What follows belongs to an exercise in optimizing a design on an open flow for small area; a production flow would make more cautious choices.
At most, simulation tests tie the RTL to the original design; equivalence was not proved.
The series may have gaps, and a smaller design here may also do less where the tests do not look.
No functional check of the RTL was part of runs 5 and 6.

===== design.v =====
module low_pass_filter
    #(parameter DATA_WIDTH = 16)
    (
        input rstn,
        input en,
        input clk,
        input signed [DATA_WIDTH - 1 : 0] xin,
        output signed [DATA_WIDTH - 1 : 0] yout
    );
    parameter NB_OF_X_REG = 13;
    parameter NB_OF_Y_REG = 2;  
    integer i;
    reg signed [DATA_WIDTH - 1 : 0] xn [NB_OF_X_REG - 1 : 0];
    reg signed [DATA_WIDTH - 1 : 0] yn [NB_OF_Y_REG - 1 : 0];
    wire signed [2 * DATA_WIDTH - 1 : 0] y;
    wire [DATA_WIDTH - 1 : 0] xn0 = xn[0];
    wire [DATA_WIDTH - 1 : 0] xn1 = xn[1];
    wire [DATA_WIDTH - 1 : 0] xn2 = xn[2];
    wire [DATA_WIDTH - 1 : 0] xn3 = xn[3];
    wire [DATA_WIDTH - 1 : 0] xn4 = xn[4];
    wire [DATA_WIDTH - 1 : 0] xn5 = xn[5];
    wire [DATA_WIDTH - 1 : 0] xn6 = xn[6];
    wire [DATA_WIDTH - 1 : 0] xn7 = xn[7];
    wire [DATA_WIDTH - 1 : 0] xn8 = xn[8];
    wire [DATA_WIDTH - 1 : 0] xn9 = xn[9];
    wire [DATA_WIDTH - 1 : 0] xn10 = xn[10];
    wire [DATA_WIDTH - 1 : 0] xn11 = xn[11];
    wire [DATA_WIDTH - 1 : 0] xn12 = xn[12];
    wire [DATA_WIDTH - 1 : 0] yn0 = yn[0];
    wire [DATA_WIDTH - 1 : 0] yn1 = yn[1];
    always @(posedge clk or negedge rstn)
    begin
        if (!rstn)
        begin
            for (i = 0; i < NB_OF_X_REG; i++)
                xn[i] <= 0;
            for (i = 0; i < NB_OF_Y_REG; i++)
                yn[i] <= 0;
        end
        else
            if (rstn && en)
            begin
                for (i = 0; i < NB_OF_X_REG - 1; i++)
                    xn[i + 1] <= xn[i];
                for (i = 0; i < NB_OF_Y_REG - 1; i++)
                    yn[i + 1] <= yn[i];
                xn[0] <= xin;
                yn[0] <= y[DATA_WIDTH - 1 + 5 : 5]; 
            end 
    end
    assign y = (2 * yn[0]) - yn[1] + xn[0] - (2 * xn[5]) + xn[11];
    assign yout = (rstn & en) ? y[DATA_WIDTH - 1 + 3 : 3] : {DATA_WIDTH{1'b0}};
endmodule
module high_pass_filter
    #(parameter DATA_WIDTH = 16)
    (
        input rstn,
        input en,
        input clk,
        input signed [DATA_WIDTH - 1 : 0] xin,
        output signed [DATA_WIDTH - 1 : 0] yout
    );
    parameter NB_OF_X_REG = 33;
    parameter NB_OF_Y_REG = 1;  
    integer i;
    reg signed [DATA_WIDTH - 1 : 0] xn [NB_OF_X_REG - 1 : 0];
    reg signed [DATA_WIDTH - 1 : 0] yn [NB_OF_Y_REG - 1 : 0];
    wire signed [2 * DATA_WIDTH - 1 : 0] y;
    wire [DATA_WIDTH - 1 : 0] xn0 = xn[0];
    wire [DATA_WIDTH - 1 : 0] xn1 = xn[1];
    wire [DATA_WIDTH - 1 : 0] xn2 = xn[2];
    wire [DATA_WIDTH - 1 : 0] xn3 = xn[3];
    wire [DATA_WIDTH - 1 : 0] xn4 = xn[4];
    wire [DATA_WIDTH - 1 : 0] xn5 = xn[5];
    wire [DATA_WIDTH - 1 : 0] xn6 = xn[6];
    wire [DATA_WIDTH - 1 : 0] xn7 = xn[7];
    wire [DATA_WIDTH - 1 : 0] xn8 = xn[8];
    wire [DATA_WIDTH - 1 : 0] xn9 = xn[9];
    wire [DATA_WIDTH - 1 : 0] xn10 = xn[10];
    wire [DATA_WIDTH - 1 : 0] xn11 = xn[11];
    wire [DATA_WIDTH - 1 : 0] xn12 = xn[12];
    wire [DATA_WIDTH - 1 : 0] xn13 = xn[13];
    wire [DATA_WIDTH - 1 : 0] xn14 = xn[14];
    wire [DATA_WIDTH - 1 : 0] xn15 = xn[15];
    wire [DATA_WIDTH - 1 : 0] xn16 = xn[16];
    wire [DATA_WIDTH - 1 : 0] xn17 = xn[17];
    wire [DATA_WIDTH - 1 : 0] xn18 = xn[18];
    wire [DATA_WIDTH - 1 : 0] xn19 = xn[19];
    wire [DATA_WIDTH - 1 : 0] xn20 = xn[20];
    wire [DATA_WIDTH - 1 : 0] xn21 = xn[21];
    wire [DATA_WIDTH - 1 : 0] xn22 = xn[22];
    wire [DATA_WIDTH - 1 : 0] xn23 = xn[23];
    wire [DATA_WIDTH - 1 : 0] xn24 = xn[24];
    wire [DATA_WIDTH - 1 : 0] xn25 = xn[25];
    wire [DATA_WIDTH - 1 : 0] xn26 = xn[26];
    wire [DATA_WIDTH - 1 : 0] xn27 = xn[27];
    wire [DATA_WIDTH - 1 : 0] xn28 = xn[28];
    wire [DATA_WIDTH - 1 : 0] xn29 = xn[29];
    wire [DATA_WIDTH - 1 : 0] xn30 = xn[30];
    wire [DATA_WIDTH - 1 : 0] xn31 = xn[31];
    wire [DATA_WIDTH - 1 : 0] xn32 = xn[32];
    wire [DATA_WIDTH - 1 : 0] yn0 = yn[0];
    always @(posedge clk or negedge rstn)
    begin
        if (!rstn)
        begin
            for (i = 0; i < NB_OF_X_REG; i++)
                xn[i] <= 0;
            for (i = 0; i < NB_OF_Y_REG; i++)
                yn[i] <= 0;
        end
        else
            if (rstn && en)
            begin
                for (i = 0; i < NB_OF_X_REG - 1; i++)
                    xn[i + 1] <= xn[i];
                for (i = 0; i < NB_OF_Y_REG - 1; i++)
                    yn[i + 1] <= yn[i];
                xn[0] <= xin;
                yn[0] <= y[DATA_WIDTH - 1 + 5 : 5];
            end 
    end
    assign y = (32 * xn[15]) - yn[0] - xn[0] + xn[31];
    assign yout = (rstn & en) ? y[DATA_WIDTH - 1 + 5 : 5] : {DATA_WIDTH{1'b0}};
endmodule
module derivative
    #(parameter DATA_WIDTH = 16)
    (
        input rstn,
        input en,
        input clk,
        input signed [DATA_WIDTH - 1 : 0] xin,
        output signed [DATA_WIDTH - 1 : 0] yout
    );
    parameter NB_OF_X_REG = 2;
    integer i;
    reg signed [DATA_WIDTH - 1 : 0] xn [NB_OF_X_REG - 1 : 0];
    wire signed [DATA_WIDTH - 1 : 0] yn;
    wire [DATA_WIDTH - 1 : 0] xn0 = xn[0];
    wire [DATA_WIDTH - 1 : 0] xn1 = xn[1];
    always @(posedge clk or negedge rstn)
    begin
        if (!rstn)
        begin
            for (i = 0; i < NB_OF_X_REG; i++)
                xn[i] <= 0;
        end
        else
            if (rstn && en)
            begin
                for (i = 0; i < NB_OF_X_REG - 1; i++)
                    xn[i + 1] <= xn[i];
                xn[0] <= xin;
            end 
    end
    assign yn = xn[0] - xn[1];
    assign yout = (rstn & en) ? yn : {DATA_WIDTH{1'b0}};
endmodule
module squared
    #(parameter DATA_WIDTH = 16)
    (
        input rstn,
        input en,
        input clk,
        input signed [DATA_WIDTH - 1 : 0] xin,
        output signed [DATA_WIDTH - 1 : 0] yout
    );
    integer i;
    reg signed [2 * DATA_WIDTH - 1 : 0] mul;
    always @(posedge clk or negedge rstn)
    begin
        if (!rstn)
            mul <= 0;
        else
            if (rstn  && en)
                mul <= xin * xin;
    end
    assign yout = (rstn & en) ? mul[DATA_WIDTH - 1 : 0] : {DATA_WIDTH{1'b0}};
endmodule
module integration
    #(parameter DATA_WIDTH = 16)
    (
        input rstn,
        input en,
        input clk,
        input [DATA_WIDTH - 1 : 0] xin,
        output [DATA_WIDTH - 1 : 0] yout
    );
    parameter WINDOW_SIZE = 30;
    reg signed [DATA_WIDTH - 1 : 0] xn [WINDOW_SIZE - 1 : 0];
    reg signed [2 * DATA_WIDTH - 1 : 0] sum;
    reg signed [2 * DATA_WIDTH - 1 : 0] s;
    integer i;
    wire [DATA_WIDTH - 1 : 0] xn0 = xn[0];
    wire [DATA_WIDTH - 1 : 0] xn1 = xn[1];
    wire [DATA_WIDTH - 1 : 0] xn2 = xn[2];
    wire [DATA_WIDTH - 1 : 0] xn3 = xn[3];
    wire [DATA_WIDTH - 1 : 0] xn4 = xn[4];
    wire [DATA_WIDTH - 1 : 0] xn5 = xn[5];
    wire [DATA_WIDTH - 1 : 0] xn6 = xn[6];
    wire [DATA_WIDTH - 1 : 0] xn7 = xn[7];
    wire [DATA_WIDTH - 1 : 0] xn8 = xn[8];
    wire [DATA_WIDTH - 1 : 0] xn9 = xn[9];
    wire [DATA_WIDTH - 1 : 0] xn10 = xn[10];
    wire [DATA_WIDTH - 1 : 0] xn11 = xn[11];
    wire [DATA_WIDTH - 1 : 0] xn12 = xn[12];
    wire [DATA_WIDTH - 1 : 0] xn13 = xn[13];
    wire [DATA_WIDTH - 1 : 0] xn14 = xn[14];
    wire [DATA_WIDTH - 1 : 0] xn15 = xn[15];
    wire [DATA_WIDTH - 1 : 0] xn16 = xn[16];
    wire [DATA_WIDTH - 1 : 0] xn17 = xn[17];
    wire [DATA_WIDTH - 1 : 0] xn18 = xn[18];
    wire [DATA_WIDTH - 1 : 0] xn19 = xn[19];
    wire [DATA_WIDTH - 1 : 0] xn20 = xn[20];
    wire [DATA_WIDTH - 1 : 0] xn21 = xn[21];
    wire [DATA_WIDTH - 1 : 0] xn22 = xn[22];
    wire [DATA_WIDTH - 1 : 0] xn23 = xn[23];
    wire [DATA_WIDTH - 1 : 0] xn24 = xn[24];
    wire [DATA_WIDTH - 1 : 0] xn25 = xn[25];
    wire [DATA_WIDTH - 1 : 0] xn26 = xn[26];
    wire [DATA_WIDTH - 1 : 0] xn27 = xn[27];
    wire [DATA_WIDTH - 1 : 0] xn28 = xn[28];
    wire [DATA_WIDTH - 1 : 0] xn29 = xn[29];
    always @(posedge clk or negedge rstn)
    begin
      if (!rstn)
      begin
        for (i = 0; i < WINDOW_SIZE; i++)
          xn[i] <= 0;
        sum <= 0;
      end
      else if (rstn && en)
      begin
        xn[0] <= xin;
        for (i = 0; i < WINDOW_SIZE; i++)
          xn[i + 1] <= xn[i];
        s = xin;
        for (i = 0; i < WINDOW_SIZE - 1; i++)
          s = s + xn[i];
        sum <= s / WINDOW_SIZE;
      end
    end
    assign yout = (rstn && en) ? sum[DATA_WIDTH - 1 : 0] : {DATA_WIDTH{1'b0}};
endmodule
module slope
  #(parameter DATA_WIDTH = 16)
  (
    input rstn,
    input en,
    input clk,
    input signed [DATA_WIDTH - 1 : 0] xin,
    output [DATA_WIDTH - 1 : 0] last_slope,
    output [DATA_WIDTH - 1 : 0] yout
  );
  parameter NB_OF_REGS = 10;
  reg [DATA_WIDTH - 1 : 0] sr [NB_OF_REGS - 1 : 0];
  reg [DATA_WIDTH - 1 : 0] max;
  reg [DATA_WIDTH - 1 : 0] result [1 : 0];
  integer i;
  always @(posedge clk or negedge rstn)
  begin
    if(!rstn)
    begin
      max = 0;
      for (i = 0; i <NB_OF_REGS; i++)
        sr[i] <= 0;
      for (i = 0; i < 2; i++)
        result[i] <= 0;
    end
    else if (rstn && en)
    begin
      sr[0] <= xin;
      for (i = 0; i < NB_OF_REGS - 1; i++)
        sr[i + 1] <= sr[i];
      max = xin;
      for (i = 0; i < NB_OF_REGS - 2; i++)
        if (sr[i] > max )
          max = sr[i];
      result[0] <= max;
      result[1] <= result[0];
    end
  end
  assign last_slope = (rstn && en) ? result[0] : {DATA_WIDTH{1'b0}};  
  assign yout = (rstn && en) ? result[0] : {DATA_WIDTH{1'b0}};
endmodule
module shift_register
  #(
    parameter DATA_WIDTH = 16,
    parameter NB_OF_REGS = 3
  )
  (
    input rstn,
    input en,
    input clk,
    input signed [DATA_WIDTH - 1 : 0] xin,
    output signed [DATA_WIDTH - 1 : 0] yout
  );
  reg signed [DATA_WIDTH - 1 : 0] sr [NB_OF_REGS - 1 : 0];
  integer i;
  always @(posedge clk or negedge rstn)
  begin
    if (!rstn)
    begin
      for (i = 0; i < NB_OF_REGS; i++)
        sr[i] <= 0;
    end
    else if (rstn && en)
    begin
      sr[0] <= xin;
      for (i = 0; i < NB_OF_REGS - 1; i++)
        sr[i + 1] <= sr[i];
    end
  end
  assign yout = (rstn && en) ? sr[NB_OF_REGS - 1] : {DATA_WIDTH{1'b0}};
endmodule
module peak_detector
  #(parameter DATA_WIDTH = 16)
  (
    input rstn,
    input en,
    input clk,
    input signed [DATA_WIDTH - 1 : 0] xin,
    input timer_activation,
    output signed [DATA_WIDTH - 1: 0] yout,
    output flag
  );
  parameter NB_OF_REGS = 3;
  reg signed [DATA_WIDTH - 1 : 0] sr [NB_OF_REGS - 1 : 0];
  reg signed [DATA_WIDTH - 1 : 0] peak;
  reg state;
  integer i;
  wire signed [DATA_WIDTH - 1 : 0] sr0 = sr[0];
  wire signed [DATA_WIDTH - 1 : 0] sr1 = sr[1];
  wire signed [DATA_WIDTH - 1 : 0] sr2 = sr[2];
  always @(posedge clk or negedge rstn)
  begin
    if (!rstn)
    begin
      for (i = 0; i < NB_OF_REGS; i++)
        sr[i] <= 0;
      peak <= 0;
      state <= 0;
    end
    else if (rstn && en)
    begin
      sr[0] <= xin;
      for (i= 0; i < NB_OF_REGS - 1; i++)
        sr[i + 1] <= sr[i];
      if (sr[1] > sr[2] && sr[1] >= sr[0])
      begin
        if (timer_activation == 0)
        begin
          peak <= sr[1];
          state <= 1;
        end
        else
        begin
          if (sr[1] > peak)
          begin
            peak <= sr[1];
            state <= 1;
          end
        end
      end
      else
        state <= 0;
    end
  end
  assign yout = (rstn && en) ? peak : {DATA_WIDTH{1'b0}};
  assign flag = (rstn && en) ? (state ? 1 : 0) : 0;
endmodule
module special_counter
  #(
    parameter PERIOD = 200
  )
  (
    input rstn,
    input en,
    input clk,
    input start,
    output reg flag,
    output active
  );
  reg signed [31 : 0] counter;
  always @(posedge clk or negedge rstn)
  begin
    if (!rstn)
    begin
      counter <= 0;
      flag <= 0;
    end
    else if (start)
    begin
      counter <= 1;
      flag <= 0;
    end
    else if (rstn && en)
    begin
      if (counter == 0)
        flag <= 0;
      else if (counter == PERIOD)
      begin
        counter <= 0;
        flag <= 1;
      end
      else  
        counter <= counter + 1;
    end
  end
  assign active = (rstn && en) ? ((counter != 0) ? 1 : 0) : 0;
endmodule
module special_counter_2
  #(
    parameter DATA_WIDTH = 16,
    parameter PERIOD = 16'hFFFF
  )
  (
    input rstn,
    input en,
    input clk,
    input start,
    input load,
    input [DATA_WIDTH - 1 : 0] value,
    output [DATA_WIDTH - 1 : 0] counter_val
  );
  reg signed [31 : 0] counter;
  always @(posedge clk or negedge rstn)
  begin
    if (!rstn)
    begin
      counter <= 0;
    end
    else if (start)
    begin
      counter <= 1;
    end
    else if (load)
    begin
      counter <= value;
    end
    else if (rstn && en)
    begin
      if (counter == PERIOD)
        counter <= 0;
      else  
        counter <= counter + 1;
    end
  end
  assign counter_val = (rstn && en) ? counter : {DATA_WIDTH{1'b0}};
endmodule
module control_unit
  #(
    parameter DATA_WIDTH = 16,
    parameter PT360MS = 350
  )
  (
    input rstn,
    input en,
    input clk,
    input signed [DATA_WIDTH - 1 : 0] peak_i,
    input signed [DATA_WIDTH - 1 : 0] peak_f,
    input signed [DATA_WIDTH - 1 : 0] thri_1,
    input signed [DATA_WIDTH - 1 : 0] thri_2,
    input signed [DATA_WIDTH - 1 : 0] thrf_1,
    input signed [DATA_WIDTH - 1 : 0] thrf_2,
    input signed [DATA_WIDTH - 1 : 0] rrmiss,
    input peak_i_flag,
    input peak_f_validation,
    input s200ms_flag,
    input s360ms_flag,
    input [DATA_WIDTH - 1 : 0] slope,
    input [DATA_WIDTH - 1 : 0] last_slope,
    input [DATA_WIDTH - 1 : 0] rr_interval,
    input timer_2s_update_flag,
    output reg timer_2s_trigger,
    output reg signed [DATA_WIDTH - 1 : 0] peak_i_max,
    output reg signed [DATA_WIDTH - 1 : 0] peak_i_mean,
    output reg signed [DATA_WIDTH - 1 : 0] peak_f_max,
    output reg signed [DATA_WIDTH - 1 : 0] peak_f_mean,
    output reg init_thrs,
    output reg load,
    output reg [DATA_WIDTH - 1 : 0] preset_value,
    output reg signed [DATA_WIDTH - 1 : 0] peak_i_sb,
    output reg signed [DATA_WIDTH - 1 : 0] peak_f_sb,
    output reg npu,
    output reg spu,
    output reg rru,
    output reg search_back,
    output reg t_wave
  );
  parameter STATE_START_UP          = 2'd0;
  parameter STATE_LEARNING_PHASE_1  = 2'd1;
  parameter STATE_LEARNING_PHASE_2  = 2'd2;
  parameter STATE_DETECTION         = 2'd3;
  reg [1 : 0] state;
  reg [1 : 0] rr_counter;
  reg [DATA_WIDTH - 1 : 0] last_rr_interval;
  reg signed [DATA_WIDTH - 1 : 0] peak_f_best;
  always @(posedge clk or negedge rstn)
  begin
    if (!rstn)
    begin
      init_thrs <= 0;
      load <= 0;
      preset_value <= 0;
      npu <= 0;
      spu <= 0;
      rru <= 0;
      search_back <= 0;
      t_wave <= 0;
      state <= STATE_START_UP;
      timer_2s_trigger <= 0;
      rr_counter <= 0;
      peak_i_max <= 0;
      peak_i_mean <= 0;
      peak_f_max <= 0;
      peak_f_mean <= 0;
      last_rr_interval <= 0;
      peak_f_best <= 0;
      peak_i_sb <= 0;
      peak_f_sb <= 0;
    end
    else if (rstn && en)
    begin
        if (peak_f_validation == 1)
          peak_f_best <= peak_f;
        case(state)
          STATE_START_UP:
          begin
            if (s200ms_flag == 1)
            begin
              peak_i_max <= peak_i;
              peak_i_mean <= peak_i;
              peak_f_max <= peak_f_best;
              peak_f_mean <= peak_f_best;
              state <= STATE_LEARNING_PHASE_1;
              timer_2s_trigger <= 1;
              rr_counter <= 0;
            end
          end
          STATE_LEARNING_PHASE_1:
          begin
            timer_2s_trigger <= 0;
            if (s200ms_flag == 1)
            begin
              if (peak_i > peak_i_max)
                  peak_i_max <= peak_i;
              if (peak_f_best > peak_f_max)
                  peak_f_max <= peak_f_best;
              peak_i_mean <= (peak_i_mean + peak_i) >> 1;
              peak_f_mean <= (peak_f_mean + peak_f_best) >> 1;
            end
            if (timer_2s_update_flag == 1)
            begin
              init_thrs <= 1;
              state <= STATE_LEARNING_PHASE_2;
            end
          end
          STATE_LEARNING_PHASE_2:
          begin
            init_thrs <= 0;
            if (s200ms_flag == 1)
            begin
              if (peak_i > thri_1 && peak_f_best > thrf_1)
              begin
                spu <= 1;
              end
              else
              begin
                npu <= 1;
                load <= 1;
              end
              rr_counter <= rr_counter + 1;
            end
            else
            begin
              if (spu == 1)
                spu <= 0;
              if (npu == 1)
                npu <= 0;
              if (load == 1)
                load <= 0;
            end
            if (rr_counter == 2)
            begin
              rr_counter <= 0;
              state <= STATE_DETECTION;
            end
          end
          STATE_DETECTION:
          begin
            if (s200ms_flag == 1)
            begin
              if (peak_i >= thri_1 && peak_f_best >= thrf_1)
              begin
                if (s200ms_flag == 1 && s360ms_flag == 0)
                begin
                  if (slope < last_slope / 2)
                  begin
                    npu <= 1;
                    spu <= 0;
                    rru <= 0;
                    t_wave <= 1;  
                  end
                  else
                  begin
                    npu <= 0;
                    spu <= 1;
                    rru <= 1;
                    search_back <= 0;
                    peak_i_sb <= 0;
                    peak_f_sb <= 0;
                  end
                end
                else if (s200ms_flag == 0 && s360ms_flag == 1)
                begin
                  npu <= 0;
                  spu <= 1;
                  rru <= 1;
                  search_back <= 0;
                end
              end
              else
              begin
                npu <= 1;
                spu <= 0;
                rru <= 0;
                if (peak_i > peak_i_sb && rr_interval >= PT360MS)
                begin
                  search_back <= 1;  
                  last_rr_interval <= rr_interval;
                  peak_i_sb <= peak_i;
                  peak_f_sb <= peak_f_best;
                end
              end
            end
            else
            begin
              if (spu == 1)
                spu <= 0;
              if (npu == 1)
                npu <= 0;
              if (rru == 1)
                rru <= 0;
              if (search_back == 1)
                search_back <= 0;
              if (t_wave == 1)
                t_wave <= 0;
              if (load == 1)
                load <= 0;
            end
            if (rr_interval > rrmiss)
            begin
              if (peak_i_sb >= thri_2 && peak_f_sb >= thrf_2)
              begin
                npu <= 0;
                spu <= 1;
                rru <= 1;
                load <= 1;
                preset_value <= last_rr_interval;
                peak_i_sb <= 0;
                peak_f_sb <= 0;
              end
            end
          end
        endcase
        if (load == 1)
          load <= 0;
    end
  end
endmodule
module correct_threshould
  #(parameter DATA_WIDTH = 16)
  (
    input rstn,
    input en,
    input clk,
    input signed [DATA_WIDTH - 1 : 0] peak_i,
    input signed [DATA_WIDTH - 1 : 0] peak_f,
    input signed [DATA_WIDTH - 1 : 0] peak_i_sb,
    input signed [DATA_WIDTH - 1 : 0] peak_f_sb,
    input signed [DATA_WIDTH - 1 : 0] peak_i_max,
    input signed [DATA_WIDTH - 1 : 0] peak_i_mean,
    input signed [DATA_WIDTH - 1 : 0] peak_f_max,
    input signed [DATA_WIDTH - 1 : 0] peak_f_mean,
    input init,
    input peak_selector,
    input npu,
    input spu,
    input flag,
    output reg signed [DATA_WIDTH - 1 : 0] thri_1,
    output reg signed [DATA_WIDTH - 1 : 0] thri_2,
    output reg signed [DATA_WIDTH - 1 : 0] thrf_1,
    output reg signed [DATA_WIDTH - 1 : 0] thrf_2,
    output reg qrs
  );
  reg signed [DATA_WIDTH - 1 : 0] peak_i_selected;
  reg signed [DATA_WIDTH - 1 : 0] peak_f_selected;
  reg signed [DATA_WIDTH - 1: 0] npk_i;
  reg signed [DATA_WIDTH - 1: 0] spk_i;
  reg signed [DATA_WIDTH - 1: 0] npk_f;
  reg signed [DATA_WIDTH - 1: 0] spk_f;
  integer t;
  reg signed [DATA_WIDTH - 1 : 0] thi1;
  reg signed [DATA_WIDTH - 1 : 0] thi2;
  reg signed [DATA_WIDTH - 1 : 0] thf1;
  reg signed [DATA_WIDTH - 1 : 0] thf2;
  reg signed [DATA_WIDTH - 1 : 0] d;
  always @(posedge clk or negedge rstn)
  begin
    if (!rstn)
    begin
      peak_i_selected = 0;
      peak_f_selected = 0;
      npk_i = 0;
      spk_i = 0;
      npk_f = 0;
      spk_f = 0;
      thi1 = 0;
      thi2 = 0;
      thf1 = 0;
      thf2 = 0;
      thri_1 <= 0;
      thri_2 <= 0;
      thrf_1 <= 0;
      thrf_2 <= 0;
      qrs <= 0;
    end
    else if (rstn && en)
    begin
      if (peak_selector == 1)
      begin
        peak_i_selected = peak_i_sb;
        peak_f_selected = peak_f_sb;
      end
      else
      begin
        peak_i_selected = peak_i;
        peak_f_selected = peak_f;
      end
      if (qrs == 1)
        qrs <= 0;
      if (init == 1)
      begin
        spk_i = (peak_i_max >> 1);
        npk_i = (peak_i_mean >> 3);
        thi1 = npk_i + ((spk_i - npk_i) >> 2);
        thi2 = thi1 >> 1;
        spk_f = (peak_f_max >> 1);
        npk_f = (peak_f_mean >> 3);
        thf1 = npk_f + ((spk_f - npk_f) >> 2);
        thf2 = thf1 >> 1;
      end
      if (npu == 1)
      begin
        t = peak_i_selected + 7 * npk_i;
        npk_i = (t >= 0) ? ((t + 4) >>> 3) : -((4 - t) >>> 3);
        t = peak_f_selected + 7 * npk_f;
        npk_f = (t >= 0) ? ((t + 4) >>> 3) : -((4 - t) >>> 3);
      end
      if (spu == 1)
      begin
        t = peak_i_selected + 7 * spk_i;
        spk_i = (t >= 0) ? ((t + 4) >>> 3) : -((4 - t) >>> 3);
        t = peak_f_selected + 7 * spk_f;
        spk_f = (t >= 0) ? ((t + 4) >>> 3) : -((4 - t) >>> 3);
        qrs <= 1;
      end
      if (spu == 1 || npu == 1)
      begin
        d = spk_i - npk_i;
        t = 4 * npk_i + d;
        thi1 = (t >= 0) ? ((t + 2) >>> 2) : -((2 - t) >>> 2);
        t = thi1;
        thi2 = (t >= 0) ? ((t + 1) >>> 1) : -((1 - t) >>> 1);
        d = spk_f - npk_f;
        t = 4 * npk_f + d;
        thf1 = (t >= 0) ? ((t + 2) >>> 2) : -((2 - t) >>> 2);
        t = thf1;
        thf2 = (t >= 0) ? ((t + 1) >>> 1) : -((1 - t) >>> 1);
      end
      if (flag == 1)
      begin
        thi1 = thi1 / 2;
        thf1 = thf1 / 2;
      end
      thri_1 <= thi1;
      thri_2 <= thi2;
      thrf_1 <= thf1;
      thrf_2 <= thf2;
    end
  end
endmodule
module rr_update
  #(parameter DATA_WIDTH = 16)
  (
    input rstn,
    input en,
    input clk,
    input rru,
    input signed [DATA_WIDTH - 1 : 0] rr_interval,
    output reg signed [DATA_WIDTH - 1 : 0] rrmiss,
    output reg regular
  );
  parameter PT1000MS = 200;
  parameter RR92PERCENT = 184;
  parameter RR116PERCENT = 232;
  parameter RR166PERCENT = 332;
  parameter REGULAR_HR = 0;
  parameter IRREGULAR_HR = 1;
  parameter NB_OF_REGS = 8;
  reg signed [DATA_WIDTH - 1 : 0] sr1 [NB_OF_REGS - 1 : 0];
  reg signed [DATA_WIDTH - 1 : 0] sr2 [NB_OF_REGS - 1 : 0];
  reg signed [2 * DATA_WIDTH - 1 : 0] rravg1;
  reg signed [2 * DATA_WIDTH - 1 : 0] rravg2;
  reg signed [DATA_WIDTH - 1 : 0] rrlow;
  reg signed [DATA_WIDTH - 1 : 0] rrhigh;
  integer i;
  integer t;
  reg signed [DATA_WIDTH - 1 : 0] rrmiss_v;
  reg regular_v;
  wire signed [DATA_WIDTH - 1 : 0] sr1_0 = sr1[0];
  wire signed [DATA_WIDTH - 1 : 0] sr1_1 = sr1[1];
  wire signed [DATA_WIDTH - 1 : 0] sr1_2 = sr1[2];
  wire signed [DATA_WIDTH - 1 : 0] sr1_3 = sr1[3];
  wire signed [DATA_WIDTH - 1 : 0] sr1_4 = sr1[4];
  wire signed [DATA_WIDTH - 1 : 0] sr1_5 = sr1[5];
  wire signed [DATA_WIDTH - 1 : 0] sr1_6 = sr1[6];
  wire signed [DATA_WIDTH - 1 : 0] sr1_7 = sr1[7];
  wire signed [DATA_WIDTH - 1 : 0] sr2_0 = sr2[0];
  wire signed [DATA_WIDTH - 1 : 0] sr2_1 = sr2[1];
  wire signed [DATA_WIDTH - 1 : 0] sr2_2 = sr2[2];
  wire signed [DATA_WIDTH - 1 : 0] sr2_3 = sr2[3];
  wire signed [DATA_WIDTH - 1 : 0] sr2_4 = sr2[4];
  wire signed [DATA_WIDTH - 1 : 0] sr2_5 = sr2[5];
  wire signed [DATA_WIDTH - 1 : 0] sr2_6 = sr2[6];
  wire signed [DATA_WIDTH - 1 : 0] sr2_7 = sr2[7];
  always @(posedge clk or negedge rstn)
  begin
    if(!rstn)
    begin
      for (i = 0; i < NB_OF_REGS; i++)
      begin
        sr1[i] <= PT1000MS;
        sr2[i] <= PT1000MS;
      end
      rravg1 = PT1000MS << 3;
      rravg2 = PT1000MS << 3;
      regular_v = REGULAR_HR;
      rrlow = RR92PERCENT;
      rrhigh = RR116PERCENT;
      rrmiss_v = RR166PERCENT;
      rrmiss <= RR166PERCENT;
      regular <= REGULAR_HR;
    end
    else if (rstn && en)
    begin
      if (rru == 1)
      begin
        sr1[0] <= rr_interval;
        for ( i = 0; i < NB_OF_REGS - 1; i++)
          sr1[i + 1] <= sr1[i];
        rravg1 = rr_interval;
        for (i = 1; i < NB_OF_REGS - 2; i++)
          rravg1 = rravg1 + sr1[i];
        rravg1 = rravg1 / NB_OF_REGS;
        if (rr_interval >= rrlow && rr_interval <= rrhigh)
        begin
          sr2[0] <= rr_interval;
          for ( i = 0; i < NB_OF_REGS - 2; i++)
            sr2[i + 1] <= sr2[i];
          rravg2 = rr_interval;
          for (i = 1; i < NB_OF_REGS - 2; i++)
            rravg2 = rravg2 + sr2[i];
          rravg2 = rravg2 / NB_OF_REGS;
          t = 92 * rravg1;
          rrlow = (t >= 0) ? ((t + 50) / 100) : -((50 - t) / 100);
          t = 116 * rravg1;
          rrhigh = (t >= 0) ? ((t + 50) / 100) : -((50 - t) / 100);
          t = 166 * rravg2;
          rrmiss_v = (t >= 0) ? ((t + 50) / 100) : -((50 - t) / 100);
          regular_v = REGULAR_HR;
        end
        else
        begin
          t = 166 * rravg1;
          rrmiss_v = (t >= 0) ? ((t + 50) / 100) : -((50 - t) / 100);
          regular_v = IRREGULAR_HR;
        end
      end
      else
      begin
        regular_v = REGULAR_HR;
      end
      rrmiss <= rrmiss_v;
      regular <= regular_v;
    end
  end
endmodule
module top
    #(parameter DATA_WIDTH = 16)
    (
        input clk,
        input rstn,
        input en,
        input [DATA_WIDTH - 1 : 0] xin,
        output y
    );
    parameter PT150MS = 30;
    parameter PT200MS = 40;
    parameter PT160MS = 32;
    parameter PT360MS = 72;
    parameter PT1000MS = 200;
    parameter PT2000MS = 400;
    parameter PT4000MS = 800;
    wire signed [DATA_WIDTH - 1 : 0] lpf_out;
    wire signed [DATA_WIDTH - 1 : 0] hpf_out;
    wire signed [DATA_WIDTH - 1 : 0] sr_out;
    wire signed [DATA_WIDTH - 1 : 0] deriv_out;
    wire signed [DATA_WIDTH - 1 : 0] squared_out;
     wire signed [DATA_WIDTH - 1 : 0] sr_out_2;
    wire signed [DATA_WIDTH - 1 : 0] integral_out;
    wire [DATA_WIDTH - 1 : 0] slope_out;
    wire [DATA_WIDTH - 1 : 0] last_slope;
    wire signed [DATA_WIDTH - 1 : 0] peak_i;
    wire signed [DATA_WIDTH - 1 : 0] peak_i_max;
    wire signed [DATA_WIDTH - 1 : 0] peak_i_mean;
    wire sc200_start;
    wire sc200_activation;
    wire sc200_flag;
    wire sc200_f_activation;
    wire sc200_f_flag;
    wire timer_360ms_update_flag;
    wire timer_360ms_activation;  
    wire timer_2s_update_flag;
    wire timer_2s_trigger;
    wire timer_2s_activation;
    wire init_thrs;
    wire signed [DATA_WIDTH - 1 : 0] peak_f;
    wire signed [DATA_WIDTH - 1 : 0] peak_f_max;
    wire signed [DATA_WIDTH - 1 : 0] peak_f_mean;
    wire peak_f_flag;
    wire [DATA_WIDTH - 1 : 0] rr_interval;
    wire qrs;
    wire signed [DATA_WIDTH - 1 : 0] rrmiss;
    wire signed [DATA_WIDTH - 1 : 0] thri_1;
    wire signed [DATA_WIDTH - 1 : 0] thrf_1;
    wire signed [DATA_WIDTH - 1 : 0] thri_2;
    wire signed [DATA_WIDTH - 1 : 0] thrf_2;
    wire npu;
    wire spu;
    wire rru;
    wire search_back;
    wire t_wave;
    wire load;
    wire [DATA_WIDTH - 1 : 0] preset_value;
    wire signed [DATA_WIDTH - 1 : 0] peak_i_sb;
    wire signed [DATA_WIDTH - 1 : 0] peak_f_sb;
    wire regular;
    low_pass_filter 
    #(
      .DATA_WIDTH(DATA_WIDTH)
    )
    LPF
    (
      .rstn(rstn),
      .en(en),
      .clk(clk),
      .xin(xin),
      .yout(lpf_out)
    );
    high_pass_filter
    #(
      .DATA_WIDTH(DATA_WIDTH)
    )
    HPF
    (
      .rstn(rstn),
      .en(en),
      .clk(clk),
      .xin(lpf_out),
      .yout(hpf_out)
    );
    shift_register
    #(
      .DATA_WIDTH(DATA_WIDTH),
      .NB_OF_REGS(3)
    )
    SR_1
    (
      .rstn(rstn),
      .en(en),
      .clk(clk),
      .xin(hpf_out),
      .yout(sr_out)
    );
    derivative
    #(
      .DATA_WIDTH(DATA_WIDTH)
    )
    DERIV
    (
      .rstn(rstn),
      .en(en),
      .clk(clk),
      .xin(hpf_out),
      .yout(deriv_out)
    );
    squared
    #(
      .DATA_WIDTH(DATA_WIDTH)
    )
    SQR
    (
      .rstn(rstn),
      .en(en),
      .clk(clk),
      .xin(deriv_out),
      .yout(squared_out)
    );
    shift_register
    #(
      .DATA_WIDTH(DATA_WIDTH),
      .NB_OF_REGS(1)
    )
    SR_2
    (
      .rstn(rstn),
      .en(en),
      .clk(clk),
      .xin(squared_out),
      .yout(sr_out_2)
    );
    integration
    #(
      .DATA_WIDTH(DATA_WIDTH)
    )
    MWI
    (
      .rstn(rstn),
      .en(en),
      .clk(clk),
      .xin(squared_out),
      .yout(integral_out)
    );
    slope
    #(
      .DATA_WIDTH(DATA_WIDTH)
    )
    SL
    (
      .rstn(rstn),
      .en(en),
      .clk(clk),
      .xin(sr_out_2),
      .last_slope(last_slope),
      .yout(slope_out)
    );
    peak_detector
    #(
      .DATA_WIDTH(DATA_WIDTH)
    )
    PDF
    (
      .rstn(rstn),
      .en(en),
      .clk(clk),
      .xin(sr_out),
      .timer_activation(sc200_f_activation),
      .yout(peak_f),
      .flag(peak_f_flag)
    );
    special_counter
    #(
      .PERIOD(PT200MS)
    )
    SC_200ms_f
    (
      .rstn(rstn),
      .en(en),
      .clk(clk),
      .start(peak_f_flag),
      .flag(sc200_f_flag),
      .active(sc200_f_activation)
    );
    peak_detector
    #(
      .DATA_WIDTH(DATA_WIDTH)
    )
    PDI
    (
      .rstn(rstn),
      .en(en),
      .clk(clk),
      .xin(integral_out),
      .timer_activation(sc200_activation),
      .yout(peak_i),
      .flag(sc200_start)
    );
    special_counter
    #(
      .PERIOD(PT200MS)
    )
    SC_200ms
    (
      .rstn(rstn),
      .en(en),
      .clk(clk),
      .start(sc200_start),
      .flag(sc200_flag),
      .active(sc200_activation)
    );
    control_unit
    #(
      .DATA_WIDTH(DATA_WIDTH),
      .PT360MS(PT360MS)
    )
    CU_1
    (
      .rstn(rstn),
      .en(en),
      .clk(clk),
      .peak_i(peak_i),
      .peak_f(peak_f),
      .thri_1(thri_1),
      .thri_2(thri_2),
      .thrf_1(thrf_1),
      .thrf_2(thrf_2),
      .rrmiss(rrmiss),
      .peak_i_flag(sc200_start),
      .peak_f_validation(sc200_f_flag),
      .s200ms_flag(sc200_flag),
      .s360ms_flag(timer_360ms_update_flag),
      .slope(slope_out),
      .last_slope(last_slope),
      .rr_interval(rr_interval),
      .timer_2s_update_flag(timer_2s_update_flag),
      .timer_2s_trigger(timer_2s_trigger),
      .peak_i_max(peak_i_max),
      .peak_i_mean(peak_i_mean),
      .peak_f_max(peak_f_max),
      .peak_f_mean(peak_f_mean),
      .init_thrs(init_thrs),
      .load(load),
      .preset_value(preset_value),
      .peak_i_sb(peak_i_sb),
      .peak_f_sb(peak_f_sb),
      .npu(npu),
      .spu(spu),
      .rru(rru),
      .search_back(search_back),
      .t_wave(t_wave)
    );
    special_counter
    #(
      .PERIOD(PT2000MS)
    )
    SC_2000s
    (
      .rstn(rstn),
      .en(en),
      .clk(clk),
      .start(timer_2s_trigger),
      .flag(timer_2s_update_flag),
      .active(timer_2s_activation)
    );
    special_counter
    #(
      .PERIOD(PT160MS)
    )
    SC_360ms
    (
      .rstn(rstn),
      .en(en),
      .clk(clk),
      .start(sc200_flag),
      .flag(timer_360ms_update_flag),
      .active(timer_360ms_activation)
    );
    special_counter_2
    #(
      .DATA_WIDTH(DATA_WIDTH),
      .PERIOD(16'hFFFF)
    )
    SC2_count_rr_interval
    (
      .rstn(rstn),
      .en(en),
      .clk(clk),
      .start(spu),
      .load(load),
      .value(preset_value),
      .counter_val(rr_interval)
    );
  correct_threshould
  #(
    .DATA_WIDTH(DATA_WIDTH)
  )
  UP
  (
    .rstn(rstn),
    .en(en),
    .clk(clk),
    .peak_i(peak_i),
    .peak_f(peak_f),
    .peak_i_sb(peak_i_sb),
    .peak_f_sb(peak_f_sb),
    .peak_i_max(peak_i_max),
    .peak_i_mean(peak_i_mean),
    .peak_f_max(peak_f_max),
    .peak_f_mean(peak_f_mean),
    .init(init_thrs),
    .peak_selector(load),
    .npu(npu),
    .spu(spu),
    .flag(regular),
    .thri_1(thri_1),
    .thri_2(thri_2),
    .thrf_1(thrf_1),
    .thrf_2(thrf_2),
    .qrs(qrs)
  );
  rr_update
  #(
    .DATA_WIDTH(DATA_WIDTH)
  )
  rr_u
  (
    .rstn(rstn),
    .en(en),
    .clk(clk),
    .rru(rru),
    .rr_interval(rr_interval),
    .rrmiss(rrmiss),
    .regular(regular)
  );
  assign y = (rstn | en) ? (load | spu) : 0;
endmodule

===== constraint.sdc =====
create_clock -name core_clock -period 80.0 [get_ports {clk}]
set_input_delay 16.0000 -clock core_clock [delete_from_list [all_inputs] [get_ports {clk}]]
set_output_delay 16.0000 -clock core_clock [all_outputs]
set_load 0.01 [all_outputs]

===== config.mk =====
export PLATFORM = sky130hd
export DESIGN_NAME = top
export DESIGN_NICKNAME = top
export VERILOG_FILES = /design/flow/design.v
export SDC_FILE = /design/flow/constraint.sdc
export NUM_CORES = 4
export LEC_CHECK = 0
export CAP_MARGIN = 20
export CORE_MARGIN = 2
export CORE_UTILIZATION = 40
export SLEW_MARGIN = 20

===== run.sh =====
#!/bin/bash
# synth_recipe.tcl (not shown) runs the flow's synth.tcl, then flattens the netlist and writes it again
# the make line also repeats each setting of config.mk as NAME=value (left out here)
make -C /OpenROAD-flow-scripts/flow DESIGN_CONFIG=/design/flow/config.mk WORK_HOME=/design/flow/orfs CLKGATE_MAP_FILE= SYNTH_SCRIPT=/design/flow/synth_recipe.tcl finish

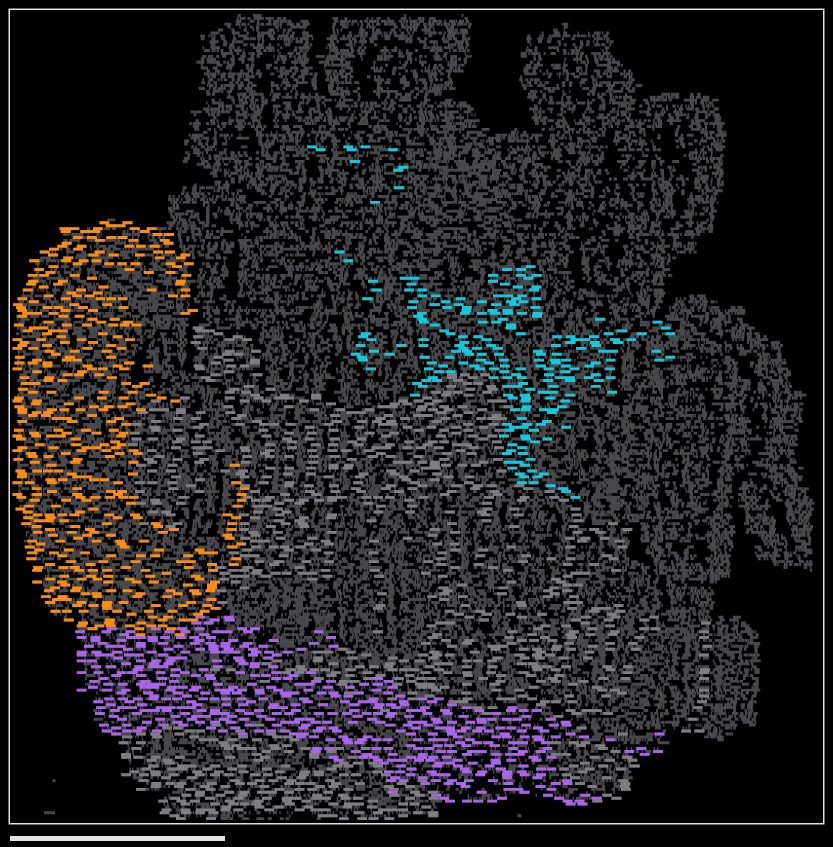
Fig. 1. Hierarchy map of the flops (run 1).
The bar under the picture is 200 um long. Other sequential cells in the stronger gray, the rest of the logic in the fainter gray.
Key: MWI = orange [sequential cells 480]; HPF = purple [sequential cells 528]; rr_u = cyan [sequential cells 241]
Another 1007 sequential cells are not colored.

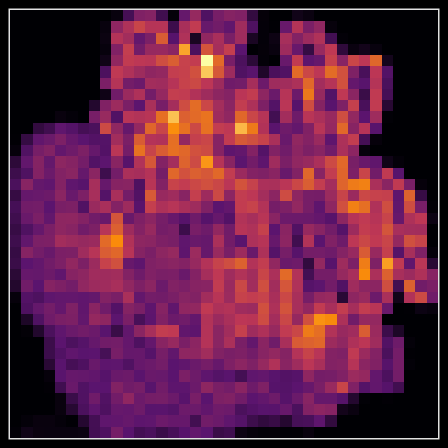
Fig. 2. Signal metal coverage by tile (run 1).
38 x 38 tiles, from black (low) to pale yellow (high), scaled to the fullest tile. Values are wire area over tile area, all layers added.
The mean over all tiles is 0.17. The fullest tile reaches 0.58. 14% of the tiles are over half the peak.
routed len/inst: 17.5 um
Routed WL: 617000 um

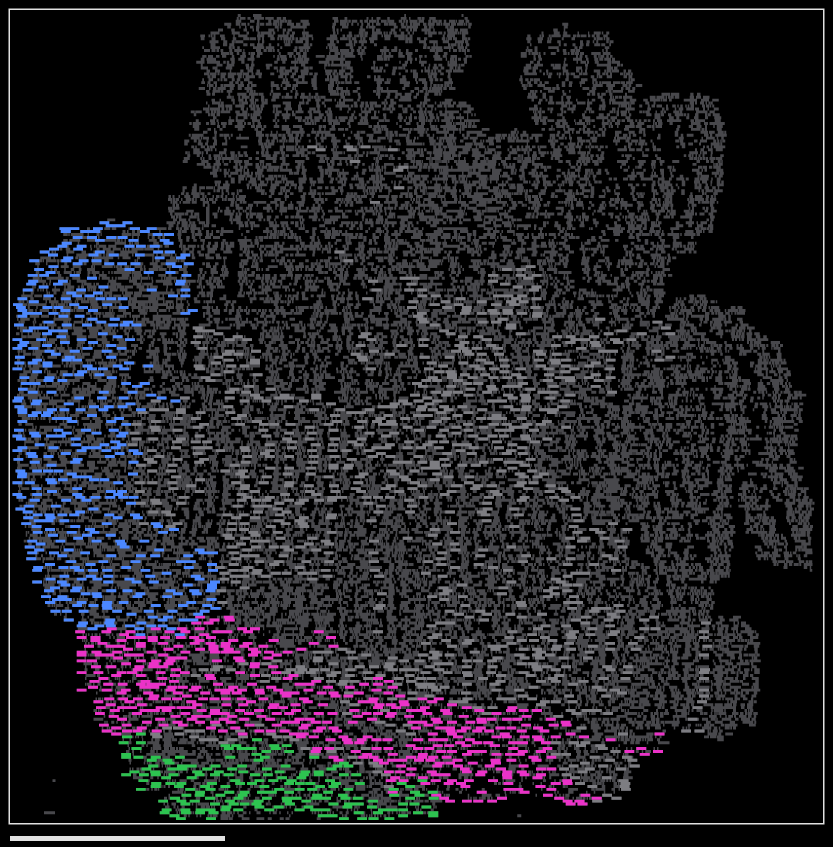
Fig. 3. Sequential cells colored by netlist name (run 1).
The bar under the picture is 200 um long. Other sequential cells in the stronger gray, the rest of the logic in the fainter gray.
Key: LPF.xn = green [sequential cells 192]; HPF.xn = magenta [sequential cells 512]; MWI.xn = blue [sequential cells 464, where left middle]
register area: 0.0565 mm2
sequential cell area share: 23.2%

==> notes.md, run 1 <==
bufs w/o clock 263; Min-Delay Endpoint HPF.xn[26][5]; R2R cell count 130; Area Growth Syn to Fin 7.17%; Die X roughly 760 um; Largest Register HPF.xn; CTS tree done; inverter count around 2500; Post-Layout Inst Area 0.243 mm2; # diodes 4; Worst-Margin Slew ~1300 ps; top post-synthesis cells by area dfrtp_1, nand2_1, fa_1; clk root buf clkbuf_16; final worst slack ~26000 ps; synthesized area between 0.2 and 0.25 mm2; minimum clock period 54040 ps; filler instances 56768; Final ANT Viol Nets 0; simple-gate area share of the yosys netlist 21.3%; hold buffer count at cts 0; initial core utilization roughly 40%; main combinational cell family by area after synthesis simple AND/OR/NAND/NOR gates; grt met3 use around 1.6%; # clock sinks about 2300; DP HPWL around 470000 um; largest class multi-input combinational cells; multi-input combinational area share 64.3%; fin. max-slew vios 0; CP endpoint kind flop; CP Depth between 100 and 150; post-synthesis adder-cell area fraction approximately 16%; dpl cell area approximately 0.23 mm2; fin util between 40% and 50%; EDFF count, synth 0; setup violators final 0; top cells by count, synth nand2_1, inv_1, dfrtp_1; TNS Setup 0 ps; max FFs per register a little over 500; Buffers on Ports 19; post-place setup slack around 26000 ps; Synth area leader dfrtp_1; Core Region approximately 0.56 mm2; Worst Path Max Fanout 31; endpoints failing hold 0; post-synthesis compound-gate area fraction 20.6%; M1 GR Usage between 30% and 40%; Hold Crit Class reg -> reg; Vias/cell 5.55; total of max-cap violations 0; status timing/DRC/antenna clean; most frequent cell after synthesis nand2_1; number of global-route vias before repair between 150k and 200k; worst r2r dst rr_u.rrlow[14]; Critical R2R Launch SC2_count_rr_interval.counter[1]; # IOs 20; startpoint types input pin; hold path depth 2; largest net degree at the start of global routing between 200 and 250; initial antenna violation count 4; Setup crit start rstn; commonest non-fill, non-tap cell in the layout nand2_1; critical path capture point rr_u.rrlow[14]
Fig. 4: run 1, top view of the die
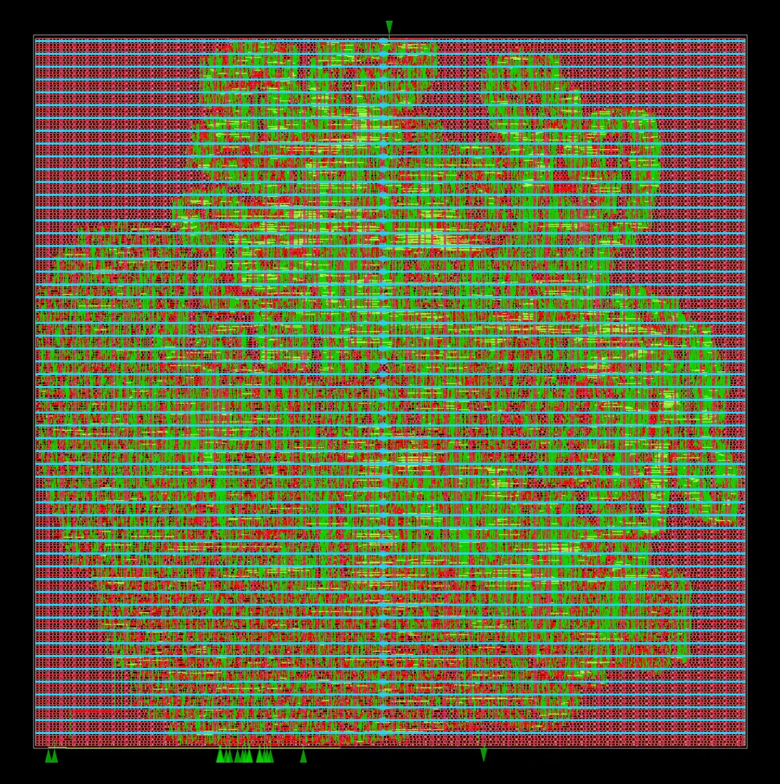

==> run 2: a larger rewrite; changed files in full <==
==> design.v <==
module top
  (
    input clk,
    input rstn,
    input en,
    input [15 : 0] xin,
    output y
  );
  integer i;
  function [23 : 0] add24;
    input [23 : 0] a;
    input [23 : 0] b;
    input ci;
    integer k;
    reg c;
    begin
      c = ci;
      for (k = 0; k < 24; k = k + 1)
      begin
        add24[k] = a[k] ^ b[k] ^ c;
        c = (a[k] & b[k]) | (c & (a[k] ^ b[k]));
      end
    end
  endfunction
  function geu16;
    input [15 : 0] a;
    input [15 : 0] b;
    integer k;
    reg c;
    begin
      c = 1'b1;
      for (k = 0; k < 16; k = k + 1)
        c = (a[k] & ~b[k]) | (c & (a[k] | ~b[k]));
      geu16 = c;
    end
  endfunction
  function ges16;
    input [15 : 0] a;
    input [15 : 0] b;
    begin
      ges16 = geu16({~a[15], a[14 : 0]}, {~b[15], b[14 : 0]});
    end
  endfunction
  function [23 : 0] sx16;
    input [15 : 0] a;
    begin
      sx16 = {{8{a[15]}}, a};
    end
  endfunction
  reg [5 : 0] vcnt;
  wire vld1 = |vcnt;
  wire vld6 = vcnt[5] | vcnt[4] | vcnt[3] | (vcnt[2] & vcnt[1]);
  wire vld12 = vcnt[5] | vcnt[4] | (vcnt[3] & vcnt[2]);
  wire vld16 = vcnt[5] | vcnt[4];
  wire vld29 = vcnt[5] | (vcnt[4] & vcnt[3] & vcnt[2] & (vcnt[1] | vcnt[0]));
  wire vld32 = vcnt[5];
  reg [15 : 0] lx [0 : 11];
  reg [15 : 0] ly0, ly1;
  wire [15 : 0] lx0 = vld1 ? lx[0] : 16'd0;
  wire [15 : 0] lx5 = vld6 ? lx[5] : 16'd0;
  wire [15 : 0] lx11 = vld12 ? lx[11] : 16'd0;
  wire [23 : 0] yl_a = add24({sx16(ly0), 1'b0}, ~sx16(ly1), 1'b1);
  wire [23 : 0] yl_b = add24(yl_a, sx16(lx0), 1'b0);
  wire [23 : 0] yl_c = add24(yl_b, ~{sx16(lx5), 1'b0}, 1'b1);
  wire [23 : 0] yl = add24(yl_c, sx16(lx11), 1'b0);
  reg [15 : 0] hx [1 : 31];
  reg [1 : 0] hx0_lo;
  wire [15 : 0] hx0 = {ly0[13 : 0], hx0_lo};
  wire [15 : 0] hx15 = vld16 ? hx[15] : 16'd0;
  wire [15 : 0] hx31 = vld32 ? hx[31] : 16'd0;
  reg [15 : 0] hy0;       
  wire [23 : 0] hz_a = add24(sx16(hx31), ~sx16(hy0), 1'b1);
  wire [23 : 0] hz = add24(hz_a, ~sx16(hx0), 1'b1);
  wire [23 : 0] hpf_w = add24({8'd0, hx15}, {8'd0, hz[20 : 5]}, 1'b0);
  wire [15 : 0] hpf_out = hpf_w[15 : 0];
  reg [15 : 0] s1, s2, p0, p1, p2;
  wire [23 : 0] dv_w = add24({8'd0, s1}, ~{8'd0, s2}, 1'b1);
  wire [14 : 0] e = dv_w[14 : 0];
  reg [23 : 0] sq_acc;
  reg [23 : 0] sq_row;
  integer si, sj;
  always @*
  begin
    sq_acc = 24'd0;
    for (si = 0; si < 8; si = si + 1)
      sq_acc[2 * si] = e[si];
    for (si = 0; si < 7; si = si + 1)
    begin
      sq_row = 24'd0;
      for (sj = si + 1; sj < 15; sj = sj + 1)
        if (si + sj + 1 < 16)
          sq_row[si + sj + 1] = e[si] & e[sj];
      sq_acc = add24(sq_acc, sq_row, 1'b0);
    end
  end
  wire [15 : 0] sq = sq_acc[15 : 0];
  wire [14 : 0] sq_c = {sq[15 : 2], sq[0]};    
  reg [14 : 0] ix [0 : 28];
  reg [20 : 0] racc;
  wire [15 : 0] ix28 = vld29 ? {ix[28][14 : 1], 1'b0, ix[28][0]} : 16'd0;
  wire [23 : 0] u0 = add24({3'd0, racc}, {8'd0, sq}, 1'b0);
  wire [4 : 0] w_hi = ix28[15] ? (sq[15] ? 5'h00 : 5'h1f) : (sq[15] ? 5'h01 : 5'h00);
  wire [23 : 0] racc_nx = add24(u0, ~{3'd0, w_hi, ix28}, 1'b1);
  wire sneg = ~(u0[20] | (&u0[19 : 16]));
  wire [23 : 0] u1 = add24(u0, sneg ? 24'd29 : 24'd0, 1'b0);
  reg [19 : 0] q15;
  reg [3 : 0] r15;
  reg [4 : 0] x15;
  integer di;
  always @*
  begin
    r15 = 4'd0;
    for (di = 20; di >= 1; di = di - 1)
    begin
      x15 = {r15, u1[di]};
      q15[di - 1] = x15[4] | (&x15[3 : 0]);
      if (q15[di - 1])
        r15 = x15[3 : 0] + 4'd1;
      else
        r15 = x15[3 : 0];
    end
  end
  wire [15 : 0] mwi = q15[15 : 0] ^ 16'h8000;
  reg [15 : 0] isum;
  reg [15 : 0] a0, a1, a2, peak_i;
  reg st_i;
  reg [15 : 0] peak_f;
  reg st_f;
  reg [5 : 0] c200i, c200f;
  reg fl200i, fl200f;
  reg [8 : 0] c2s;
  reg fl2s;
  reg [5 : 0] c160;
  reg fl160;
  reg [15 : 0] rrc;
  reg init_thrs, load, npu, spu, rru;
  reg [15 : 0] preset_value;
  reg [1 : 0] state;
  reg timer_2s_trigger;
  reg [1 : 0] rr_counter;
  reg [15 : 0] last_rr_interval;
  reg [15 : 0] peak_f_best, peak_i_sb, peak_f_sb;
  reg [15 : 0] spk_i, npk_i, spk_f, npk_f;
  reg [15 : 0] thri_1, thri_2, thrf_1, thrf_2;
  reg [15 : 0] sr1 [0 : 5];
  reg [15 : 0] sr2 [0 : 5];
  reg [15 : 0] avg_lim;    
  reg [15 : 0] avg_miss;   
  reg regular;
  wire [15 : 0] rr_interval = rrc;
  always @(posedge clk)
  begin
    if (en)
    begin
      lx[0] <= xin;
      for (i = 1; i < 12; i = i + 1)
        lx[i] <= lx[i - 1];
      hx[1] <= hx0;
      for (i = 2; i < 32; i = i + 1)
        hx[i] <= hx[i - 1];
      ix[0] <= sq_c;
      for (i = 1; i < 29; i = i + 1)
        ix[i] <= ix[i - 1];
    end
  end
  always @(posedge clk or negedge rstn)
  begin
    if (!rstn)
    begin
      vcnt <= 0;
      ly0 <= 0;
      ly1 <= 0;
      hx0_lo <= 0;
      hy0 <= 0;
      s1 <= 0;
      s2 <= 0;
      p0 <= 0;
      p1 <= 0;
      p2 <= 0;
      racc <= 21'h0F0000;
      isum <= 0;
      a0 <= 0;
      a1 <= 0;
      a2 <= 0;
    end
    else if (en)
    begin
      if (!vcnt[5])
        vcnt <= add24({18'd0, vcnt}, 24'd0, 1'b1);
      ly0 <= yl[20 : 5];
      ly1 <= ly0;
      hx0_lo <= yl[4 : 3];
      hy0 <= hpf_out;
      s1 <= hy0;
      s2 <= s1;
      p0 <= s2;
      p1 <= p0;
      p2 <= p1;
      racc <= racc_nx[20 : 0];
      isum <= mwi;
      a0 <= isum;
      a1 <= a0;
      a2 <= a1;
    end
  end
  wire a1_gt_a2 = ~ges16(a2, a1);
  wire a1_ge_a0 = ges16(a1, a0);
  wire a1_gt_pk = ~ges16(peak_i, a1);
  wire p1_gt_p2 = ~ges16(p2, p1);
  wire p1_ge_p0 = ges16(p1, p0);
  wire p1_gt_pk = ~ges16(peak_f, p1);
  always @(posedge clk or negedge rstn)
  begin
    if (!rstn)
    begin
      peak_i <= 0;
      st_i <= 0;
      peak_f <= 0;
      st_f <= 0;
    end
    else if (en)
    begin
      if (a1_gt_a2 && a1_ge_a0)
      begin
        if (c200i == 0 || a1_gt_pk)
        begin
          peak_i <= a1;
          st_i <= 1;
        end
      end
      else
        st_i <= 0;
      if (p1_gt_p2 && p1_ge_p0)
      begin
        if (c200f == 0 || p1_gt_pk)
        begin
          peak_f <= p1;
          st_f <= 1;
        end
      end
      else
        st_f <= 0;
    end
  end
  wire [23 : 0] c200i_inc = add24({18'd0, c200i}, 24'd0, 1'b1);
  wire [23 : 0] c200f_inc = add24({18'd0, c200f}, 24'd0, 1'b1);
  wire [23 : 0] c2s_inc = add24({15'd0, c2s}, 24'd0, 1'b1);
  wire [23 : 0] c160_inc = add24({18'd0, c160}, 24'd0, 1'b1);
  wire [23 : 0] rrc_inc = add24({8'd0, rrc}, 24'd0, 1'b1);
  always @(posedge clk or negedge rstn)
  begin
    if (!rstn)
    begin
      c200i <= 0;
      fl200i <= 0;
      c200f <= 0;
      fl200f <= 0;
      c2s <= 0;
      fl2s <= 0;
      c160 <= 0;
      fl160 <= 0;
      rrc <= 0;
    end
    else
    begin
      if (en && st_i)
      begin
        c200i <= 1;
        fl200i <= 0;
      end
      else if (en)
      begin
        if (c200i == 0)
          fl200i <= 0;
        else if (c200i == 40)
        begin
          c200i <= 0;
          fl200i <= 1;
        end
        else
          c200i <= c200i_inc[5 : 0];
      end
      if (en && st_f)
      begin
        c200f <= 1;
        fl200f <= 0;
      end
      else if (en)
      begin
        if (c200f == 0)
          fl200f <= 0;
        else if (c200f == 40)
        begin
          c200f <= 0;
          fl200f <= 1;
        end
        else
          c200f <= c200f_inc[5 : 0];
      end
      if (timer_2s_trigger)
      begin
        c2s <= 1;
        fl2s <= 0;
      end
      else if (en)
      begin
        if (c2s == 0)
          fl2s <= 0;
        else if (c2s == 400)
        begin
          c2s <= 0;
          fl2s <= 1;
        end
        else
          c2s <= c2s_inc[8 : 0];
      end
      if (fl200i)
      begin
        c160 <= 1;
        fl160 <= 0;
      end
      else if (en)
      begin
        if (c160 == 0)
          fl160 <= 0;
        else if (c160 == 32)
        begin
          c160 <= 0;
          fl160 <= 1;
        end
        else
          c160 <= c160_inc[5 : 0];
      end
      if (spu)
        rrc <= 1;
      else if (load)
        rrc <= preset_value;
      else if (en)
        rrc <= rrc_inc[15 : 0];
    end
  end
  function [17 : 0] div25;
    input [15 : 0] a;
    reg [23 : 0] n;
    reg [4 : 0] r;
    reg [5 : 0] x;
    reg [12 : 0] q;
    integer k;
    begin
      n = {a[15], a[15], a[15], a[15], a[15], a[15], a, 2'b00};
      n = add24(n, 24'd102400, 1'b0);
      r = 5'd0;
      for (k = 17; k >= 0; k = k - 1)
      begin
        x = {r, n[k]};
        if (k < 13)
          q[k] = (x >= 6'd25);
        if (x >= 6'd25)
          r = x - 6'd25;
        else
          r = x[4 : 0];
      end
      div25 = {q, r};
    end
  endfunction
  wire [17 : 0] dl = div25(avg_lim);
  wire [12 : 0] ql = dl[17 : 5];      
  wire [4 : 0] rl = dl[4 : 0];
  wire [17 : 0] dm = div25(avg_miss);
  wire [12 : 0] qm = dm[17 : 5];
  wire [4 : 0] rm = dm[4 : 0];
  wire [23 : 0] qsl = {{12{~ql[12]}}, ql[11 : 0]};
  wire [23 : 0] qsm = {{12{~qm[12]}}, qm[11 : 0]};
  wire [23 : 0] rrhigh_w = add24(sx16(avg_lim), qsl, rl >= 5'd13);
  wire [23 : 0] ql_p1 = add24(qsl, 24'd0, 1'b1);
  wire [23 : 0] rrlow_w = add24(sx16(avg_lim), ~{ql_p1[23], ql_p1[23 : 1]}, 1'b1);
  wire bonus_m = avg_miss[0] ? (avg_miss[15] ? (rm != 5'd0) : 1'b1) : (rm >= 5'd13);
  wire [23 : 0] rm_a = add24(sx16(avg_miss), {{9{avg_miss[15]}}, avg_miss[15 : 1]}, bonus_m);
  wire [23 : 0] rrmiss_w = add24(rm_a, qsm, 1'b0);
  wire [15 : 0] rrlow = rrlow_w[15 : 0];
  wire [15 : 0] rrhigh = rrhigh_w[15 : 0];
  wire [15 : 0] rrmiss = rrmiss_w[15 : 0];
  wire s200ms_flag = fl200i;
  wire s360ms_flag = fl160;
  wire pi_gt_t1 = ~ges16(thri_1, peak_i);
  wire pi_ge_t1 = ges16(peak_i, thri_1);
  wire pf_gt_t1 = ~ges16(thrf_1, peak_f_best);
  wire pf_ge_t1 = ges16(peak_f_best, thrf_1);
  wire pi_gt_max = ~ges16(spk_i, peak_i);
  wire pf_gt_max = ~ges16(spk_f, peak_f_best);
  wire pi_gt_sb = ~ges16(peak_i_sb, peak_i);
  wire rr_ge_72 = (|rrc[15 : 7]) | (rrc[6] & (rrc[5] | rrc[4] | rrc[3]));
  wire rr_gt_miss = ~geu16(rrmiss, rrc);
  wire sbi_ge_t2 = ges16(peak_i_sb, thri_2);
  wire sbf_ge_t2 = ges16(peak_f_sb, thrf_2);
  wire [23 : 0] mean_i = add24({8'd0, npk_i}, {8'd0, peak_i}, 1'b0);
  wire [23 : 0] mean_f = add24({8'd0, npk_f}, {8'd0, peak_f_best}, 1'b0);
  always @(posedge clk or negedge rstn)
  begin
    if (!rstn)
    begin
      init_thrs <= 0;
      load <= 0;
      preset_value <= 0;
      npu <= 0;
      spu <= 0;
      rru <= 0;
      state <= 0;
      timer_2s_trigger <= 0;
      rr_counter <= 0;
      last_rr_interval <= 0;
      peak_f_best <= 0;
      peak_i_sb <= 0;
      peak_f_sb <= 0;
    end
    else if (en)
    begin
      if (fl200f == 1)
        peak_f_best <= peak_f;
      case (state)
        2'd0:
        begin
          if (s200ms_flag == 1)
          begin
            state <= 2'd1;
            timer_2s_trigger <= 1;
            rr_counter <= 0;
          end
        end
        2'd1:
        begin
          timer_2s_trigger <= 0;
          if (fl2s == 1)
          begin
            init_thrs <= 1;
            state <= 2'd2;
          end
        end
        2'd2:
        begin
          init_thrs <= 0;
          if (s200ms_flag == 1)
          begin
            if (pi_gt_t1 && pf_gt_t1)
              spu <= 1;
            else
            begin
              npu <= 1;
              load <= 1;
            end
            rr_counter <= rr_counter + 1;
          end
          else
          begin
            spu <= 0;
            npu <= 0;
            load <= 0;
          end
          if (rr_counter == 2)
          begin
            rr_counter <= 0;
            state <= 2'd3;
          end
        end
        2'd3:
        begin
          if (s200ms_flag == 1)
          begin
            if (pi_ge_t1 && pf_ge_t1)
            begin
              if (s360ms_flag == 0)
              begin
                npu <= 0;
                spu <= 1;
                rru <= 1;
                peak_i_sb <= 0;
                peak_f_sb <= 0;
              end
            end
            else
            begin
              npu <= 1;
              spu <= 0;
              rru <= 0;
              if (pi_gt_sb && rr_ge_72)
              begin
                last_rr_interval <= rr_interval;
                peak_i_sb <= peak_i;
                peak_f_sb <= peak_f_best;
              end
            end
          end
          else
          begin
            spu <= 0;
            npu <= 0;
            rru <= 0;
            load <= 0;
          end
          if (rr_gt_miss)
          begin
            if (sbi_ge_t2 && sbf_ge_t2)
            begin
              npu <= 0;
              spu <= 1;
              rru <= 1;
              load <= 1;
              preset_value <= last_rr_interval;
              peak_i_sb <= 0;
              peak_f_sb <= 0;
            end
          end
        end
      endcase
      if (load == 1)
        load <= 0;
    end
  end
  wire [15 : 0] sel_i = load ? peak_i_sb : peak_i;
  wire [15 : 0] sel_f = load ? peak_f_sb : peak_f;
  function [15 : 0] upd8;
    input [15 : 0] p;
    input [15 : 0] k;
    reg [23 : 0] w;
    reg [23 : 0] b;
    reg c;
    begin
      w = add24(sx16(p), ~sx16(k), 1'b1);                  
      b = add24({{3{w[23]}}, w[23 : 3]}, sx16(k), 1'b0);    
      c = b[16] ? (w[2] & (w[1] | w[0])) : w[2];
      b = add24(b, 24'd0, c);
      upd8 = b[15 : 0];
    end
  endfunction
  wire [15 : 0] base_i = spu ? spk_i : npk_i;
  wire [15 : 0] base_f = spu ? spk_f : npk_f;
  wire [15 : 0] new_i = upd8(sel_i, base_i);
  wire [15 : 0] new_f = upd8(sel_f, base_f);
  wire [15 : 0] nspk_i = init_thrs ? (spk_i >> 1) : (spu ? new_i : spk_i);
  wire [15 : 0] nnpk_i = init_thrs ? (npk_i >> 3) : (npu ? new_i : npk_i);
  wire [15 : 0] nspk_f = init_thrs ? (spk_f >> 1) : (spu ? new_f : spk_f);
  wire [15 : 0] nnpk_f = init_thrs ? (npk_f >> 3) : (npu ? new_f : npk_f);
  function [31 : 0] thr;
    input [15 : 0] s;
    input [15 : 0] n;
    input init;
    reg [23 : 0] d;
    reg [23 : 0] a;
    reg [23 : 0] t1;
    reg [23 : 0] t2;
    reg c;
    begin
      d = add24({8'd0, s}, ~{8'd0, n}, 1'b1);
      a = add24(sx16(n), {{10{init ? 1'b0 : d[15]}}, d[15 : 2]}, 1'b0);
      c = a[16] ? (d[1] & d[0]) : d[1];
      t1 = add24(a, 24'd0, init ? 1'b0 : c);
      if (init)
        t2 = {9'd0, t1[15 : 1]};
      else
        t2 = add24({8'd0, t1[15], t1[15 : 1]}, 24'd0, t1[0] & ~t1[15]);
      thr = {t2[15 : 0], t1[15 : 0]};
    end
  endfunction
  function [15 : 0] half_t;
    input [15 : 0] t;
    reg [23 : 0] u;
    begin
      u = add24({8'd0, t[15], t[15 : 1]}, 24'd0, t[0] & t[15]);
      half_t = u[15 : 0];
    end
  endfunction
  wire [31 : 0] thr_i = thr(nspk_i, nnpk_i, init_thrs);
  wire [31 : 0] thr_f = thr(nspk_f, nnpk_f, init_thrs);
  wire upd = init_thrs | spu | npu;
  wire [15 : 0] thi1_p = upd ? thr_i[15 : 0] : thri_1;
  wire [15 : 0] thf1_p = upd ? thr_f[15 : 0] : thrf_1;
  wire [15 : 0] nthi1 = regular ? half_t(thi1_p) : thi1_p;
  wire [15 : 0] nthf1 = regular ? half_t(thf1_p) : thf1_p;
  always @(posedge clk or negedge rstn)
  begin
    if (!rstn)
    begin
      npk_i <= 0;
      spk_i <= 0;
      npk_f <= 0;
      spk_f <= 0;
      thri_1 <= 0;
      thri_2 <= 0;
      thrf_1 <= 0;
      thrf_2 <= 0;
    end
    else if (en)
    begin
      if (!state[1])
      begin
        if (s200ms_flag)
        begin
          if (!state[0])
          begin
            spk_i <= peak_i;
            npk_i <= peak_i;
            spk_f <= peak_f_best;
            npk_f <= peak_f_best;
          end
          else
          begin
            if (pi_gt_max)
              spk_i <= peak_i;
            if (pf_gt_max)
              spk_f <= peak_f_best;
            npk_i <= {1'b0, mean_i[15 : 1]};
            npk_f <= {1'b0, mean_f[15 : 1]};
          end
        end
      end
      else
      begin
        npk_i <= nnpk_i;
        spk_i <= nspk_i;
        npk_f <= nnpk_f;
        spk_f <= nspk_f;
      end
      thri_1 <= nthi1;
      thri_2 <= upd ? thr_i[31 : 16] : thri_2;
      thrf_1 <= nthf1;
      thrf_2 <= upd ? thr_f[31 : 16] : thrf_2;
    end
  end
  wire [23 : 0] sum1_a = add24(sx16(rrc), sx16(sr1[1]), 1'b0);
  wire [23 : 0] sum1_b = add24(sum1_a, sx16(sr1[2]), 1'b0);
  wire [23 : 0] sum1_c = add24(sum1_b, sx16(sr1[3]), 1'b0);
  wire [23 : 0] sum1_d = add24(sum1_c, sx16(sr1[4]), 1'b0);
  wire [23 : 0] sum1 = add24(sum1_d, sx16(sr1[5]), 1'b0);
  wire [23 : 0] sum2_a = add24(sx16(rrc), sx16(sr2[1]), 1'b0);
  wire [23 : 0] sum2_b = add24(sum2_a, sx16(sr2[2]), 1'b0);
  wire [23 : 0] sum2_c = add24(sum2_b, sx16(sr2[3]), 1'b0);
  wire [23 : 0] sum2_d = add24(sum2_c, sx16(sr2[4]), 1'b0);
  wire [23 : 0] sum2 = add24(sum2_d, sx16(sr2[5]), 1'b0);
  wire [23 : 0] avg1_w = add24({{3{sum1[23]}}, sum1[23 : 3]}, 24'd0, sum1[18] & (sum1[2 : 0] != 3'd0));
  wire [23 : 0] avg2_w = add24({{3{sum2[23]}}, sum2[23 : 3]}, 24'd0, sum2[18] & (sum2[2 : 0] != 3'd0));
  wire [15 : 0] avg1 = avg1_w[15 : 0];
  wire [15 : 0] avg2 = avg2_w[15 : 0];
  wire in_range = ges16(rrc, rrlow) && ges16(rrhigh, rrc);
  always @(posedge clk or negedge rstn)
  begin
    if (!rstn)
    begin
      for (i = 0; i < 6; i = i + 1)
      begin
        sr1[i] <= 200;
        sr2[i] <= 200;
      end
      avg_lim <= 200;
      avg_miss <= 200;
      regular <= 0;
    end
    else if (en)
    begin
      if (rru)
      begin
        sr1[0] <= rrc;
        for (i = 1; i < 6; i = i + 1)
          sr1[i] <= sr1[i - 1];
        if (in_range)
        begin
          sr2[0] <= rrc;
          for (i = 1; i < 6; i = i + 1)
            sr2[i] <= sr2[i - 1];
          avg_lim <= avg1;
          avg_miss <= avg2;
        end
        else
          avg_miss <= avg1;
        regular <= !in_range;
      end
      else
        regular <= 0;
    end
  end
  assign y = (rstn | en) ? (load | spu) : 1'b0;
endmodule
==> config.mk <==
export PLATFORM = sky130hd
export DESIGN_NAME = top
export DESIGN_NICKNAME = top
export VERILOG_FILES = /design/flow/design.v
export SDC_FILE = /design/flow/constraint.sdc
export NUM_CORES = 4
export LEC_CHECK = 0
export ABC_AREA = 1
export CAP_MARGIN = 20
export CORE_MARGIN = 2
export CORE_UTILIZATION = 65
export CTS_BUF_LIST = sky130_fd_sc_hd__clkbuf_8
export SLEW_MARGIN = 20
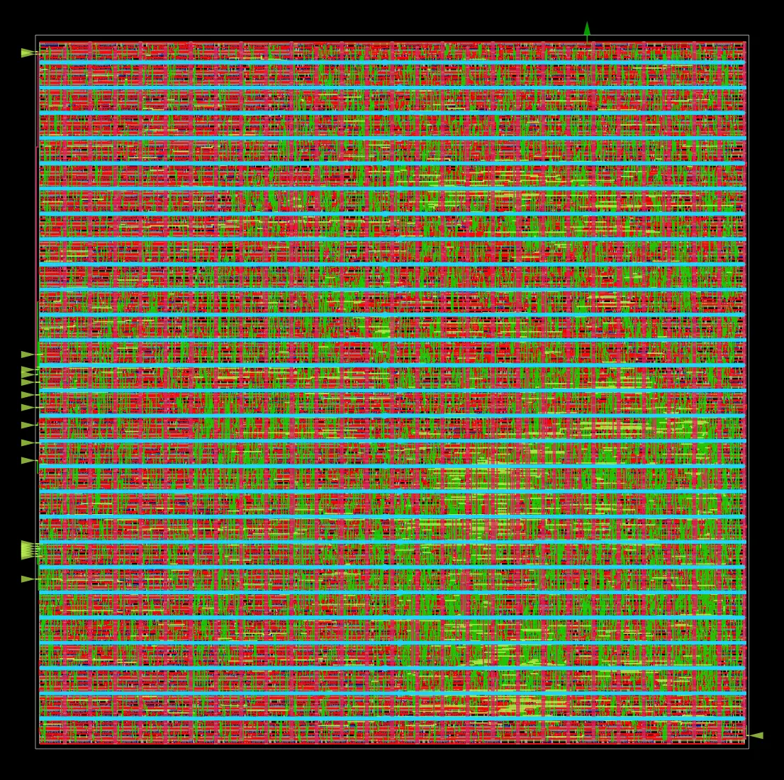
Fig. 5. Top view of the die (run 2).
Post-Layout Inst Area: 0.102 mm2
die area: 0.148 mm2
# IOs: 20

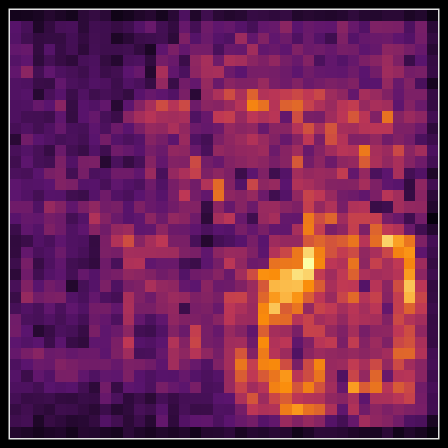
Fig. 6. Signal metal coverage by tile (run 2).
38 x 38 tiles, from black (low) to pale yellow (high), scaled to the fullest tile. Values are wire area over tile area, all layers added.
The fullest tile reaches 0.65. 0.10% of the tiles are nearly empty. 12% of the tiles are over half the peak. The densest ninth of the die: right middle.

==> run 2 against run 1 <==
Global-route usage is 5.8 points higher. Non-clock buffer count decreased by 173. Routed wire length decreased by 69%. Flip-flop and latch count shrank 388. Register-to-register slack gained 11000 ps. Clock-buffer cell count fell by 47. First-iteration DRC count decreased by 72%. Area after synthesis fell by 58%. Cell count down 70%. Design area fell by 58%. Critical path type is now in -> out.
==> notes.md, run 2 <==
post-synthesis adder-cell area fraction 17.1% (was 16.5%); biggest regs hx: 496 flops, ix: 435 flops, lx: 192 flops (was HPF.xn: 512 flops, MWI.xn: 464 flops, LPF.xn: 192 flops); CTS Buffer Depth 4 (unchanged); Synth Flop Type edfxtp_1 (was dfrtp_1); multi-input combinational area share 35.7% (was 64.3%); CP Depth 4 (was 130); Routed WL 193000 um (was 617000 um); row count 139 (was 276); clock buffers 346 (was 393); gr busiest metal met2 (unchanged); fin. max-slew vios 0 (unchanged); DR DRC count 0 (unchanged); grt total ovfl 0 (unchanged); initial core utilization 65.6% (was 40.2%); Non-Clock Buffer Area Fraction 0.769% (was 0.874%); TNS Setup 0 ps (unchanged); multiplexer share of the synthesized area 0.0239% (was 2.51%); Yosys cell types 75 (was 210); top cells by count, synth nand2_1, edfxtp_1, inv_1 (was nand2_1, inv_1, dfrtp_1); Core Region 0.144 mm2 (was 0.565 mm2); R2R setup slack 52060 ps (was 40880 ps); Setup crit start en (was rstn); H-tree level count 5 (unchanged); Area Growth Syn to Fin 8.66% (was 7.17%); CP endpoint kind primary output (was flop); layout cell share with drive strength beyond 1 9.83% (was 6.83%); worst r2r dst isum[0] (was rr_u.rrlow[14]); hold path depth 0 (was 2); Final ANT Viol Nets 0 (unchanged); crit-path cells buf_16 > nor2_1 > nor2_1 > clkdlybuf4s50_1; dpl cells 9897 (was 34829); WL met1 83700 um (was 303000 um); M1 GR Usage 37.0% (was 31.2%); seq_cells 1868 (was 2256); number of global-route vias before repair 58976 (was 188887); post-synthesis compound-gate area fraction 8.83% (was 20.6%); via total after detailed routing 58514 (was 196180); largest class flip-flops and latches (was multi-input combinational cells); grt met3 use 4.35% (was 1.62%); Post-synth ARST share 39.9% (was 100%); largest net degree at the start of global routing 171 (was 231); EDFF count, synth 1123 (was 0); Critical R2R Launch s1[0] (was SC2_count_rr_interval.counter[1]); DP HPWL 133000 um (was 471000 um); Synth top area share 35.8% (was 24.4%); #FFs+latches synth 1868 (was 2256); CTS Buf Count 318 (was 275); crit path DAT 17350 ps (was 54750 ps); main combinational cell family by area after synthesis adder cells (was simple AND/OR/NAND/NOR gates); Highest Signal Layer met4 (unchanged); R2R cell count 152 (was 130); dpl cell area 0.0964 mm2 (was 0.234 mm2); Nets 9271 (was 29918); post-place setup slack 46600 ps (was 26070 ps); top post-synthesis cells by area edfxtp_1, dfrtp_1, fa_1 (was dfrtp_1, nand2_1, fa_1); clk root buf clkbuf_8 (was clkbuf_16); Slew headroom 28.3% (was 13.8%); inverter count 1131 (was 2514); Fmax 30.0 MHz (was 18.5 MHz); Die X 385 um (was 757 um); well tap count 1903 (was 7506); Post-Layout Cell Count 10451 (was 35327); routed len/inst 18.5 um (was 17.5 um); filler instances 10193 (was 56768); max incr delay on CP 590 ps (was 820 ps); 1st-pass router iterations 8 (was 6); Worst Path Max Fanout 73 (was 31); CP bufs+invs 2 (was 10); startpoint types input pin (unchanged); WS Path Type in -> out (was in -> reg); HP Start ix[8][8] (was HPF.xn[25][5]); Synth area leader edfxtp_1 (was dfrtp_1); Hold Crit Class reg -> reg (unchanged); final worst slack 46650 ps (was 25960 ps); met3 routed WL 9930 um (was 25900 um); commonest cells after routing, fill and taps aside nand2_1, inv_1, edfxtp_1 (was nand2_1, inv_1, dfrtp_1); Seq/Total Area, Yosys 55.7% (was 24.9%); Routability Congestion 0.924 (was 0.933); Largest Register hx (was HPF.xn); Synth Warn # 6 (was 29); DR iter-0 viols 4312 (was 15593); post-CTS sizing 0 (unchanged); critical path capture point y (was rr_u.rrlow[14]); multi-input gates 4905 (was 22291); met2 WL 92100 um (was 277000 um); most frequent cell after synthesis nand2_1 (unchanged); fin util 71.2% (was 43.0%); first-pass GRT wire length 311000 um (was 1020000 um); met2 Use GR 43.0% (was 33.5%); Mapped Avg Cell Area 11.5 um2 (was 8.07 um2); bufs w/o clock 90 (was 263); Worst-Skew Late Latency 1030 ps (was 930 ps); status timing/DRC/antenna clean (unchanged); Min-Delay Endpoint ix[9][8] (was HPF.xn[26][5]); register area 0.0524 mm2 (was 0.0565 mm2); unrepaired setup endpoints after global routing false (unchanged); minimum clock period 33350 ps (was 54040 ps); Crit-path slowest cell clkdlybuf4s50_1 (was a21oi_1); max FFs per register 496 (was 512); final hold slack 326 ps (was 447 ps); hold buffer count at cts 0 (unchanged); Vias/cell 5.60 (was 5.55); sequential cell area share 51.2% (was 23.2%); initial antenna violation count 5 (was 4); total track usage 26.8% (was 21.0%); post-CTS setup buffer count 0 (unchanged); xor and xnor area share after synthesis 1.15% (was 7.89%); CTS tree done (unchanged); family with the most delay on the worst path buffers and inverters (was compound AO/OA/AOI/OAI gates); endpoints failing hold 0 (unchanged); most frequent cell on the critical path nor2_1 (was a21oi_1); Clock Skews 114 ps (was 86.3 ps); Die H 385 um (was 757 um); Clock Pin Slew Worst Setup and Hold Paths 60 ps (about the same); setup violators final 0 (unchanged); commonest non-fill, non-tap cell in the layout nand2_1 (unchanged); total of max-cap violations 0 (unchanged); Final Cycle Share 41.7% (was 67.5%); # diodes 4 (unchanged); Buffers on Ports 19 (unchanged); Mapped Cells 8160 (was 28126); simple-gate area share of the yosys netlist 11.6% (was 21.3%); Multi-input gate area 0.0366 mm2 (was 0.156 mm2); Worst-Margin Slew 1080 ps (was 1280 ps); synthesized area 0.0942 mm2 (was 0.227 mm2); # clock sinks 1868 (was 2256); Worst Path Required 64000 ps (was 80710 ps); clk tree area frac 5.75% (was 3.82%)
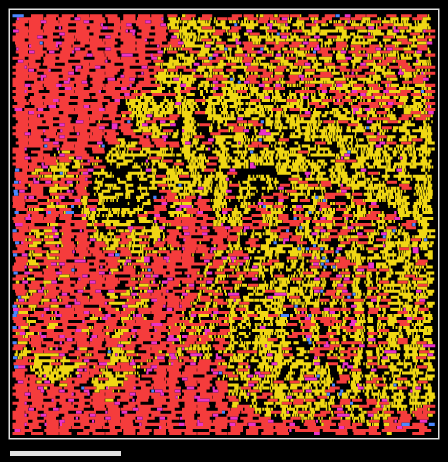
Fig. 7. Placement by cell class (run 2).
The bar under the picture is 100 um long.
Key: clock drivers and dummy loads = magenta [cells 550]; remaining buffers and delay cells = blue [cells 90]; combinational and other logic = yellow [cells 6036]; sequential cells = red [cells 1868]

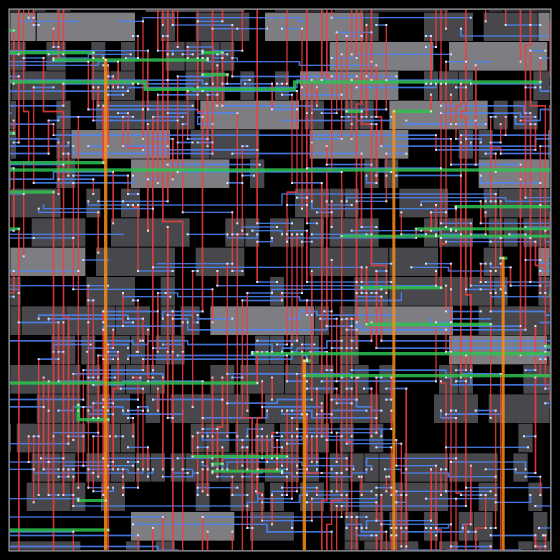
Fig. 8. Close-up of the layout (run 2).
Window x 263 to 313, y 263 to 313 um. Cells in gray, sequential cells in the stronger gray; small squares are vias.
Key: metal 1 = blue; metal 3 = green; metal 2 = red; metal 4 = orange
188 logic cells have their middle in the window. Netlist names of flops here include avg_lim (4), preset_value (4), rrc (4). Sequential cells in the window: 16. Most frequent: nand2_1 (51), inv_1 (18).

Fig. 9: run 2, sequential cells colored by netlist name
The bar under the picture is 100 um long. Other sequential cells in the stronger gray, the rest of the logic in the fainter gray.
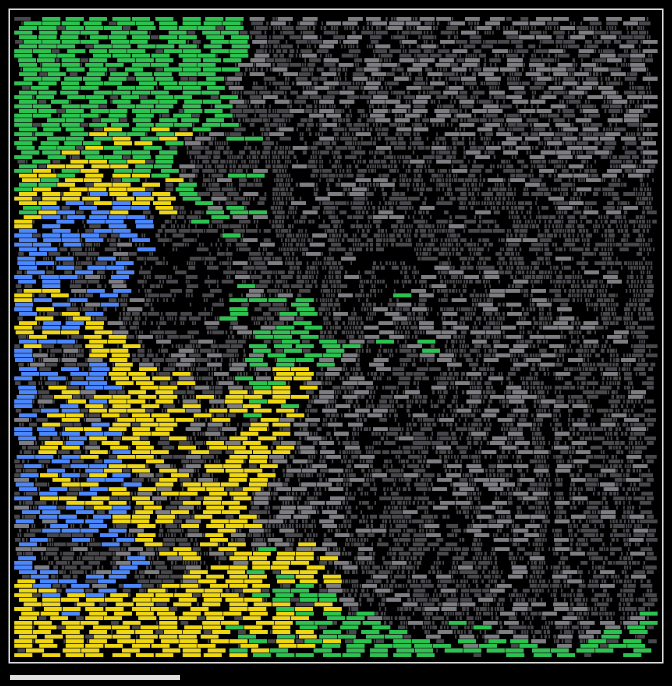

==> run 3, diff against run 2 <==
--- a/config.mk
+++ b/config.mk
@@ -10,4 +10,3 @@
 export CORE_MARGIN = 2
 export CORE_UTILIZATION = 65
-export CTS_BUF_LIST = sky130_fd_sc_hd__clkbuf_8
 export SLEW_MARGIN = 20
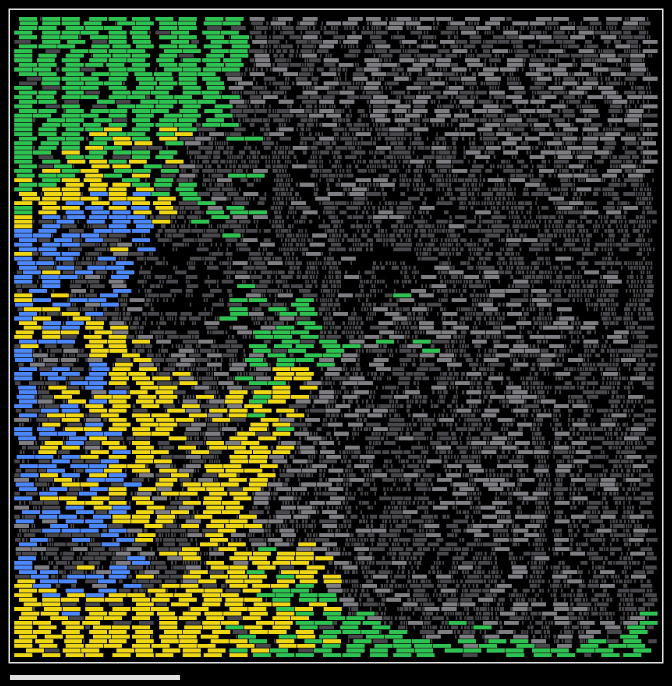
Fig. 10. Sequential cells colored by netlist name (run 3).
The bar under the picture is 100 um long. Other sequential cells in the stronger gray, the rest of the logic in the fainter gray.
Key: lx = blue [sequential cells 192]; hx = yellow [sequential cells 496]; ix = green [sequential cells 435]

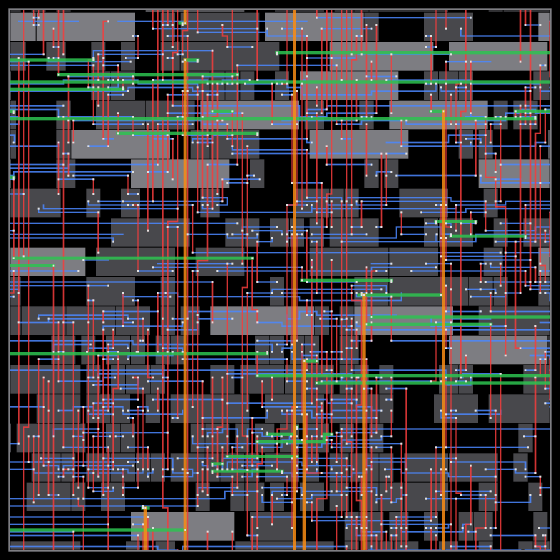
Fig. 11. Close-up of the layout (run 3).
Window x 263 to 313, y 263 to 313 um. Cells in gray, sequential cells in the stronger gray; small squares are vias.

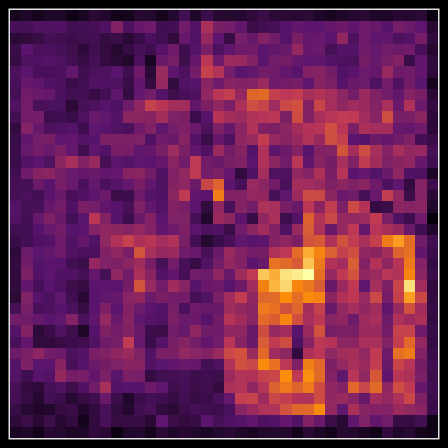
Fig. 12. Signal metal coverage by tile (run 3).
38 x 38 tiles, from black (low) to pale yellow (high), scaled to the fullest tile. Values are wire area over tile area, all layers added.
The mean over all tiles is 0.21. 11% of the tiles are over half the peak. The densest ninth of the die: right middle. 0.10% of the tiles are nearly empty. The fullest tile reaches 0.68.

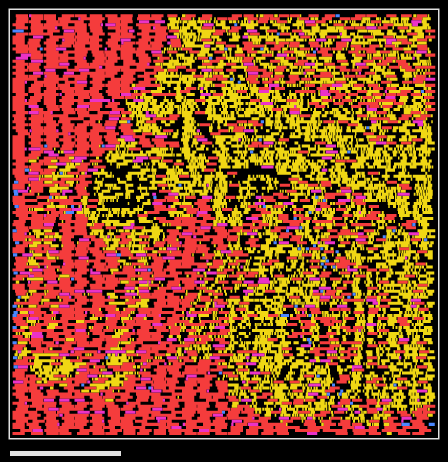
Fig. 13. Placement by cell class (run 3).
The bar under the picture is 100 um long.
Key: remaining buffers and delay cells = blue [cells 90]; combinational and other logic = yellow [cells 6036]; clock drivers and dummy loads = magenta [cells 345]; sequential cells = red [cells 1868]

==> run 3 against run 2 <==
Highest routed layer unchanged. Global-route usage is 0.45 points higher. Die area unchanged. Via count down 0.81%. Critical endpoint unchanged. Core utilization grew 0.23 points. Routed wire length up 1.4%. Sequential share of layout area is 0.17 points lower. Largest cell class unchanged.
==> notes.md, run 3 <==
status timing/DRC/antenna clean (unchanged); Slew headroom 27.2% (was 28.3%); well tap count 1903 (unchanged); initial core utilization 65.6% (unchanged); fin. max-slew vios 0 (unchanged); final hold slack 390 ps (was 326 ps); post-CTS setup buffer count 0 (unchanged); Clock Skews 58.6 ps (was 114 ps); max incr delay on CP 600 ps (was 590 ps); commonest cells after routing, fill and taps aside nand2_1, edfxtp_1, inv_1 (was nand2_1, inv_1, edfxtp_1); met3 routed WL 9440 um (was 9930 um); Seq/Total Area, Yosys 55.7% (unchanged); 1st-pass router iterations 6 (was 8); clk tree area frac 6.06% (was 5.75%); Post-Layout Inst Area 0.103 mm2 (was 0.102 mm2); Worst Path Required 64000 ps (about the same); first-pass GRT wire length 315000 um (was 311000 um); grt total ovfl 0 (unchanged); Worst-Skew Late Latency 840 ps (was 1030 ps); sequential cell area share 51.1% (was 51.2%); synthesized area 0.0942 mm2 (unchanged); Die X 385 um (unchanged); minimum clock period 33400 ps (was 33350 ps); Routability Congestion 0.924 (unchanged); post-synthesis compound-gate area fraction 8.83% (unchanged); initial antenna violation count 1 (was 5); Final ANT Viol Nets 0 (unchanged); endpoints failing hold 0 (unchanged); Synth top area share 35.8% (unchanged); M1 GR Usage 37.8% (was 37.0%); Mapped Avg Cell Area 11.5 um2 (unchanged); Non-Clock Buffer Area Fraction 0.767% (was 0.769%); dpl cells 9897 (unchanged); CTS Buffer Depth 3 (was 4); number of global-route vias before repair 58336 (was 58976); Largest Register hx (unchanged); WS Path Type in -> out (unchanged); Core Region 0.144 mm2 (unchanged); main combinational cell family by area after synthesis adder cells (unchanged); via total after detailed routing 58039 (was 58514); Synth Flop Type edfxtp_1 (unchanged); top cells by count, synth nand2_1, edfxtp_1, inv_1 (unchanged); CP Depth 4 (unchanged); post-place setup slack 46600 ps (unchanged); most frequent cell after synthesis nand2_1 (unchanged); hold buffer count at cts 0 (unchanged); Mapped Cells 8160 (unchanged); xor and xnor area share after synthesis 1.15% (unchanged); crit path DAT 17400 ps (was 17350 ps); Hold Crit Class reg -> reg (unchanged); DR DRC count 0 (unchanged); gr busiest metal met2 (unchanged); DP HPWL 133000 um (unchanged); fin util 71.5% (was 71.2%); total of max-cap violations 0 (unchanged); Routed WL 196000 um (was 193000 um); clock buffers 242 (was 346); Buffers on Ports 19 (unchanged); Yosys cell types 75 (unchanged); CP endpoint kind primary output (unchanged); CTS tree done (unchanged); clk root buf clkbuf_16 (was clkbuf_8); total track usage 27.3% (was 26.8%); CTS Buf Count 183 (was 318); Worst-Margin Slew 1080 ps (about the same); seq_cells 1868 (unchanged); bufs w/o clock 90 (unchanged); filler instances 10037 (was 10193); register area 0.0524 mm2 (unchanged); R2R cell count 154 (was 152); post-synthesis adder-cell area fraction 17.1% (unchanged); biggest regs hx: 496 flops, ix: 435 flops, lx: 192 flops (unchanged); commonest non-fill, non-tap cell in the layout nand2_1 (unchanged); die area 0.148 mm2 (unchanged); CP bufs+invs 2 (unchanged); setup violators final 0 (unchanged); simple-gate area share of the yosys netlist 11.6% (unchanged); row count 139 (unchanged); unrepaired setup endpoints after global routing false (unchanged)
Fig. 14: run 3, top view of the die
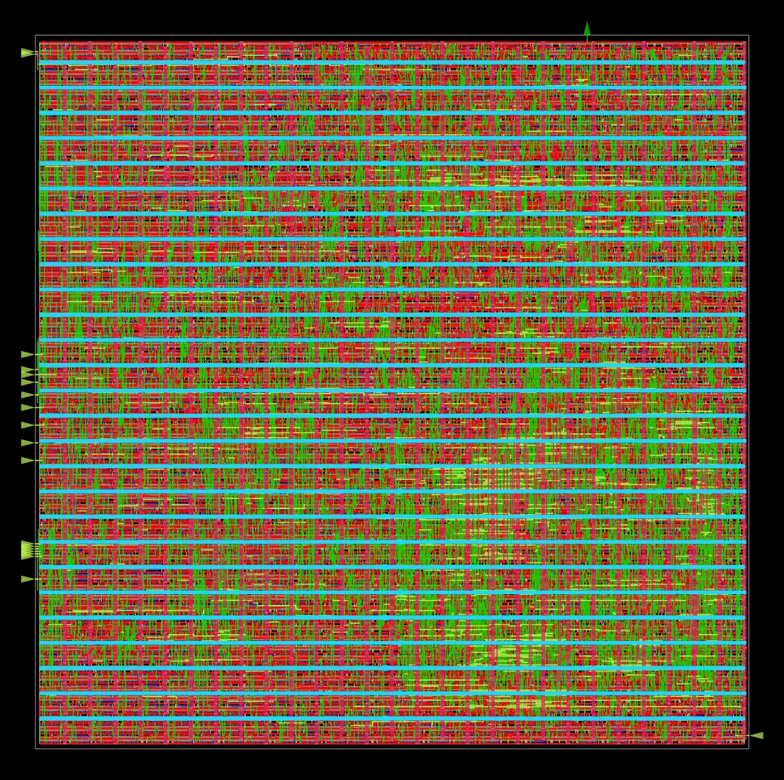

==> run 4, diff against run 3 <==
--- a/config.mk
+++ b/config.mk
@@ -10,3 +10,4 @@
 export CORE_MARGIN = 2
 export CORE_UTILIZATION = 65
+export CTS_BUF_LIST = sky130_fd_sc_hd__clkbuf_4
 export SLEW_MARGIN = 20
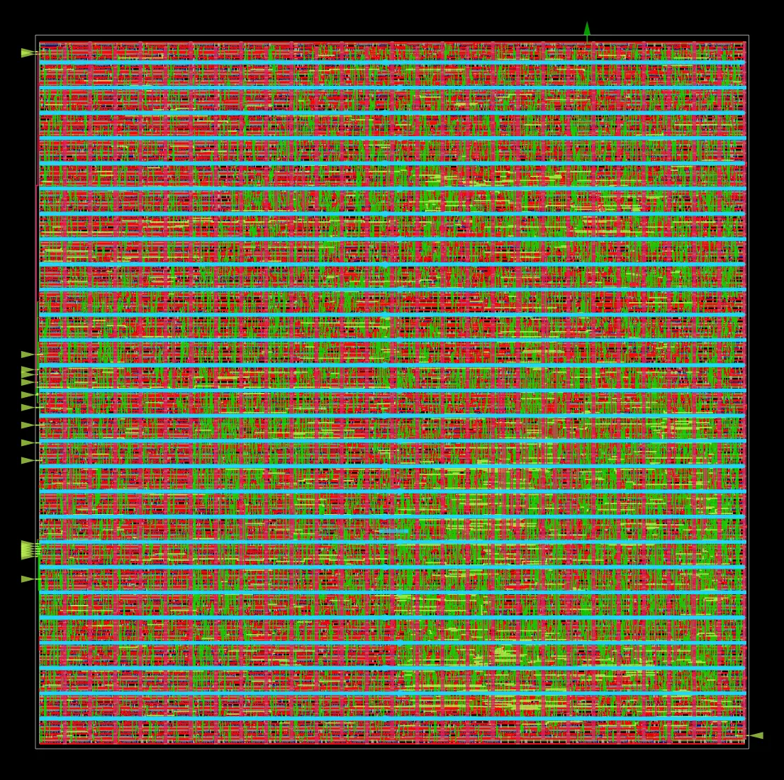
Fig. 15. Top view of the die (run 4).
Die H: 385 um
Post-Layout Inst Area: 0.103 mm2

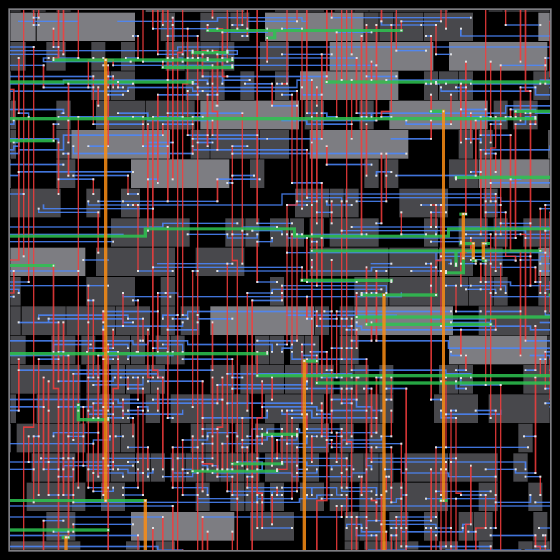
Fig. 16. Close-up of the layout (run 4).
Window x 263 to 313, y 263 to 313 um. Cells in gray, sequential cells in the stronger gray; small squares are vias.
Key: metal 1 = blue; metal 3 = green; metal 2 = red; metal 4 = orange
Most frequent: nand2_1 (51), inv_1 (16), o21ai_0 (15). Netlist names of flops here include avg_lim (4), preset_value (4), rrc (4). 191 logic cells have their middle in the window. Sequential cells in the window: 16.

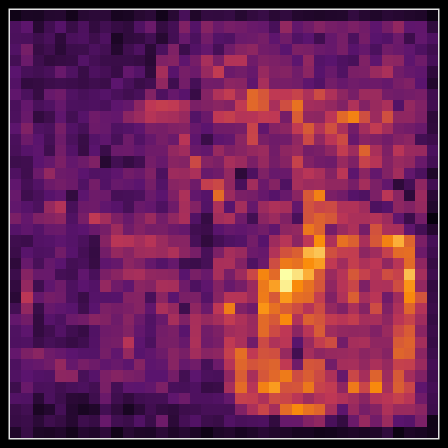
Fig. 17. Signal metal coverage by tile (run 4).
38 x 38 tiles, from black (low) to pale yellow (high), scaled to the fullest tile. Values are wire area over tile area, all layers added.
The densest ninth of the die: right middle. The fullest tile reaches 0.65. 0.10% of the tiles are nearly empty.
via total after detailed routing: 59688
Routed WL: 194000 um
routed len/inst: 18.0 um

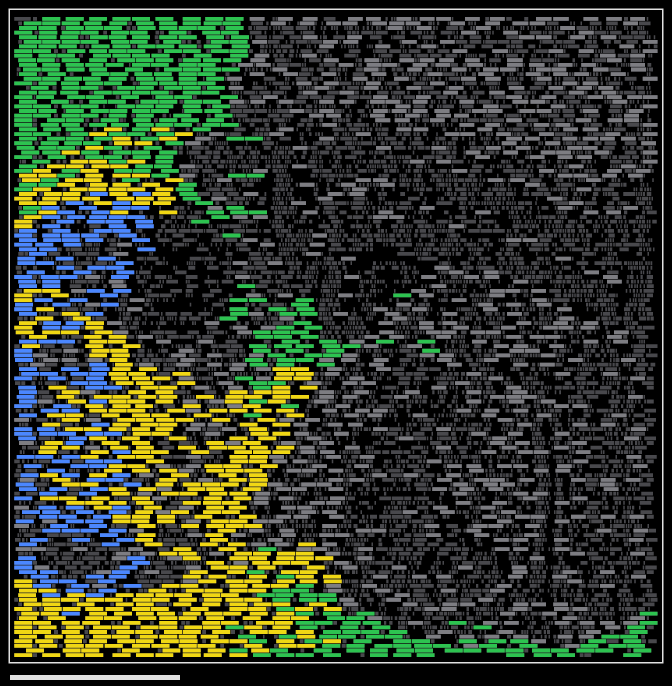
Fig. 18. Sequential cells colored by netlist name (run 4).
The bar under the picture is 100 um long. Other sequential cells in the stronger gray, the rest of the logic in the fainter gray.
sequential cell area share: 51.1%
register area: 0.0524 mm2
fin util: 71.4%

==> run 4 against run 3 <==
Critical endpoint unchanged. Setup slack gained 49 ps. Core utilization shrank 0.052 points. Cell count grew 5.1%. Worst hold slack lost 67 ps. Area after synthesis is the same. Clock skew grew 91 ps. Non-clock buffer count is the same. Flip-flop and latch count is the same.
==> notes.md, run 4 <==
Synth area leader edfxtp_1 (unchanged); final worst slack 46650 ps (was 46600 ps); # IOs 20 (unchanged); CP bufs+invs 2 (unchanged); critical path capture point y (unchanged); die area 0.148 mm2 (unchanged); largest net degree at the start of global routing 171 (unchanged); Buffers on Ports 19 (unchanged); worst r2r dst isum[0] (unchanged); initial core utilization 65.6% (unchanged); met3 routed WL 10200 um (was 9440 um); Die X 385 um (unchanged); largest class flip-flops and latches (unchanged); dpl cells 9897 (unchanged); clk root buf clkbuf_4 (was clkbuf_16); Mapped Avg Cell Area 11.5 um2 (unchanged); hold buffer count at cts 0 (unchanged); WL met1 84100 um (was 84600 um); DR DRC count 0 (unchanged); Hold Crit Class reg -> reg (unchanged); multi-input combinational area share 35.7% (was 35.6%); DP HPWL 133000 um (unchanged); status timing/DRC/antenna clean (unchanged); Clock Pin Slew Worst Setup and Hold Paths 70 ps (was 60 ps); Highest Signal Layer met5 (was met4); commonest cells after routing, fill and taps aside nand2_1, edfxtp_1, inv_1 (unchanged); most frequent cell on the critical path nor2_1 (unchanged); unrepaired setup endpoints after global routing false (unchanged); inverter count 1131 (unchanged); Nets 9428 (was 9136); row count 139 (unchanged); Multi-input gate area 0.0366 mm2 (unchanged); Min-Delay Endpoint ix[9][8] (was hx[25][3]); total track usage 27.0% (was 27.3%); Fmax 30.0 MHz (was 29.9 MHz); Worst-Margin Slew 1060 ps (was 1080 ps); Yosys cell types 75 (unchanged); max incr delay on CP 590 ps (was 600 ps); hold path depth 0 (unchanged); minimum clock period 33350 ps (was 33400 ps); Clock Skews 150 ps (was 58.6 ps); commonest non-fill, non-tap cell in the layout nand2_1 (unchanged); family with the most delay on the worst path buffers and inverters (unchanged); EDFF count, synth 1123 (unchanged); max FFs per register 496 (unchanged); multi-input gates 4905 (unchanged); CP Depth 4 (unchanged); synthesized area 0.0942 mm2 (unchanged); met2 WL 92600 um (was 94900 um); Routability Congestion 0.924 (unchanged); Final ANT Viol Nets 0 (unchanged); most frequent cell after synthesis nand2_1 (unchanged); Synth Warn # 6 (unchanged); 1st-pass router iterations 8 (was 6); Synth top area share 35.8% (unchanged); Worst Path Max Fanout 73 (unchanged)
Fig. 19: run 4, placement by cell class
The bar under the picture is 100 um long.
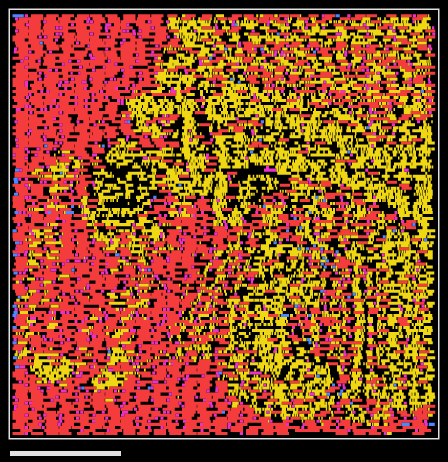

==> run 5, diff against run 4 <==
--- a/design.v
+++ b/design.v
@@ -56,23 +56,32 @@
   wire vld32 = vcnt[5];
   reg [15 : 0] lx [0 : 11];
-  reg [15 : 0] ly0, ly1;
+  reg [15 : 0] ly0_r, ly1_r;
+  wire [15 : 0] ly0 = vld1 ? ly0_r : 16'd0;
+  wire [15 : 0] ly1 = vld1 ? ly1_r : 16'd0;
   wire [15 : 0] lx0 = vld1 ? lx[0] : 16'd0;
   wire [15 : 0] lx5 = vld6 ? lx[5] : 16'd0;
   wire [15 : 0] lx11 = vld12 ? lx[11] : 16'd0;
-  wire [23 : 0] yl_a = add24({sx16(ly0), 1'b0}, ~sx16(ly1), 1'b1);
-  wire [23 : 0] yl_b = add24(yl_a, sx16(lx0), 1'b0);
-  wire [23 : 0] yl_c = add24(yl_b, ~{sx16(lx5), 1'b0}, 1'b1);
-  wire [23 : 0] yl = add24(yl_c, sx16(lx11), 1'b0);
+  wire [23 : 0] yl_a = add24({sx16(ly0), 1'b0}, sx16(lx0), 1'b0);
+  wire [23 : 0] yl_b = add24(yl_a, sx16(lx11), 1'b0);
+  wire [23 : 0] yl_c = add24(sx16(ly1), {sx16(lx5), 1'b0}, 1'b0);
+  wire [23 : 0] yl = add24(yl_b, ~yl_c, 1'b1);
   reg [15 : 0] hx [1 : 31];
-  reg [1 : 0] hx0_lo;
+  reg [1 : 0] hx0_lo_r;
+  wire [1 : 0] hx0_lo = vld1 ? hx0_lo_r : 2'd0;
   wire [15 : 0] hx0 = {ly0[13 : 0], hx0_lo};
   wire [15 : 0] hx15 = vld16 ? hx[15] : 16'd0;
   wire [15 : 0] hx31 = vld32 ? hx[31] : 16'd0;
-  reg [15 : 0] hy0;       
-  wire [23 : 0] hz_a = add24(sx16(hx31), ~sx16(hy0), 1'b1);
-  wire [23 : 0] hz = add24(hz_a, ~sx16(hx0), 1'b1);
+  reg [15 : 0] hy0_r;       
+  wire [15 : 0] hy0 = vld1 ? hy0_r : 16'd0;
+  wire [23 : 0] hz_a = add24(sx16(hy0), sx16(hx0), 1'b0);
+  wire [23 : 0] hz = add24(sx16(hx31), ~hz_a, 1'b1);
   wire [23 : 0] hpf_w = add24({8'd0, hx15}, {8'd0, hz[20 : 5]}, 1'b0);
   wire [15 : 0] hpf_out = hpf_w[15 : 0];
-  reg [15 : 0] s1, s2, p0, p1, p2;
+  reg [15 : 0] s1_r, s2_r, p0_r, p1_r, p2_r;
+  wire [15 : 0] s1 = vld1 ? s1_r : 16'd0;
+  wire [15 : 0] s2 = vld1 ? s2_r : 16'd0;
+  wire [15 : 0] p0 = vld1 ? p0_r : 16'd0;
+  wire [15 : 0] p1 = vld1 ? p1_r : 16'd0;
+  wire [15 : 0] p2 = vld1 ? p2_r : 16'd0;
   wire [23 : 0] dv_w = add24({8'd0, s1}, ~{8'd0, s2}, 1'b1);
   wire [14 : 0] e = dv_w[14 : 0];
@@ -97,5 +106,6 @@
   wire [14 : 0] sq_c = {sq[15 : 2], sq[0]};    
   reg [14 : 0] ix [0 : 28];
-  reg [20 : 0] racc;
+  reg [20 : 0] racc_r;
+  wire [20 : 0] racc = vld1 ? racc_r : 21'h0F0000;
   wire [15 : 0] ix28 = vld29 ? {ix[28][14 : 1], 1'b0, ix[28][0]} : 16'd0;
   wire [23 : 0] u0 = add24({3'd0, racc}, {8'd0, sq}, 1'b0);
@@ -122,6 +132,10 @@
   end
   wire [15 : 0] mwi = q15[15 : 0] ^ 16'h8000;
-  reg [15 : 0] isum;
-  reg [15 : 0] a0, a1, a2, peak_i;
+  reg [15 : 0] isum_r;
+  wire [15 : 0] isum = vld1 ? isum_r : 16'd0;
+  reg [15 : 0] a0_r, a1_r, a2_r, peak_i;
+  wire [15 : 0] a0 = vld1 ? a0_r : 16'd0;
+  wire [15 : 0] a1 = vld1 ? a1_r : 16'd0;
+  wire [15 : 0] a2 = vld1 ? a2_r : 16'd0;
   reg st_i;
   reg [15 : 0] peak_f;
@@ -131,13 +145,9 @@
   reg [8 : 0] c2s;
   reg fl2s;
-  reg [5 : 0] c160;
-  reg fl160;
   reg [15 : 0] rrc;
-  reg init_thrs, load, npu, spu, rru;
-  reg [15 : 0] preset_value;
+  reg init_thrs, load, npu, spu;
   reg [1 : 0] state;
   reg timer_2s_trigger;
   reg [1 : 0] rr_counter;
-  reg [15 : 0] last_rr_interval;
   reg [15 : 0] peak_f_best, peak_i_sb, peak_f_sb;
   reg [15 : 0] spk_i, npk_i, spk_f, npk_f;
@@ -162,4 +172,18 @@
       for (i = 1; i < 29; i = i + 1)
         ix[i] <= ix[i - 1];
+      ly0_r <= yl[20 : 5];
+      ly1_r <= ly0;
+      hx0_lo_r <= yl[4 : 3];
+      hy0_r <= hpf_out;
+      s1_r <= hy0;
+      s2_r <= s1;
+      p0_r <= s2;
+      p1_r <= p0;
+      p2_r <= p1;
+      racc_r <= racc_nx[20 : 0];
+      isum_r <= mwi;
+      a0_r <= isum;
+      a1_r <= a0;
+      a2_r <= a1;
     end
   end
@@ -169,18 +193,4 @@
     begin
       vcnt <= 0;
-      ly0 <= 0;
-      ly1 <= 0;
-      hx0_lo <= 0;
-      hy0 <= 0;
-      s1 <= 0;
-      s2 <= 0;
-      p0 <= 0;
-      p1 <= 0;
-      p2 <= 0;
-      racc <= 21'h0F0000;
-      isum <= 0;
-      a0 <= 0;
-      a1 <= 0;
-      a2 <= 0;
     end
     else if (en)
@@ -188,18 +198,4 @@
       if (!vcnt[5])
         vcnt <= add24({18'd0, vcnt}, 24'd0, 1'b1);
-      ly0 <= yl[20 : 5];
-      ly1 <= ly0;
-      hx0_lo <= yl[4 : 3];
-      hy0 <= hpf_out;
-      s1 <= hy0;
-      s2 <= s1;
-      p0 <= s2;
-      p1 <= p0;
-      p2 <= p1;
-      racc <= racc_nx[20 : 0];
-      isum <= mwi;
-      a0 <= isum;
-      a1 <= a0;
-      a2 <= a1;
     end
   end
@@ -246,5 +242,4 @@
   wire [23 : 0] c200f_inc = add24({18'd0, c200f}, 24'd0, 1'b1);
   wire [23 : 0] c2s_inc = add24({15'd0, c2s}, 24'd0, 1'b1);
-  wire [23 : 0] c160_inc = add24({18'd0, c160}, 24'd0, 1'b1);
   wire [23 : 0] rrc_inc = add24({8'd0, rrc}, 24'd0, 1'b1);
   always @(posedge clk or negedge rstn)
@@ -258,6 +253,4 @@
       c2s <= 0;
       fl2s <= 0;
-      c160 <= 0;
-      fl160 <= 0;
       rrc <= 0;
     end
@@ -315,25 +308,8 @@
           c2s <= c2s_inc[8 : 0];
       end
-      if (fl200i)
-      begin
-        c160 <= 1;
-        fl160 <= 0;
-      end
-      else if (en)
-      begin
-        if (c160 == 0)
-          fl160 <= 0;
-        else if (c160 == 32)
-        begin
-          c160 <= 0;
-          fl160 <= 1;
-        end
-        else
-          c160 <= c160_inc[5 : 0];
-      end
       if (spu)
         rrc <= 1;
       else if (load)
-        rrc <= preset_value;
+        rrc <= 0;
       else if (en)
         rrc <= rrc_inc[15 : 0];
@@ -382,5 +358,5 @@
   wire [15 : 0] rrmiss = rrmiss_w[15 : 0];
   wire s200ms_flag = fl200i;
-  wire s360ms_flag = fl160;
+  wire rru = spu & (state == 2'd3);
   wire pi_gt_t1 = ~ges16(thri_1, peak_i);
   wire pi_ge_t1 = ges16(peak_i, thri_1);
@@ -402,12 +378,9 @@
       init_thrs <= 0;
       load <= 0;
-      preset_value <= 0;
       npu <= 0;
       spu <= 0;
-      rru <= 0;
       state <= 0;
       timer_2s_trigger <= 0;
       rr_counter <= 0;
-      last_rr_interval <= 0;
       peak_f_best <= 0;
       peak_i_sb <= 0;
@@ -469,12 +442,8 @@
             if (pi_ge_t1 && pf_ge_t1)
             begin
-              if (s360ms_flag == 0)
-              begin
-                npu <= 0;
-                spu <= 1;
-                rru <= 1;
-                peak_i_sb <= 0;
-                peak_f_sb <= 0;
-              end
+              npu <= 0;
+              spu <= 1;
+              peak_i_sb <= 0;
+              peak_f_sb <= 0;
             end
             else
@@ -482,8 +451,6 @@
               npu <= 1;
               spu <= 0;
-              rru <= 0;
               if (pi_gt_sb && rr_ge_72)
               begin
-                last_rr_interval <= rr_interval;
                 peak_i_sb <= peak_i;
                 peak_f_sb <= peak_f_best;
@@ -495,5 +462,4 @@
             spu <= 0;
             npu <= 0;
-            rru <= 0;
             load <= 0;
           end
@@ -504,7 +470,5 @@
               npu <= 0;
               spu <= 1;
-              rru <= 1;
               load <= 1;
-              preset_value <= last_rr_interval;
               peak_i_sb <= 0;
               peak_f_sb <= 0;
@@ -517,6 +481,6 @@
     end
   end
-  wire [15 : 0] sel_i = load ? peak_i_sb : peak_i;
-  wire [15 : 0] sel_f = load ? peak_f_sb : peak_f;
+  wire [15 : 0] sel_i = load ? 16'd0 : peak_i;
+  wire [15 : 0] sel_f = load ? 16'd0 : peak_f;
   function [15 : 0] upd8;
     input [15 : 0] p;
--- a/config.mk
+++ b/config.mk
@@ -10,4 +10,5 @@
 export CORE_MARGIN = 2
 export CORE_UTILIZATION = 65
-export CTS_BUF_LIST = sky130_fd_sc_hd__clkbuf_4
+export CTS_CLUSTER_DIAMETER = 100
+export CTS_CLUSTER_SIZE = 20
 export SLEW_MARGIN = 20
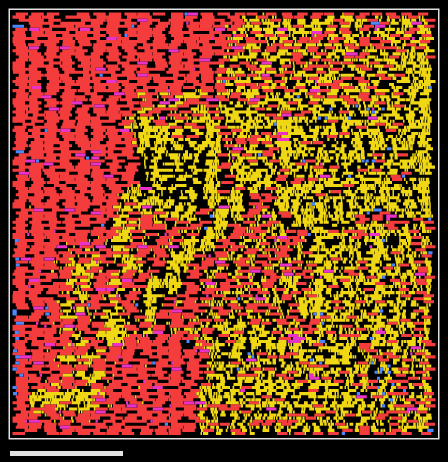
Fig. 20. Placement by cell class (run 5).
The bar under the picture is 100 um long.
Key: clock drivers and dummy loads = magenta [cells 166]; combinational and other logic = yellow [cells 5694]; remaining buffers and delay cells = blue [cells 93]; sequential cells = red [cells 1814]
fin util: 69.1%
Post-Layout Inst Area: 0.0974 mm2
sequential cell area share: 53.4%
row count: 138
Core Region: 0.141 mm2

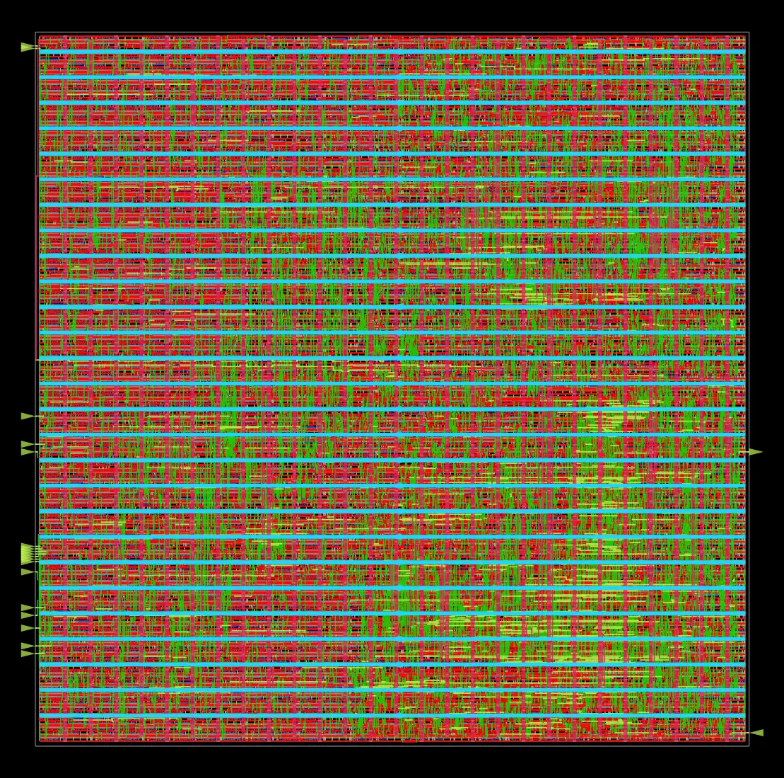
Fig. 21. Top view of the die (run 5).
Die H: 380 um
die area: 0.145 mm2

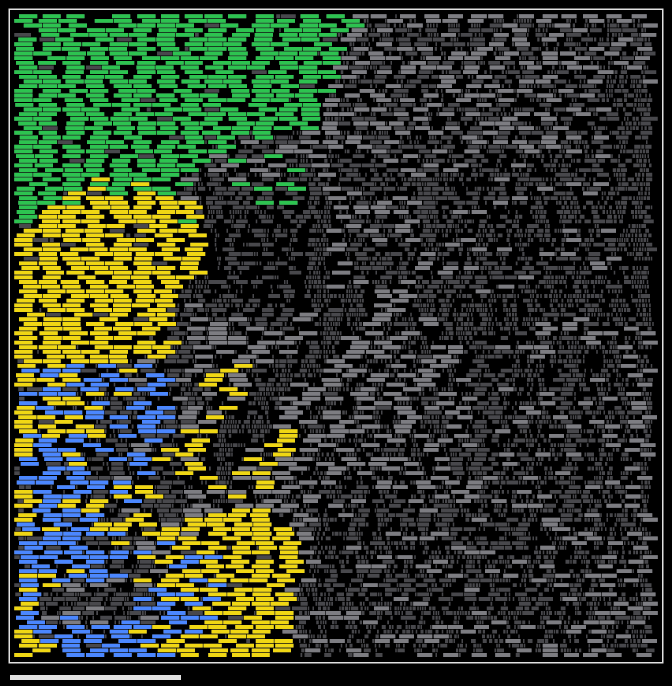
Fig. 22. Sequential cells colored by netlist name (run 5).
The bar under the picture is 100 um long. Other sequential cells in the stronger gray, the rest of the logic in the fainter gray.
Key: lx = blue [sequential cells 192, where bottom left]; hx = yellow [sequential cells 495]; ix = green [sequential cells 435]
Another 692 sequential cells are not colored.
register area: 0.0521 mm2

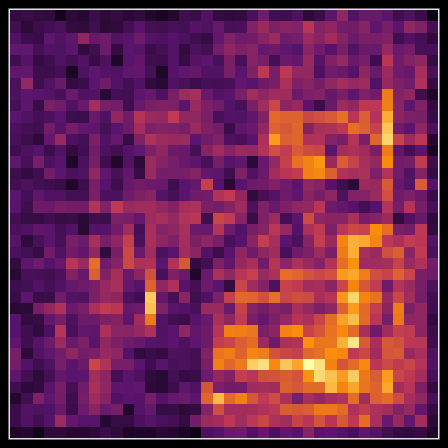
Fig. 23. Signal metal coverage by tile (run 5).
38 x 38 tiles, from black (low) to pale yellow (high), scaled to the fullest tile. Values are wire area over tile area, all layers added.
The fullest tile reaches 0.56. 17% of the tiles are over half the peak. The densest ninth of the die: bottom right. The emptiest ninth of the die: top left. The mean over all tiles is 0.19.

==> run 5 against run 4 <==
Still clean. Clock skew is 110 ps lower. Core utilization is 2.3 points lower. Setup slack better by 42 ps. Critical path type unchanged. Critical endpoint unchanged. Highest routed layer is now met4.
==> notes.md, run 5 <==
HP Start ix[25][13] (was ix[8][8]); Largest Register hx (unchanged); dpl cell area 0.0944 mm2 (was 0.0964 mm2); top cells by count, synth nand2_1, edfxtp_1, inv_1 (unchanged); clk tree area frac 3.06% (was 5.98%); # IOs 20 (unchanged); clock buffers 153 (was 748); Synth Warn # 6 (unchanged); initial core utilization 65.3% (was 65.6%); Buffers on Ports 19 (unchanged); TNS Setup 0 ps (unchanged); Highest Signal Layer met4 (was met5); filler instances 10199 (was 10370); Min-Delay Endpoint ix[26][13] (was ix[9][8]); commonest cells after routing, fill and taps aside nand2_1, edfxtp_1, inv_1 (unchanged); CP bufs+invs 2 (unchanged); CP endpoint kind primary output (unchanged); met2 WL 82200 um (was 92600 um); Worst Path Max Fanout 68 (was 73); minimum clock period 33310 ps (was 33350 ps); Multi-input gate area 0.0347 mm2 (was 0.0366 mm2); Area Growth Syn to Fin 5.83% (was 8.93%); largest net degree at the start of global routing 179 (was 171); met3 routed WL 9440 um (was 10200 um); top post-synthesis cells by area edfxtp_1, fa_1, dfrtp_1 (was edfxtp_1, dfrtp_1, fa_1); biggest regs hx: 495 flops, ix: 435 flops, lx: 192 flops (was hx: 496 flops, ix: 435 flops, lx: 192 flops); max FFs per register 495 (was 496); Mapped Cells 7730 (was 8160); hold buffer count at cts 0 (unchanged); WL met1 79700 um (was 84100 um); family with the most delay on the worst path buffers and inverters (unchanged); Clock Pin Slew Worst Setup and Hold Paths 80 ps (was 70 ps); Clock Skews 44.0 ps (was 150 ps); clk root buf clkbuf_16 (was clkbuf_4); CTS Buf Count 102 (was 475); Vias/cell 5.59 (was 5.54); Crit-path slowest cell clkdlybuf4s50_1 (unchanged); seq_cells 1814 (was 1868); final worst slack 46690 ps (was 46650 ps); Slew headroom 29.9% (was 29.4%); Fmax 30.0 MHz (about the same); xor and xnor area share after synthesis 1.22% (was 1.15%); # clock sinks 1814 (was 1868); via total after detailed routing 53944 (was 59688); post-synthesis adder-cell area fraction 17.4% (was 17.1%); inverter count 1188 (was 1131); post-CTS setup buffer count 0 (unchanged); largest class flip-flops and latches (unchanged); Worst Path Required 64000 ps (about the same); multi-input combinational area share 35.6% (was 35.7%); CTS tree done (unchanged); WS Path Type in -> out (unchanged); routed len/inst 18.3 um (was 18.0 um); H-tree level count 3 (was 5); endpoints failing hold 0 (unchanged); total track usage 24.8% (was 27.0%); synthesized area 0.0921 mm2 (was 0.0942 mm2); CTS Buffer Depth 3 (was 4); Routed WL 176000 um (was 194000 um); 1st-pass router iterations 6 (was 8); Worst-Margin Slew 1050 ps (was 1060 ps); total of max-cap violations 0 (unchanged); post-CTS sizing 0 (unchanged); Post-synth ARST share 27.0% (was 39.9%); Synth top area share 43.2% (was 35.8%); simple-gate area share of the yosys netlist 11.0% (was 11.6%); Synth area leader edfxtp_1 (unchanged); grt total ovfl 0 (unchanged); max incr delay on CP 580 ps (was 590 ps); critical path capture point y (unchanged); Yosys cell types 75 (unchanged); Critical R2R Launch vcnt[5] (was s1[0]); initial antenna violation count 2 (was 5); worst r2r dst isum_r[0] (was isum[0]); Final ANT Viol Nets 0 (unchanged); Worst-Skew Late Latency 740 ps (was 1310 ps); crit path DAT 17310 ps (was 17350 ps); most frequent cell after synthesis nand2_1 (unchanged); DP HPWL 125000 um (was 133000 um); grt met3 use 3.78% (was 4.49%); #FFs+latches synth 1814 (was 1868); well tap count 1890 (was 1903); commonest non-fill, non-tap cell in the layout nand2_1 (unchanged); post-synthesis compound-gate area fraction 8.02% (was 8.83%); R2R setup slack 50760 ps (was 52120 ps); Post-Layout Cell Count 9657 (was 10766); bufs w/o clock 93 (was 90); fin. max-slew vios 0 (unchanged); layout cell share with drive strength beyond 1 7.44% (was 13.7%); unrepaired setup endpoints after global routing false (unchanged); DR DRC count 0 (unchanged); Nets 8654 (was 9428); Synth Flop Type edfxtp_1 (unchanged); Setup crit start rstn (was en); Non-Clock Buffer Area Fraction 0.842% (was 0.767%); crit-path cells buf_8 > nor2_1 > nor2_1 > clkdlybuf4s50_1 (was buf_16 > nor2_1 > nor2_1 > clkdlybuf4s50_1); post-place setup slack 46700 ps (was 46600 ps); DR iter-0 viols 4357 (was 4529); multi-input gates 4506 (was 4905); Mapped Avg Cell Area 11.9 um2 (was 11.5 um2); gr busiest metal met2 (unchanged); M1 GR Usage 36.4% (was 36.9%); CP Depth 4 (unchanged); # diodes 0 (was 7); Final Cycle Share 41.6% (was 41.7%); dpl cells 9490 (was 9897); met2 Use GR 39.1% (was 43.2%); hold path depth 0 (unchanged); multiplexer share of the synthesized area 0.0367% (was 0.0239%); setup violators final 0 (unchanged); main combinational cell family by area after synthesis adder cells (unchanged); final hold slack 397 ps (was 322 ps); Seq/Total Area, Yosys 56.6% (was 55.7%); number of global-route vias before repair 53264 (was 60453); startpoint types input pin (unchanged); Hold Crit Class reg -> reg (unchanged); most frequent cell on the critical path nor2_1 (unchanged); first-pass GRT wire length 286000 um (was 314000 um); Routability Congestion 0.874 (was 0.924); EDFF count, synth 1324 (was 1123); Die X 380 um (was 385 um); R2R cell count 145 (was 154); status timing/DRC/antenna clean (unchanged)
Fig. 24: run 5, close-up of the layout
Window x 260 to 310, y 260 to 310 um. Cells in gray, sequential cells in the stronger gray; small squares are vias.
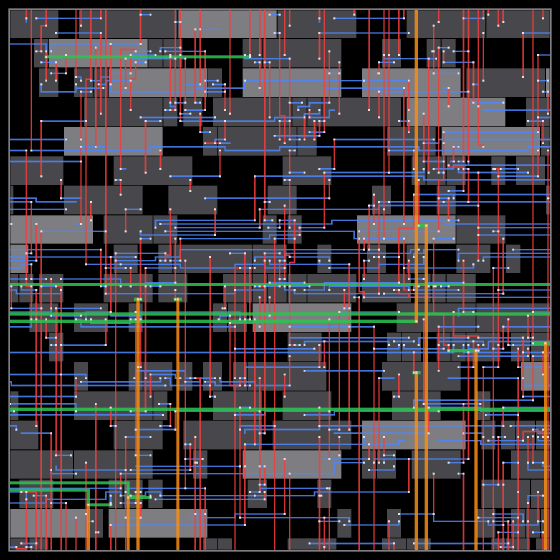

==> run 6, diff against run 5 <==
--- a/config.mk
+++ b/config.mk
@@ -10,5 +10,5 @@
 export CORE_MARGIN = 2
 export CORE_UTILIZATION = 65
-export CTS_CLUSTER_DIAMETER = 100
-export CTS_CLUSTER_SIZE = 20
+export CTS_CLUSTER_DIAMETER = 70
+export CTS_CLUSTER_SIZE = 26
 export SLEW_MARGIN = 20
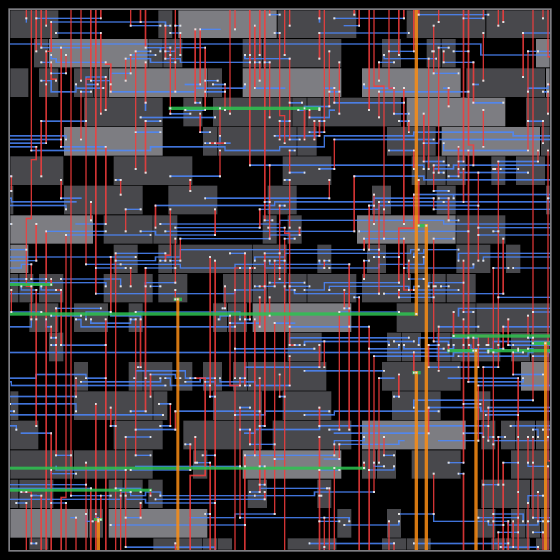
Fig. 25. Close-up of the layout (run 6).
Window x 260 to 310, y 260 to 310 um. Cells in gray, sequential cells in the stronger gray; small squares are vias.
Key: metal 2 = red; metal 3 = green; metal 1 = blue; metal 4 = orange
142 logic cells have their middle in the window. Most frequent: nand2_1 (30), fa_1 (23). Sequential cells in the window: 15. Netlist names of flops here include sr2 (8), avg_lim (4), rrc (3).

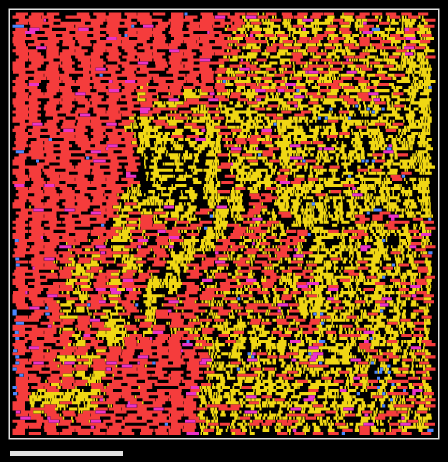
Fig. 26. Placement by cell class (run 6).
The bar under the picture is 100 um long.
fin util: 69.5%
Post-Layout Inst Area: 0.0981 mm2

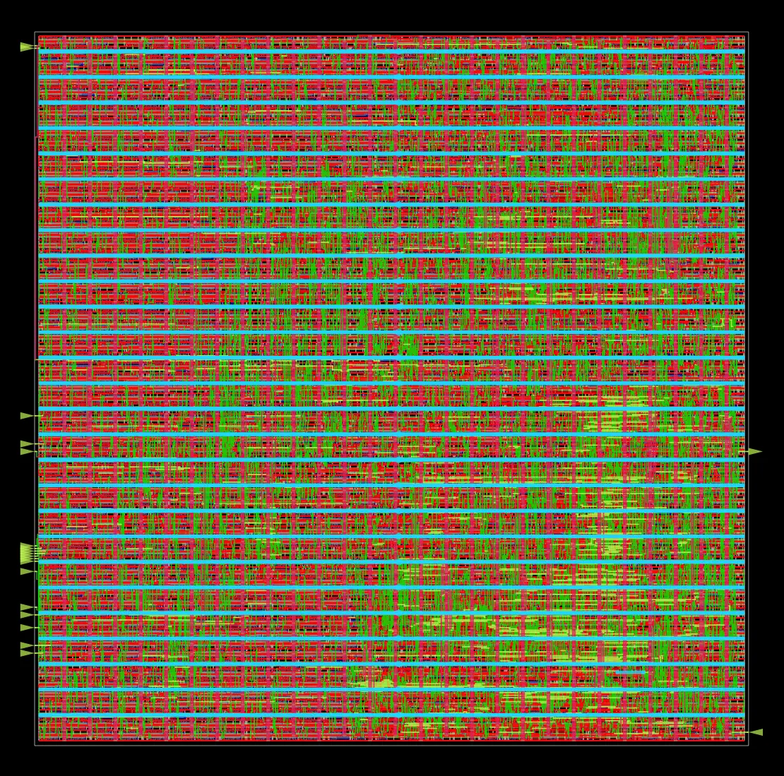
Fig. 27. Top view of the die (run 6).
Die X: 380 um
Routed WL: 176000 um
Post-Layout Cell Count: 9677

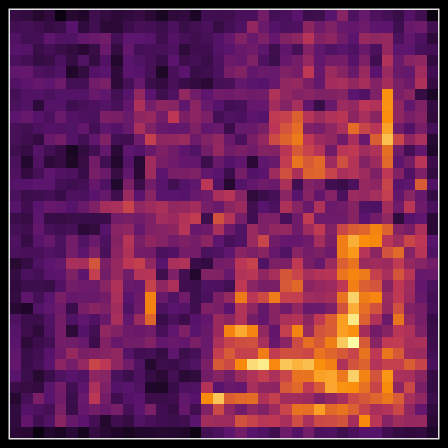
Fig. 28. Signal metal coverage by tile (run 6).
38 x 38 tiles, from black (low) to pale yellow (high), scaled to the fullest tile. Values are wire area over tile area, all layers added.
The emptiest ninth of the die: top left. The mean over all tiles is 0.19. The fullest tile reaches 0.59. 14% of the tiles are over half the peak. The densest ninth of the die: bottom right.

==> run 6 against run 5 <==
Sequential share of layout area is 0.34 points lower. Critical path depth stayed put. Area after synthesis stayed put. Still clean.
==> notes.md, run 6 <==
Clock Skews 64.8 ps (was 44.0 ps); R2R cell count 145 (unchanged); commonest cells after routing, fill and taps aside nand2_1, edfxtp_1, inv_1 (unchanged); initial antenna violation count 3 (was 2); Worst Path Required 64000 ps (about the same); Synth top area share 43.2% (unchanged); post-place setup slack 46700 ps (unchanged); Hold Crit Class reg -> reg (unchanged); simple-gate area share of the yosys netlist 11.0% (unchanged); met2 Use GR 39.3% (was 39.1%); most frequent cell after synthesis nand2_1 (unchanged); final worst slack 46690 ps (about the same); DP HPWL 125000 um (unchanged); final hold slack 412 ps (was 397 ps); Synth Flop Type edfxtp_1 (unchanged); synthesized area 0.0921 mm2 (unchanged); met2 WL 82400 um (was 82200 um); Highest Signal Layer met5 (was met4); register area 0.0521 mm2 (unchanged); Buffers on Ports 19 (unchanged); xor and xnor area share after synthesis 1.22% (unchanged); # clock sinks 1814 (unchanged); multiplexer share of the synthesized area 0.0367% (unchanged); Final ANT Viol Nets 0 (unchanged); crit-path cells buf_8 > nor2_1 > nor2_1 > clkdlybuf4s50_1 (unchanged); Synth Warn # 6 (unchanged); WS Path Type in -> out (unchanged); top post-synthesis cells by area edfxtp_1, fa_1, dfrtp_1 (unchanged); sequential cell area share 53.1% (was 53.4%); HP Start ix[6][8] (was ix[25][13]); total of max-cap violations 0 (unchanged); post-synthesis compound-gate area fraction 8.02% (unchanged); #FFs+latches synth 1814 (unchanged); Seq/Total Area, Yosys 56.6% (unchanged); post-synthesis adder-cell area fraction 17.4% (unchanged); Core Region 0.141 mm2 (unchanged); number of global-route vias before repair 53301 (was 53264); largest net degree at the start of global routing 179 (unchanged); Fmax 30.0 MHz (about the same); met3 routed WL 9080 um (was 9440 um); post-CTS setup buffer count 0 (unchanged); filler instances 10128 (was 10199); grt total ovfl 0 (unchanged); clk root buf clkbuf_16 (unchanged); max incr delay on CP 570 ps (was 580 ps); bufs w/o clock 93 (unchanged); EDFF count, synth 1324 (unchanged); grt met3 use 3.28% (was 3.78%); CTS tree done (unchanged); family with the most delay on the worst path buffers and inverters (unchanged); Slew headroom 29.2% (was 29.9%); fin. max-slew vios 0 (unchanged); M1 GR Usage 36.6% (was 36.4%); layout cell share with drive strength beyond 1 8.17% (was 7.44%); clk tree area frac 3.67% (was 3.06%); dpl cell area 0.0944 mm2 (unchanged); inverter count 1188 (unchanged); Vias/cell 5.58 (was 5.59); unrepaired setup endpoints after global routing false (unchanged); Mapped Avg Cell Area 11.9 um2 (unchanged); R2R setup slack 50810 ps (was 50760 ps); multi-input combinational area share 35.4% (was 35.6%); top cells by count, synth nand2_1, edfxtp_1, inv_1 (unchanged); first-pass GRT wire length 286000 um (about the same); CTS Buf Count 108 (was 102); Largest Register hx (unchanged); multi-input gates 4506 (unchanged); crit path DAT 17310 ps (about the same); well tap count 1890 (unchanged); minimum clock period 33310 ps (about the same); main combinational cell family by area after synthesis adder cells (unchanged); Worst Path Max Fanout 68 (unchanged); worst r2r dst isum_r[0] (unchanged); setup violators final 0 (unchanged); Nets 8660 (was 8654); Worst-Skew Late Latency 760 ps (was 740 ps); Yosys cell types 75 (unchanged); Critical R2R Launch vcnt[5] (unchanged); Multi-input gate area 0.0347 mm2 (unchanged); WL met1 79700 um (about the same); Clock Pin Slew Worst Setup and Hold Paths 90 ps (was 80 ps); Routability Congestion 0.874 (unchanged); critical path capture point y (unchanged); Crit-path slowest cell clkdlybuf4s50_1 (unchanged); Min-Delay Endpoint ix[7][8] (was ix[26][13]); via total after detailed routing 54039 (was 53944); largest class flip-flops and latches (unchanged); max FFs per register 495 (unchanged); total track usage 24.8% (about the same); Setup crit start rstn (unchanged); post-CTS sizing 0 (unchanged); TNS Setup 0 ps (unchanged); biggest regs hx: 495 flops, ix: 435 flops, lx: 192 flops (unchanged); # diodes 1 (was 0); # IOs 20 (unchanged); CP bufs+invs 2 (unchanged); status timing/DRC/antenna clean (unchanged); DR iter-0 viols 4270 (was 4357); commonest non-fill, non-tap cell in the layout nand2_1 (unchanged); H-tree level count 3 (unchanged); 1st-pass router iterations 6 (unchanged); Mapped Cells 7730 (unchanged); hold path depth 0 (unchanged); endpoints failing hold 0 (unchanged); routed len/inst 18.2 um (was 18.3 um); most frequent cell on the critical path nor2_1 (unchanged); initial core utilization 65.3% (unchanged); Area Growth Syn to Fin 6.50% (was 5.83%); DR DRC count 0 (unchanged); Synth area leader edfxtp_1 (unchanged); startpoint types input pin (unchanged); CP endpoint kind primary output (unchanged); dpl cells 9490 (unchanged); seq_cells 1814 (unchanged); clock buffers 117 (was 153); gr busiest metal met2 (unchanged); Non-Clock Buffer Area Fraction 0.837% (was 0.842%); CP Depth 4 (unchanged); Post-synth ARST share 27.0% (unchanged); Worst-Margin Slew 1060 ps (was 1050 ps); die area 0.145 mm2 (unchanged); row count 138 (unchanged)
Fig. 29: run 6, sequential cells colored by netlist name
The bar under the picture is 100 um long. Other sequential cells in the stronger gray, the rest of the logic in the fainter gray.
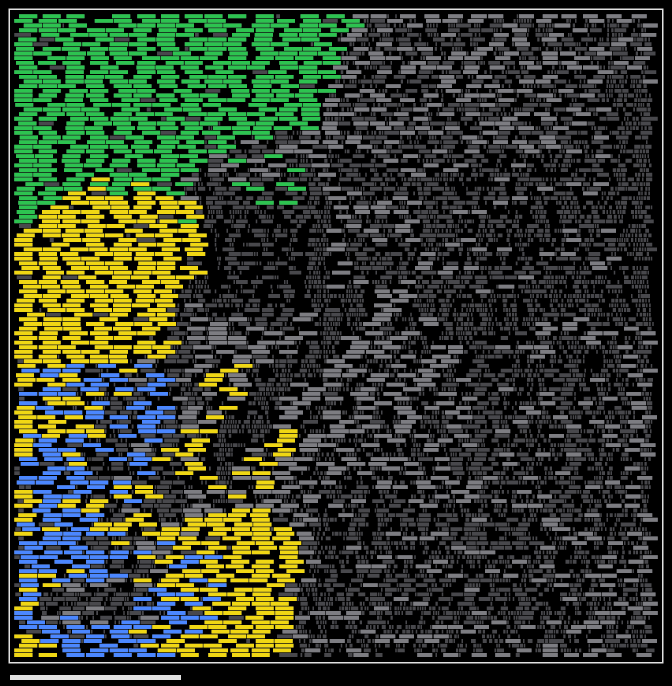

==> run 7, diff against run 6 <==
--- a/design.v
+++ b/design.v
@@ -78,10 +78,9 @@
   wire [23 : 0] hpf_w = add24({8'd0, hx15}, {8'd0, hz[20 : 5]}, 1'b0);
   wire [15 : 0] hpf_out = hpf_w[15 : 0];
-  reg [15 : 0] s1_r, s2_r, p0_r, p1_r, p2_r;
+  reg [15 : 0] s1_r, s2_r, p0_r, p1_r;
   wire [15 : 0] s1 = vld1 ? s1_r : 16'd0;
   wire [15 : 0] s2 = vld1 ? s2_r : 16'd0;
   wire [15 : 0] p0 = vld1 ? p0_r : 16'd0;
   wire [15 : 0] p1 = vld1 ? p1_r : 16'd0;
-  wire [15 : 0] p2 = vld1 ? p2_r : 16'd0;
   wire [23 : 0] dv_w = add24({8'd0, s1}, ~{8'd0, s2}, 1'b1);
   wire [14 : 0] e = dv_w[14 : 0];
@@ -134,8 +133,11 @@
   reg [15 : 0] isum_r;
   wire [15 : 0] isum = vld1 ? isum_r : 16'd0;
-  reg [15 : 0] a0_r, a1_r, a2_r, peak_i;
+  reg [15 : 0] a0_r, a1_r, peak_i;
+  reg [1 : 0] gi_r;
+  reg [2 : 0] gs_r;
+  wire [1 : 0] gi = vld1 ? gi_r : 2'd0;
+  wire [2 : 0] gs = vld1 ? gs_r : 3'd0;
   wire [15 : 0] a0 = vld1 ? a0_r : 16'd0;
   wire [15 : 0] a1 = vld1 ? a1_r : 16'd0;
-  wire [15 : 0] a2 = vld1 ? a2_r : 16'd0;
   reg st_i;
   reg [15 : 0] peak_f;
@@ -159,4 +161,6 @@
   reg regular;
   wire [15 : 0] rr_interval = rrc;
+  wire s1_gt_s2 = ~ges16(s2, s1);
+  wire isum_gt_a0 = ~ges16(a0, isum);
   always @(posedge clk)
   begin
@@ -180,10 +184,10 @@
       p0_r <= s2;
       p1_r <= p0;
-      p2_r <= p1;
+      gs_r <= {gs[1 : 0], s1_gt_s2};
       racc_r <= racc_nx[20 : 0];
       isum_r <= mwi;
       a0_r <= isum;
       a1_r <= a0;
-      a2_r <= a1;
+      gi_r <= {gi[0], isum_gt_a0};
     end
   end
@@ -200,9 +204,9 @@
     end
   end
-  wire a1_gt_a2 = ~ges16(a2, a1);
-  wire a1_ge_a0 = ges16(a1, a0);
+  wire a1_gt_a2 = gi[1];
+  wire a1_ge_a0 = ~gi[0];
   wire a1_gt_pk = ~ges16(peak_i, a1);
-  wire p1_gt_p2 = ~ges16(p2, p1);
-  wire p1_ge_p0 = ges16(p1, p0);
+  wire p1_gt_p2 = gs[2];
+  wire p1_ge_p0 = ~gs[1];
   wire p1_gt_pk = ~ges16(peak_f, p1);
   always @(posedge clk or negedge rstn)
@@ -210,5 +214,4 @@
     if (!rstn)
     begin
-      peak_i <= 0;
       st_i <= 0;
       peak_f <= 0;
@@ -220,8 +223,5 @@
       begin
         if (c200i == 0 || a1_gt_pk)
-        begin
-          peak_i <= a1;
           st_i <= 1;
-        end
       end
       else
@@ -239,4 +239,9 @@
     end
   end
+  always @(posedge clk)
+  begin
+    if (en && a1_gt_a2 && a1_ge_a0 && (c200i == 0 || a1_gt_pk))
+      peak_i <= a1;
+  end
   wire [23 : 0] c200i_inc = add24({18'd0, c200i}, 24'd0, 1'b1);
   wire [23 : 0] c200f_inc = add24({18'd0, c200f}, 24'd0, 1'b1);
@@ -384,6 +389,4 @@
       rr_counter <= 0;
       peak_f_best <= 0;
-      peak_i_sb <= 0;
-      peak_f_sb <= 0;
     end
     else if (en)
@@ -444,6 +447,4 @@
               npu <= 0;
               spu <= 1;
-              peak_i_sb <= 0;
-              peak_f_sb <= 0;
             end
             else
@@ -451,9 +452,4 @@
               npu <= 1;
               spu <= 0;
-              if (pi_gt_sb && rr_ge_72)
-              begin
-                peak_i_sb <= peak_i;
-                peak_f_sb <= peak_f_best;
-              end
             end
           end
@@ -471,6 +467,4 @@
               spu <= 1;
               load <= 1;
-              peak_i_sb <= 0;
-              peak_f_sb <= 0;
             end
           end
@@ -541,18 +535,7 @@
   wire [15 : 0] nthi1 = regular ? half_t(thi1_p) : thi1_p;
   wire [15 : 0] nthf1 = regular ? half_t(thf1_p) : thf1_p;
-  always @(posedge clk or negedge rstn)
+  always @(posedge clk)
   begin
-    if (!rstn)
-    begin
-      npk_i <= 0;
-      spk_i <= 0;
-      npk_f <= 0;
-      spk_f <= 0;
-      thri_1 <= 0;
-      thri_2 <= 0;
-      thrf_1 <= 0;
-      thrf_2 <= 0;
-    end
-    else if (en)
+    if (en)
     begin
       if (!state[1])
@@ -585,7 +568,7 @@
         spk_f <= nspk_f;
       end
-      thri_1 <= nthi1;
+      thri_1 <= state[1] ? nthi1 : 16'd0;
       thri_2 <= upd ? thr_i[31 : 16] : thri_2;
-      thrf_1 <= nthf1;
+      thrf_1 <= state[1] ? nthf1 : 16'd0;
       thrf_2 <= upd ? thr_f[31 : 16] : thrf_2;
     end
@@ -606,20 +589,19 @@
   wire [15 : 0] avg2 = avg2_w[15 : 0];
   wire in_range = ges16(rrc, rrlow) && ges16(rrhigh, rrc);
-  always @(posedge clk or negedge rstn)
+  always @(posedge clk)
   begin
-    if (!rstn)
+    if (en)
     begin
-      for (i = 0; i < 6; i = i + 1)
+      if (state != 2'd3)
       begin
-        sr1[i] <= 200;
-        sr2[i] <= 200;
+        for (i = 0; i < 6; i = i + 1)
+        begin
+          sr1[i] <= 200;
+          sr2[i] <= 200;
+        end
+        avg_lim <= 200;
+        avg_miss <= 200;
       end
-      avg_lim <= 200;
-      avg_miss <= 200;
-      regular <= 0;
-    end
-    else if (en)
-    begin
-      if (rru)
+      else if (spu)
       begin
         sr1[0] <= rrc;
@@ -636,8 +618,44 @@
         else
           avg_miss <= avg1;
-        regular <= !in_range;
+      end
+    end
+  end
+  always @(posedge clk or negedge rstn)
+  begin
+    if (!rstn)
+      regular <= 0;
+    else if (en)
+      regular <= rru & !in_range;
+  end
+  always @(posedge clk)
+  begin
+    if (en)
+    begin
+      if (state != 2'd3)
+      begin
+        peak_i_sb <= 0;
+        peak_f_sb <= 0;
       end
       else
-        regular <= 0;
+      begin
+        if (s200ms_flag)
+        begin
+          if (pi_ge_t1 && pf_ge_t1)
+          begin
+            peak_i_sb <= 0;
+            peak_f_sb <= 0;
+          end
+          else if (pi_gt_sb && rr_ge_72)
+          begin
+            peak_i_sb <= peak_i;
+            peak_f_sb <= peak_f_best;
+          end
+        end
+        if (rr_gt_miss && sbi_ge_t2 && sbf_ge_t2)
+        begin
+          peak_i_sb <= 0;
+          peak_f_sb <= 0;
+        end
+      end
     end
   end
--- a/config.mk
+++ b/config.mk
@@ -10,5 +10,5 @@
 export CORE_MARGIN = 2
 export CORE_UTILIZATION = 65
-export CTS_CLUSTER_DIAMETER = 70
-export CTS_CLUSTER_SIZE = 26
+export CTS_CLUSTER_DIAMETER = 100
+export CTS_CLUSTER_SIZE = 20
 export SLEW_MARGIN = 20
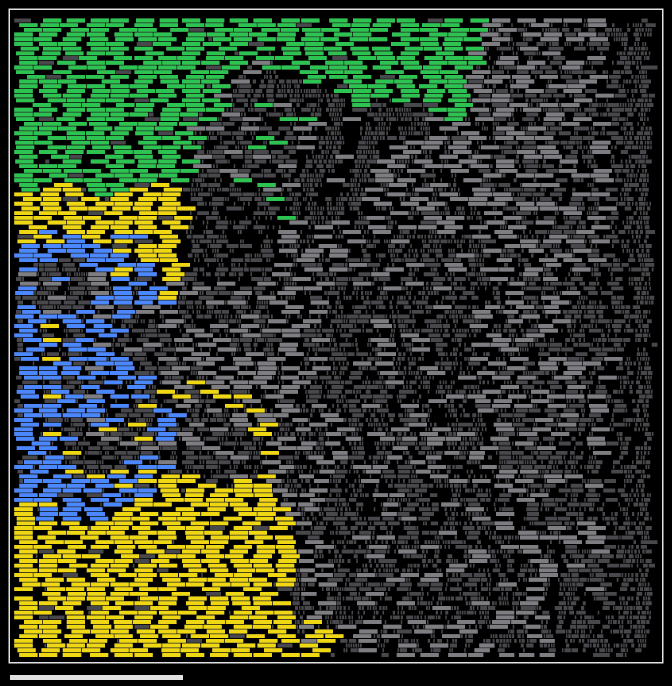
Fig. 30. Sequential cells colored by netlist name (run 7).
The bar under the picture is 100 um long. Other sequential cells in the stronger gray, the rest of the logic in the fainter gray.
Key: ix = green [sequential cells 435]; lx = blue [sequential cells 192]; hx = yellow [sequential cells 495]
Another 665 sequential cells are not colored.
register area: 0.0532 mm2
fin util: 69.6%
sequential cell area share: 55.5%

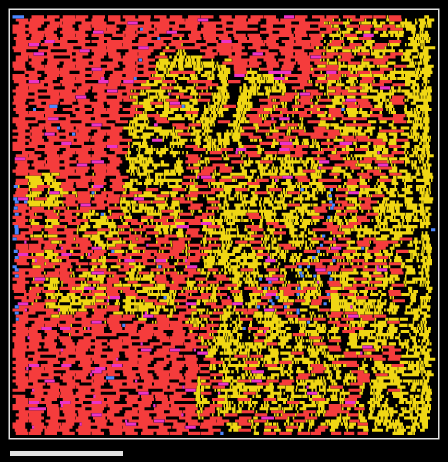
Fig. 31. Placement by cell class (run 7).
The bar under the picture is 100 um long.
Key: clock drivers and dummy loads = magenta [cells 157]; combinational and other logic = yellow [cells 5260]; sequential cells = red [cells 1787]; remaining buffers and delay cells = blue [cells 74]

==> run 7 against run 6 <==
Design area decreased by 2.2%. Setup slack worse by 5.6 ps. Maximum frequency about the same. Critical path depth unchanged. First-iteration DRC count fell by 11%. Worst hold slack got worse by 16 ps. Non-clock buffer count shrank 19.
==> notes.md, run 7 <==
Fmax 30.0 MHz (about the same); CTS Buf Count 100 (was 108); CTS tree done (unchanged); met2 Use GR 42.5% (was 39.3%); Post-synth ARST share 5.04% (was 27.0%); Nets 8201 (was 8660); Synth top area share 56.2% (was 43.2%); HP Start hx[25][0] (was ix[6][8]); Clock Pin Slew Worst Setup and Hold Paths 80 ps (was 90 ps); total of max-cap violations 0 (unchanged); Core Region 0.138 mm2 (was 0.141 mm2); simple-gate area share of the yosys netlist 11.3% (was 11.0%); family with the most delay on the worst path buffers and inverters (unchanged); DP HPWL 119000 um (was 125000 um); final hold slack 396 ps (was 412 ps); commonest non-fill, non-tap cell in the layout edfxtp_1 (was nand2_1); endpoints failing hold 0 (unchanged); TNS Setup 0 ps (unchanged); routed len/inst 18.6 um (was 18.2 um); met3 routed WL 6840 um (was 9080 um); startpoint types input pin (unchanged); Min-Delay Endpoint hx[26][0] (was ix[7][8]); 1st-pass router iterations 6 (unchanged); Mapped Avg Cell Area 12.6 um2 (was 11.9 um2); R2R cell count 146 (was 145); Routed WL 168000 um (was 176000 um); Largest Register hx (unchanged); Hold Crit Class reg -> reg (unchanged); R2R setup slack 51490 ps (was 50810 ps); Post-Layout Cell Count 9073 (was 9677); Clock Skews 50.6 ps (was 64.8 ps); post-CTS sizing 0 (unchanged); Highest Signal Layer met4 (was met5); CP Depth 4 (unchanged); most frequent cell after synthesis edfxtp_1 (was nand2_1); Mapped Cells 7197 (was 7730); worst r2r dst isum_r[0] (unchanged); Worst-Margin Slew 1060 ps (about the same); biggest regs hx: 495 flops, ix: 435 flops, lx: 192 flops (unchanged); dpl cell area 0.0930 mm2 (was 0.0944 mm2); Crit-path slowest cell clkdlybuf4s50_1 (unchanged); unrepaired setup endpoints after global routing false (unchanged); top cells by count, synth edfxtp_1, nand2_1, inv_1 (was nand2_1, edfxtp_1, inv_1); Area Growth Syn to Fin 5.82% (was 6.50%); layout cell share with drive strength beyond 1 7.46% (was 8.17%); grt total ovfl 0 (unchanged); filler instances 9692 (was 10128); Post-Layout Inst Area 0.0959 mm2 (was 0.0981 mm2); # clock sinks 1787 (was 1814); Synth Flop Type edfxtp_1 (unchanged); well tap count 1794 (was 1890); inverter count 1262 (was 1188); status timing/DRC/antenna clean (unchanged); # IOs 20 (unchanged); final worst slack 46690 ps (about the same); H-tree level count 3 (unchanged); multi-input combinational area share 33.5% (was 35.4%); CP endpoint kind primary output (unchanged); initial antenna violation count 2 (was 3); minimum clock period 33310 ps (about the same); multi-input gates 3998 (was 4506); Routability Congestion 0.899 (was 0.874); top post-synthesis cells by area edfxtp_1, fa_1, nand2_1 (was edfxtp_1, fa_1, dfrtp_1); bufs w/o clock 74 (was 93); seq_cells 1787 (was 1814); clk root buf clkbuf_16 (unchanged); # diodes 1 (unchanged); Slew headroom 29.5% (was 29.2%); WL met1 70400 um (was 79700 um); number of global-route vias before repair 50431 (was 53301); met2 WL 85700 um (was 82400 um); max FFs per register 495 (unchanged); Multi-input gate area 0.0321 mm2 (was 0.0347 mm2); Vias/cell 5.50 (was 5.58); Final Cycle Share 41.6% (about the same); Buffers on Ports 19 (unchanged); post-CTS setup buffer count 0 (unchanged); total track usage 24.4% (was 24.8%); Critical R2R Launch vcnt[5] (unchanged); multiplexer share of the synthesized area 0.0373% (was 0.0367%); Synth area leader edfxtp_1 (unchanged); Non-Clock Buffer Area Fraction 0.671% (was 0.837%); M1 GR Usage 32.4% (was 36.6%); #FFs+latches synth 1787 (was 1814); via total after detailed routing 49889 (was 54039); post-synthesis adder-cell area fraction 18.1% (was 17.4%)
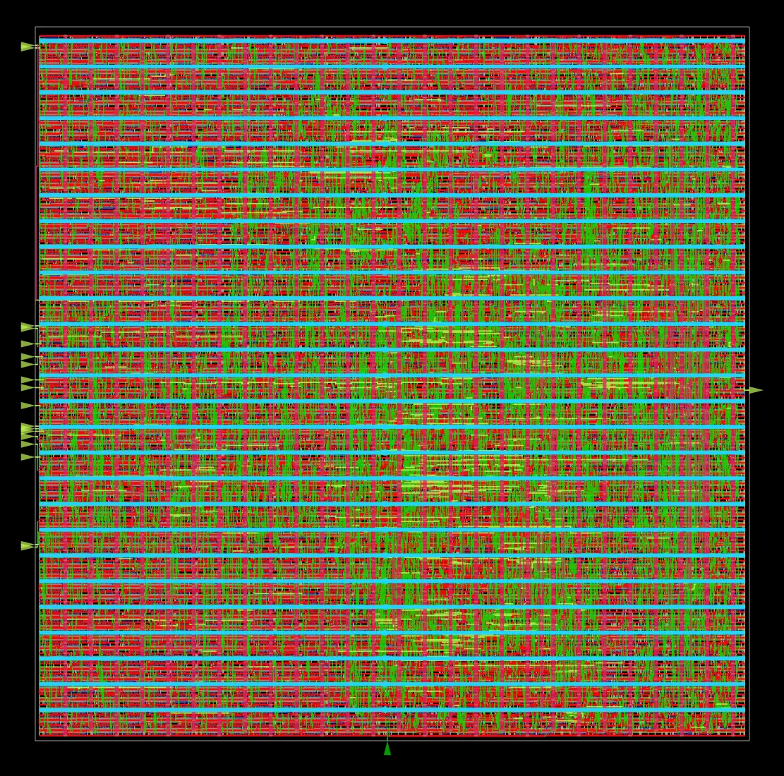
Fig. 32. Top view of the die (run 7).
row count: 136
Die X: 377 um
die area: 0.142 mm2

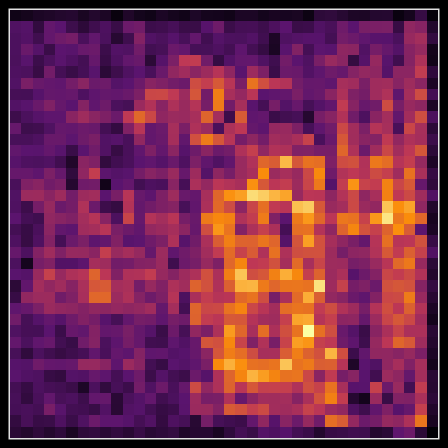
Fig. 33. Signal metal coverage by tile (run 7).
38 x 38 tiles, from black (low) to pale yellow (high), scaled to the fullest tile. Values are wire area over tile area, all layers added.
The mean over all tiles is 0.19. 0.10% of the tiles are nearly empty. The fullest tile reaches 0.52. 20% of the tiles are over half the peak.

Fig. 34: run 7, close-up of the layout
Window x 258 to 308, y 258 to 308 um. Cells in gray, sequential cells in the stronger gray; small squares are vias.
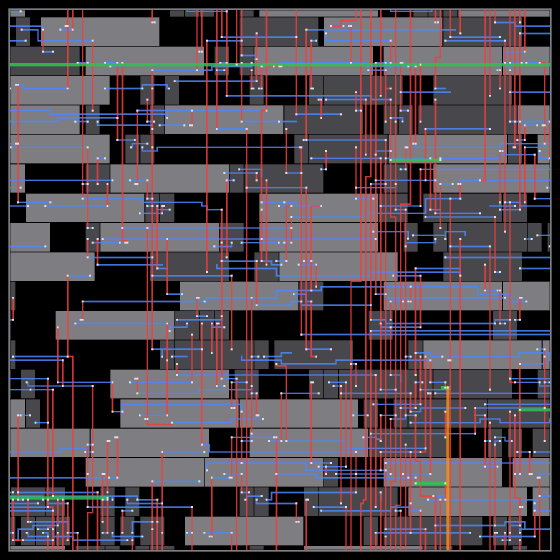

==> run 8, diff against run 7 <==
==> flow/run.sh (new file) <==
#!/bin/bash
# Standard layout, except that synthesis maps the logic with an area-oriented
# ABC script (flow/abc_area.script).  Yosys, its register handling and every
# later step are the standard ones: synthesis runs with a copy of the ORFS
# scripts folder that differs only in abc_area.script, and the remaining
# steps run with the stock scripts.
set -euo pipefail
here=$(pwd)
rm -rf "$here/synth_scripts"
cp -r "$FLOW_HOME/scripts" "$here/synth_scripts"
cp "$here/flow/abc_area.script" "$here/synth_scripts/abc_area.script"
SCRIPTS_DIR="$here/synth_scripts" bash standard.sh synth > "$here/synth.log" 2>&1
bash standard.sh > "$here/layout.log" 2>&1
==> flow/abc_area.script (new file) <==
strash
dc2
dch -f
amap
topo
stime -c
buffer -c
upsize -c
dnsize -c
==> standard.sh (new file) <==
#!/bin/bash
# synth_recipe.tcl (not shown) runs the flow's synth.tcl, then flattens the netlist and writes it again
# the make line also repeats each setting of config.mk as NAME=value (left out here)
make -C /OpenROAD-flow-scripts/flow DESIGN_CONFIG=/design/flow/config.mk WORK_HOME=/design/flow/orfs CLKGATE_MAP_FILE= SYNTH_SCRIPT=/design/flow/synth_recipe.tcl "${@:-finish}"
removed: run.sh
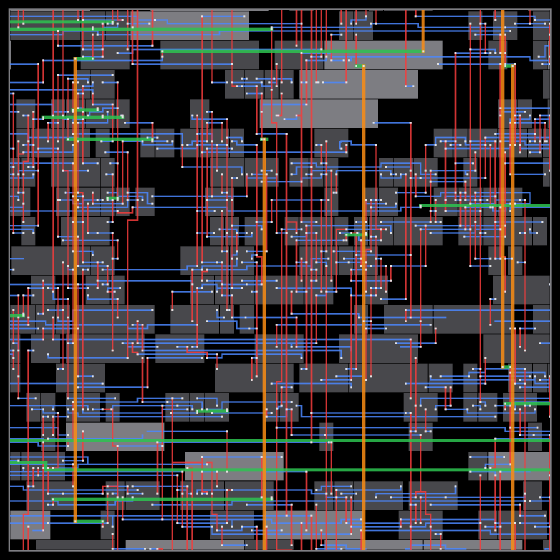
Fig. 35. Close-up of the layout (run 8).
Window x 252 to 302, y 252 to 302 um. Cells in gray, sequential cells in the stronger gray; small squares are vias.
Key: metal 3 = green; metal 2 = red; metal 4 = orange; metal 1 = blue
Netlist names of flops here include rrc (4), avg_lim (3). Sequential cells in the window: 8. 172 logic cells have their middle in the window. Most frequent: inv_1 (26), nor2_1 (19), ha_1 (19).

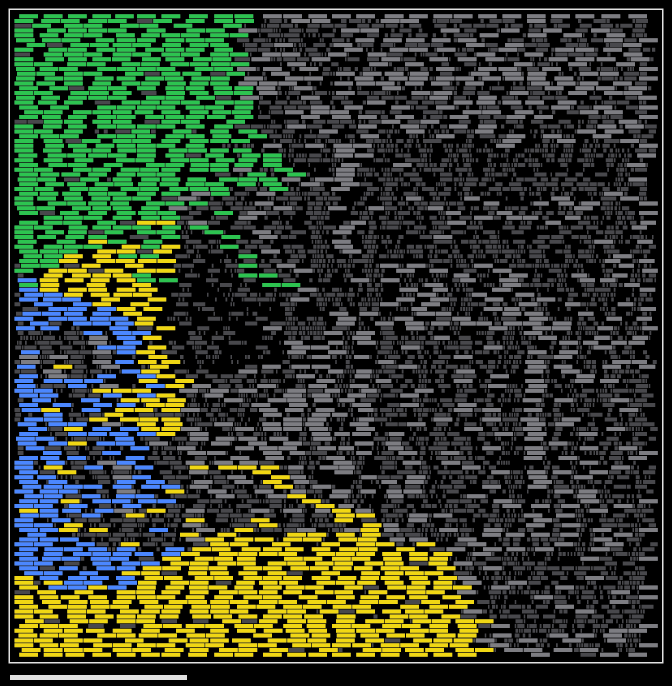
Fig. 36. Sequential cells colored by netlist name (run 8).
The bar under the picture is 100 um long. Other sequential cells in the stronger gray, the rest of the logic in the fainter gray.
Key: ix = green [sequential cells 435, where top left]; hx = yellow [sequential cells 495]; lx = blue [sequential cells 192]
Another 665 sequential cells are not colored.

==> run 8 against run 7 <==
Design area fell by 4.1%. Synthesized cell count is 14% lower. Non-clock buffer count stayed put. Still clean on timing, DRC and antenna. Worst hold slack better by 4.2 ps. Flip-flop and latch count stayed put. Setup slack got worse by 83 ps. Clock-buffer cell count fell by 13. Area after synthesis is 4.2% lower. Critical endpoint is now isum_r[0]. Cell count fell by 12%. Sequential share of layout area grew 2.3 points. Maximum frequency is 0.25% lower.
==> notes.md, run 8 <==
status timing/DRC/antenna clean (unchanged); via total after detailed routing 45990 (was 49889); 1st-pass router iterations 6 (unchanged); WL met1 71600 um (was 70400 um); M1 GR Usage 34.8% (was 32.4%); row count 134 (was 136); filler instances 9083 (was 9692); synthesized area 0.0868 mm2 (was 0.0906 mm2); well tap count 1768 (was 1794); simple-gate area share of the yosys netlist 6.19% (was 11.3%); # clock sinks 1787 (unchanged); #FFs+latches synth 1787 (unchanged); family with the most delay on the worst path adder cells (was buffers and inverters); post-CTS setup buffer count 0 (unchanged); gr busiest metal met2 (unchanged); met2 WL 77000 um (was 85700 um); inverter count 970 (was 1262); final worst slack 46600 ps (was 46690 ps); Area Growth Syn to Fin 6.03% (was 5.82%); register area 0.0532 mm2 (unchanged); xor and xnor area share after synthesis 0.0808% (was 1.27%); startpoint types flop (was input pin); worst r2r dst isum_r[0] (unchanged); multi-input combinational area share 31.9% (was 33.5%); Routability Congestion 0.882 (was 0.899); clock buffers 132 (was 145); initial antenna violation count 0 (was 2); Highest Signal Layer met4 (unchanged); Worst Path Max Fanout 70 (was 21); grt total ovfl 0 (unchanged); most frequent cell after synthesis edfxtp_1 (unchanged); Synth top area share 58.7% (was 56.2%); Vias/cell 5.75 (was 5.50); Worst-Margin Slew 1130 ps (was 1060 ps); sequential cell area share 57.9% (was 55.5%); CTS Buf Count 100 (unchanged); Non-Clock Buffer Area Fraction 0.683% (was 0.671%); layout cell share with drive strength beyond 1 6.13% (was 7.46%); Slew headroom 24.7% (was 29.5%); Critical R2R Launch vcnt[4] (was vcnt[5]); met3 routed WL 7260 um (was 6840 um); most frequent cell on the critical path ha_1 (was nor2_1); met2 Use GR 39.1% (was 42.5%); clk tree area frac 3.14% (was 3.03%); unrepaired setup endpoints after global routing false (unchanged); Clock Skews 59.8 ps (was 50.6 ps); first-pass GRT wire length 254000 um (was 271000 um); dpl cell area 0.0891 mm2 (was 0.0930 mm2); clk root buf clkbuf_16 (unchanged); initial core utilization 65.2% (was 65.7%); R2R setup slack 46600 ps (was 51490 ps); DP HPWL 112000 um (was 119000 um); EDFF count, synth 1697 (unchanged); Core Region 0.133 mm2 (was 0.138 mm2); bufs w/o clock 74 (unchanged); die area 0.136 mm2 (was 0.142 mm2); CTS tree done (unchanged); Hold Crit Class reg -> reg (unchanged); Clock Pin Slew Worst Setup and Hold Paths 90 ps (was 80 ps); Synth Warn # 6 (unchanged); biggest regs hx: 495 flops, ix: 435 flops, lx: 192 flops (unchanged); post-place setup slack 46570 ps (was 46670 ps); Final ANT Viol Nets 0 (unchanged); Crit-path slowest cell dfrtp_1 (was clkdlybuf4s50_1); post-CTS sizing 0 (unchanged); Worst-Skew Late Latency 760 ps (was 750 ps); # diodes 0 (was 1); Post-synth ARST share 5.04% (unchanged); multiplexer share of the synthesized area 0% (was 0.0373%); hold path depth 0 (unchanged); commonest cells after routing, fill and taps aside edfxtp_1, inv_1, fa_1 (was edfxtp_1, nand2_1, inv_1); dpl cells 7860 (was 8915); setup violators final 0 (unchanged); multi-input gates 3262 (was 3998); Worst Path Required 80490 ps (was 64000 ps); Nets 7173 (was 8201); WS Path Type reg -> reg (was in -> out); commonest non-fill, non-tap cell in the layout edfxtp_1 (unchanged); TNS Setup 0 ps (unchanged); Setup crit start vcnt[4] (was rstn); Min-Delay Endpoint lx[11][0] (was hx[26][0]); largest net degree at the start of global routing 168 (was 191); fin. max-slew vios 0 (unchanged)
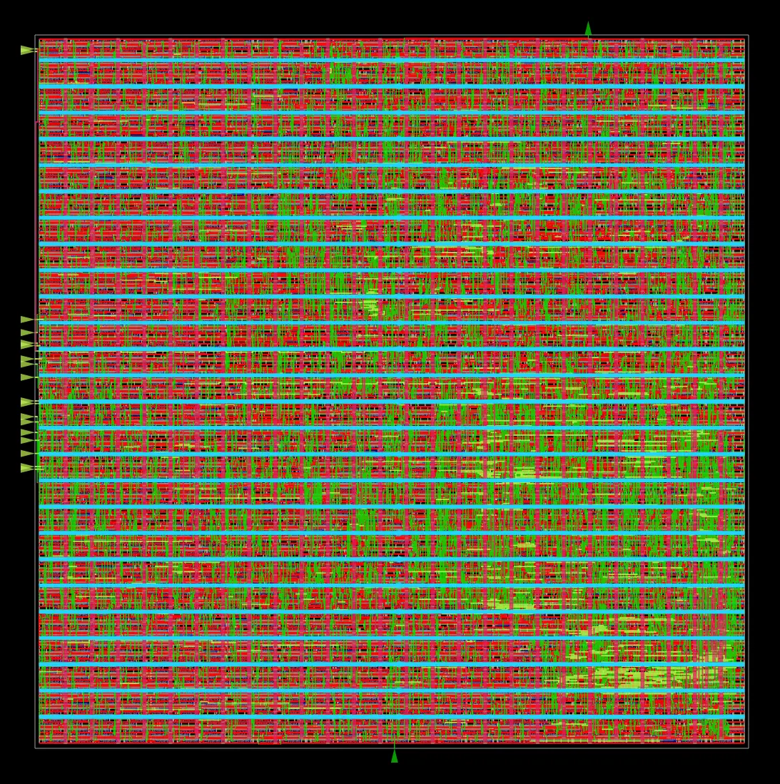
Fig. 37. Top view of the die (run 8).
Post-Layout Inst Area: 0.0920 mm2
fin util: 69.2%
Routed WL: 160000 um
Die X: 369 um
Die H: 369 um

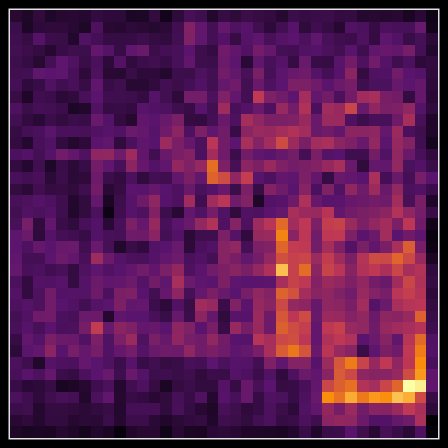
Fig. 38. Signal metal coverage by tile (run 8).
37 x 37 tiles, from black (low) to pale yellow (high), scaled to the fullest tile. Values are wire area over tile area, all layers added.
total track usage: 23.9%
routed len/inst: 19.9 um

Fig. 39: run 8, placement by cell class
The bar under the picture is 100 um long.
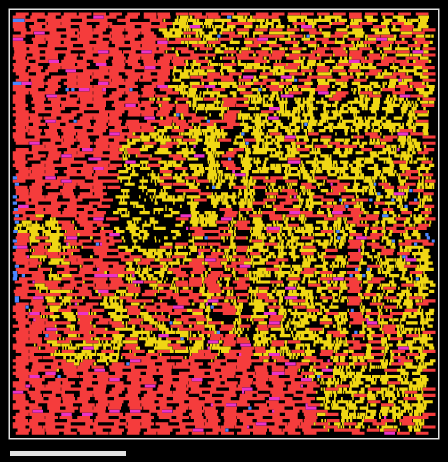

==> run 9, diff against run 8 <==
==> flow/abc_area.script (replaced) <==
strash
dc2
dch -f
amap -m -F 2 -A 8
topo
stime -c
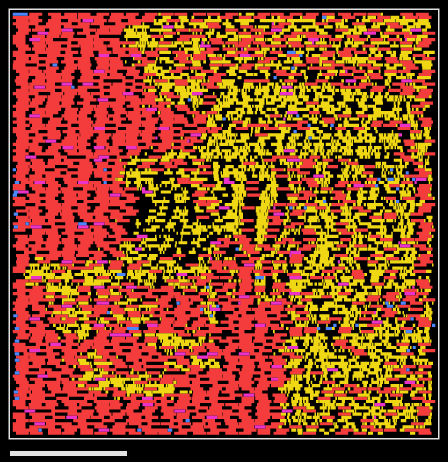
Fig. 40. Placement by cell class (run 9).
The bar under the picture is 100 um long.
Key: clock drivers and dummy loads = magenta [cells 131]; combinational and other logic = yellow [cells 4178]; remaining buffers and delay cells = blue [cells 76]; sequential cells = red [cells 1787]
row count: 133
fin util: 69.7%
Core Region: 0.131 mm2
Post-Layout Inst Area: 0.0913 mm2
sequential cell area share: 58.3%

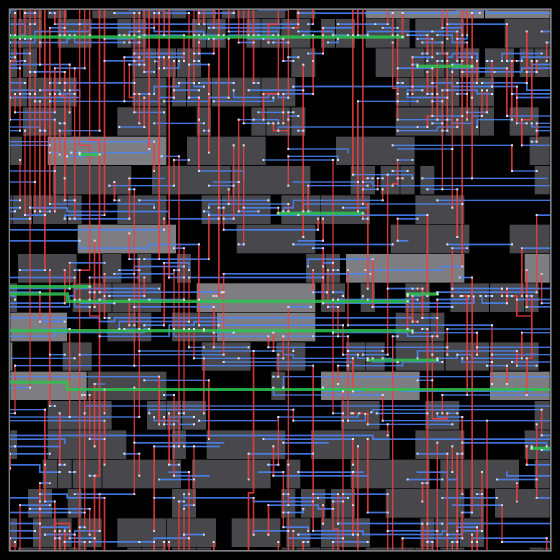
Fig. 41. Close-up of the layout (run 9).
Window x 250 to 300, y 250 to 300 um. Cells in gray, sequential cells in the stronger gray; small squares are vias.

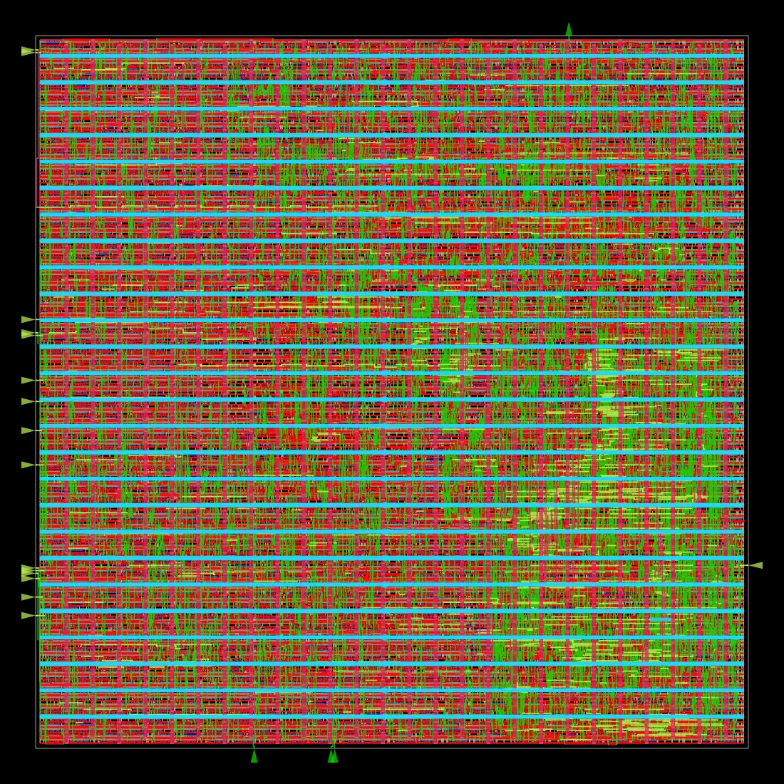
Fig. 42. Top view of the die (run 9).
Routed WL: 160000 um
Die X: 367 um
Die H: 367 um

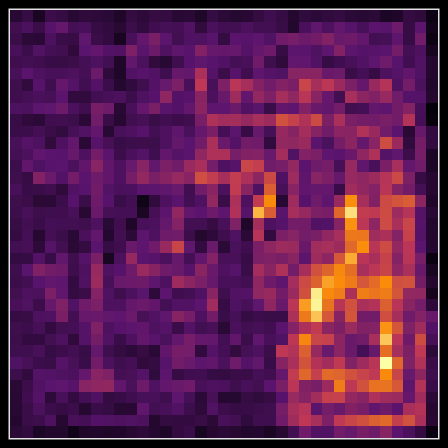
Fig. 43. Signal metal coverage by tile (run 9).
37 x 37 tiles, from black (low) to pale yellow (high), scaled to the fullest tile. Values are wire area over tile area, all layers added.
The fullest tile reaches 0.68. The mean over all tiles is 0.19. 8.4% of the tiles are over half the peak. 0.10% of the tiles are nearly empty.

==> run 9 against run 8 <==
Still clean on timing, DRC and antenna. First-iteration DRC count grew 14%. Routed wire length grew 0.48%. Cell count shrank 0.94%. Critical path type unchanged.
==> notes.md, run 9 <==
Worst-Skew Late Latency 740 ps (was 760 ps); # IOs 20 (unchanged); DP HPWL 111000 um (was 112000 um); CP Depth 166 (was 164); CTS tree done (unchanged); Routability Congestion 0.883 (was 0.882); #FFs+latches synth 1787 (unchanged); Largest Register hx (unchanged); max incr delay on CP 650 ps (was 830 ps); max FFs per register 495 (unchanged); commonest non-fill, non-tap cell in the layout edfxtp_1 (unchanged); final worst slack 42150 ps (was 46600 ps); Seq/Total Area, Yosys 62.2% (was 61.3%); top cells by count, synth edfxtp_1, clkinv_1, fa_1 (was edfxtp_1, inv_1, fa_1); DR DRC count 0 (unchanged); initial core utilization 65.3% (was 65.2%); Area Growth Syn to Fin 6.76% (was 6.03%); met2 WL 74400 um (was 77000 um); Mapped Avg Cell Area 14.3 um2 (was 14.1 um2); via total after detailed routing 46195 (was 45990); well tap count 1755 (was 1768); HP Start ix[26][10] (was lx[10][0]); seq_cells 1787 (unchanged); DR iter-0 viols 4653 (was 4097); CP endpoint kind flop (unchanged); post-synthesis compound-gate area fraction 8.76% (was 8.68%); Worst-Margin Slew 1180 ps (was 1130 ps); endpoints failing hold 0 (unchanged); # diodes 2 (was 0); Synth Warn # 6 (unchanged); Final ANT Viol Nets 0 (unchanged); inverter count 963 (was 970); Vias/cell 5.83 (was 5.75); met3 routed WL 8900 um (was 7260 um); Clock Skews 37.9 ps (was 59.8 ps); Buffers on Ports 19 (unchanged); routed len/inst 20.2 um (was 19.9 um); multiplexer share of the synthesized area 0% (unchanged); dpl cells 7794 (was 7860); post-synthesis adder-cell area fraction 19.1% (was 18.9%); Yosys cell types 53 (was 82); first-pass GRT wire length 256000 um (was 254000 um); Non-Clock Buffer Area Fraction 0.778% (was 0.683%); setup violators final 0 (unchanged); dpl cell area 0.0885 mm2 (was 0.0891 mm2); WS Path Type reg -> reg (unchanged); WL met1 73900 um (was 71600 um); CTS Buffer Depth 3 (unchanged); hold buffer count at cts 0 (unchanged); gr busiest metal met2 (unchanged); total of max-cap violations 0 (unchanged); TNS Setup 0 ps (unchanged); post-CTS sizing 0 (unchanged); Highest Signal Layer met5 (was met4); Post-Layout Cell Count 7929 (was 8004); main combinational cell family by area after synthesis adder cells (unchanged); Mapped Cells 5965 (was 6168); CP bufs+invs 43 (was 38); synthesized area 0.0855 mm2 (was 0.0868 mm2); clock buffers 119 (was 132); clk tree area frac 3.05% (was 3.14%); largest class flip-flops and latches (unchanged); Setup crit start vcnt[1] (was vcnt[4]); Critical R2R Launch vcnt[1] (was vcnt[4]); EDFF count, synth 1697 (unchanged); H-tree level count 3 (unchanged); Multi-input gate area 0.0288 mm2 (was 0.0294 mm2); commonest cells after routing, fill and taps aside edfxtp_1, clkinv_1, fa_1 (was edfxtp_1, inv_1, fa_1); met2 Use GR 38.0% (was 39.1%); Final Cycle Share 47.3% (was 41.7%); layout cell share with drive strength beyond 1 3.05% (was 6.13%); family with the most delay on the worst path adder cells (unchanged); Worst Path Required 80500 ps (was 80490 ps); R2R cell count 166 (was 164); critical path capture point isum_r[0] (unchanged); Post-synth ARST share 5.04% (unchanged); grt total ovfl 0 (unchanged); total track usage 24.4% (was 23.9%); Slew headroom 21.2% (was 24.7%); biggest regs hx: 495 flops, ix: 435 flops, lx: 192 flops (unchanged); die area 0.134 mm2 (was 0.136 mm2); unrepaired setup endpoints after global routing false (unchanged); R2R setup slack 42150 ps (was 46600 ps); initial antenna violation count 3 (was 0); filler instances 8954 (was 9083); startpoint types flop (unchanged); hold path depth 0 (unchanged); Synth top area share 59.6% (was 58.7%); fin. max-slew vios 0 (unchanged); Hold Crit Class reg -> reg (unchanged); most frequent cell on the critical path clkinv_1 (was ha_1); Fmax 26.4 MHz (was 29.9 MHz); post-place setup slack 42810 ps (was 46570 ps); Nets 7121 (was 7173); Synth Flop Type edfxtp_1 (unchanged); # clock sinks 1787 (unchanged); Crit-path slowest cell fa_1 (was dfrtp_1); register area 0.0532 mm2 (unchanged); Worst Path Max Fanout 63 (was 70); top post-synthesis cells by area edfxtp_1, fa_1, ha_1 (unchanged); multi-input combinational area share 31.5% (was 31.9%); worst r2r dst isum_r[0] (unchanged); xor and xnor area share after synthesis 0.0819% (was 0.0808%); Min-Delay Endpoint ix[27][10] (was lx[11][0]); grt met3 use 3.33% (was 2.71%); largest net degree at the start of global routing 208 (was 168); simple-gate area share of the yosys netlist 5.59% (was 6.19%); minimum clock period 37850 ps (was 33400 ps); final hold slack 409 ps (was 400 ps); multi-input gates 3215 (was 3262); status timing/DRC/antenna clean (unchanged); bufs w/o clock 76 (was 74); number of global-route vias before repair 46091 (was 46633); M1 GR Usage 37.3% (was 34.8%); 1st-pass router iterations 9 (was 6); clk root buf clkbuf_16 (unchanged); post-CTS setup buffer count 0 (unchanged); crit path DAT 38350 ps (was 33880 ps); Synth area leader edfxtp_1 (unchanged)
Fig. 44: run 9, sequential cells colored by netlist name
The bar under the picture is 100 um long. Other sequential cells in the stronger gray, the rest of the logic in the fainter gray.
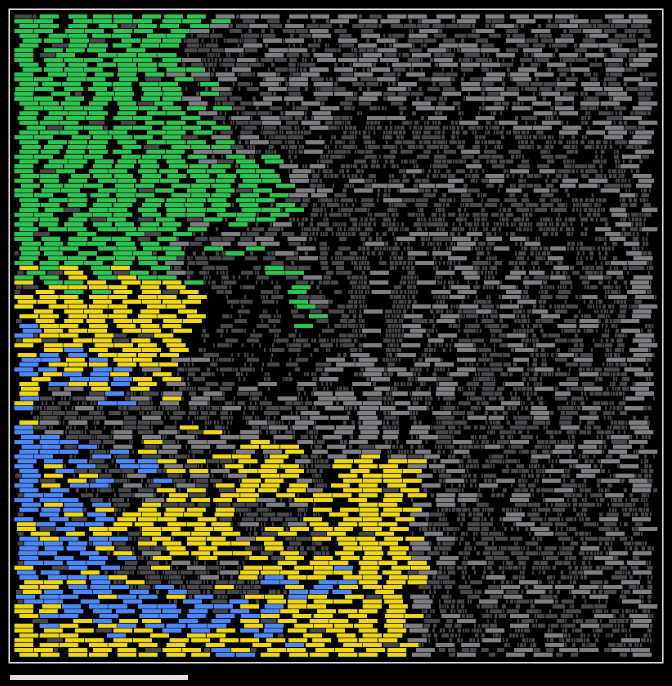

==> run 10, diff against run 9 <==
==> flow/abc_area.script (replaced) <==
strash
dc2
dch -f
amap -m -F 2 -A 8
topo
stime -c
buffer -c
upsize -c
dnsize -c
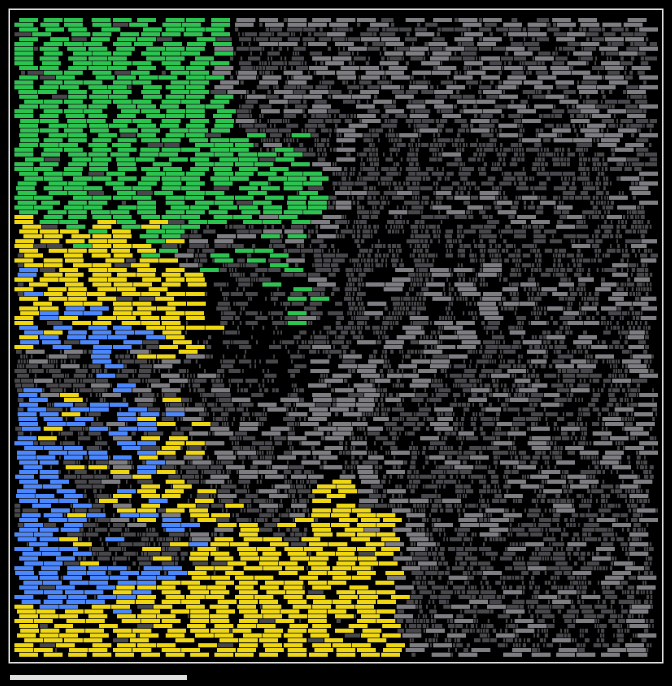
Fig. 45. Sequential cells colored by netlist name (run 10).
The bar under the picture is 100 um long. Other sequential cells in the stronger gray, the rest of the logic in the fainter gray.
Key: hx = yellow [sequential cells 495]; ix = green [sequential cells 435, where top left]; lx = blue [sequential cells 192]
Another 665 sequential cells are not colored.
sequential cell area share: 58.0%
register area: 0.0532 mm2
fin util: 69.7%

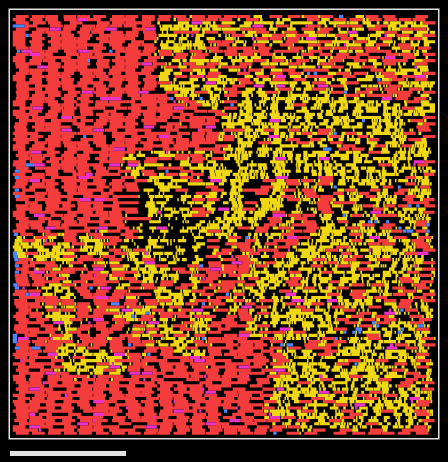
Fig. 46. Placement by cell class (run 10).
The bar under the picture is 100 um long.
Key: sequential cells = red [cells 1787]; clock drivers and dummy loads = magenta [cells 164]; combinational and other logic = yellow [cells 4178]; remaining buffers and delay cells = blue [cells 81]

==> run 10 against run 9 <==
Synthesized cell count is 2.5% higher. Cell count is 0.47% higher. Area after synthesis is 1.1% higher. Setup slack better by 4200 ps. Routed wire length is 0.69% higher. Still clean on timing, DRC and antenna. Clock skew is 3.9 ps higher. Core utilization is 0.058 points lower. First-iteration DRC count is 4.9% higher. Design area is 0.55% higher.
==> notes.md, run 10 <==
Yosys cell types 83 (was 53); Post-synth ARST share 5.04% (unchanged); clk tree area frac 3.17% (was 3.05%); largest net degree at the start of global routing 210 (was 208); Mapped Avg Cell Area 14.1 um2 (was 14.3 um2); Clock Pin Slew Worst Setup and Hold Paths 80 ps (was 90 ps); seq_cells 1787 (unchanged); synthesized area 0.0865 mm2 (was 0.0855 mm2); met2 Use GR 37.3% (was 38.0%); CTS tree done (unchanged); # clock sinks 1787 (unchanged); routed len/inst 20.3 um (was 20.2 um); #FFs+latches synth 1787 (unchanged); crit path DAT 17660 ps (was 38350 ps); largest class flip-flops and latches (unchanged); grt total ovfl 0 (unchanged); Largest Register hx (unchanged); Die X 369 um (was 367 um); post-place setup slack 46250 ps (was 42810 ps); final worst slack 46340 ps (was 42150 ps); setup violators final 0 (unchanged); post-CTS setup buffer count 0 (unchanged); post-synthesis compound-gate area fraction 9.02% (was 8.76%); # IOs 20 (unchanged); first-pass GRT wire length 257000 um (was 256000 um); grt met3 use 3.47% (was 3.33%); Slew headroom 22.4% (was 21.2%); via total after detailed routing 46400 (was 46195); unrepaired setup endpoints after global routing false (unchanged); biggest regs hx: 495 flops, ix: 435 flops, lx: 192 flops (unchanged); CTS Buffer Depth 3 (unchanged); met2 WL 74300 um (was 74400 um); R2R cell count 169 (was 166); crit-path cells buf_4 > nor2_1 > nor2_1 > clkdlybuf4s50_1; Buffers on Ports 19 (unchanged); # diodes 1 (was 2); max FFs per register 495 (unchanged); simple-gate area share of the yosys netlist 5.61% (was 5.59%); die area 0.136 mm2 (was 0.134 mm2); minimum clock period 33660 ps (was 37850 ps); Non-Clock Buffer Area Fraction 0.785% (was 0.778%); Synth area leader edfxtp_1 (unchanged); CP Depth 4 (was 166); Area Growth Syn to Fin 6.18% (was 6.76%); WS Path Type in -> out (was reg -> reg); M1 GR Usage 37.1% (was 37.3%); Seq/Total Area, Yosys 61.5% (was 62.2%); Routability Congestion 0.896 (was 0.883); main combinational cell family by area after synthesis adder cells (unchanged); clock buffers 154 (was 119); final hold slack 407 ps (was 409 ps); Worst-Margin Slew 1160 ps (was 1180 ps); CP bufs+invs 2 (was 43); HP Start ix[17][3] (was ix[26][10]); commonest cells after routing, fill and taps aside edfxtp_1, inv_1, fa_1 (was edfxtp_1, clkinv_1, fa_1); Synth Warn # 6 (unchanged); filler instances 9037 (was 8954); multi-input gates 3215 (unchanged); inverter count 963 (unchanged); post-synthesis adder-cell area fraction 18.9% (was 19.1%); well tap count 1755 (unchanged); commonest non-fill, non-tap cell in the layout edfxtp_1 (unchanged); startpoint types input pin (was flop); 1st-pass router iterations 10 (was 9); Synth top area share 58.9% (was 59.6%); hold buffer count at cts 0 (unchanged); Vias/cell 5.82 (was 5.83); fin. max-slew vios 0 (unchanged); Mapped Cells 6114 (was 5965); Multi-input gate area 0.0291 mm2 (was 0.0288 mm2); DR iter-0 viols 4883 (was 4653); Post-Layout Cell Count 7966 (was 7929); xor and xnor area share after synthesis 0.0810% (was 0.0819%); Post-Layout Inst Area 0.0918 mm2 (was 0.0913 mm2); most frequent cell after synthesis edfxtp_1 (unchanged); Synth Flop Type edfxtp_1 (unchanged); Nets 7126 (was 7121); top post-synthesis cells by area edfxtp_1, fa_1, ha_1 (unchanged); CP endpoint kind primary output (was flop); Final ANT Viol Nets 0 (unchanged); Highest Signal Layer met5 (unchanged); initial antenna violation count 4 (was 3); gr busiest metal met2 (unchanged); Worst-Skew Late Latency 750 ps (was 740 ps); hold path depth 0 (unchanged); DP HPWL 113000 um (was 111000 um); Routed WL 161000 um (was 160000 um); number of global-route vias before repair 46026 (was 46091); Clock Skews 41.8 ps (was 37.9 ps); max incr delay on CP 600 ps (was 650 ps); Worst Path Max Fanout 52 (was 63); post-CTS sizing 0 (unchanged); WL met1 73400 um (was 73900 um); Die H 369 um (was 367 um); dpl cells 7801 (was 7794); met3 routed WL 9930 um (was 8900 um); worst r2r dst isum_r[0] (unchanged); R2R setup slack 46580 ps (was 42150 ps); Crit-path slowest cell clkdlybuf4s50_1 (was fa_1); Hold Crit Class reg -> reg (unchanged); DR DRC count 0 (unchanged); initial core utilization 65.6% (was 65.3%); row count 133 (unchanged); Min-Delay Endpoint ix[18][3] (was ix[27][10]); Worst Path Required 64000 ps (was 80500 ps); clk root buf clkbuf_16 (unchanged); critical path capture point y (was isum_r[0]); total of max-cap violations 0 (unchanged); Setup crit start rstn (was vcnt[1]); endpoints failing hold 0 (unchanged); Fmax 29.7 MHz (was 26.4 MHz); Critical R2R Launch vcnt[5] (was vcnt[1]); Final Cycle Share 42.1% (was 47.3%); most frequent cell on the critical path nor2_1 (was clkinv_1); EDFF count, synth 1697 (unchanged); layout cell share with drive strength beyond 1 6.09% (was 3.05%); top cells by count, synth edfxtp_1, inv_1, fa_1 (was edfxtp_1, clkinv_1, fa_1); status timing/DRC/antenna clean (unchanged)
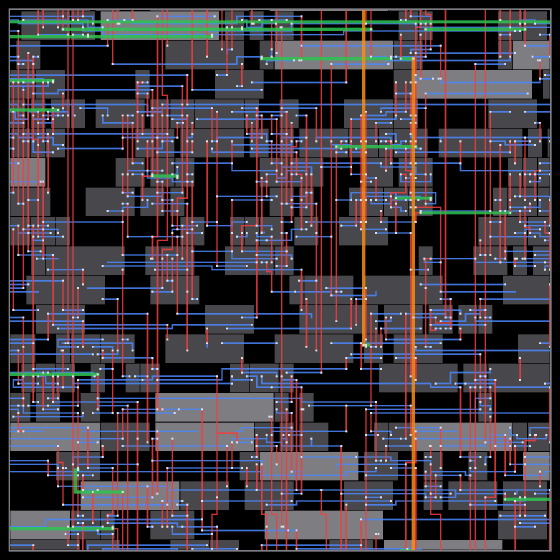
Fig. 47. Close-up of the layout (run 10).
Window x 252 to 302, y 252 to 302 um. Cells in gray, sequential cells in the stronger gray; small squares are vias.
Key: metal 3 = green; metal 2 = red; metal 4 = orange; metal 1 = blue
Sequential cells in the window: 11. Most frequent: ha_1 (23), a21oi_1 (22). 165 logic cells have their middle in the window. Netlist names of flops here include rrc (5), avg_lim (3), avg_miss (3).

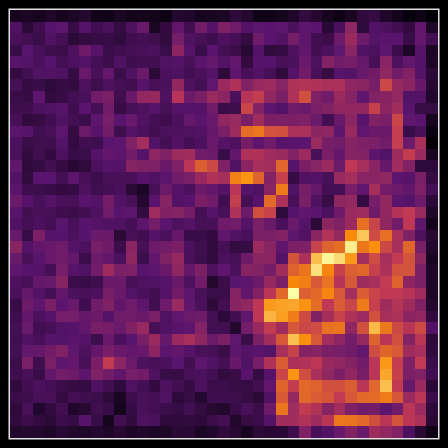
Fig. 48. Signal metal coverage by tile (run 10).
37 x 37 tiles, from black (low) to pale yellow (high), scaled to the fullest tile. Values are wire area over tile area, all layers added.
The fullest tile reaches 0.65. 0.10% of the tiles are nearly empty. The densest ninth of the die: bottom right. 11% of the tiles are over half the peak.

Fig. 49: run 10, top view of the die
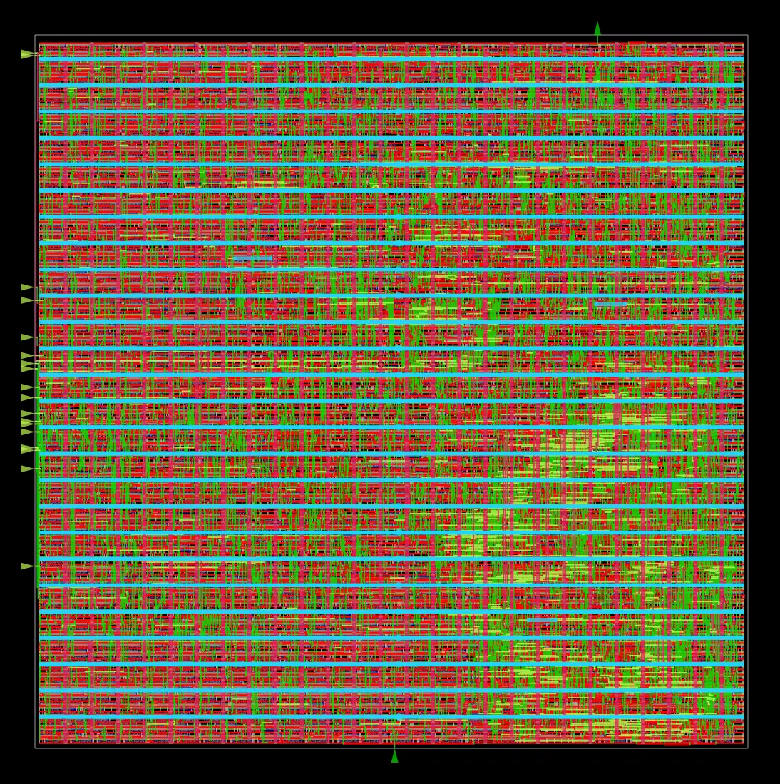

==> run 11, diff against run 10 <==
--- a/design.v
+++ b/design.v
@@ -145,10 +145,7 @@
   reg [5 : 0] c200i, c200f;
   reg fl200i, fl200f;
-  reg [8 : 0] c2s;
-  reg fl2s;
   reg [15 : 0] rrc;
   reg init_thrs, load, npu, spu;
   reg [1 : 0] state;
-  reg timer_2s_trigger;
   reg [1 : 0] rr_counter;
   reg [15 : 0] peak_f_best, peak_i_sb, peak_f_sb;
@@ -246,5 +243,4 @@
   wire [23 : 0] c200i_inc = add24({18'd0, c200i}, 24'd0, 1'b1);
   wire [23 : 0] c200f_inc = add24({18'd0, c200f}, 24'd0, 1'b1);
-  wire [23 : 0] c2s_inc = add24({15'd0, c2s}, 24'd0, 1'b1);
   wire [23 : 0] rrc_inc = add24({8'd0, rrc}, 24'd0, 1'b1);
   always @(posedge clk or negedge rstn)
@@ -256,6 +252,4 @@
       c200f <= 0;
       fl200f <= 0;
-      c2s <= 0;
-      fl2s <= 0;
       rrc <= 0;
     end
@@ -296,24 +290,7 @@
           c200f <= c200f_inc[5 : 0];
       end
-      if (timer_2s_trigger)
-      begin
-        c2s <= 1;
-        fl2s <= 0;
-      end
-      else if (en)
-      begin
-        if (c2s == 0)
-          fl2s <= 0;
-        else if (c2s == 400)
-        begin
-          c2s <= 0;
-          fl2s <= 1;
-        end
-        else
-          c2s <= c2s_inc[8 : 0];
-      end
       if (spu)
         rrc <= 1;
-      else if (load)
+      else if (load || (en && state == 2'd0 && fl200i))
         rrc <= 0;
       else if (en)
@@ -386,5 +363,4 @@
       spu <= 0;
       state <= 0;
-      timer_2s_trigger <= 0;
       rr_counter <= 0;
       peak_f_best <= 0;
@@ -400,5 +376,4 @@
           begin
             state <= 2'd1;
-            timer_2s_trigger <= 1;
             rr_counter <= 0;
           end
@@ -406,6 +381,5 @@
         2'd1:
         begin
-          timer_2s_trigger <= 0;
-          if (fl2s == 1)
+          if (rrc == 16'd401)
           begin
             init_thrs <= 1;
@@ -574,14 +548,19 @@
     end
   end
-  wire [23 : 0] sum1_a = add24(sx16(rrc), sx16(sr1[1]), 1'b0);
-  wire [23 : 0] sum1_b = add24(sum1_a, sx16(sr1[2]), 1'b0);
-  wire [23 : 0] sum1_c = add24(sum1_b, sx16(sr1[3]), 1'b0);
-  wire [23 : 0] sum1_d = add24(sum1_c, sx16(sr1[4]), 1'b0);
-  wire [23 : 0] sum1 = add24(sum1_d, sx16(sr1[5]), 1'b0);
-  wire [23 : 0] sum2_a = add24(sx16(rrc), sx16(sr2[1]), 1'b0);
-  wire [23 : 0] sum2_b = add24(sum2_a, sx16(sr2[2]), 1'b0);
-  wire [23 : 0] sum2_c = add24(sum2_b, sx16(sr2[3]), 1'b0);
-  wire [23 : 0] sum2_d = add24(sum2_c, sx16(sr2[4]), 1'b0);
-  wire [23 : 0] sum2 = add24(sum2_d, sx16(sr2[5]), 1'b0);
+  wire [15 : 0] rrc_b = {~rrc[15], rrc[14 : 0]};
+  wire [23 : 0] sum1_a = add24({8'd0, rrc_b}, {8'd0, sr1[1]}, 1'b0);
+  wire [23 : 0] sum1_b = add24(sum1_a, {8'd0, sr1[2]}, 1'b0);
+  wire [23 : 0] sum1_c = add24(sum1_b, {8'd0, sr1[3]}, 1'b0);
+  wire [23 : 0] sum1_d = add24(sum1_c, {8'd0, sr1[4]}, 1'b0);
+  wire [23 : 0] sum1_e = add24(sum1_d, {8'd0, sr1[5]}, 1'b0);
+  wire [23 : 0] sum2_a = add24({8'd0, rrc_b}, {8'd0, sr2[1]}, 1'b0);
+  wire [23 : 0] sum2_b = add24(sum2_a, {8'd0, sr2[2]}, 1'b0);
+  wire [23 : 0] sum2_c = add24(sum2_b, {8'd0, sr2[3]}, 1'b0);
+  wire [23 : 0] sum2_d = add24(sum2_c, {8'd0, sr2[4]}, 1'b0);
+  wire [23 : 0] sum2_e = add24(sum2_d, {8'd0, sr2[5]}, 1'b0);
+  wire [23 : 0] sum1_f = add24({5'd0, sum1_e[18 : 0]}, 24'h050000, 1'b0);
+  wire [23 : 0] sum2_f = add24({5'd0, sum2_e[18 : 0]}, 24'h050000, 1'b0);
+  wire [23 : 0] sum1 = {{5{sum1_f[18]}}, sum1_f[18 : 0]};
+  wire [23 : 0] sum2 = {{5{sum2_f[18]}}, sum2_f[18 : 0]};
   wire [23 : 0] avg1_w = add24({{3{sum1[23]}}, sum1[23 : 3]}, 24'd0, sum1[18] & (sum1[2 : 0] != 3'd0));
   wire [23 : 0] avg2_w = add24({{3{sum2[23]}}, sum2[23 : 3]}, 24'd0, sum2[18] & (sum2[2 : 0] != 3'd0));
@@ -597,6 +576,6 @@
         for (i = 0; i < 6; i = i + 1)
         begin
-          sr1[i] <= 200;
-          sr2[i] <= 200;
+          sr1[i] <= 16'h80c8;    
+          sr2[i] <= 16'h80c8;
         end
         avg_lim <= 200;
@@ -605,10 +584,10 @@
       else if (spu)
       begin
-        sr1[0] <= rrc;
+        sr1[0] <= rrc_b;
         for (i = 1; i < 6; i = i + 1)
           sr1[i] <= sr1[i - 1];
         if (in_range)
         begin
-          sr2[0] <= rrc;
+          sr2[0] <= rrc_b;
           for (i = 1; i < 6; i = i + 1)
             sr2[i] <= sr2[i - 1];
==> flow/abc_area.script (replaced) <==
strash
dc2
dch -f
amap -m -F 2 -A 8
topo
stime -c
--- a/config.mk
+++ b/config.mk
@@ -10,5 +10,5 @@
 export CORE_MARGIN = 2
 export CORE_UTILIZATION = 65
-export CTS_CLUSTER_DIAMETER = 100
-export CTS_CLUSTER_SIZE = 20
+export CTS_CLUSTER_DIAMETER = 90
+export CTS_CLUSTER_SIZE = 24
 export SLEW_MARGIN = 20
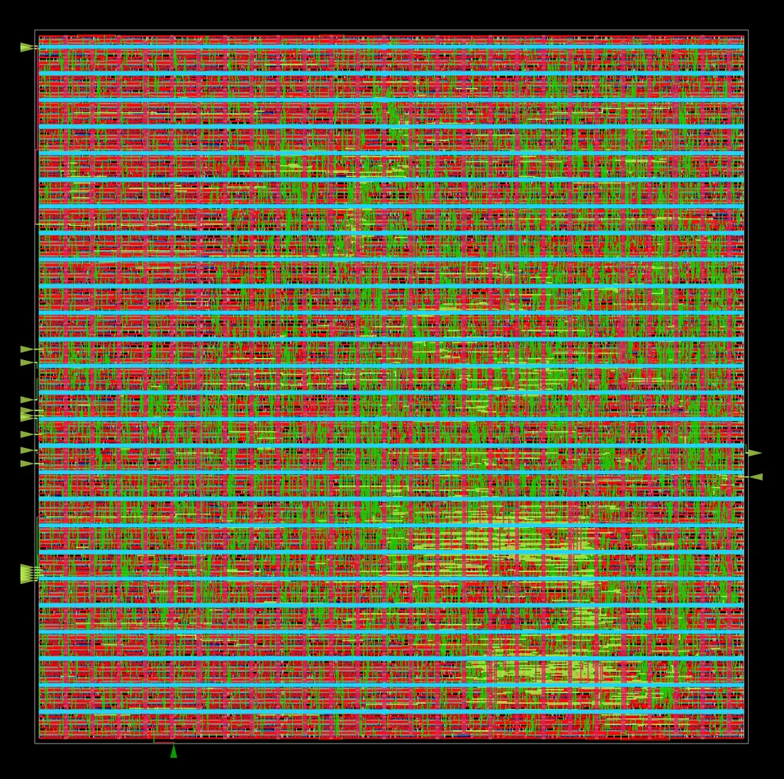
Fig. 50. Top view of the die (run 11).
die area: 0.133 mm2
Die H: 365 um
Post-Layout Inst Area: 0.0902 mm2
Routed WL: 161000 um
Die X: 365 um

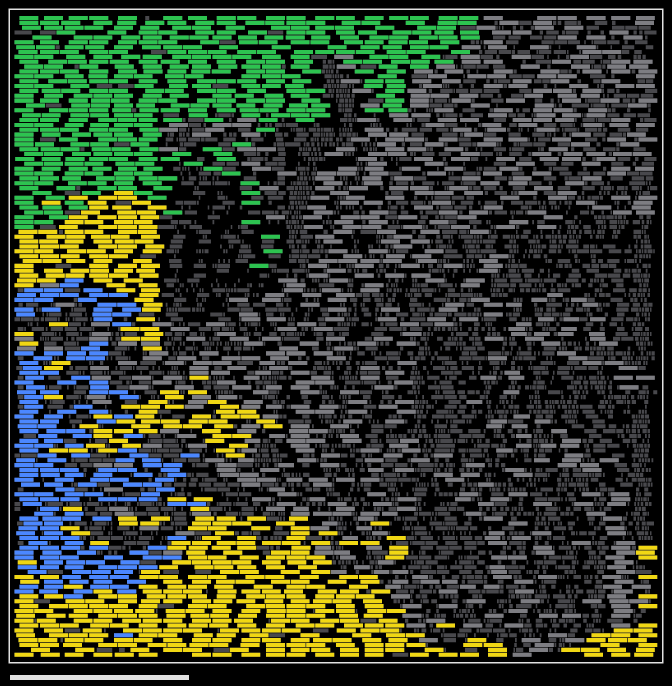
Fig. 51. Sequential cells colored by netlist name (run 11).
The bar under the picture is 100 um long. Other sequential cells in the stronger gray, the rest of the logic in the fainter gray.
Key: lx = blue [sequential cells 192]; ix = green [sequential cells 435]; hx = yellow [sequential cells 495]
register area: 0.0529 mm2
fin util: 69.8%
sequential cell area share: 58.7%

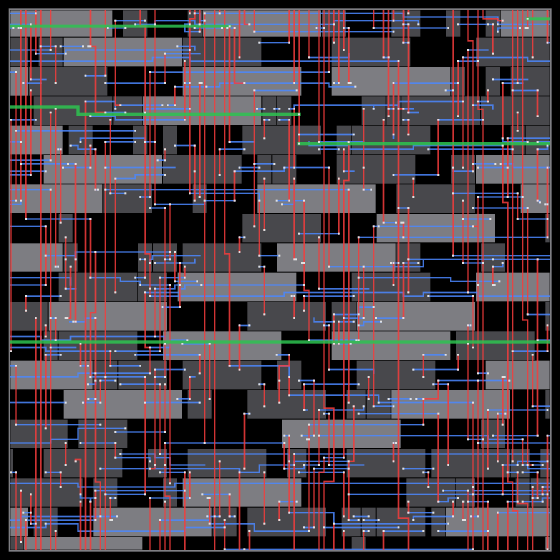
Fig. 52. Close-up of the layout (run 11).
Window x 249 to 299, y 249 to 299 um. Cells in gray, sequential cells in the stronger gray; small squares are vias.
Key: metal 3 = green; metal 2 = red; metal 1 = blue
Netlist names of flops here include sr1 (24). Most frequent: fa_1 (29), edfxtp_1 (26), nor2b_1 (19). 113 logic cells have their middle in the window. Sequential cells in the window: 26.

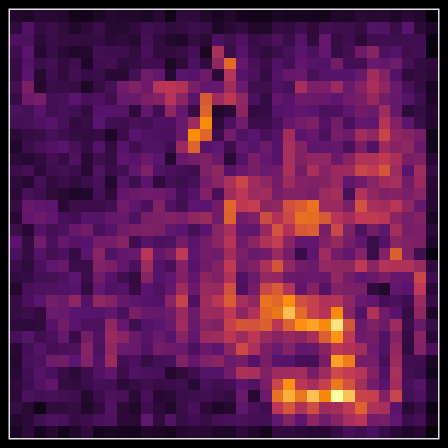
Fig. 53. Signal metal coverage by tile (run 11).
36 x 36 tiles, from black (low) to pale yellow (high), scaled to the fullest tile. Values are wire area over tile area, all layers added.
0.10% of the tiles are nearly empty. The emptiest ninth of the die: top left. The mean over all tiles is 0.19.
via total after detailed routing: 46105
total track usage: 24.7%
routed len/inst: 20.5 um

==> run 11 against run 10 <==
Area after synthesis shrank 2.1%. Largest cell class unchanged. Critical endpoint is now isum_r[0]. Highest routed layer is now met4. First-iteration DRC count shrank 18%. Design area shrank 1.7%. Global-route usage grew 0.43 points. Die area shrank 2.1%.
==> notes.md, run 11 <==
multi-input gates 3144 (was 3215); Setup crit start vcnt[0] (was rstn); Worst-Skew Late Latency 740 ps (was 750 ps); biggest regs hx: 495 flops, ix: 435 flops, lx: 192 flops (unchanged); Critical R2R Launch vcnt[0] (was vcnt[5]); first-pass GRT wire length 254000 um (was 257000 um); clk tree area frac 2.77% (was 3.17%); # diodes 0 (was 1); dpl cell area 0.0877 mm2 (was 0.0889 mm2); Core Region 0.129 mm2 (was 0.132 mm2); Non-Clock Buffer Area Fraction 0.916% (was 0.785%); multiplexer share of the synthesized area 0% (unchanged); Fmax 26.6 MHz (was 29.7 MHz); crit path DAT 38040 ps (was 17660 ps); Routability Congestion 0.888 (was 0.896); final worst slack 42420 ps (was 46340 ps); met3 routed WL 8590 um (was 9930 um); status timing/DRC/antenna clean (unchanged); CP endpoint kind flop (was primary output); initial antenna violation count 2 (was 4); R2R cell count 168 (was 169); 1st-pass router iterations 7 (was 10); startpoint types flop (was input pin); WL met1 69300 um (was 73400 um); post-synthesis adder-cell area fraction 18.9% (about the same); Post-synth ARST share 4.45% (was 5.04%); commonest cells after routing, fill and taps aside edfxtp_1, clkinv_1, fa_1 (was edfxtp_1, inv_1, fa_1); post-synthesis compound-gate area fraction 8.74% (was 9.02%); bufs w/o clock 97 (was 81); HP Start hx[2][1] (was ix[17][3]); Vias/cell 5.87 (was 5.82); hold path depth 0 (unchanged); Final ANT Viol Nets 0 (unchanged); multi-input combinational area share 31.2% (was 31.7%); met2 Use GR 40.7% (was 37.3%); WS Path Type reg -> reg (was in -> out); Highest Signal Layer met4 (was met5); Synth Flop Type edfxtp_1 (unchanged); xor and xnor area share after synthesis 0.0310% (was 0.0810%); DP HPWL 114000 um (was 113000 um); gr busiest metal met2 (unchanged); critical path capture point isum_r[0] (was y); DR DRC count 0 (unchanged); dpl cells 7716 (was 7801); top post-synthesis cells by area edfxtp_1, fa_1, ha_1 (unchanged); #FFs+latches synth 1776 (was 1787); max incr delay on CP 540 ps (was 600 ps); Mapped Cells 5879 (was 6114); Clock Pin Slew Worst Setup and Hold Paths 100 ps (was 80 ps); Multi-input gate area 0.0282 mm2 (was 0.0291 mm2); Nets 7027 (was 7126); Post-Layout Cell Count 7848 (was 7966); Slew headroom 30.3% (was 22.4%); endpoints failing hold 0 (unchanged); Synth area leader edfxtp_1 (unchanged); hold buffer count at cts 0 (unchanged); largest net degree at the start of global routing 194 (was 210); Worst Path Max Fanout 19 (was 52); TNS Setup 0 ps (unchanged); CTS tree done (unchanged); unrepaired setup endpoints after global routing false (unchanged); Yosys cell types 53 (was 83); filler instances 8879 (was 9037); initial core utilization 65.5% (was 65.6%); M1 GR Usage 35.0% (was 37.1%); met2 WL 78100 um (was 74300 um); Crit-path slowest cell a221oi_1 (was clkdlybuf4s50_1); CP bufs+invs 46 (was 2); family with the most delay on the worst path adder cells (was buffers and inverters); Buffers on Ports 19 (unchanged); # IOs 20 (unchanged); Clock Skews 55.7 ps (was 41.8 ps); Area Growth Syn to Fin 6.61% (was 6.18%); CTS Buf Count 86 (was 100); post-place setup slack 43200 ps (was 46250 ps); Largest Register hx (unchanged); Min-Delay Endpoint hx[3][1] (was ix[18][3]); Seq/Total Area, Yosys 62.5% (was 61.5%); clk root buf clkbuf_16 (unchanged); CP Depth 168 (was 4); seq_cells 1776 (was 1787); grt met3 use 3.13% (was 3.47%); worst r2r dst isum_r[0] (unchanged); Worst-Margin Slew 1040 ps (was 1160 ps); minimum clock period 37580 ps (was 33660 ps); main combinational cell family by area after synthesis adder cells (unchanged); grt total ovfl 0 (unchanged); most frequent cell after synthesis edfxtp_1 (unchanged); commonest non-fill, non-tap cell in the layout edfxtp_1 (unchanged); clock buffers 114 (was 154); largest class flip-flops and latches (unchanged); # clock sinks 1776 (was 1787); R2R setup slack 42420 ps (was 46580 ps); most frequent cell on the critical path clkinv_1 (was nor2_1); number of global-route vias before repair 46116 (was 46026); Hold Crit Class reg -> reg (unchanged); simple-gate area share of the yosys netlist 5.52% (was 5.61%); inverter count 959 (was 963); row count 132 (was 133); final hold slack 408 ps (was 407 ps); Final Cycle Share 47.0% (was 42.1%); post-CTS sizing 0 (unchanged); fin. max-slew vios 0 (unchanged); well tap count 1742 (was 1755); Synth Warn # 6 (unchanged); Worst Path Required 80460 ps (was 64000 ps); max FFs per register 495 (unchanged); CTS Buffer Depth 3 (unchanged); Mapped Avg Cell Area 14.4 um2 (was 14.1 um2); DR iter-0 viols 4010 (was 4883); top cells by count, synth edfxtp_1, clkinv_1, fa_1 (was edfxtp_1, inv_1, fa_1); EDFF count, synth 1697 (unchanged); Synth top area share 60.2% (was 58.9%); layout cell share with drive strength beyond 1 3.34% (was 6.09%); synthesized area 0.0847 mm2 (was 0.0865 mm2); H-tree level count 3 (unchanged); total of max-cap violations 0 (unchanged); setup violators final 0 (unchanged); post-CTS setup buffer count 0 (unchanged)
Fig. 54: run 11, placement by cell class
The bar under the picture is 100 um long.
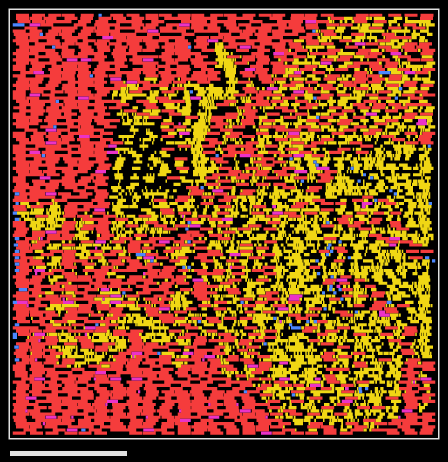

==> run 12, diff against run 11 <==
--- a/config.mk
+++ b/config.mk
@@ -10,5 +10,5 @@
 export CORE_MARGIN = 2
 export CORE_UTILIZATION = 65
-export CTS_CLUSTER_DIAMETER = 90
-export CTS_CLUSTER_SIZE = 24
+export CTS_CLUSTER_DIAMETER = 100
+export CTS_CLUSTER_SIZE = 20
 export SLEW_MARGIN = 20
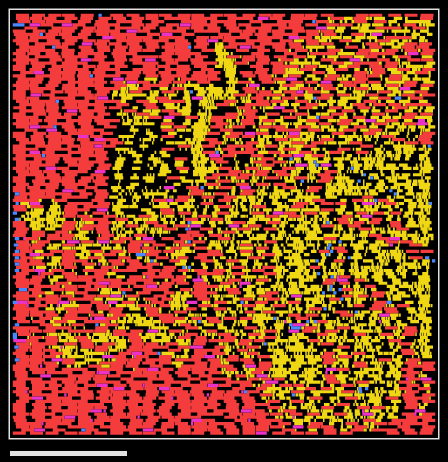
Fig. 55. Placement by cell class (run 12).
The bar under the picture is 100 um long.
Key: sequential cells = red [cells 1776]; remaining buffers and delay cells = blue [cells 96]; combinational and other logic = yellow [cells 4103]; clock drivers and dummy loads = magenta [cells 150]

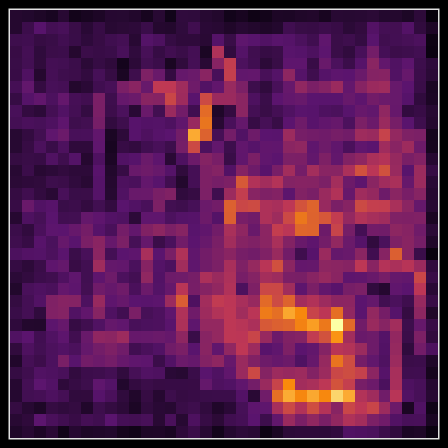
Fig. 56. Signal metal coverage by tile (run 12).
36 x 36 tiles, from black (low) to pale yellow (high), scaled to the fullest tile. Values are wire area over tile area, all layers added.
The mean over all tiles is 0.19. 0.10% of the tiles are nearly empty. The fullest tile reaches 0.72. 6.4% of the tiles are over half the peak. The emptiest ninth of the die: top left.
routed len/inst: 20.5 um
Routed WL: 161000 um
total track usage: 24.9%

==> run 12 against run 11 <==
Maximum frequency hardly changed. Critical path depth stayed put. Still clean. Setup slack worse by 30 ps. Area after synthesis stayed put. Cell count is 0.24% higher. Core utilization is 0.28 points higher. Sequential share of layout area is 0.23 points lower. Non-clock buffer count is 1 lower. Synthesized cell count stayed put. Worst hold slack hardly changed. Largest cell class unchanged. Routed wire length is 0.38% higher.
==> notes.md, run 12 <==
Setup crit start vcnt[0] (unchanged); Worst-Margin Slew 1090 ps (was 1040 ps); R2R setup slack 42390 ps (was 42420 ps); post-synthesis adder-cell area fraction 18.9% (unchanged); initial core utilization 65.5% (unchanged); family with the most delay on the worst path adder cells (unchanged); seq_cells 1776 (unchanged); CTS Buffer Depth 3 (unchanged); dpl cell area 0.0877 mm2 (unchanged); CP Depth 168 (unchanged); total of max-cap violations 0 (unchanged); WL met1 69300 um (about the same); max FFs per register 495 (unchanged); via total after detailed routing 46178 (was 46105); critical path capture point isum_r[0] (unchanged); met2 Use GR 40.6% (was 40.7%); #FFs+latches synth 1776 (unchanged); WS Path Type reg -> reg (unchanged); clock buffers 138 (was 114); Post-synth ARST share 4.45% (unchanged); commonest cells after routing, fill and taps aside edfxtp_1, clkinv_1, fa_1 (unchanged); multiplexer share of the synthesized area 0% (unchanged); Clock Pin Slew Worst Setup and Hold Paths 90 ps (was 100 ps); layout cell share with drive strength beyond 1 3.49% (was 3.34%); final worst slack 42390 ps (was 42420 ps); grt total ovfl 0 (unchanged); bufs w/o clock 96 (was 97); Die H 365 um (unchanged); most frequent cell after synthesis edfxtp_1 (unchanged); multi-input combinational area share 31.1% (was 31.2%); clk tree area frac 3.19% (was 2.77%); Synth Flop Type edfxtp_1 (unchanged); Synth area leader edfxtp_1 (unchanged); Final Cycle Share 47.0% (about the same); Mapped Avg Cell Area 14.4 um2 (unchanged); met2 WL 78400 um (was 78100 um); Multi-input gate area 0.0282 mm2 (unchanged); status timing/DRC/antenna clean (unchanged); Fmax 26.6 MHz (about the same); xor and xnor area share after synthesis 0.0310% (unchanged); Crit-path slowest cell a221oi_1 (unchanged); Clock Skews 34.1 ps (was 55.7 ps); Final ANT Viol Nets 0 (unchanged); well tap count 1742 (unchanged); filler instances 8847 (was 8879); crit path DAT 38090 ps (was 38040 ps); unrepaired setup endpoints after global routing false (unchanged); fin util 70.1% (was 69.8%); gr busiest metal met2 (unchanged); simple-gate area share of the yosys netlist 5.52% (unchanged); multi-input gates 3144 (unchanged); setup violators final 0 (unchanged); largest class flip-flops and latches (unchanged); Critical R2R Launch vcnt[0] (unchanged); CP endpoint kind flop (unchanged); EDFF count, synth 1697 (unchanged); clk root buf clkbuf_16 (unchanged); H-tree level count 3 (unchanged); top cells by count, synth edfxtp_1, clkinv_1, fa_1 (unchanged); inverter count 959 (unchanged); # diodes 0 (unchanged); Worst Path Max Fanout 19 (unchanged); post-CTS sizing 0 (unchanged); Highest Signal Layer met4 (unchanged); Synth Warn # 6 (unchanged); Worst Path Required 80490 ps (was 80460 ps); post-synthesis compound-gate area fraction 8.74% (unchanged); synthesized area 0.0847 mm2 (unchanged); Hold Crit Class reg -> reg (unchanged); die area 0.133 mm2 (unchanged)
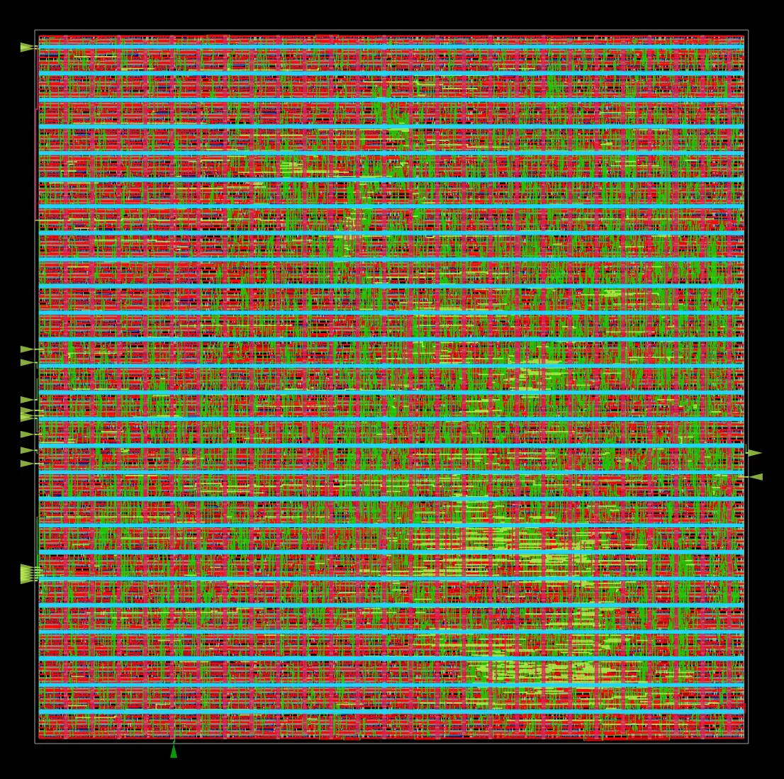
Fig. 57. Top view of the die (run 12).
row count: 132
Post-Layout Cell Count: 7867
Post-Layout Inst Area: 0.0906 mm2

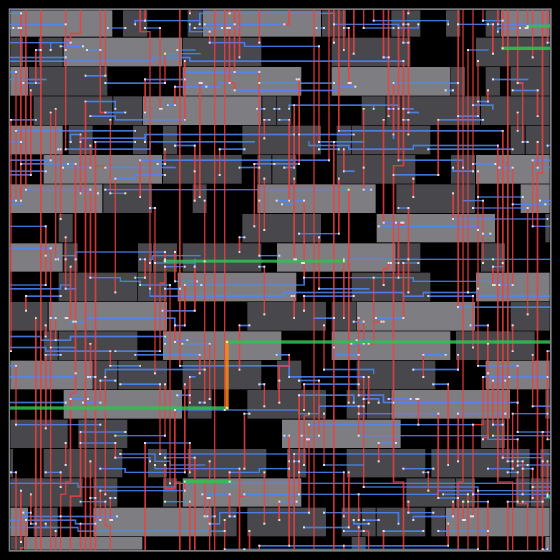
Fig. 58. Close-up of the layout (run 12).
Window x 249 to 299, y 249 to 299 um. Cells in gray, sequential cells in the stronger gray; small squares are vias.
Key: metal 3 = green; metal 1 = blue; metal 4 = orange; metal 2 = red
Most frequent: fa_1 (29), edfxtp_1 (26), nor2b_1 (19). Netlist names of flops here include sr1 (24). Sequential cells in the window: 26. 113 logic cells have their middle in the window.

Fig. 59: run 12, sequential cells colored by netlist name
The bar under the picture is 100 um long. Other sequential cells in the stronger gray, the rest of the logic in the fainter gray.
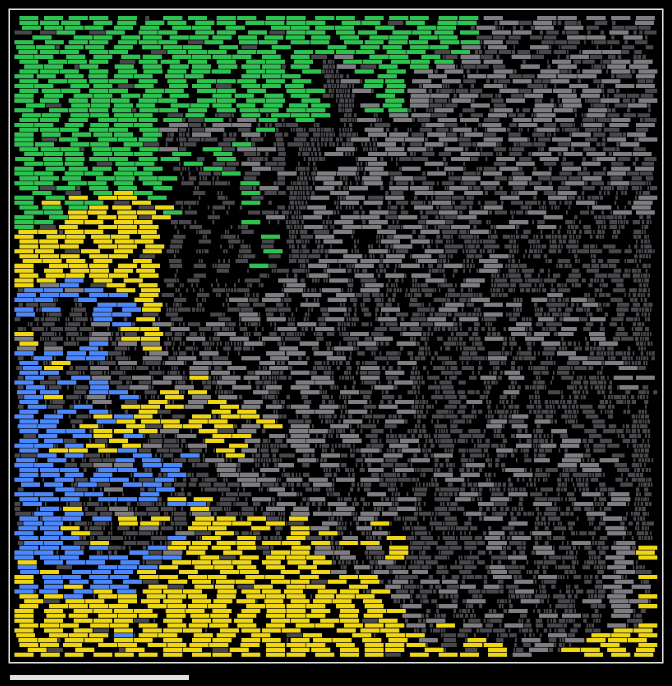

==> run 13, diff against run 12 <==
--- a/design.v
+++ b/design.v
@@ -62,7 +62,7 @@
   wire [15 : 0] lx5 = vld6 ? lx[5] : 16'd0;
   wire [15 : 0] lx11 = vld12 ? lx[11] : 16'd0;
-  wire [23 : 0] yl_a = add24({sx16(ly0), 1'b0}, sx16(lx0), 1'b0);
-  wire [23 : 0] yl_b = add24(yl_a, sx16(lx11), 1'b0);
-  wire [23 : 0] yl_c = add24(sx16(ly1), {sx16(lx5), 1'b0}, 1'b0);
+  wire [23 : 0] yl_a = add24({7'd0, ~ly0[15], ly0[14 : 0], 1'b0}, {8'd0, ~lx0[15], lx0[14 : 0]}, 1'b0);
+  wire [23 : 0] yl_b = add24(yl_a, {8'd0, ~lx11[15], lx11[14 : 0]}, 1'b0);
+  wire [23 : 0] yl_c = add24({7'd0, ~ly1[15], ly1}, {7'd0, ~lx5[15], lx5[14 : 0], 1'b0}, 1'b0);
   wire [23 : 0] yl = add24(yl_b, ~yl_c, 1'b1);
   reg [15 : 0] hx [1 : 31];
@@ -74,6 +74,6 @@
   reg [15 : 0] hy0_r;       
   wire [15 : 0] hy0 = vld1 ? hy0_r : 16'd0;
-  wire [23 : 0] hz_a = add24(sx16(hy0), sx16(hx0), 1'b0);
-  wire [23 : 0] hz = add24(sx16(hx31), ~hz_a, 1'b1);
+  wire [23 : 0] hz_a = add24({8'd0, ~hy0[15], hy0[14 : 0]}, {8'd0, ~hx0[15], hx0[14 : 0]}, 1'b0);
+  wire [23 : 0] hz = add24({7'd0, ~hx31[15], hx31}, ~hz_a, 1'b1);
   wire [23 : 0] hpf_w = add24({8'd0, hx15}, {8'd0, hz[20 : 5]}, 1'b0);
   wire [15 : 0] hpf_out = hpf_w[15 : 0];
--- a/config.mk
+++ b/config.mk
@@ -10,5 +10,5 @@
 export CORE_MARGIN = 2
 export CORE_UTILIZATION = 65
-export CTS_CLUSTER_DIAMETER = 100
-export CTS_CLUSTER_SIZE = 20
+export CTS_CLUSTER_DIAMETER = 80
+export CTS_CLUSTER_SIZE = 28
 export SLEW_MARGIN = 20
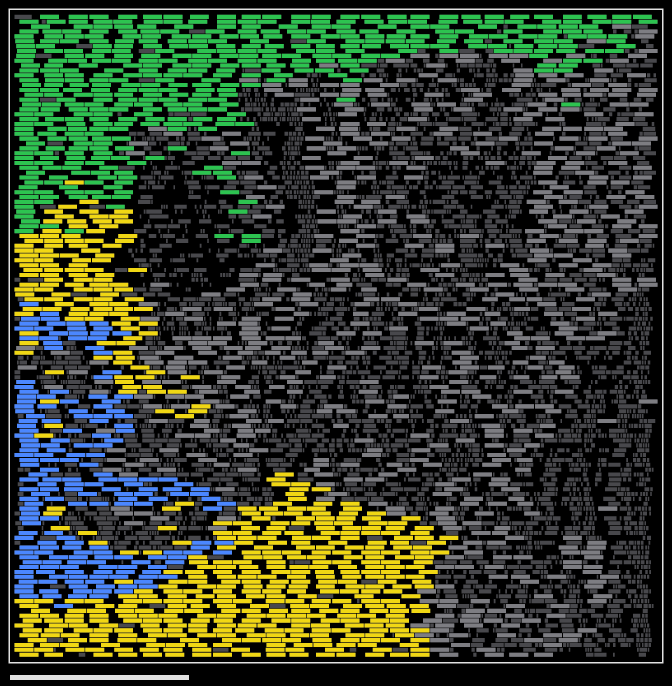
Fig. 60. Sequential cells colored by netlist name (run 13).
The bar under the picture is 100 um long. Other sequential cells in the stronger gray, the rest of the logic in the fainter gray.
register area: 0.0529 mm2
sequential cell area share: 58.7%

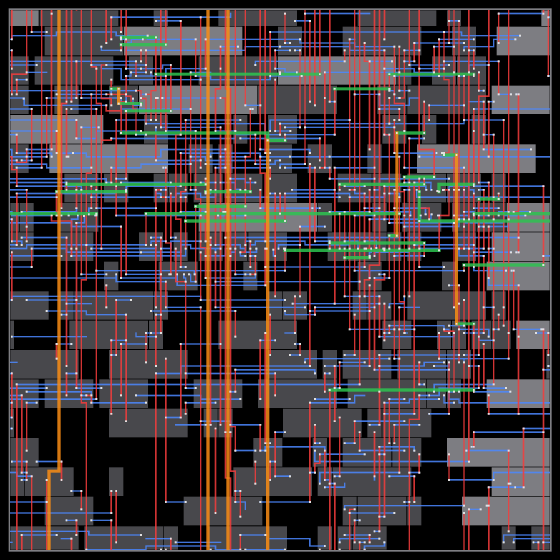
Fig. 61. Close-up of the layout (run 13).
Window x 248 to 298, y 248 to 298 um. Cells in gray, sequential cells in the stronger gray; small squares are vias.
Key: metal 1 = blue; metal 4 = orange; metal 2 = red; metal 3 = green
Netlist names of flops here include npk_i (4), spk_i (4), sr1 (2). 144 logic cells have their middle in the window. Sequential cells in the window: 11. Most frequent: clkinv_1 (27), fa_1 (25), o22ai_1 (20).

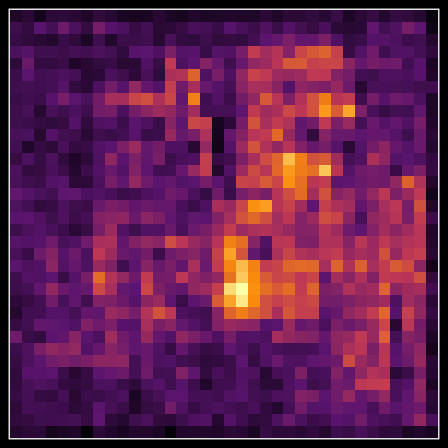
Fig. 62. Signal metal coverage by tile (run 13).
36 x 36 tiles, from black (low) to pale yellow (high), scaled to the fullest tile. Values are wire area over tile area, all layers added.
0.20% of the tiles are nearly empty. The fullest tile reaches 0.65. The emptiest ninth of the die: top left. 12% of the tiles are over half the peak.
Routed WL: 158000 um
via total after detailed routing: 45392
routed len/inst: 20.3 um

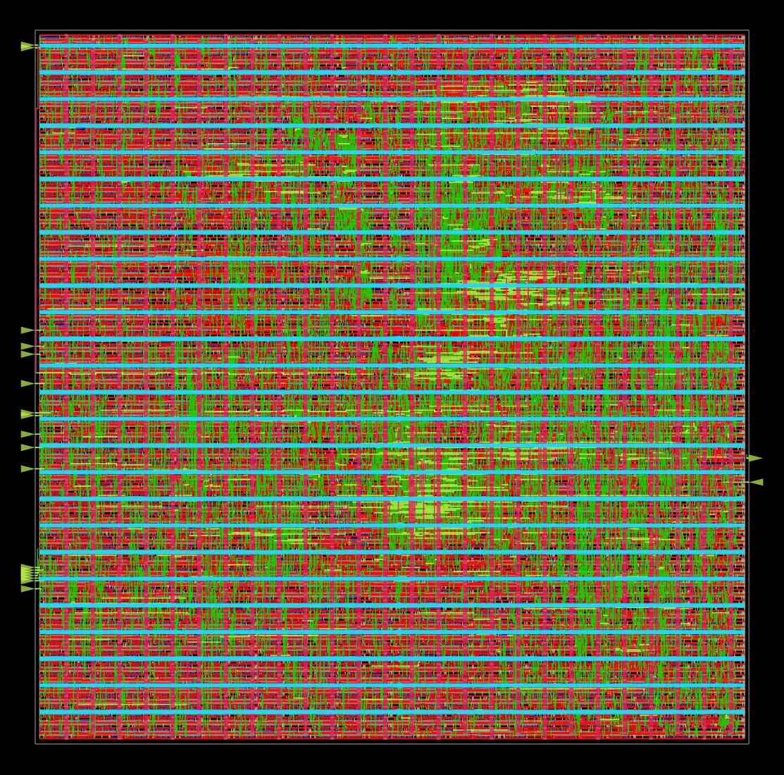
Fig. 63. Top view of the die (run 13).
Post-Layout Cell Count: 7785
Die H: 364 um
Post-Layout Inst Area: 0.0900 mm2
fin util: 69.7%
die area: 0.133 mm2

==> run 13 against run 12 <==
Cell count fell by 1.0%. Via count fell by 1.7%. Clock-buffer cell count is 48 lower. Non-clock buffer count is 19 lower. Synthesized cell count fell by 0.78%. Routed wire length fell by 1.9%. Clock skew grew 3.5 ps. Setup slack got worse by 1800 ps. Critical path type unchanged. Largest cell class unchanged. Highest routed layer unchanged.
==> notes.md, run 13 <==
Worst Path Max Fanout 47 (was 19); row count 132 (unchanged); gr busiest metal met2 (unchanged); seq_cells 1774 (was 1776); Multi-input gate area 0.0281 mm2 (was 0.0282 mm2); post-place setup slack 41280 ps (was 43200 ps); filler instances 8837 (was 8847); CTS Buf Count 86 (was 100); CP Depth 166 (was 168); Final Cycle Share 49.3% (was 47.0%); top post-synthesis cells by area edfxtp_1, fa_1, ha_1 (unchanged); Worst-Margin Slew 1110 ps (was 1090 ps); HP Start hx[23][5] (was ix[8][2]); multi-input gates 3124 (was 3144); bufs w/o clock 77 (was 96); grt total ovfl 0 (unchanged); Routability Congestion 0.892 (was 0.888); top cells by count, synth edfxtp_1, clkinv_1, fa_1 (unchanged); H-tree level count 3 (unchanged); Min-Delay Endpoint hx[24][5] (was ix[9][2]); Final ANT Viol Nets 0 (unchanged); unrepaired setup endpoints after global routing false (unchanged); dpl cell area 0.0873 mm2 (was 0.0877 mm2); multi-input combinational area share 31.2% (was 31.1%); Hold Crit Class reg -> reg (unchanged); Vias/cell 5.83 (was 5.87); DP HPWL 110000 um (was 114000 um); CTS Buffer Depth 3 (unchanged); Largest Register hx (unchanged); fin. max-slew vios 0 (unchanged); dpl cells 7652 (was 7716); Clock Skews 37.6 ps (was 34.1 ps); biggest regs hx: 495 flops, ix: 435 flops, lx: 192 flops (unchanged); DR iter-0 viols 4257 (was 4064); Synth Warn # 6 (unchanged); setup violators final 0 (unchanged); largest net degree at the start of global routing 184 (was 194); # diodes 0 (unchanged); final worst slack 40580 ps (was 42390 ps); Area Growth Syn to Fin 6.73% (was 7.04%); 1st-pass router iterations 7 (was 10); Slew headroom 25.9% (was 27.3%); initial antenna violation count 1 (was 3); main combinational cell family by area after synthesis adder cells (unchanged); layout cell share with drive strength beyond 1 3.43% (was 3.49%); Synth Flop Type edfxtp_1 (unchanged); met2 Use GR 40.3% (was 40.6%); M1 GR Usage 34.6% (was 35.3%); status timing/DRC/antenna clean (unchanged); Crit-path slowest cell o311ai_0 (was a221oi_1); crit path DAT 39910 ps (was 38090 ps); startpoint types flop (unchanged); worst r2r dst isum_r[0] (unchanged); R2R cell count 166 (was 168); Non-Clock Buffer Area Fraction 0.734% (was 0.882%); max incr delay on CP 830 ps (was 560 ps); met3 routed WL 7650 um (was 8910 um); most frequent cell after synthesis edfxtp_1 (unchanged); well tap count 1742 (unchanged); Post-synth ARST share 4.45% (about the same); EDFF count, synth 1695 (was 1697); Worst-Skew Late Latency 750 ps (about the same); clk root buf clkbuf_16 (unchanged); commonest cells after routing, fill and taps aside edfxtp_1, clkinv_1, fa_1 (unchanged); most frequent cell on the critical path clkinv_1 (unchanged); final hold slack 415 ps (was 408 ps); grt met3 use 3.04% (was 3.47%); critical path capture point isum_r[0] (unchanged); synthesized area 0.0844 mm2 (was 0.0847 mm2); Buffers on Ports 19 (unchanged); Synth area leader edfxtp_1 (unchanged); # IOs 20 (unchanged); TNS Setup 0 ps (unchanged); initial core utilization 65.3% (was 65.5%); max FFs per register 495 (unchanged); R2R setup slack 40580 ps (was 42390 ps); WS Path Type reg -> reg (unchanged); #FFs+latches synth 1774 (was 1776); number of global-route vias before repair 45188 (was 46251); CP endpoint kind flop (unchanged); largest class flip-flops and latches (unchanged); clk tree area frac 3.05% (was 3.19%); xor and xnor area share after synthesis 0.0311% (was 0.0310%); Mapped Cells 5833 (was 5879); total track usage 24.4% (was 24.9%); Clock Pin Slew Worst Setup and Hold Paths 100 ps (was 90 ps); Mapped Avg Cell Area 14.5 um2 (was 14.4 um2); CTS tree done (unchanged); first-pass GRT wire length 250000 um (was 255000 um); clock buffers 90 (was 138); post-synthesis adder-cell area fraction 18.8% (was 18.9%); family with the most delay on the worst path adder cells (unchanged); Seq/Total Area, Yosys 62.7% (was 62.5%); Fmax 25.4 MHz (was 26.6 MHz); post-CTS sizing 0 (unchanged); # clock sinks 1774 (was 1776); Setup crit start vcnt[5] (was vcnt[0]); post-synthesis compound-gate area fraction 8.74% (about the same); simple-gate area share of the yosys netlist 5.56% (was 5.52%); Synth top area share 60.3% (was 60.2%); inverter count 935 (was 959); Nets 6956 (was 7040); Core Region 0.129 mm2 (about the same); hold buffer count at cts 0 (unchanged)
Fig. 64: run 13, placement by cell class
The bar under the picture is 100 um long.
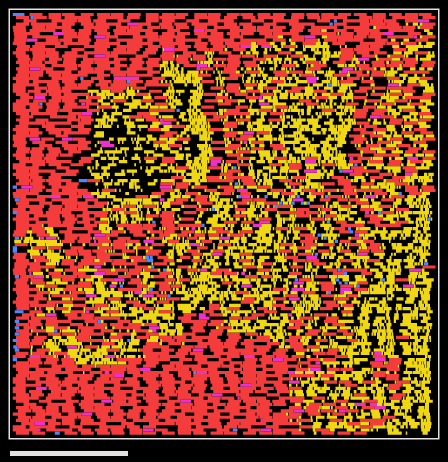

==> run 14, diff against run 13 <==
--- a/config.mk
+++ b/config.mk
@@ -10,5 +10,5 @@
 export CORE_MARGIN = 2
 export CORE_UTILIZATION = 65
-export CTS_CLUSTER_DIAMETER = 80
-export CTS_CLUSTER_SIZE = 28
+export CTS_CLUSTER_DIAMETER = 70
+export CTS_CLUSTER_SIZE = 32
 export SLEW_MARGIN = 20
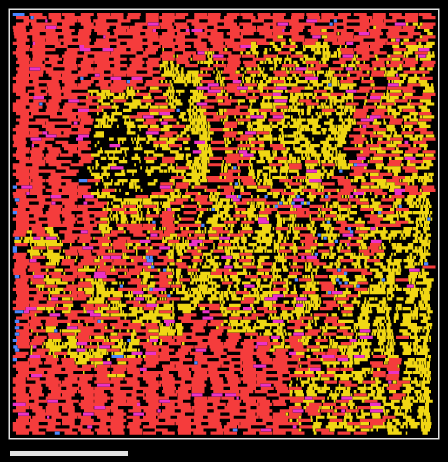
Fig. 65. Placement by cell class (run 14).
The bar under the picture is 100 um long.
Key: remaining buffers and delay cells = blue [cells 78]; combinational and other logic = yellow [cells 4059]; clock drivers and dummy loads = magenta [cells 197]; sequential cells = red [cells 1774]
Post-Layout Inst Area: 0.0915 mm2
Core Region: 0.129 mm2
fin util: 70.8%
sequential cell area share: 57.8%

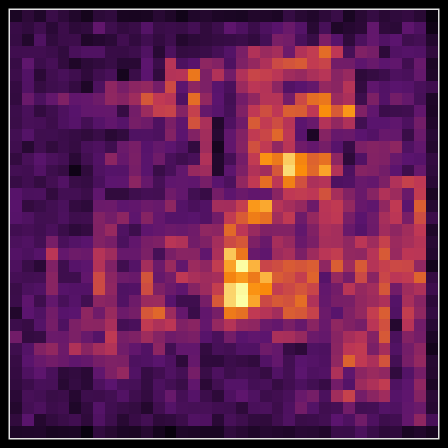
Fig. 66. Signal metal coverage by tile (run 14).
36 x 36 tiles, from black (low) to pale yellow (high), scaled to the fullest tile. Values are wire area over tile area, all layers added.
The mean over all tiles is 0.19. The emptiest ninth of the die: top left. The fullest tile reaches 0.66. 12% of the tiles are over half the peak.

==> run 14 against run 13 <==
Register-to-register slack gained 80 ps. Via count rose by 0.84%. Design area rose by 1.6%. Critical endpoint unchanged.
==> notes.md, run 14 <==
# clock sinks 1774 (unchanged); Min-Delay Endpoint ix[28][7] (was hx[24][5]); Buffers on Ports 19 (unchanged); simple-gate area share of the yosys netlist 5.56% (unchanged); post-CTS sizing 0 (unchanged); via total after detailed routing 45772 (was 45392); Synth Warn # 6 (unchanged); die area 0.133 mm2 (unchanged); total of max-cap violations 0 (unchanged); #FFs+latches synth 1774 (unchanged); CTS Buf Count 105 (was 86); CTS Buffer Depth 3 (unchanged); first-pass GRT wire length 252000 um (was 250000 um); met3 routed WL 8420 um (was 7650 um); post-place setup slack 41280 ps (unchanged); commonest non-fill, non-tap cell in the layout edfxtp_1 (unchanged); Final ANT Viol Nets 0 (unchanged); # IOs 20 (unchanged); DR DRC count 0 (unchanged); Largest Register hx (unchanged); H-tree level count 3 (unchanged); Worst-Margin Slew 1110 ps (about the same); family with the most delay on the worst path adder cells (unchanged); Synth Flop Type edfxtp_1 (unchanged); Seq/Total Area, Yosys 62.7% (unchanged); Critical R2R Launch vcnt[5] (unchanged); post-synthesis adder-cell area fraction 18.8% (unchanged); grt total ovfl 0 (unchanged); 1st-pass router iterations 9 (was 7); xor and xnor area share after synthesis 0.0311% (unchanged); multiplexer share of the synthesized area 0% (unchanged); TNS Setup 0 ps (unchanged); setup violators final 0 (unchanged); well tap count 1742 (unchanged); inverter count 935 (unchanged); largest class flip-flops and latches (unchanged); Crit-path slowest cell o311ai_0 (unchanged); HP Start ix[27][7] (was hx[23][5]); biggest regs hx: 495 flops, ix: 435 flops, lx: 192 flops (unchanged); critical path capture point isum_r[0] (unchanged); Area Growth Syn to Fin 8.41% (was 6.73%); Yosys cell types 51 (unchanged); multi-input combinational area share 30.7% (was 31.2%); Synth area leader edfxtp_1 (unchanged); max incr delay on CP 830 ps (about the same); Worst Path Max Fanout 47 (unchanged); Slew headroom 25.8% (was 25.9%); R2R setup slack 40670 ps (was 40580 ps); Post-synth ARST share 4.45% (unchanged); filler instances 8666 (was 8837); fin. max-slew vios 0 (unchanged); row count 132 (unchanged); Fmax 25.4 MHz (about the same); M1 GR Usage 34.8% (was 34.6%); clk root buf clkbuf_16 (unchanged); CTS tree done (unchanged); multi-input gates 3124 (unchanged); Vias/cell 5.83 (about the same); Worst Path Required 80480 ps (was 80490 ps); bufs w/o clock 78 (was 77); dpl cells 7652 (unchanged); most frequent cell on the critical path clkinv_1 (unchanged); register area 0.0529 mm2 (unchanged); Routability Congestion 0.892 (unchanged); startpoint types flop (unchanged); initial core utilization 65.3% (unchanged); synthesized area 0.0844 mm2 (unchanged); initial antenna violation count 0 (was 1); Synth top area share 60.3% (unchanged); largest net degree at the start of global routing 184 (unchanged); commonest cells after routing, fill and taps aside edfxtp_1, clkinv_1, fa_1 (unchanged); unrepaired setup endpoints after global routing false (unchanged); met2 Use GR 40.5% (was 40.3%); clock buffers 106 (was 90); R2R cell count 166 (unchanged); layout cell share with drive strength beyond 1 4.44% (was 3.43%); status timing/DRC/antenna clean (unchanged); number of global-route vias before repair 45531 (was 45188); most frequent cell after synthesis edfxtp_1 (unchanged); Mapped Cells 5833 (unchanged); # diodes 1 (was 0); Final Cycle Share 49.2% (was 49.3%); Non-Clock Buffer Area Fraction 0.752% (was 0.734%); Worst-Skew Late Latency 770 ps (was 750 ps); Highest Signal Layer met4 (unchanged); main combinational cell family by area after synthesis adder cells (unchanged); dpl cell area 0.0873 mm2 (unchanged); WL met1 68300 um (was 68700 um); grt met3 use 3.52% (was 3.04%); hold path depth 0 (unchanged); clk tree area frac 4.52% (was 3.05%); post-synthesis compound-gate area fraction 8.74% (unchanged); hold buffer count at cts 0 (unchanged); endpoints failing hold 0 (unchanged); max FFs per register 495 (unchanged); post-CTS setup buffer count 0 (unchanged); met2 WL 78100 um (was 77300 um); gr busiest metal met2 (unchanged); Nets 6976 (was 6956); minimum clock period 39330 ps (was 39420 ps); Clock Skews 73.2 ps (was 37.6 ps); DP HPWL 110000 um (unchanged); top post-synthesis cells by area edfxtp_1, fa_1, ha_1 (unchanged); Multi-input gate area 0.0281 mm2 (unchanged); total track usage 24.7% (was 24.4%); crit path DAT 39820 ps (was 39910 ps); top cells by count, synth edfxtp_1, clkinv_1, fa_1 (unchanged); final worst slack 40670 ps (was 40580 ps); CP endpoint kind flop (unchanged); EDFF count, synth 1695 (unchanged); CP bufs+invs 45 (unchanged); worst r2r dst isum_r[0] (unchanged); Setup crit start vcnt[5] (unchanged); WS Path Type reg -> reg (unchanged); CP Depth 166 (unchanged); seq_cells 1774 (unchanged); final hold slack 389 ps (was 415 ps); Clock Pin Slew Worst Setup and Hold Paths 110 ps (was 100 ps); Hold Crit Class reg -> reg (unchanged); Mapped Avg Cell Area 14.5 um2 (unchanged); DR iter-0 viols 4286 (was 4257); routed len/inst 20.4 um (was 20.3 um)
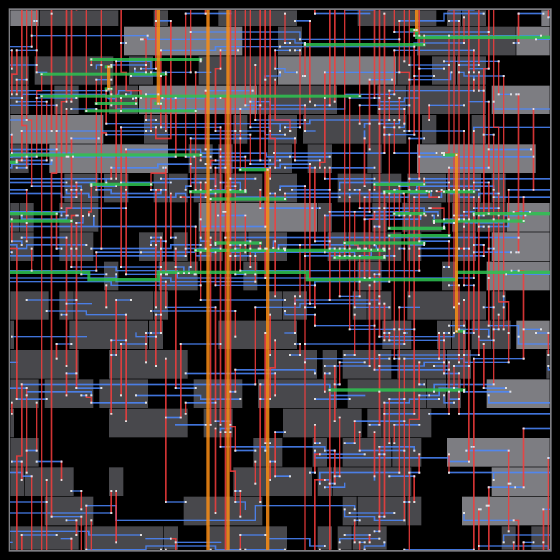
Fig. 67. Close-up of the layout (run 14).
Window x 248 to 298, y 248 to 298 um. Cells in gray, sequential cells in the stronger gray; small squares are vias.
Key: metal 2 = red; metal 4 = orange; metal 3 = green; metal 1 = blue
Sequential cells in the window: 11. Netlist names of flops here include npk_i (4), spk_i (4), sr1 (2). Most frequent: clkinv_1 (27), fa_1 (24), o22ai_1 (20). 144 logic cells have their middle in the window.

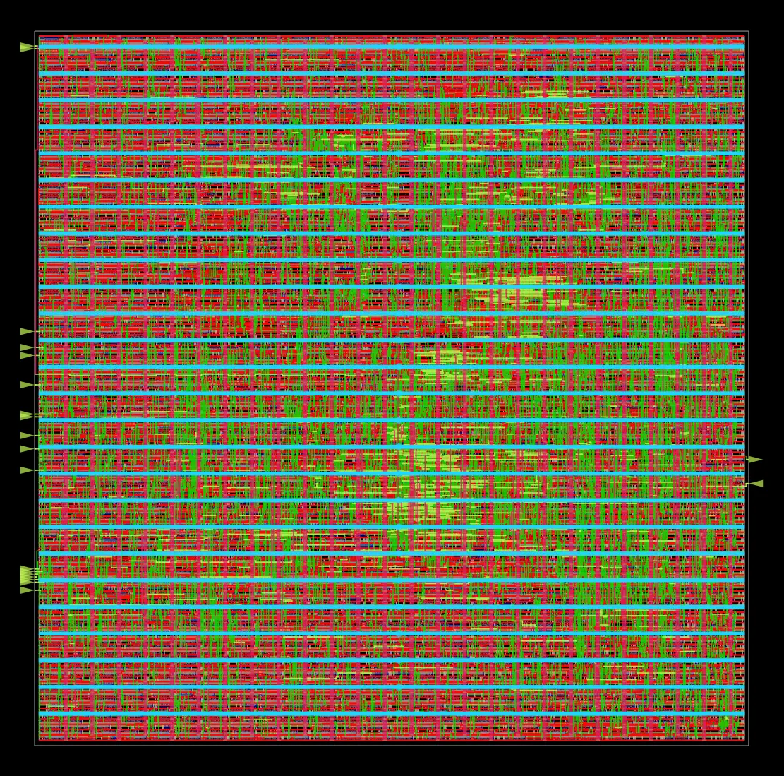
Fig. 68. Top view of the die (run 14).
Routed WL: 160000 um
Post-Layout Cell Count: 7851
Die X: 364 um

Fig. 69: run 14, sequential cells colored by netlist name
The bar under the picture is 100 um long. Other sequential cells in the stronger gray, the rest of the logic in the fainter gray.
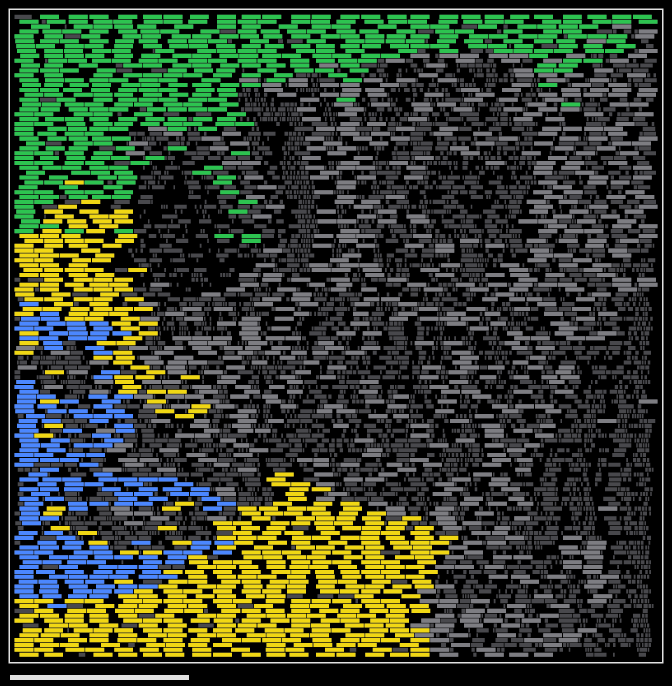

==> run 15, diff against run 14 <==
--- a/config.mk
+++ b/config.mk
@@ -10,5 +10,5 @@
 export CORE_MARGIN = 2
 export CORE_UTILIZATION = 65
-export CTS_CLUSTER_DIAMETER = 70
-export CTS_CLUSTER_SIZE = 32
+export CTS_CLUSTER_DIAMETER = 90
+export CTS_CLUSTER_SIZE = 24
 export SLEW_MARGIN = 20
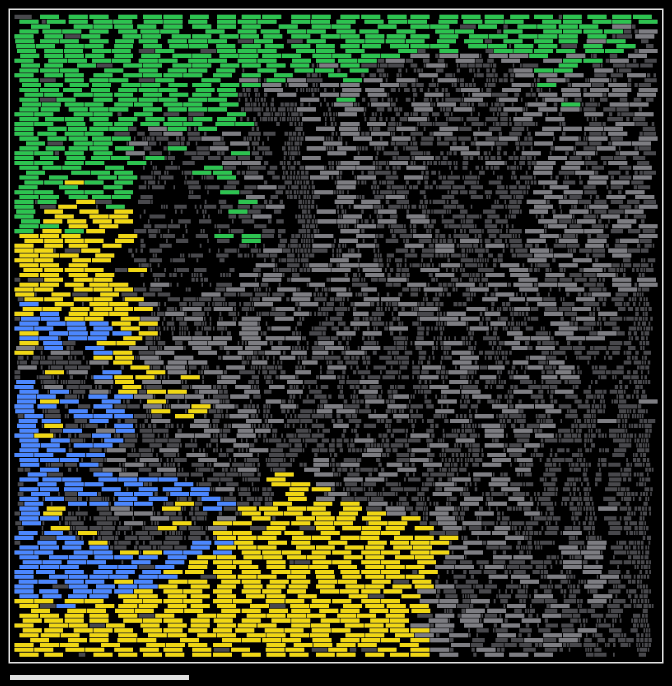
Fig. 70. Sequential cells colored by netlist name (run 15).
The bar under the picture is 100 um long. Other sequential cells in the stronger gray, the rest of the logic in the fainter gray.
Key: ix = green [sequential cells 435, where a horizontal strip, top]; lx = blue [sequential cells 192]; hx = yellow [sequential cells 495]
Another 652 sequential cells are not colored.
sequential cell area share: 58.9%
fin util: 69.6%

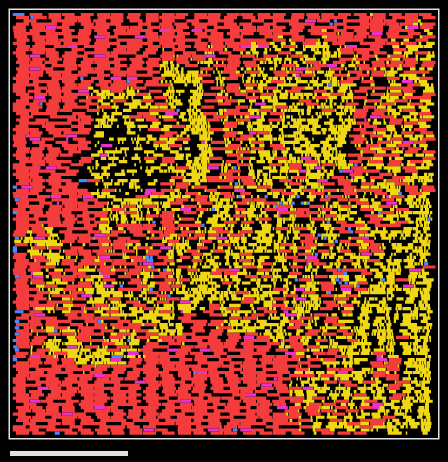
Fig. 71. Placement by cell class (run 15).
The bar under the picture is 100 um long.
Key: combinational and other logic = yellow [cells 4059]; clock drivers and dummy loads = magenta [cells 128]; sequential cells = red [cells 1774]; remaining buffers and delay cells = blue [cells 78]

==> run 15 against run 14 <==
Highest routed layer unchanged. Worst hold slack gained 7.9 ps. Still clean on timing, DRC and antenna. First-iteration DRC count is 2.6% lower. Critical path depth fell by 2.
==> notes.md, run 15 <==
status timing/DRC/antenna clean (unchanged); critical path capture point isum_r[0] (unchanged); H-tree level count 3 (unchanged); CTS Buf Count 88 (was 105); simple-gate area share of the yosys netlist 5.56% (unchanged); Hold Crit Class reg -> reg (unchanged); layout cell share with drive strength beyond 1 3.06% (was 4.44%); endpoints failing hold 0 (unchanged); CP bufs+invs 43 (was 45); R2R setup slack 40710 ps (was 40670 ps); post-CTS sizing 0 (unchanged); Nets 6959 (was 6976); seq_cells 1774 (unchanged); Die X 364 um (unchanged); clock buffers 109 (was 106); post-synthesis compound-gate area fraction 8.74% (unchanged); Mapped Avg Cell Area 14.5 um2 (unchanged); fin. max-slew vios 0 (unchanged); filler instances 8862 (was 8666); Synth Warn # 6 (unchanged); largest class flip-flops and latches (unchanged); initial core utilization 65.3% (unchanged); Synth Flop Type edfxtp_1 (unchanged); largest net degree at the start of global routing 184 (unchanged); DR DRC count 0 (unchanged); met2 Use GR 40.2% (was 40.5%); grt total ovfl 0 (unchanged); main combinational cell family by area after synthesis adder cells (unchanged); Highest Signal Layer met4 (unchanged); Multi-input gate area 0.0281 mm2 (unchanged); Non-Clock Buffer Area Fraction 0.766% (was 0.752%); Crit-path slowest cell o311ai_0 (unchanged); xor and xnor area share after synthesis 0.0311% (unchanged); #FFs+latches synth 1774 (unchanged); final hold slack 396 ps (was 389 ps); final worst slack 40710 ps (was 40670 ps); worst r2r dst isum_r[0] (unchanged); first-pass GRT wire length 250000 um (was 252000 um); via total after detailed routing 45482 (was 45772); Worst Path Max Fanout 47 (unchanged); WL met1 68500 um (was 68300 um); Fmax 25.5 MHz (was 25.4 MHz); Critical R2R Launch vcnt[5] (unchanged); crit path DAT 39760 ps (was 39820 ps); Clock Pin Slew Worst Setup and Hold Paths 100 ps (was 110 ps); top cells by count, synth edfxtp_1, clkinv_1, fa_1 (unchanged); DR iter-0 viols 4174 (was 4286); Post-synth ARST share 4.45% (unchanged); # diodes 0 (was 1); initial antenna violation count 2 (was 0); Vias/cell 5.85 (was 5.83); hold buffer count at cts 0 (unchanged); Buffers on Ports 19 (unchanged); max incr delay on CP 810 ps (was 830 ps); Core Region 0.129 mm2 (unchanged); post-CTS setup buffer count 0 (unchanged); Final ANT Viol Nets 0 (unchanged); Worst-Skew Late Latency 740 ps (was 770 ps); total of max-cap violations 0 (unchanged); Clock Skews 40.9 ps (was 73.2 ps); Worst-Margin Slew 1120 ps (was 1110 ps); HP Start ix[27][13] (was ix[27][7]); Min-Delay Endpoint ix[28][13] (was ix[28][7]); Setup crit start vcnt[5] (unchanged); synthesized area 0.0844 mm2 (unchanged); most frequent cell on the critical path clkinv_1 (unchanged); Slew headroom 25.5% (was 25.8%); Yosys cell types 51 (unchanged); Synth top area share 60.3% (unchanged); met2 WL 77300 um (was 78100 um); Routability Congestion 0.892 (unchanged); die area 0.133 mm2 (unchanged); inverter count 935 (unchanged); hold path depth 0 (unchanged); max FFs per register 495 (unchanged); 1st-pass router iterations 7 (was 9); TNS Setup 0 ps (unchanged); commonest cells after routing, fill and taps aside edfxtp_1, clkinv_1, fa_1 (unchanged); CTS tree done (unchanged); Final Cycle Share 49.1% (was 49.2%); Synth area leader edfxtp_1 (unchanged); Largest Register hx (unchanged); family with the most delay on the worst path adder cells (unchanged); post-synthesis adder-cell area fraction 18.8% (unchanged); commonest non-fill, non-tap cell in the layout edfxtp_1 (unchanged); number of global-route vias before repair 45268 (was 45531); Area Growth Syn to Fin 6.50% (was 8.41%); DP HPWL 110000 um (unchanged); setup violators final 0 (unchanged); dpl cells 7652 (unchanged); R2R cell count 164 (was 166)
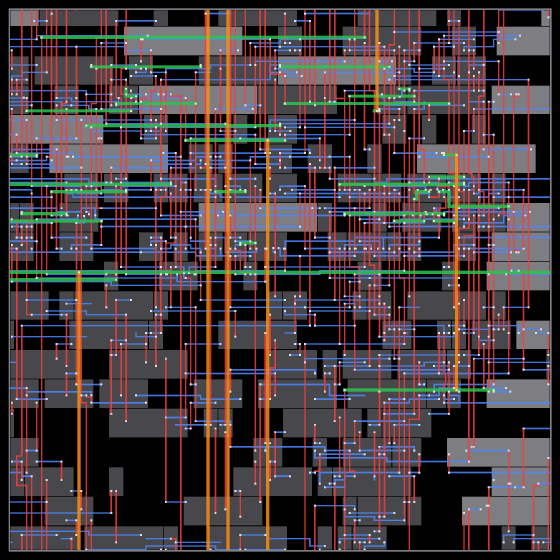
Fig. 72. Close-up of the layout (run 15).
Window x 248 to 298, y 248 to 298 um. Cells in gray, sequential cells in the stronger gray; small squares are vias.
Key: metal 1 = blue; metal 2 = red; metal 4 = orange; metal 3 = green
143 logic cells have their middle in the window. Most frequent: clkinv_1 (27), fa_1 (24), o22ai_1 (20). Netlist names of flops here include npk_i (4), spk_i (4), sr1 (2). Sequential cells in the window: 11.

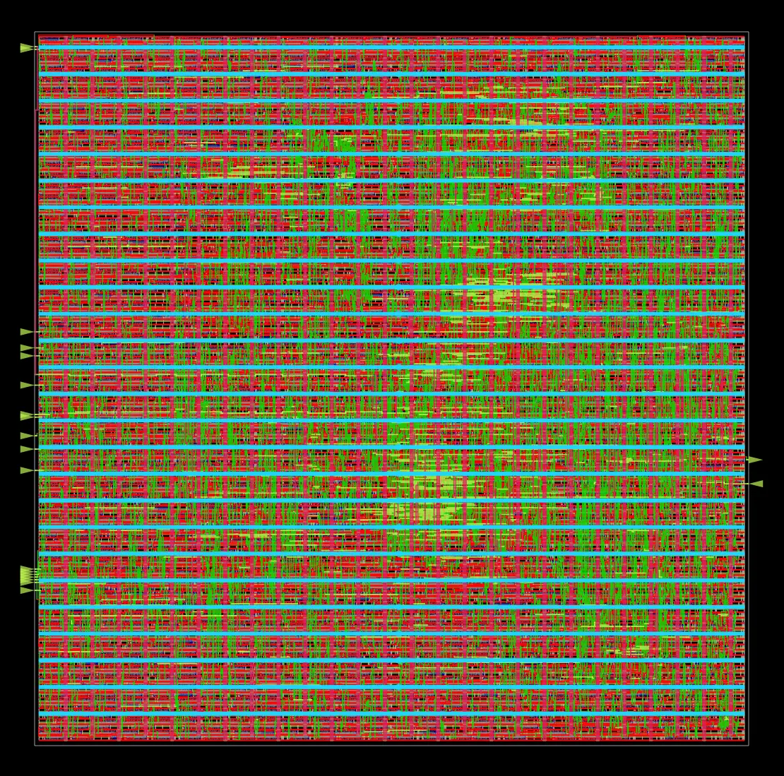
Fig. 73. Top view of the die (run 15).
Routed WL: 158000 um
Post-Layout Inst Area: 0.0898 mm2
Post-Layout Cell Count: 7781

Fig. 74: run 15, signal metal coverage by tile
36 x 36 tiles, from black (low) to pale yellow (high), scaled to the fullest tile. Values are wire area over tile area, all layers added.
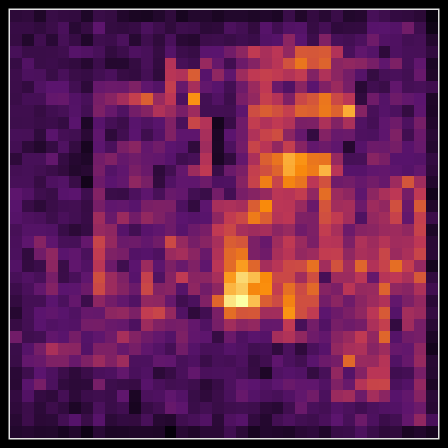

==> run 16, diff against run 15 <==
--- a/design.v
+++ b/design.v
@@ -42,4 +42,21 @@
     end
   endfunction
+  function gec16;
+    input [15 : 0] a;
+    input [15 : 0] b;
+    input ci;
+    integer k;
+    reg c;
+    reg [15 : 0] x;
+    reg [15 : 0] z;
+    begin
+      x = {~a[15], a[14 : 0]};
+      z = {~b[15], b[14 : 0]};
+      c = ci;
+      for (k = 0; k < 16; k = k + 1)
+        c = (x[k] & ~z[k]) | (c & (x[k] | ~z[k]));
+      gec16 = c;
+    end
+  endfunction
   function [23 : 0] sx16;
     input [15 : 0] a;
@@ -341,8 +358,6 @@
   wire s200ms_flag = fl200i;
   wire rru = spu & (state == 2'd3);
-  wire pi_gt_t1 = ~ges16(thri_1, peak_i);
-  wire pi_ge_t1 = ges16(peak_i, thri_1);
-  wire pf_gt_t1 = ~ges16(thrf_1, peak_f_best);
-  wire pf_ge_t1 = ges16(peak_f_best, thrf_1);
+  wire pi_t1 = gec16(peak_i, thri_1, state[0]);
+  wire pf_t1 = gec16(peak_f_best, thrf_1, state[0]);
   wire pi_gt_max = ~ges16(spk_i, peak_i);
   wire pf_gt_max = ~ges16(spk_f, peak_f_best);
@@ -392,5 +407,5 @@
           if (s200ms_flag == 1)
           begin
-            if (pi_gt_t1 && pf_gt_t1)
+            if (pi_t1 && pf_t1)
               spu <= 1;
             else
@@ -417,5 +432,5 @@
           if (s200ms_flag == 1)
           begin
-            if (pi_ge_t1 && pf_ge_t1)
+            if (pi_t1 && pf_t1)
             begin
               npu <= 0;
@@ -620,5 +635,5 @@
         if (s200ms_flag)
         begin
-          if (pi_ge_t1 && pf_ge_t1)
+          if (pi_t1 && pf_t1)
           begin
             peak_i_sb <= 0;
--- a/config.mk
+++ b/config.mk
@@ -9,5 +9,5 @@
 export CAP_MARGIN = 20
 export CORE_MARGIN = 2
-export CORE_UTILIZATION = 65
+export CORE_UTILIZATION = 80
 export CTS_CLUSTER_DIAMETER = 90
 export CTS_CLUSTER_SIZE = 24
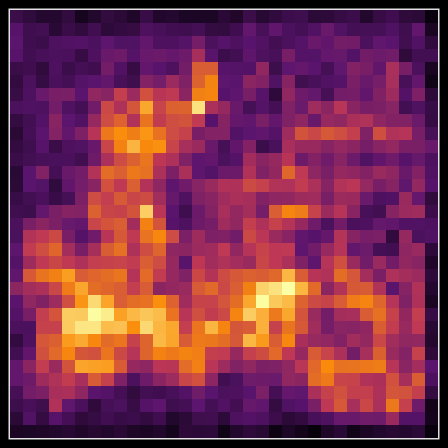
Fig. 75. Signal metal coverage by tile (run 16).
33 x 33 tiles, from black (low) to pale yellow (high), scaled to the fullest tile. Values are wire area over tile area, all layers added.
via total after detailed routing: 49837
total track usage: 36.9%
Routed WL: 195000 um

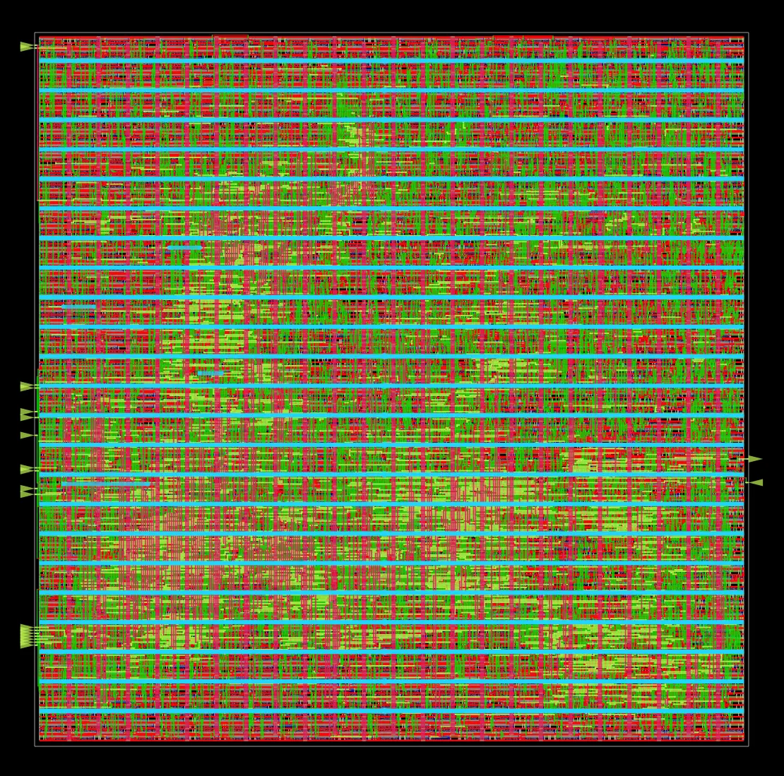
Fig. 76. Top view of the die (run 16).
Post-Layout Cell Count: 7404
die area: 0.108 mm2
Die H: 328 um
fin util: 85.1%

==> run 16 against run 15 <==
First-iteration DRC count increased by 75%. Core utilization up 16 points. Highest routed layer is now met5.
==> notes.md, run 16 <==
Final Cycle Share 50.5% (was 49.1%); Post-synth ARST share 4.45% (unchanged); # IOs 20 (unchanged); post-synthesis adder-cell area fraction 18.9% (was 18.8%); initial antenna violation count 10 (was 2); R2R setup slack 39570 ps (was 40710 ps); WS Path Type reg -> reg (unchanged); dpl cells 7274 (was 7652); Clock Pin Slew Worst Setup and Hold Paths 110 ps (was 100 ps); max FFs per register 495 (unchanged); filler instances 4702 (was 8862); Yosys cell types 50 (was 51); final worst slack 39570 ps (was 40710 ps); commonest non-fill, non-tap cell in the layout edfxtp_1 (unchanged); CP bufs+invs 49 (was 43); Synth Flop Type edfxtp_1 (unchanged); CTS tree done (unchanged); Routability Congestion 0.911 (was 0.892); Highest Signal Layer met5 (was met4); multi-input gates 3102 (was 3124); #FFs+latches synth 1774 (unchanged); Hold Crit Class reg -> reg (unchanged); H-tree level count 3 (unchanged); WL met1 66100 um (was 68500 um); status timing/DRC/antenna clean (unchanged); Area Growth Syn to Fin 5.89% (was 6.50%); endpoints failing hold 0 (unchanged); Synth top area share 60.4% (was 60.3%); Die X 328 um (was 364 um); CP endpoint kind flop (unchanged); clk root buf clkbuf_16 (unchanged); final hold slack 411 ps (was 396 ps); dpl cell area 0.0867 mm2 (was 0.0873 mm2); Nets 6929 (was 6959); most frequent cell after synthesis edfxtp_1 (unchanged); minimum clock period 40430 ps (was 39290 ps); Largest Register hx (unchanged); top cells by count, synth edfxtp_1, clkinv_1, fa_1 (unchanged); well tap count 1391 (was 1742); met2 WL 95800 um (was 77300 um); top post-synthesis cells by area edfxtp_1, fa_1, ha_1 (unchanged); Non-Clock Buffer Area Fraction 0.735% (was 0.766%); clk tree area frac 2.78% (was 2.81%); DR iter-0 viols 7305 (was 4174); Fmax 24.7 MHz (was 25.5 MHz); bufs w/o clock 74 (was 78); Worst-Skew Late Latency 740 ps (about the same); CP Depth 173 (was 164); HP Start hx[7][11] (was ix[27][13]); worst r2r dst isum_r[0] (unchanged); Worst Path Max Fanout 49 (was 47); hold buffer count at cts 0 (unchanged); family with the most delay on the worst path adder cells (unchanged); met3 routed WL 20200 um (was 7920 um); post-synthesis compound-gate area fraction 8.83% (was 8.74%); fin. max-slew vios 0 (unchanged); routed len/inst 26.3 um (was 20.4 um); Crit-path slowest cell dfrtp_1 (was o311ai_0); synthesized area 0.0842 mm2 (was 0.0844 mm2); Min-Delay Endpoint hx[8][11] (was ix[28][13]); critical path capture point isum_r[0] (unchanged); startpoint types flop (unchanged); post-place setup slack 41930 ps (was 41280 ps); Synth Warn # 6 (unchanged); Vias/cell 6.73 (was 5.85); xor and xnor area share after synthesis 0.0104% (was 0.0311%); Buffers on Ports 19 (unchanged); first-pass GRT wire length 295000 um (was 250000 um); register area 0.0529 mm2 (unchanged); 1st-pass router iterations 9 (was 7); Critical R2R Launch vcnt[4] (was vcnt[5]); Clock Skews 49.3 ps (was 40.9 ps); post-CTS setup buffer count 0 (unchanged); grt met3 use 8.01% (was 3.25%); gr busiest metal met2 (unchanged); Setup crit start vcnt[4] (was vcnt[5]); CTS Buffer Depth 3 (unchanged); Worst-Margin Slew 1220 ps (was 1120 ps); inverter count 933 (was 935); hold path depth 0 (unchanged); TNS Setup 0 ps (unchanged); max incr delay on CP 620 ps (was 810 ps); Mapped Avg Cell Area 14.5 um2 (about the same); simple-gate area share of the yosys netlist 5.37% (was 5.56%); largest class flip-flops and latches (unchanged); grt total ovfl 0 (unchanged); # clock sinks 1774 (unchanged); largest net degree at the start of global routing 214 (was 184); multiplexer share of the synthesized area 0% (unchanged); Worst Path Required 80490 ps (was 80480 ps); R2R cell count 173 (was 164); total of max-cap violations 0 (unchanged); Multi-input gate area 0.0279 mm2 (was 0.0281 mm2); CTS Buf Count 86 (was 88); EDFF count, synth 1695 (unchanged); Slew headroom 18.7% (was 25.5%); DP HPWL 123000 um (was 110000 um); biggest regs hx: 495 flops, ix: 435 flops, lx: 192 flops (unchanged); layout cell share with drive strength beyond 1 2.93% (was 3.06%); crit path DAT 40930 ps (was 39760 ps); most frequent cell on the critical path clkinv_1 (unchanged); main combinational cell family by area after synthesis adder cells (unchanged); multi-input combinational area share 31.3% (was 31.2%); M1 GR Usage 47.1% (was 34.4%); Synth area leader edfxtp_1 (unchanged)
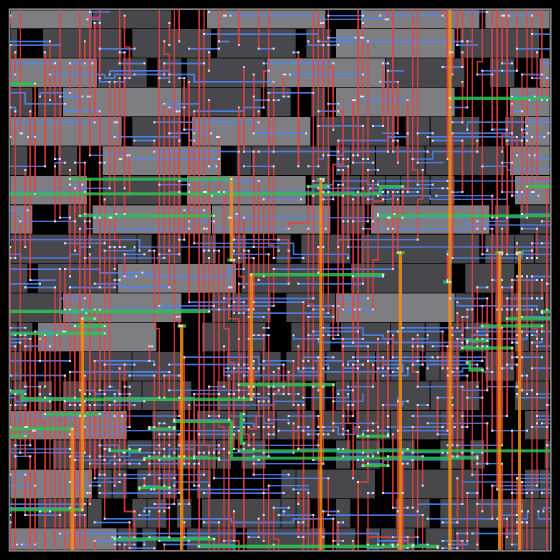
Fig. 77. Close-up of the layout (run 16).
Window x 221 to 271, y 221 to 271 um. Cells in gray, sequential cells in the stronger gray; small squares are vias.
Key: metal 3 = green; metal 2 = red; metal 1 = blue; metal 4 = orange
Sequential cells in the window: 24. Netlist names of flops here include sr1 (14), avg_lim (8), avg_miss (2). Most frequent: clkinv_1 (26), edfxtp_1 (24), fa_1 (22). 184 logic cells have their middle in the window.

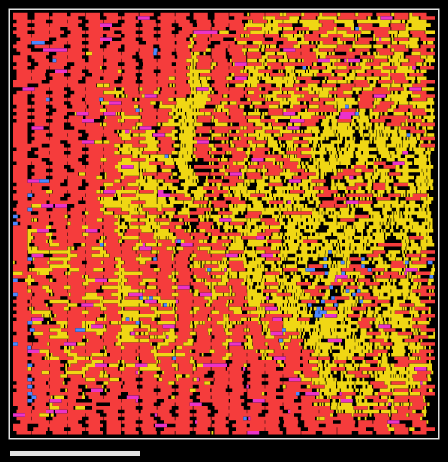
Fig. 78. Placement by cell class (run 16).
The bar under the picture is 100 um long.
Post-Layout Inst Area: 0.0892 mm2
Core Region: 0.105 mm2
row count: 119
sequential cell area share: 59.3%

-- port drivers added, routing unchanged --
The flow's constraints put no driver on any port. The routed layouts listed below were extracted and timed again, unchanged, in two steps. Step 1 assumes that a clkbuf_16 drives the clock port and a buf_2 every other input. Step 2 times the ports against the registers' clock, not the clock port: input delays grow and output delays shrink by t, the midpoint of the rising clock arrivals with the driver on. Slacks: ideal ports / drivers / drivers and shift; pairs: ideal ports / drivers.
run | shift t [ns] | slack for setup (ns) | clock arrival spread, ns
run 1 | 0.984 | 25.962 / 25.998 / 25.014 | 0.091 / 0.091
run 2 | 1.031 | 46.645 / 46.559 / 46.559 | 0.148 / 0.147
run 3 | 0.895 | 46.601 / 46.514 / 46.514 | 0.061 / 0.061
run 4 | 1.323 | 46.650 / 46.564 / 46.564 | 0.175 / 0.175
run 5 | 0.795 | 46.691 / 46.640 / 46.640 | 0.049 / 0.049
run 6 | 0.801 | 46.693 / 46.642 / 46.642 | 0.065 / 0.065
run 7 | 0.800 | 46.687 / 46.664 / 46.664 | 0.054 / 0.053
run 8 | 0.807 | 46.604 / 46.525 / 46.525 | 0.061 / 0.061
run 9 | 0.795 | 42.147 / 42.147 / 42.147 | 0.043 / 0.043
run 10 | 0.793 | 46.343 / 46.307 / 46.307 | 0.049 / 0.050
run 11 | 0.782 | 42.425 / 42.425 / 42.425 | 0.056 / 0.056
run 12 | 0.811 | 42.394 / 42.394 / 42.394 | 0.037 / 0.038
run 13 | 0.802 | 40.582 / 40.582 / 40.582 | 0.037 / 0.038
run 14 | 0.806 | 40.665 / 40.665 / 40.665 | 0.079 / 0.079
run 15 | 0.783 | 40.711 / 40.711 / 40.711 | 0.051 / 0.050
run 16 | 0.794 | 39.565 / 39.565 / 39.565 | 0.059 / 0.059
After both steps setup and hold are still met in every run listed. For run 1, which loses most, drivers alone change the setup slack by +0.036 ns; drivers and shift together by -0.948 ns.
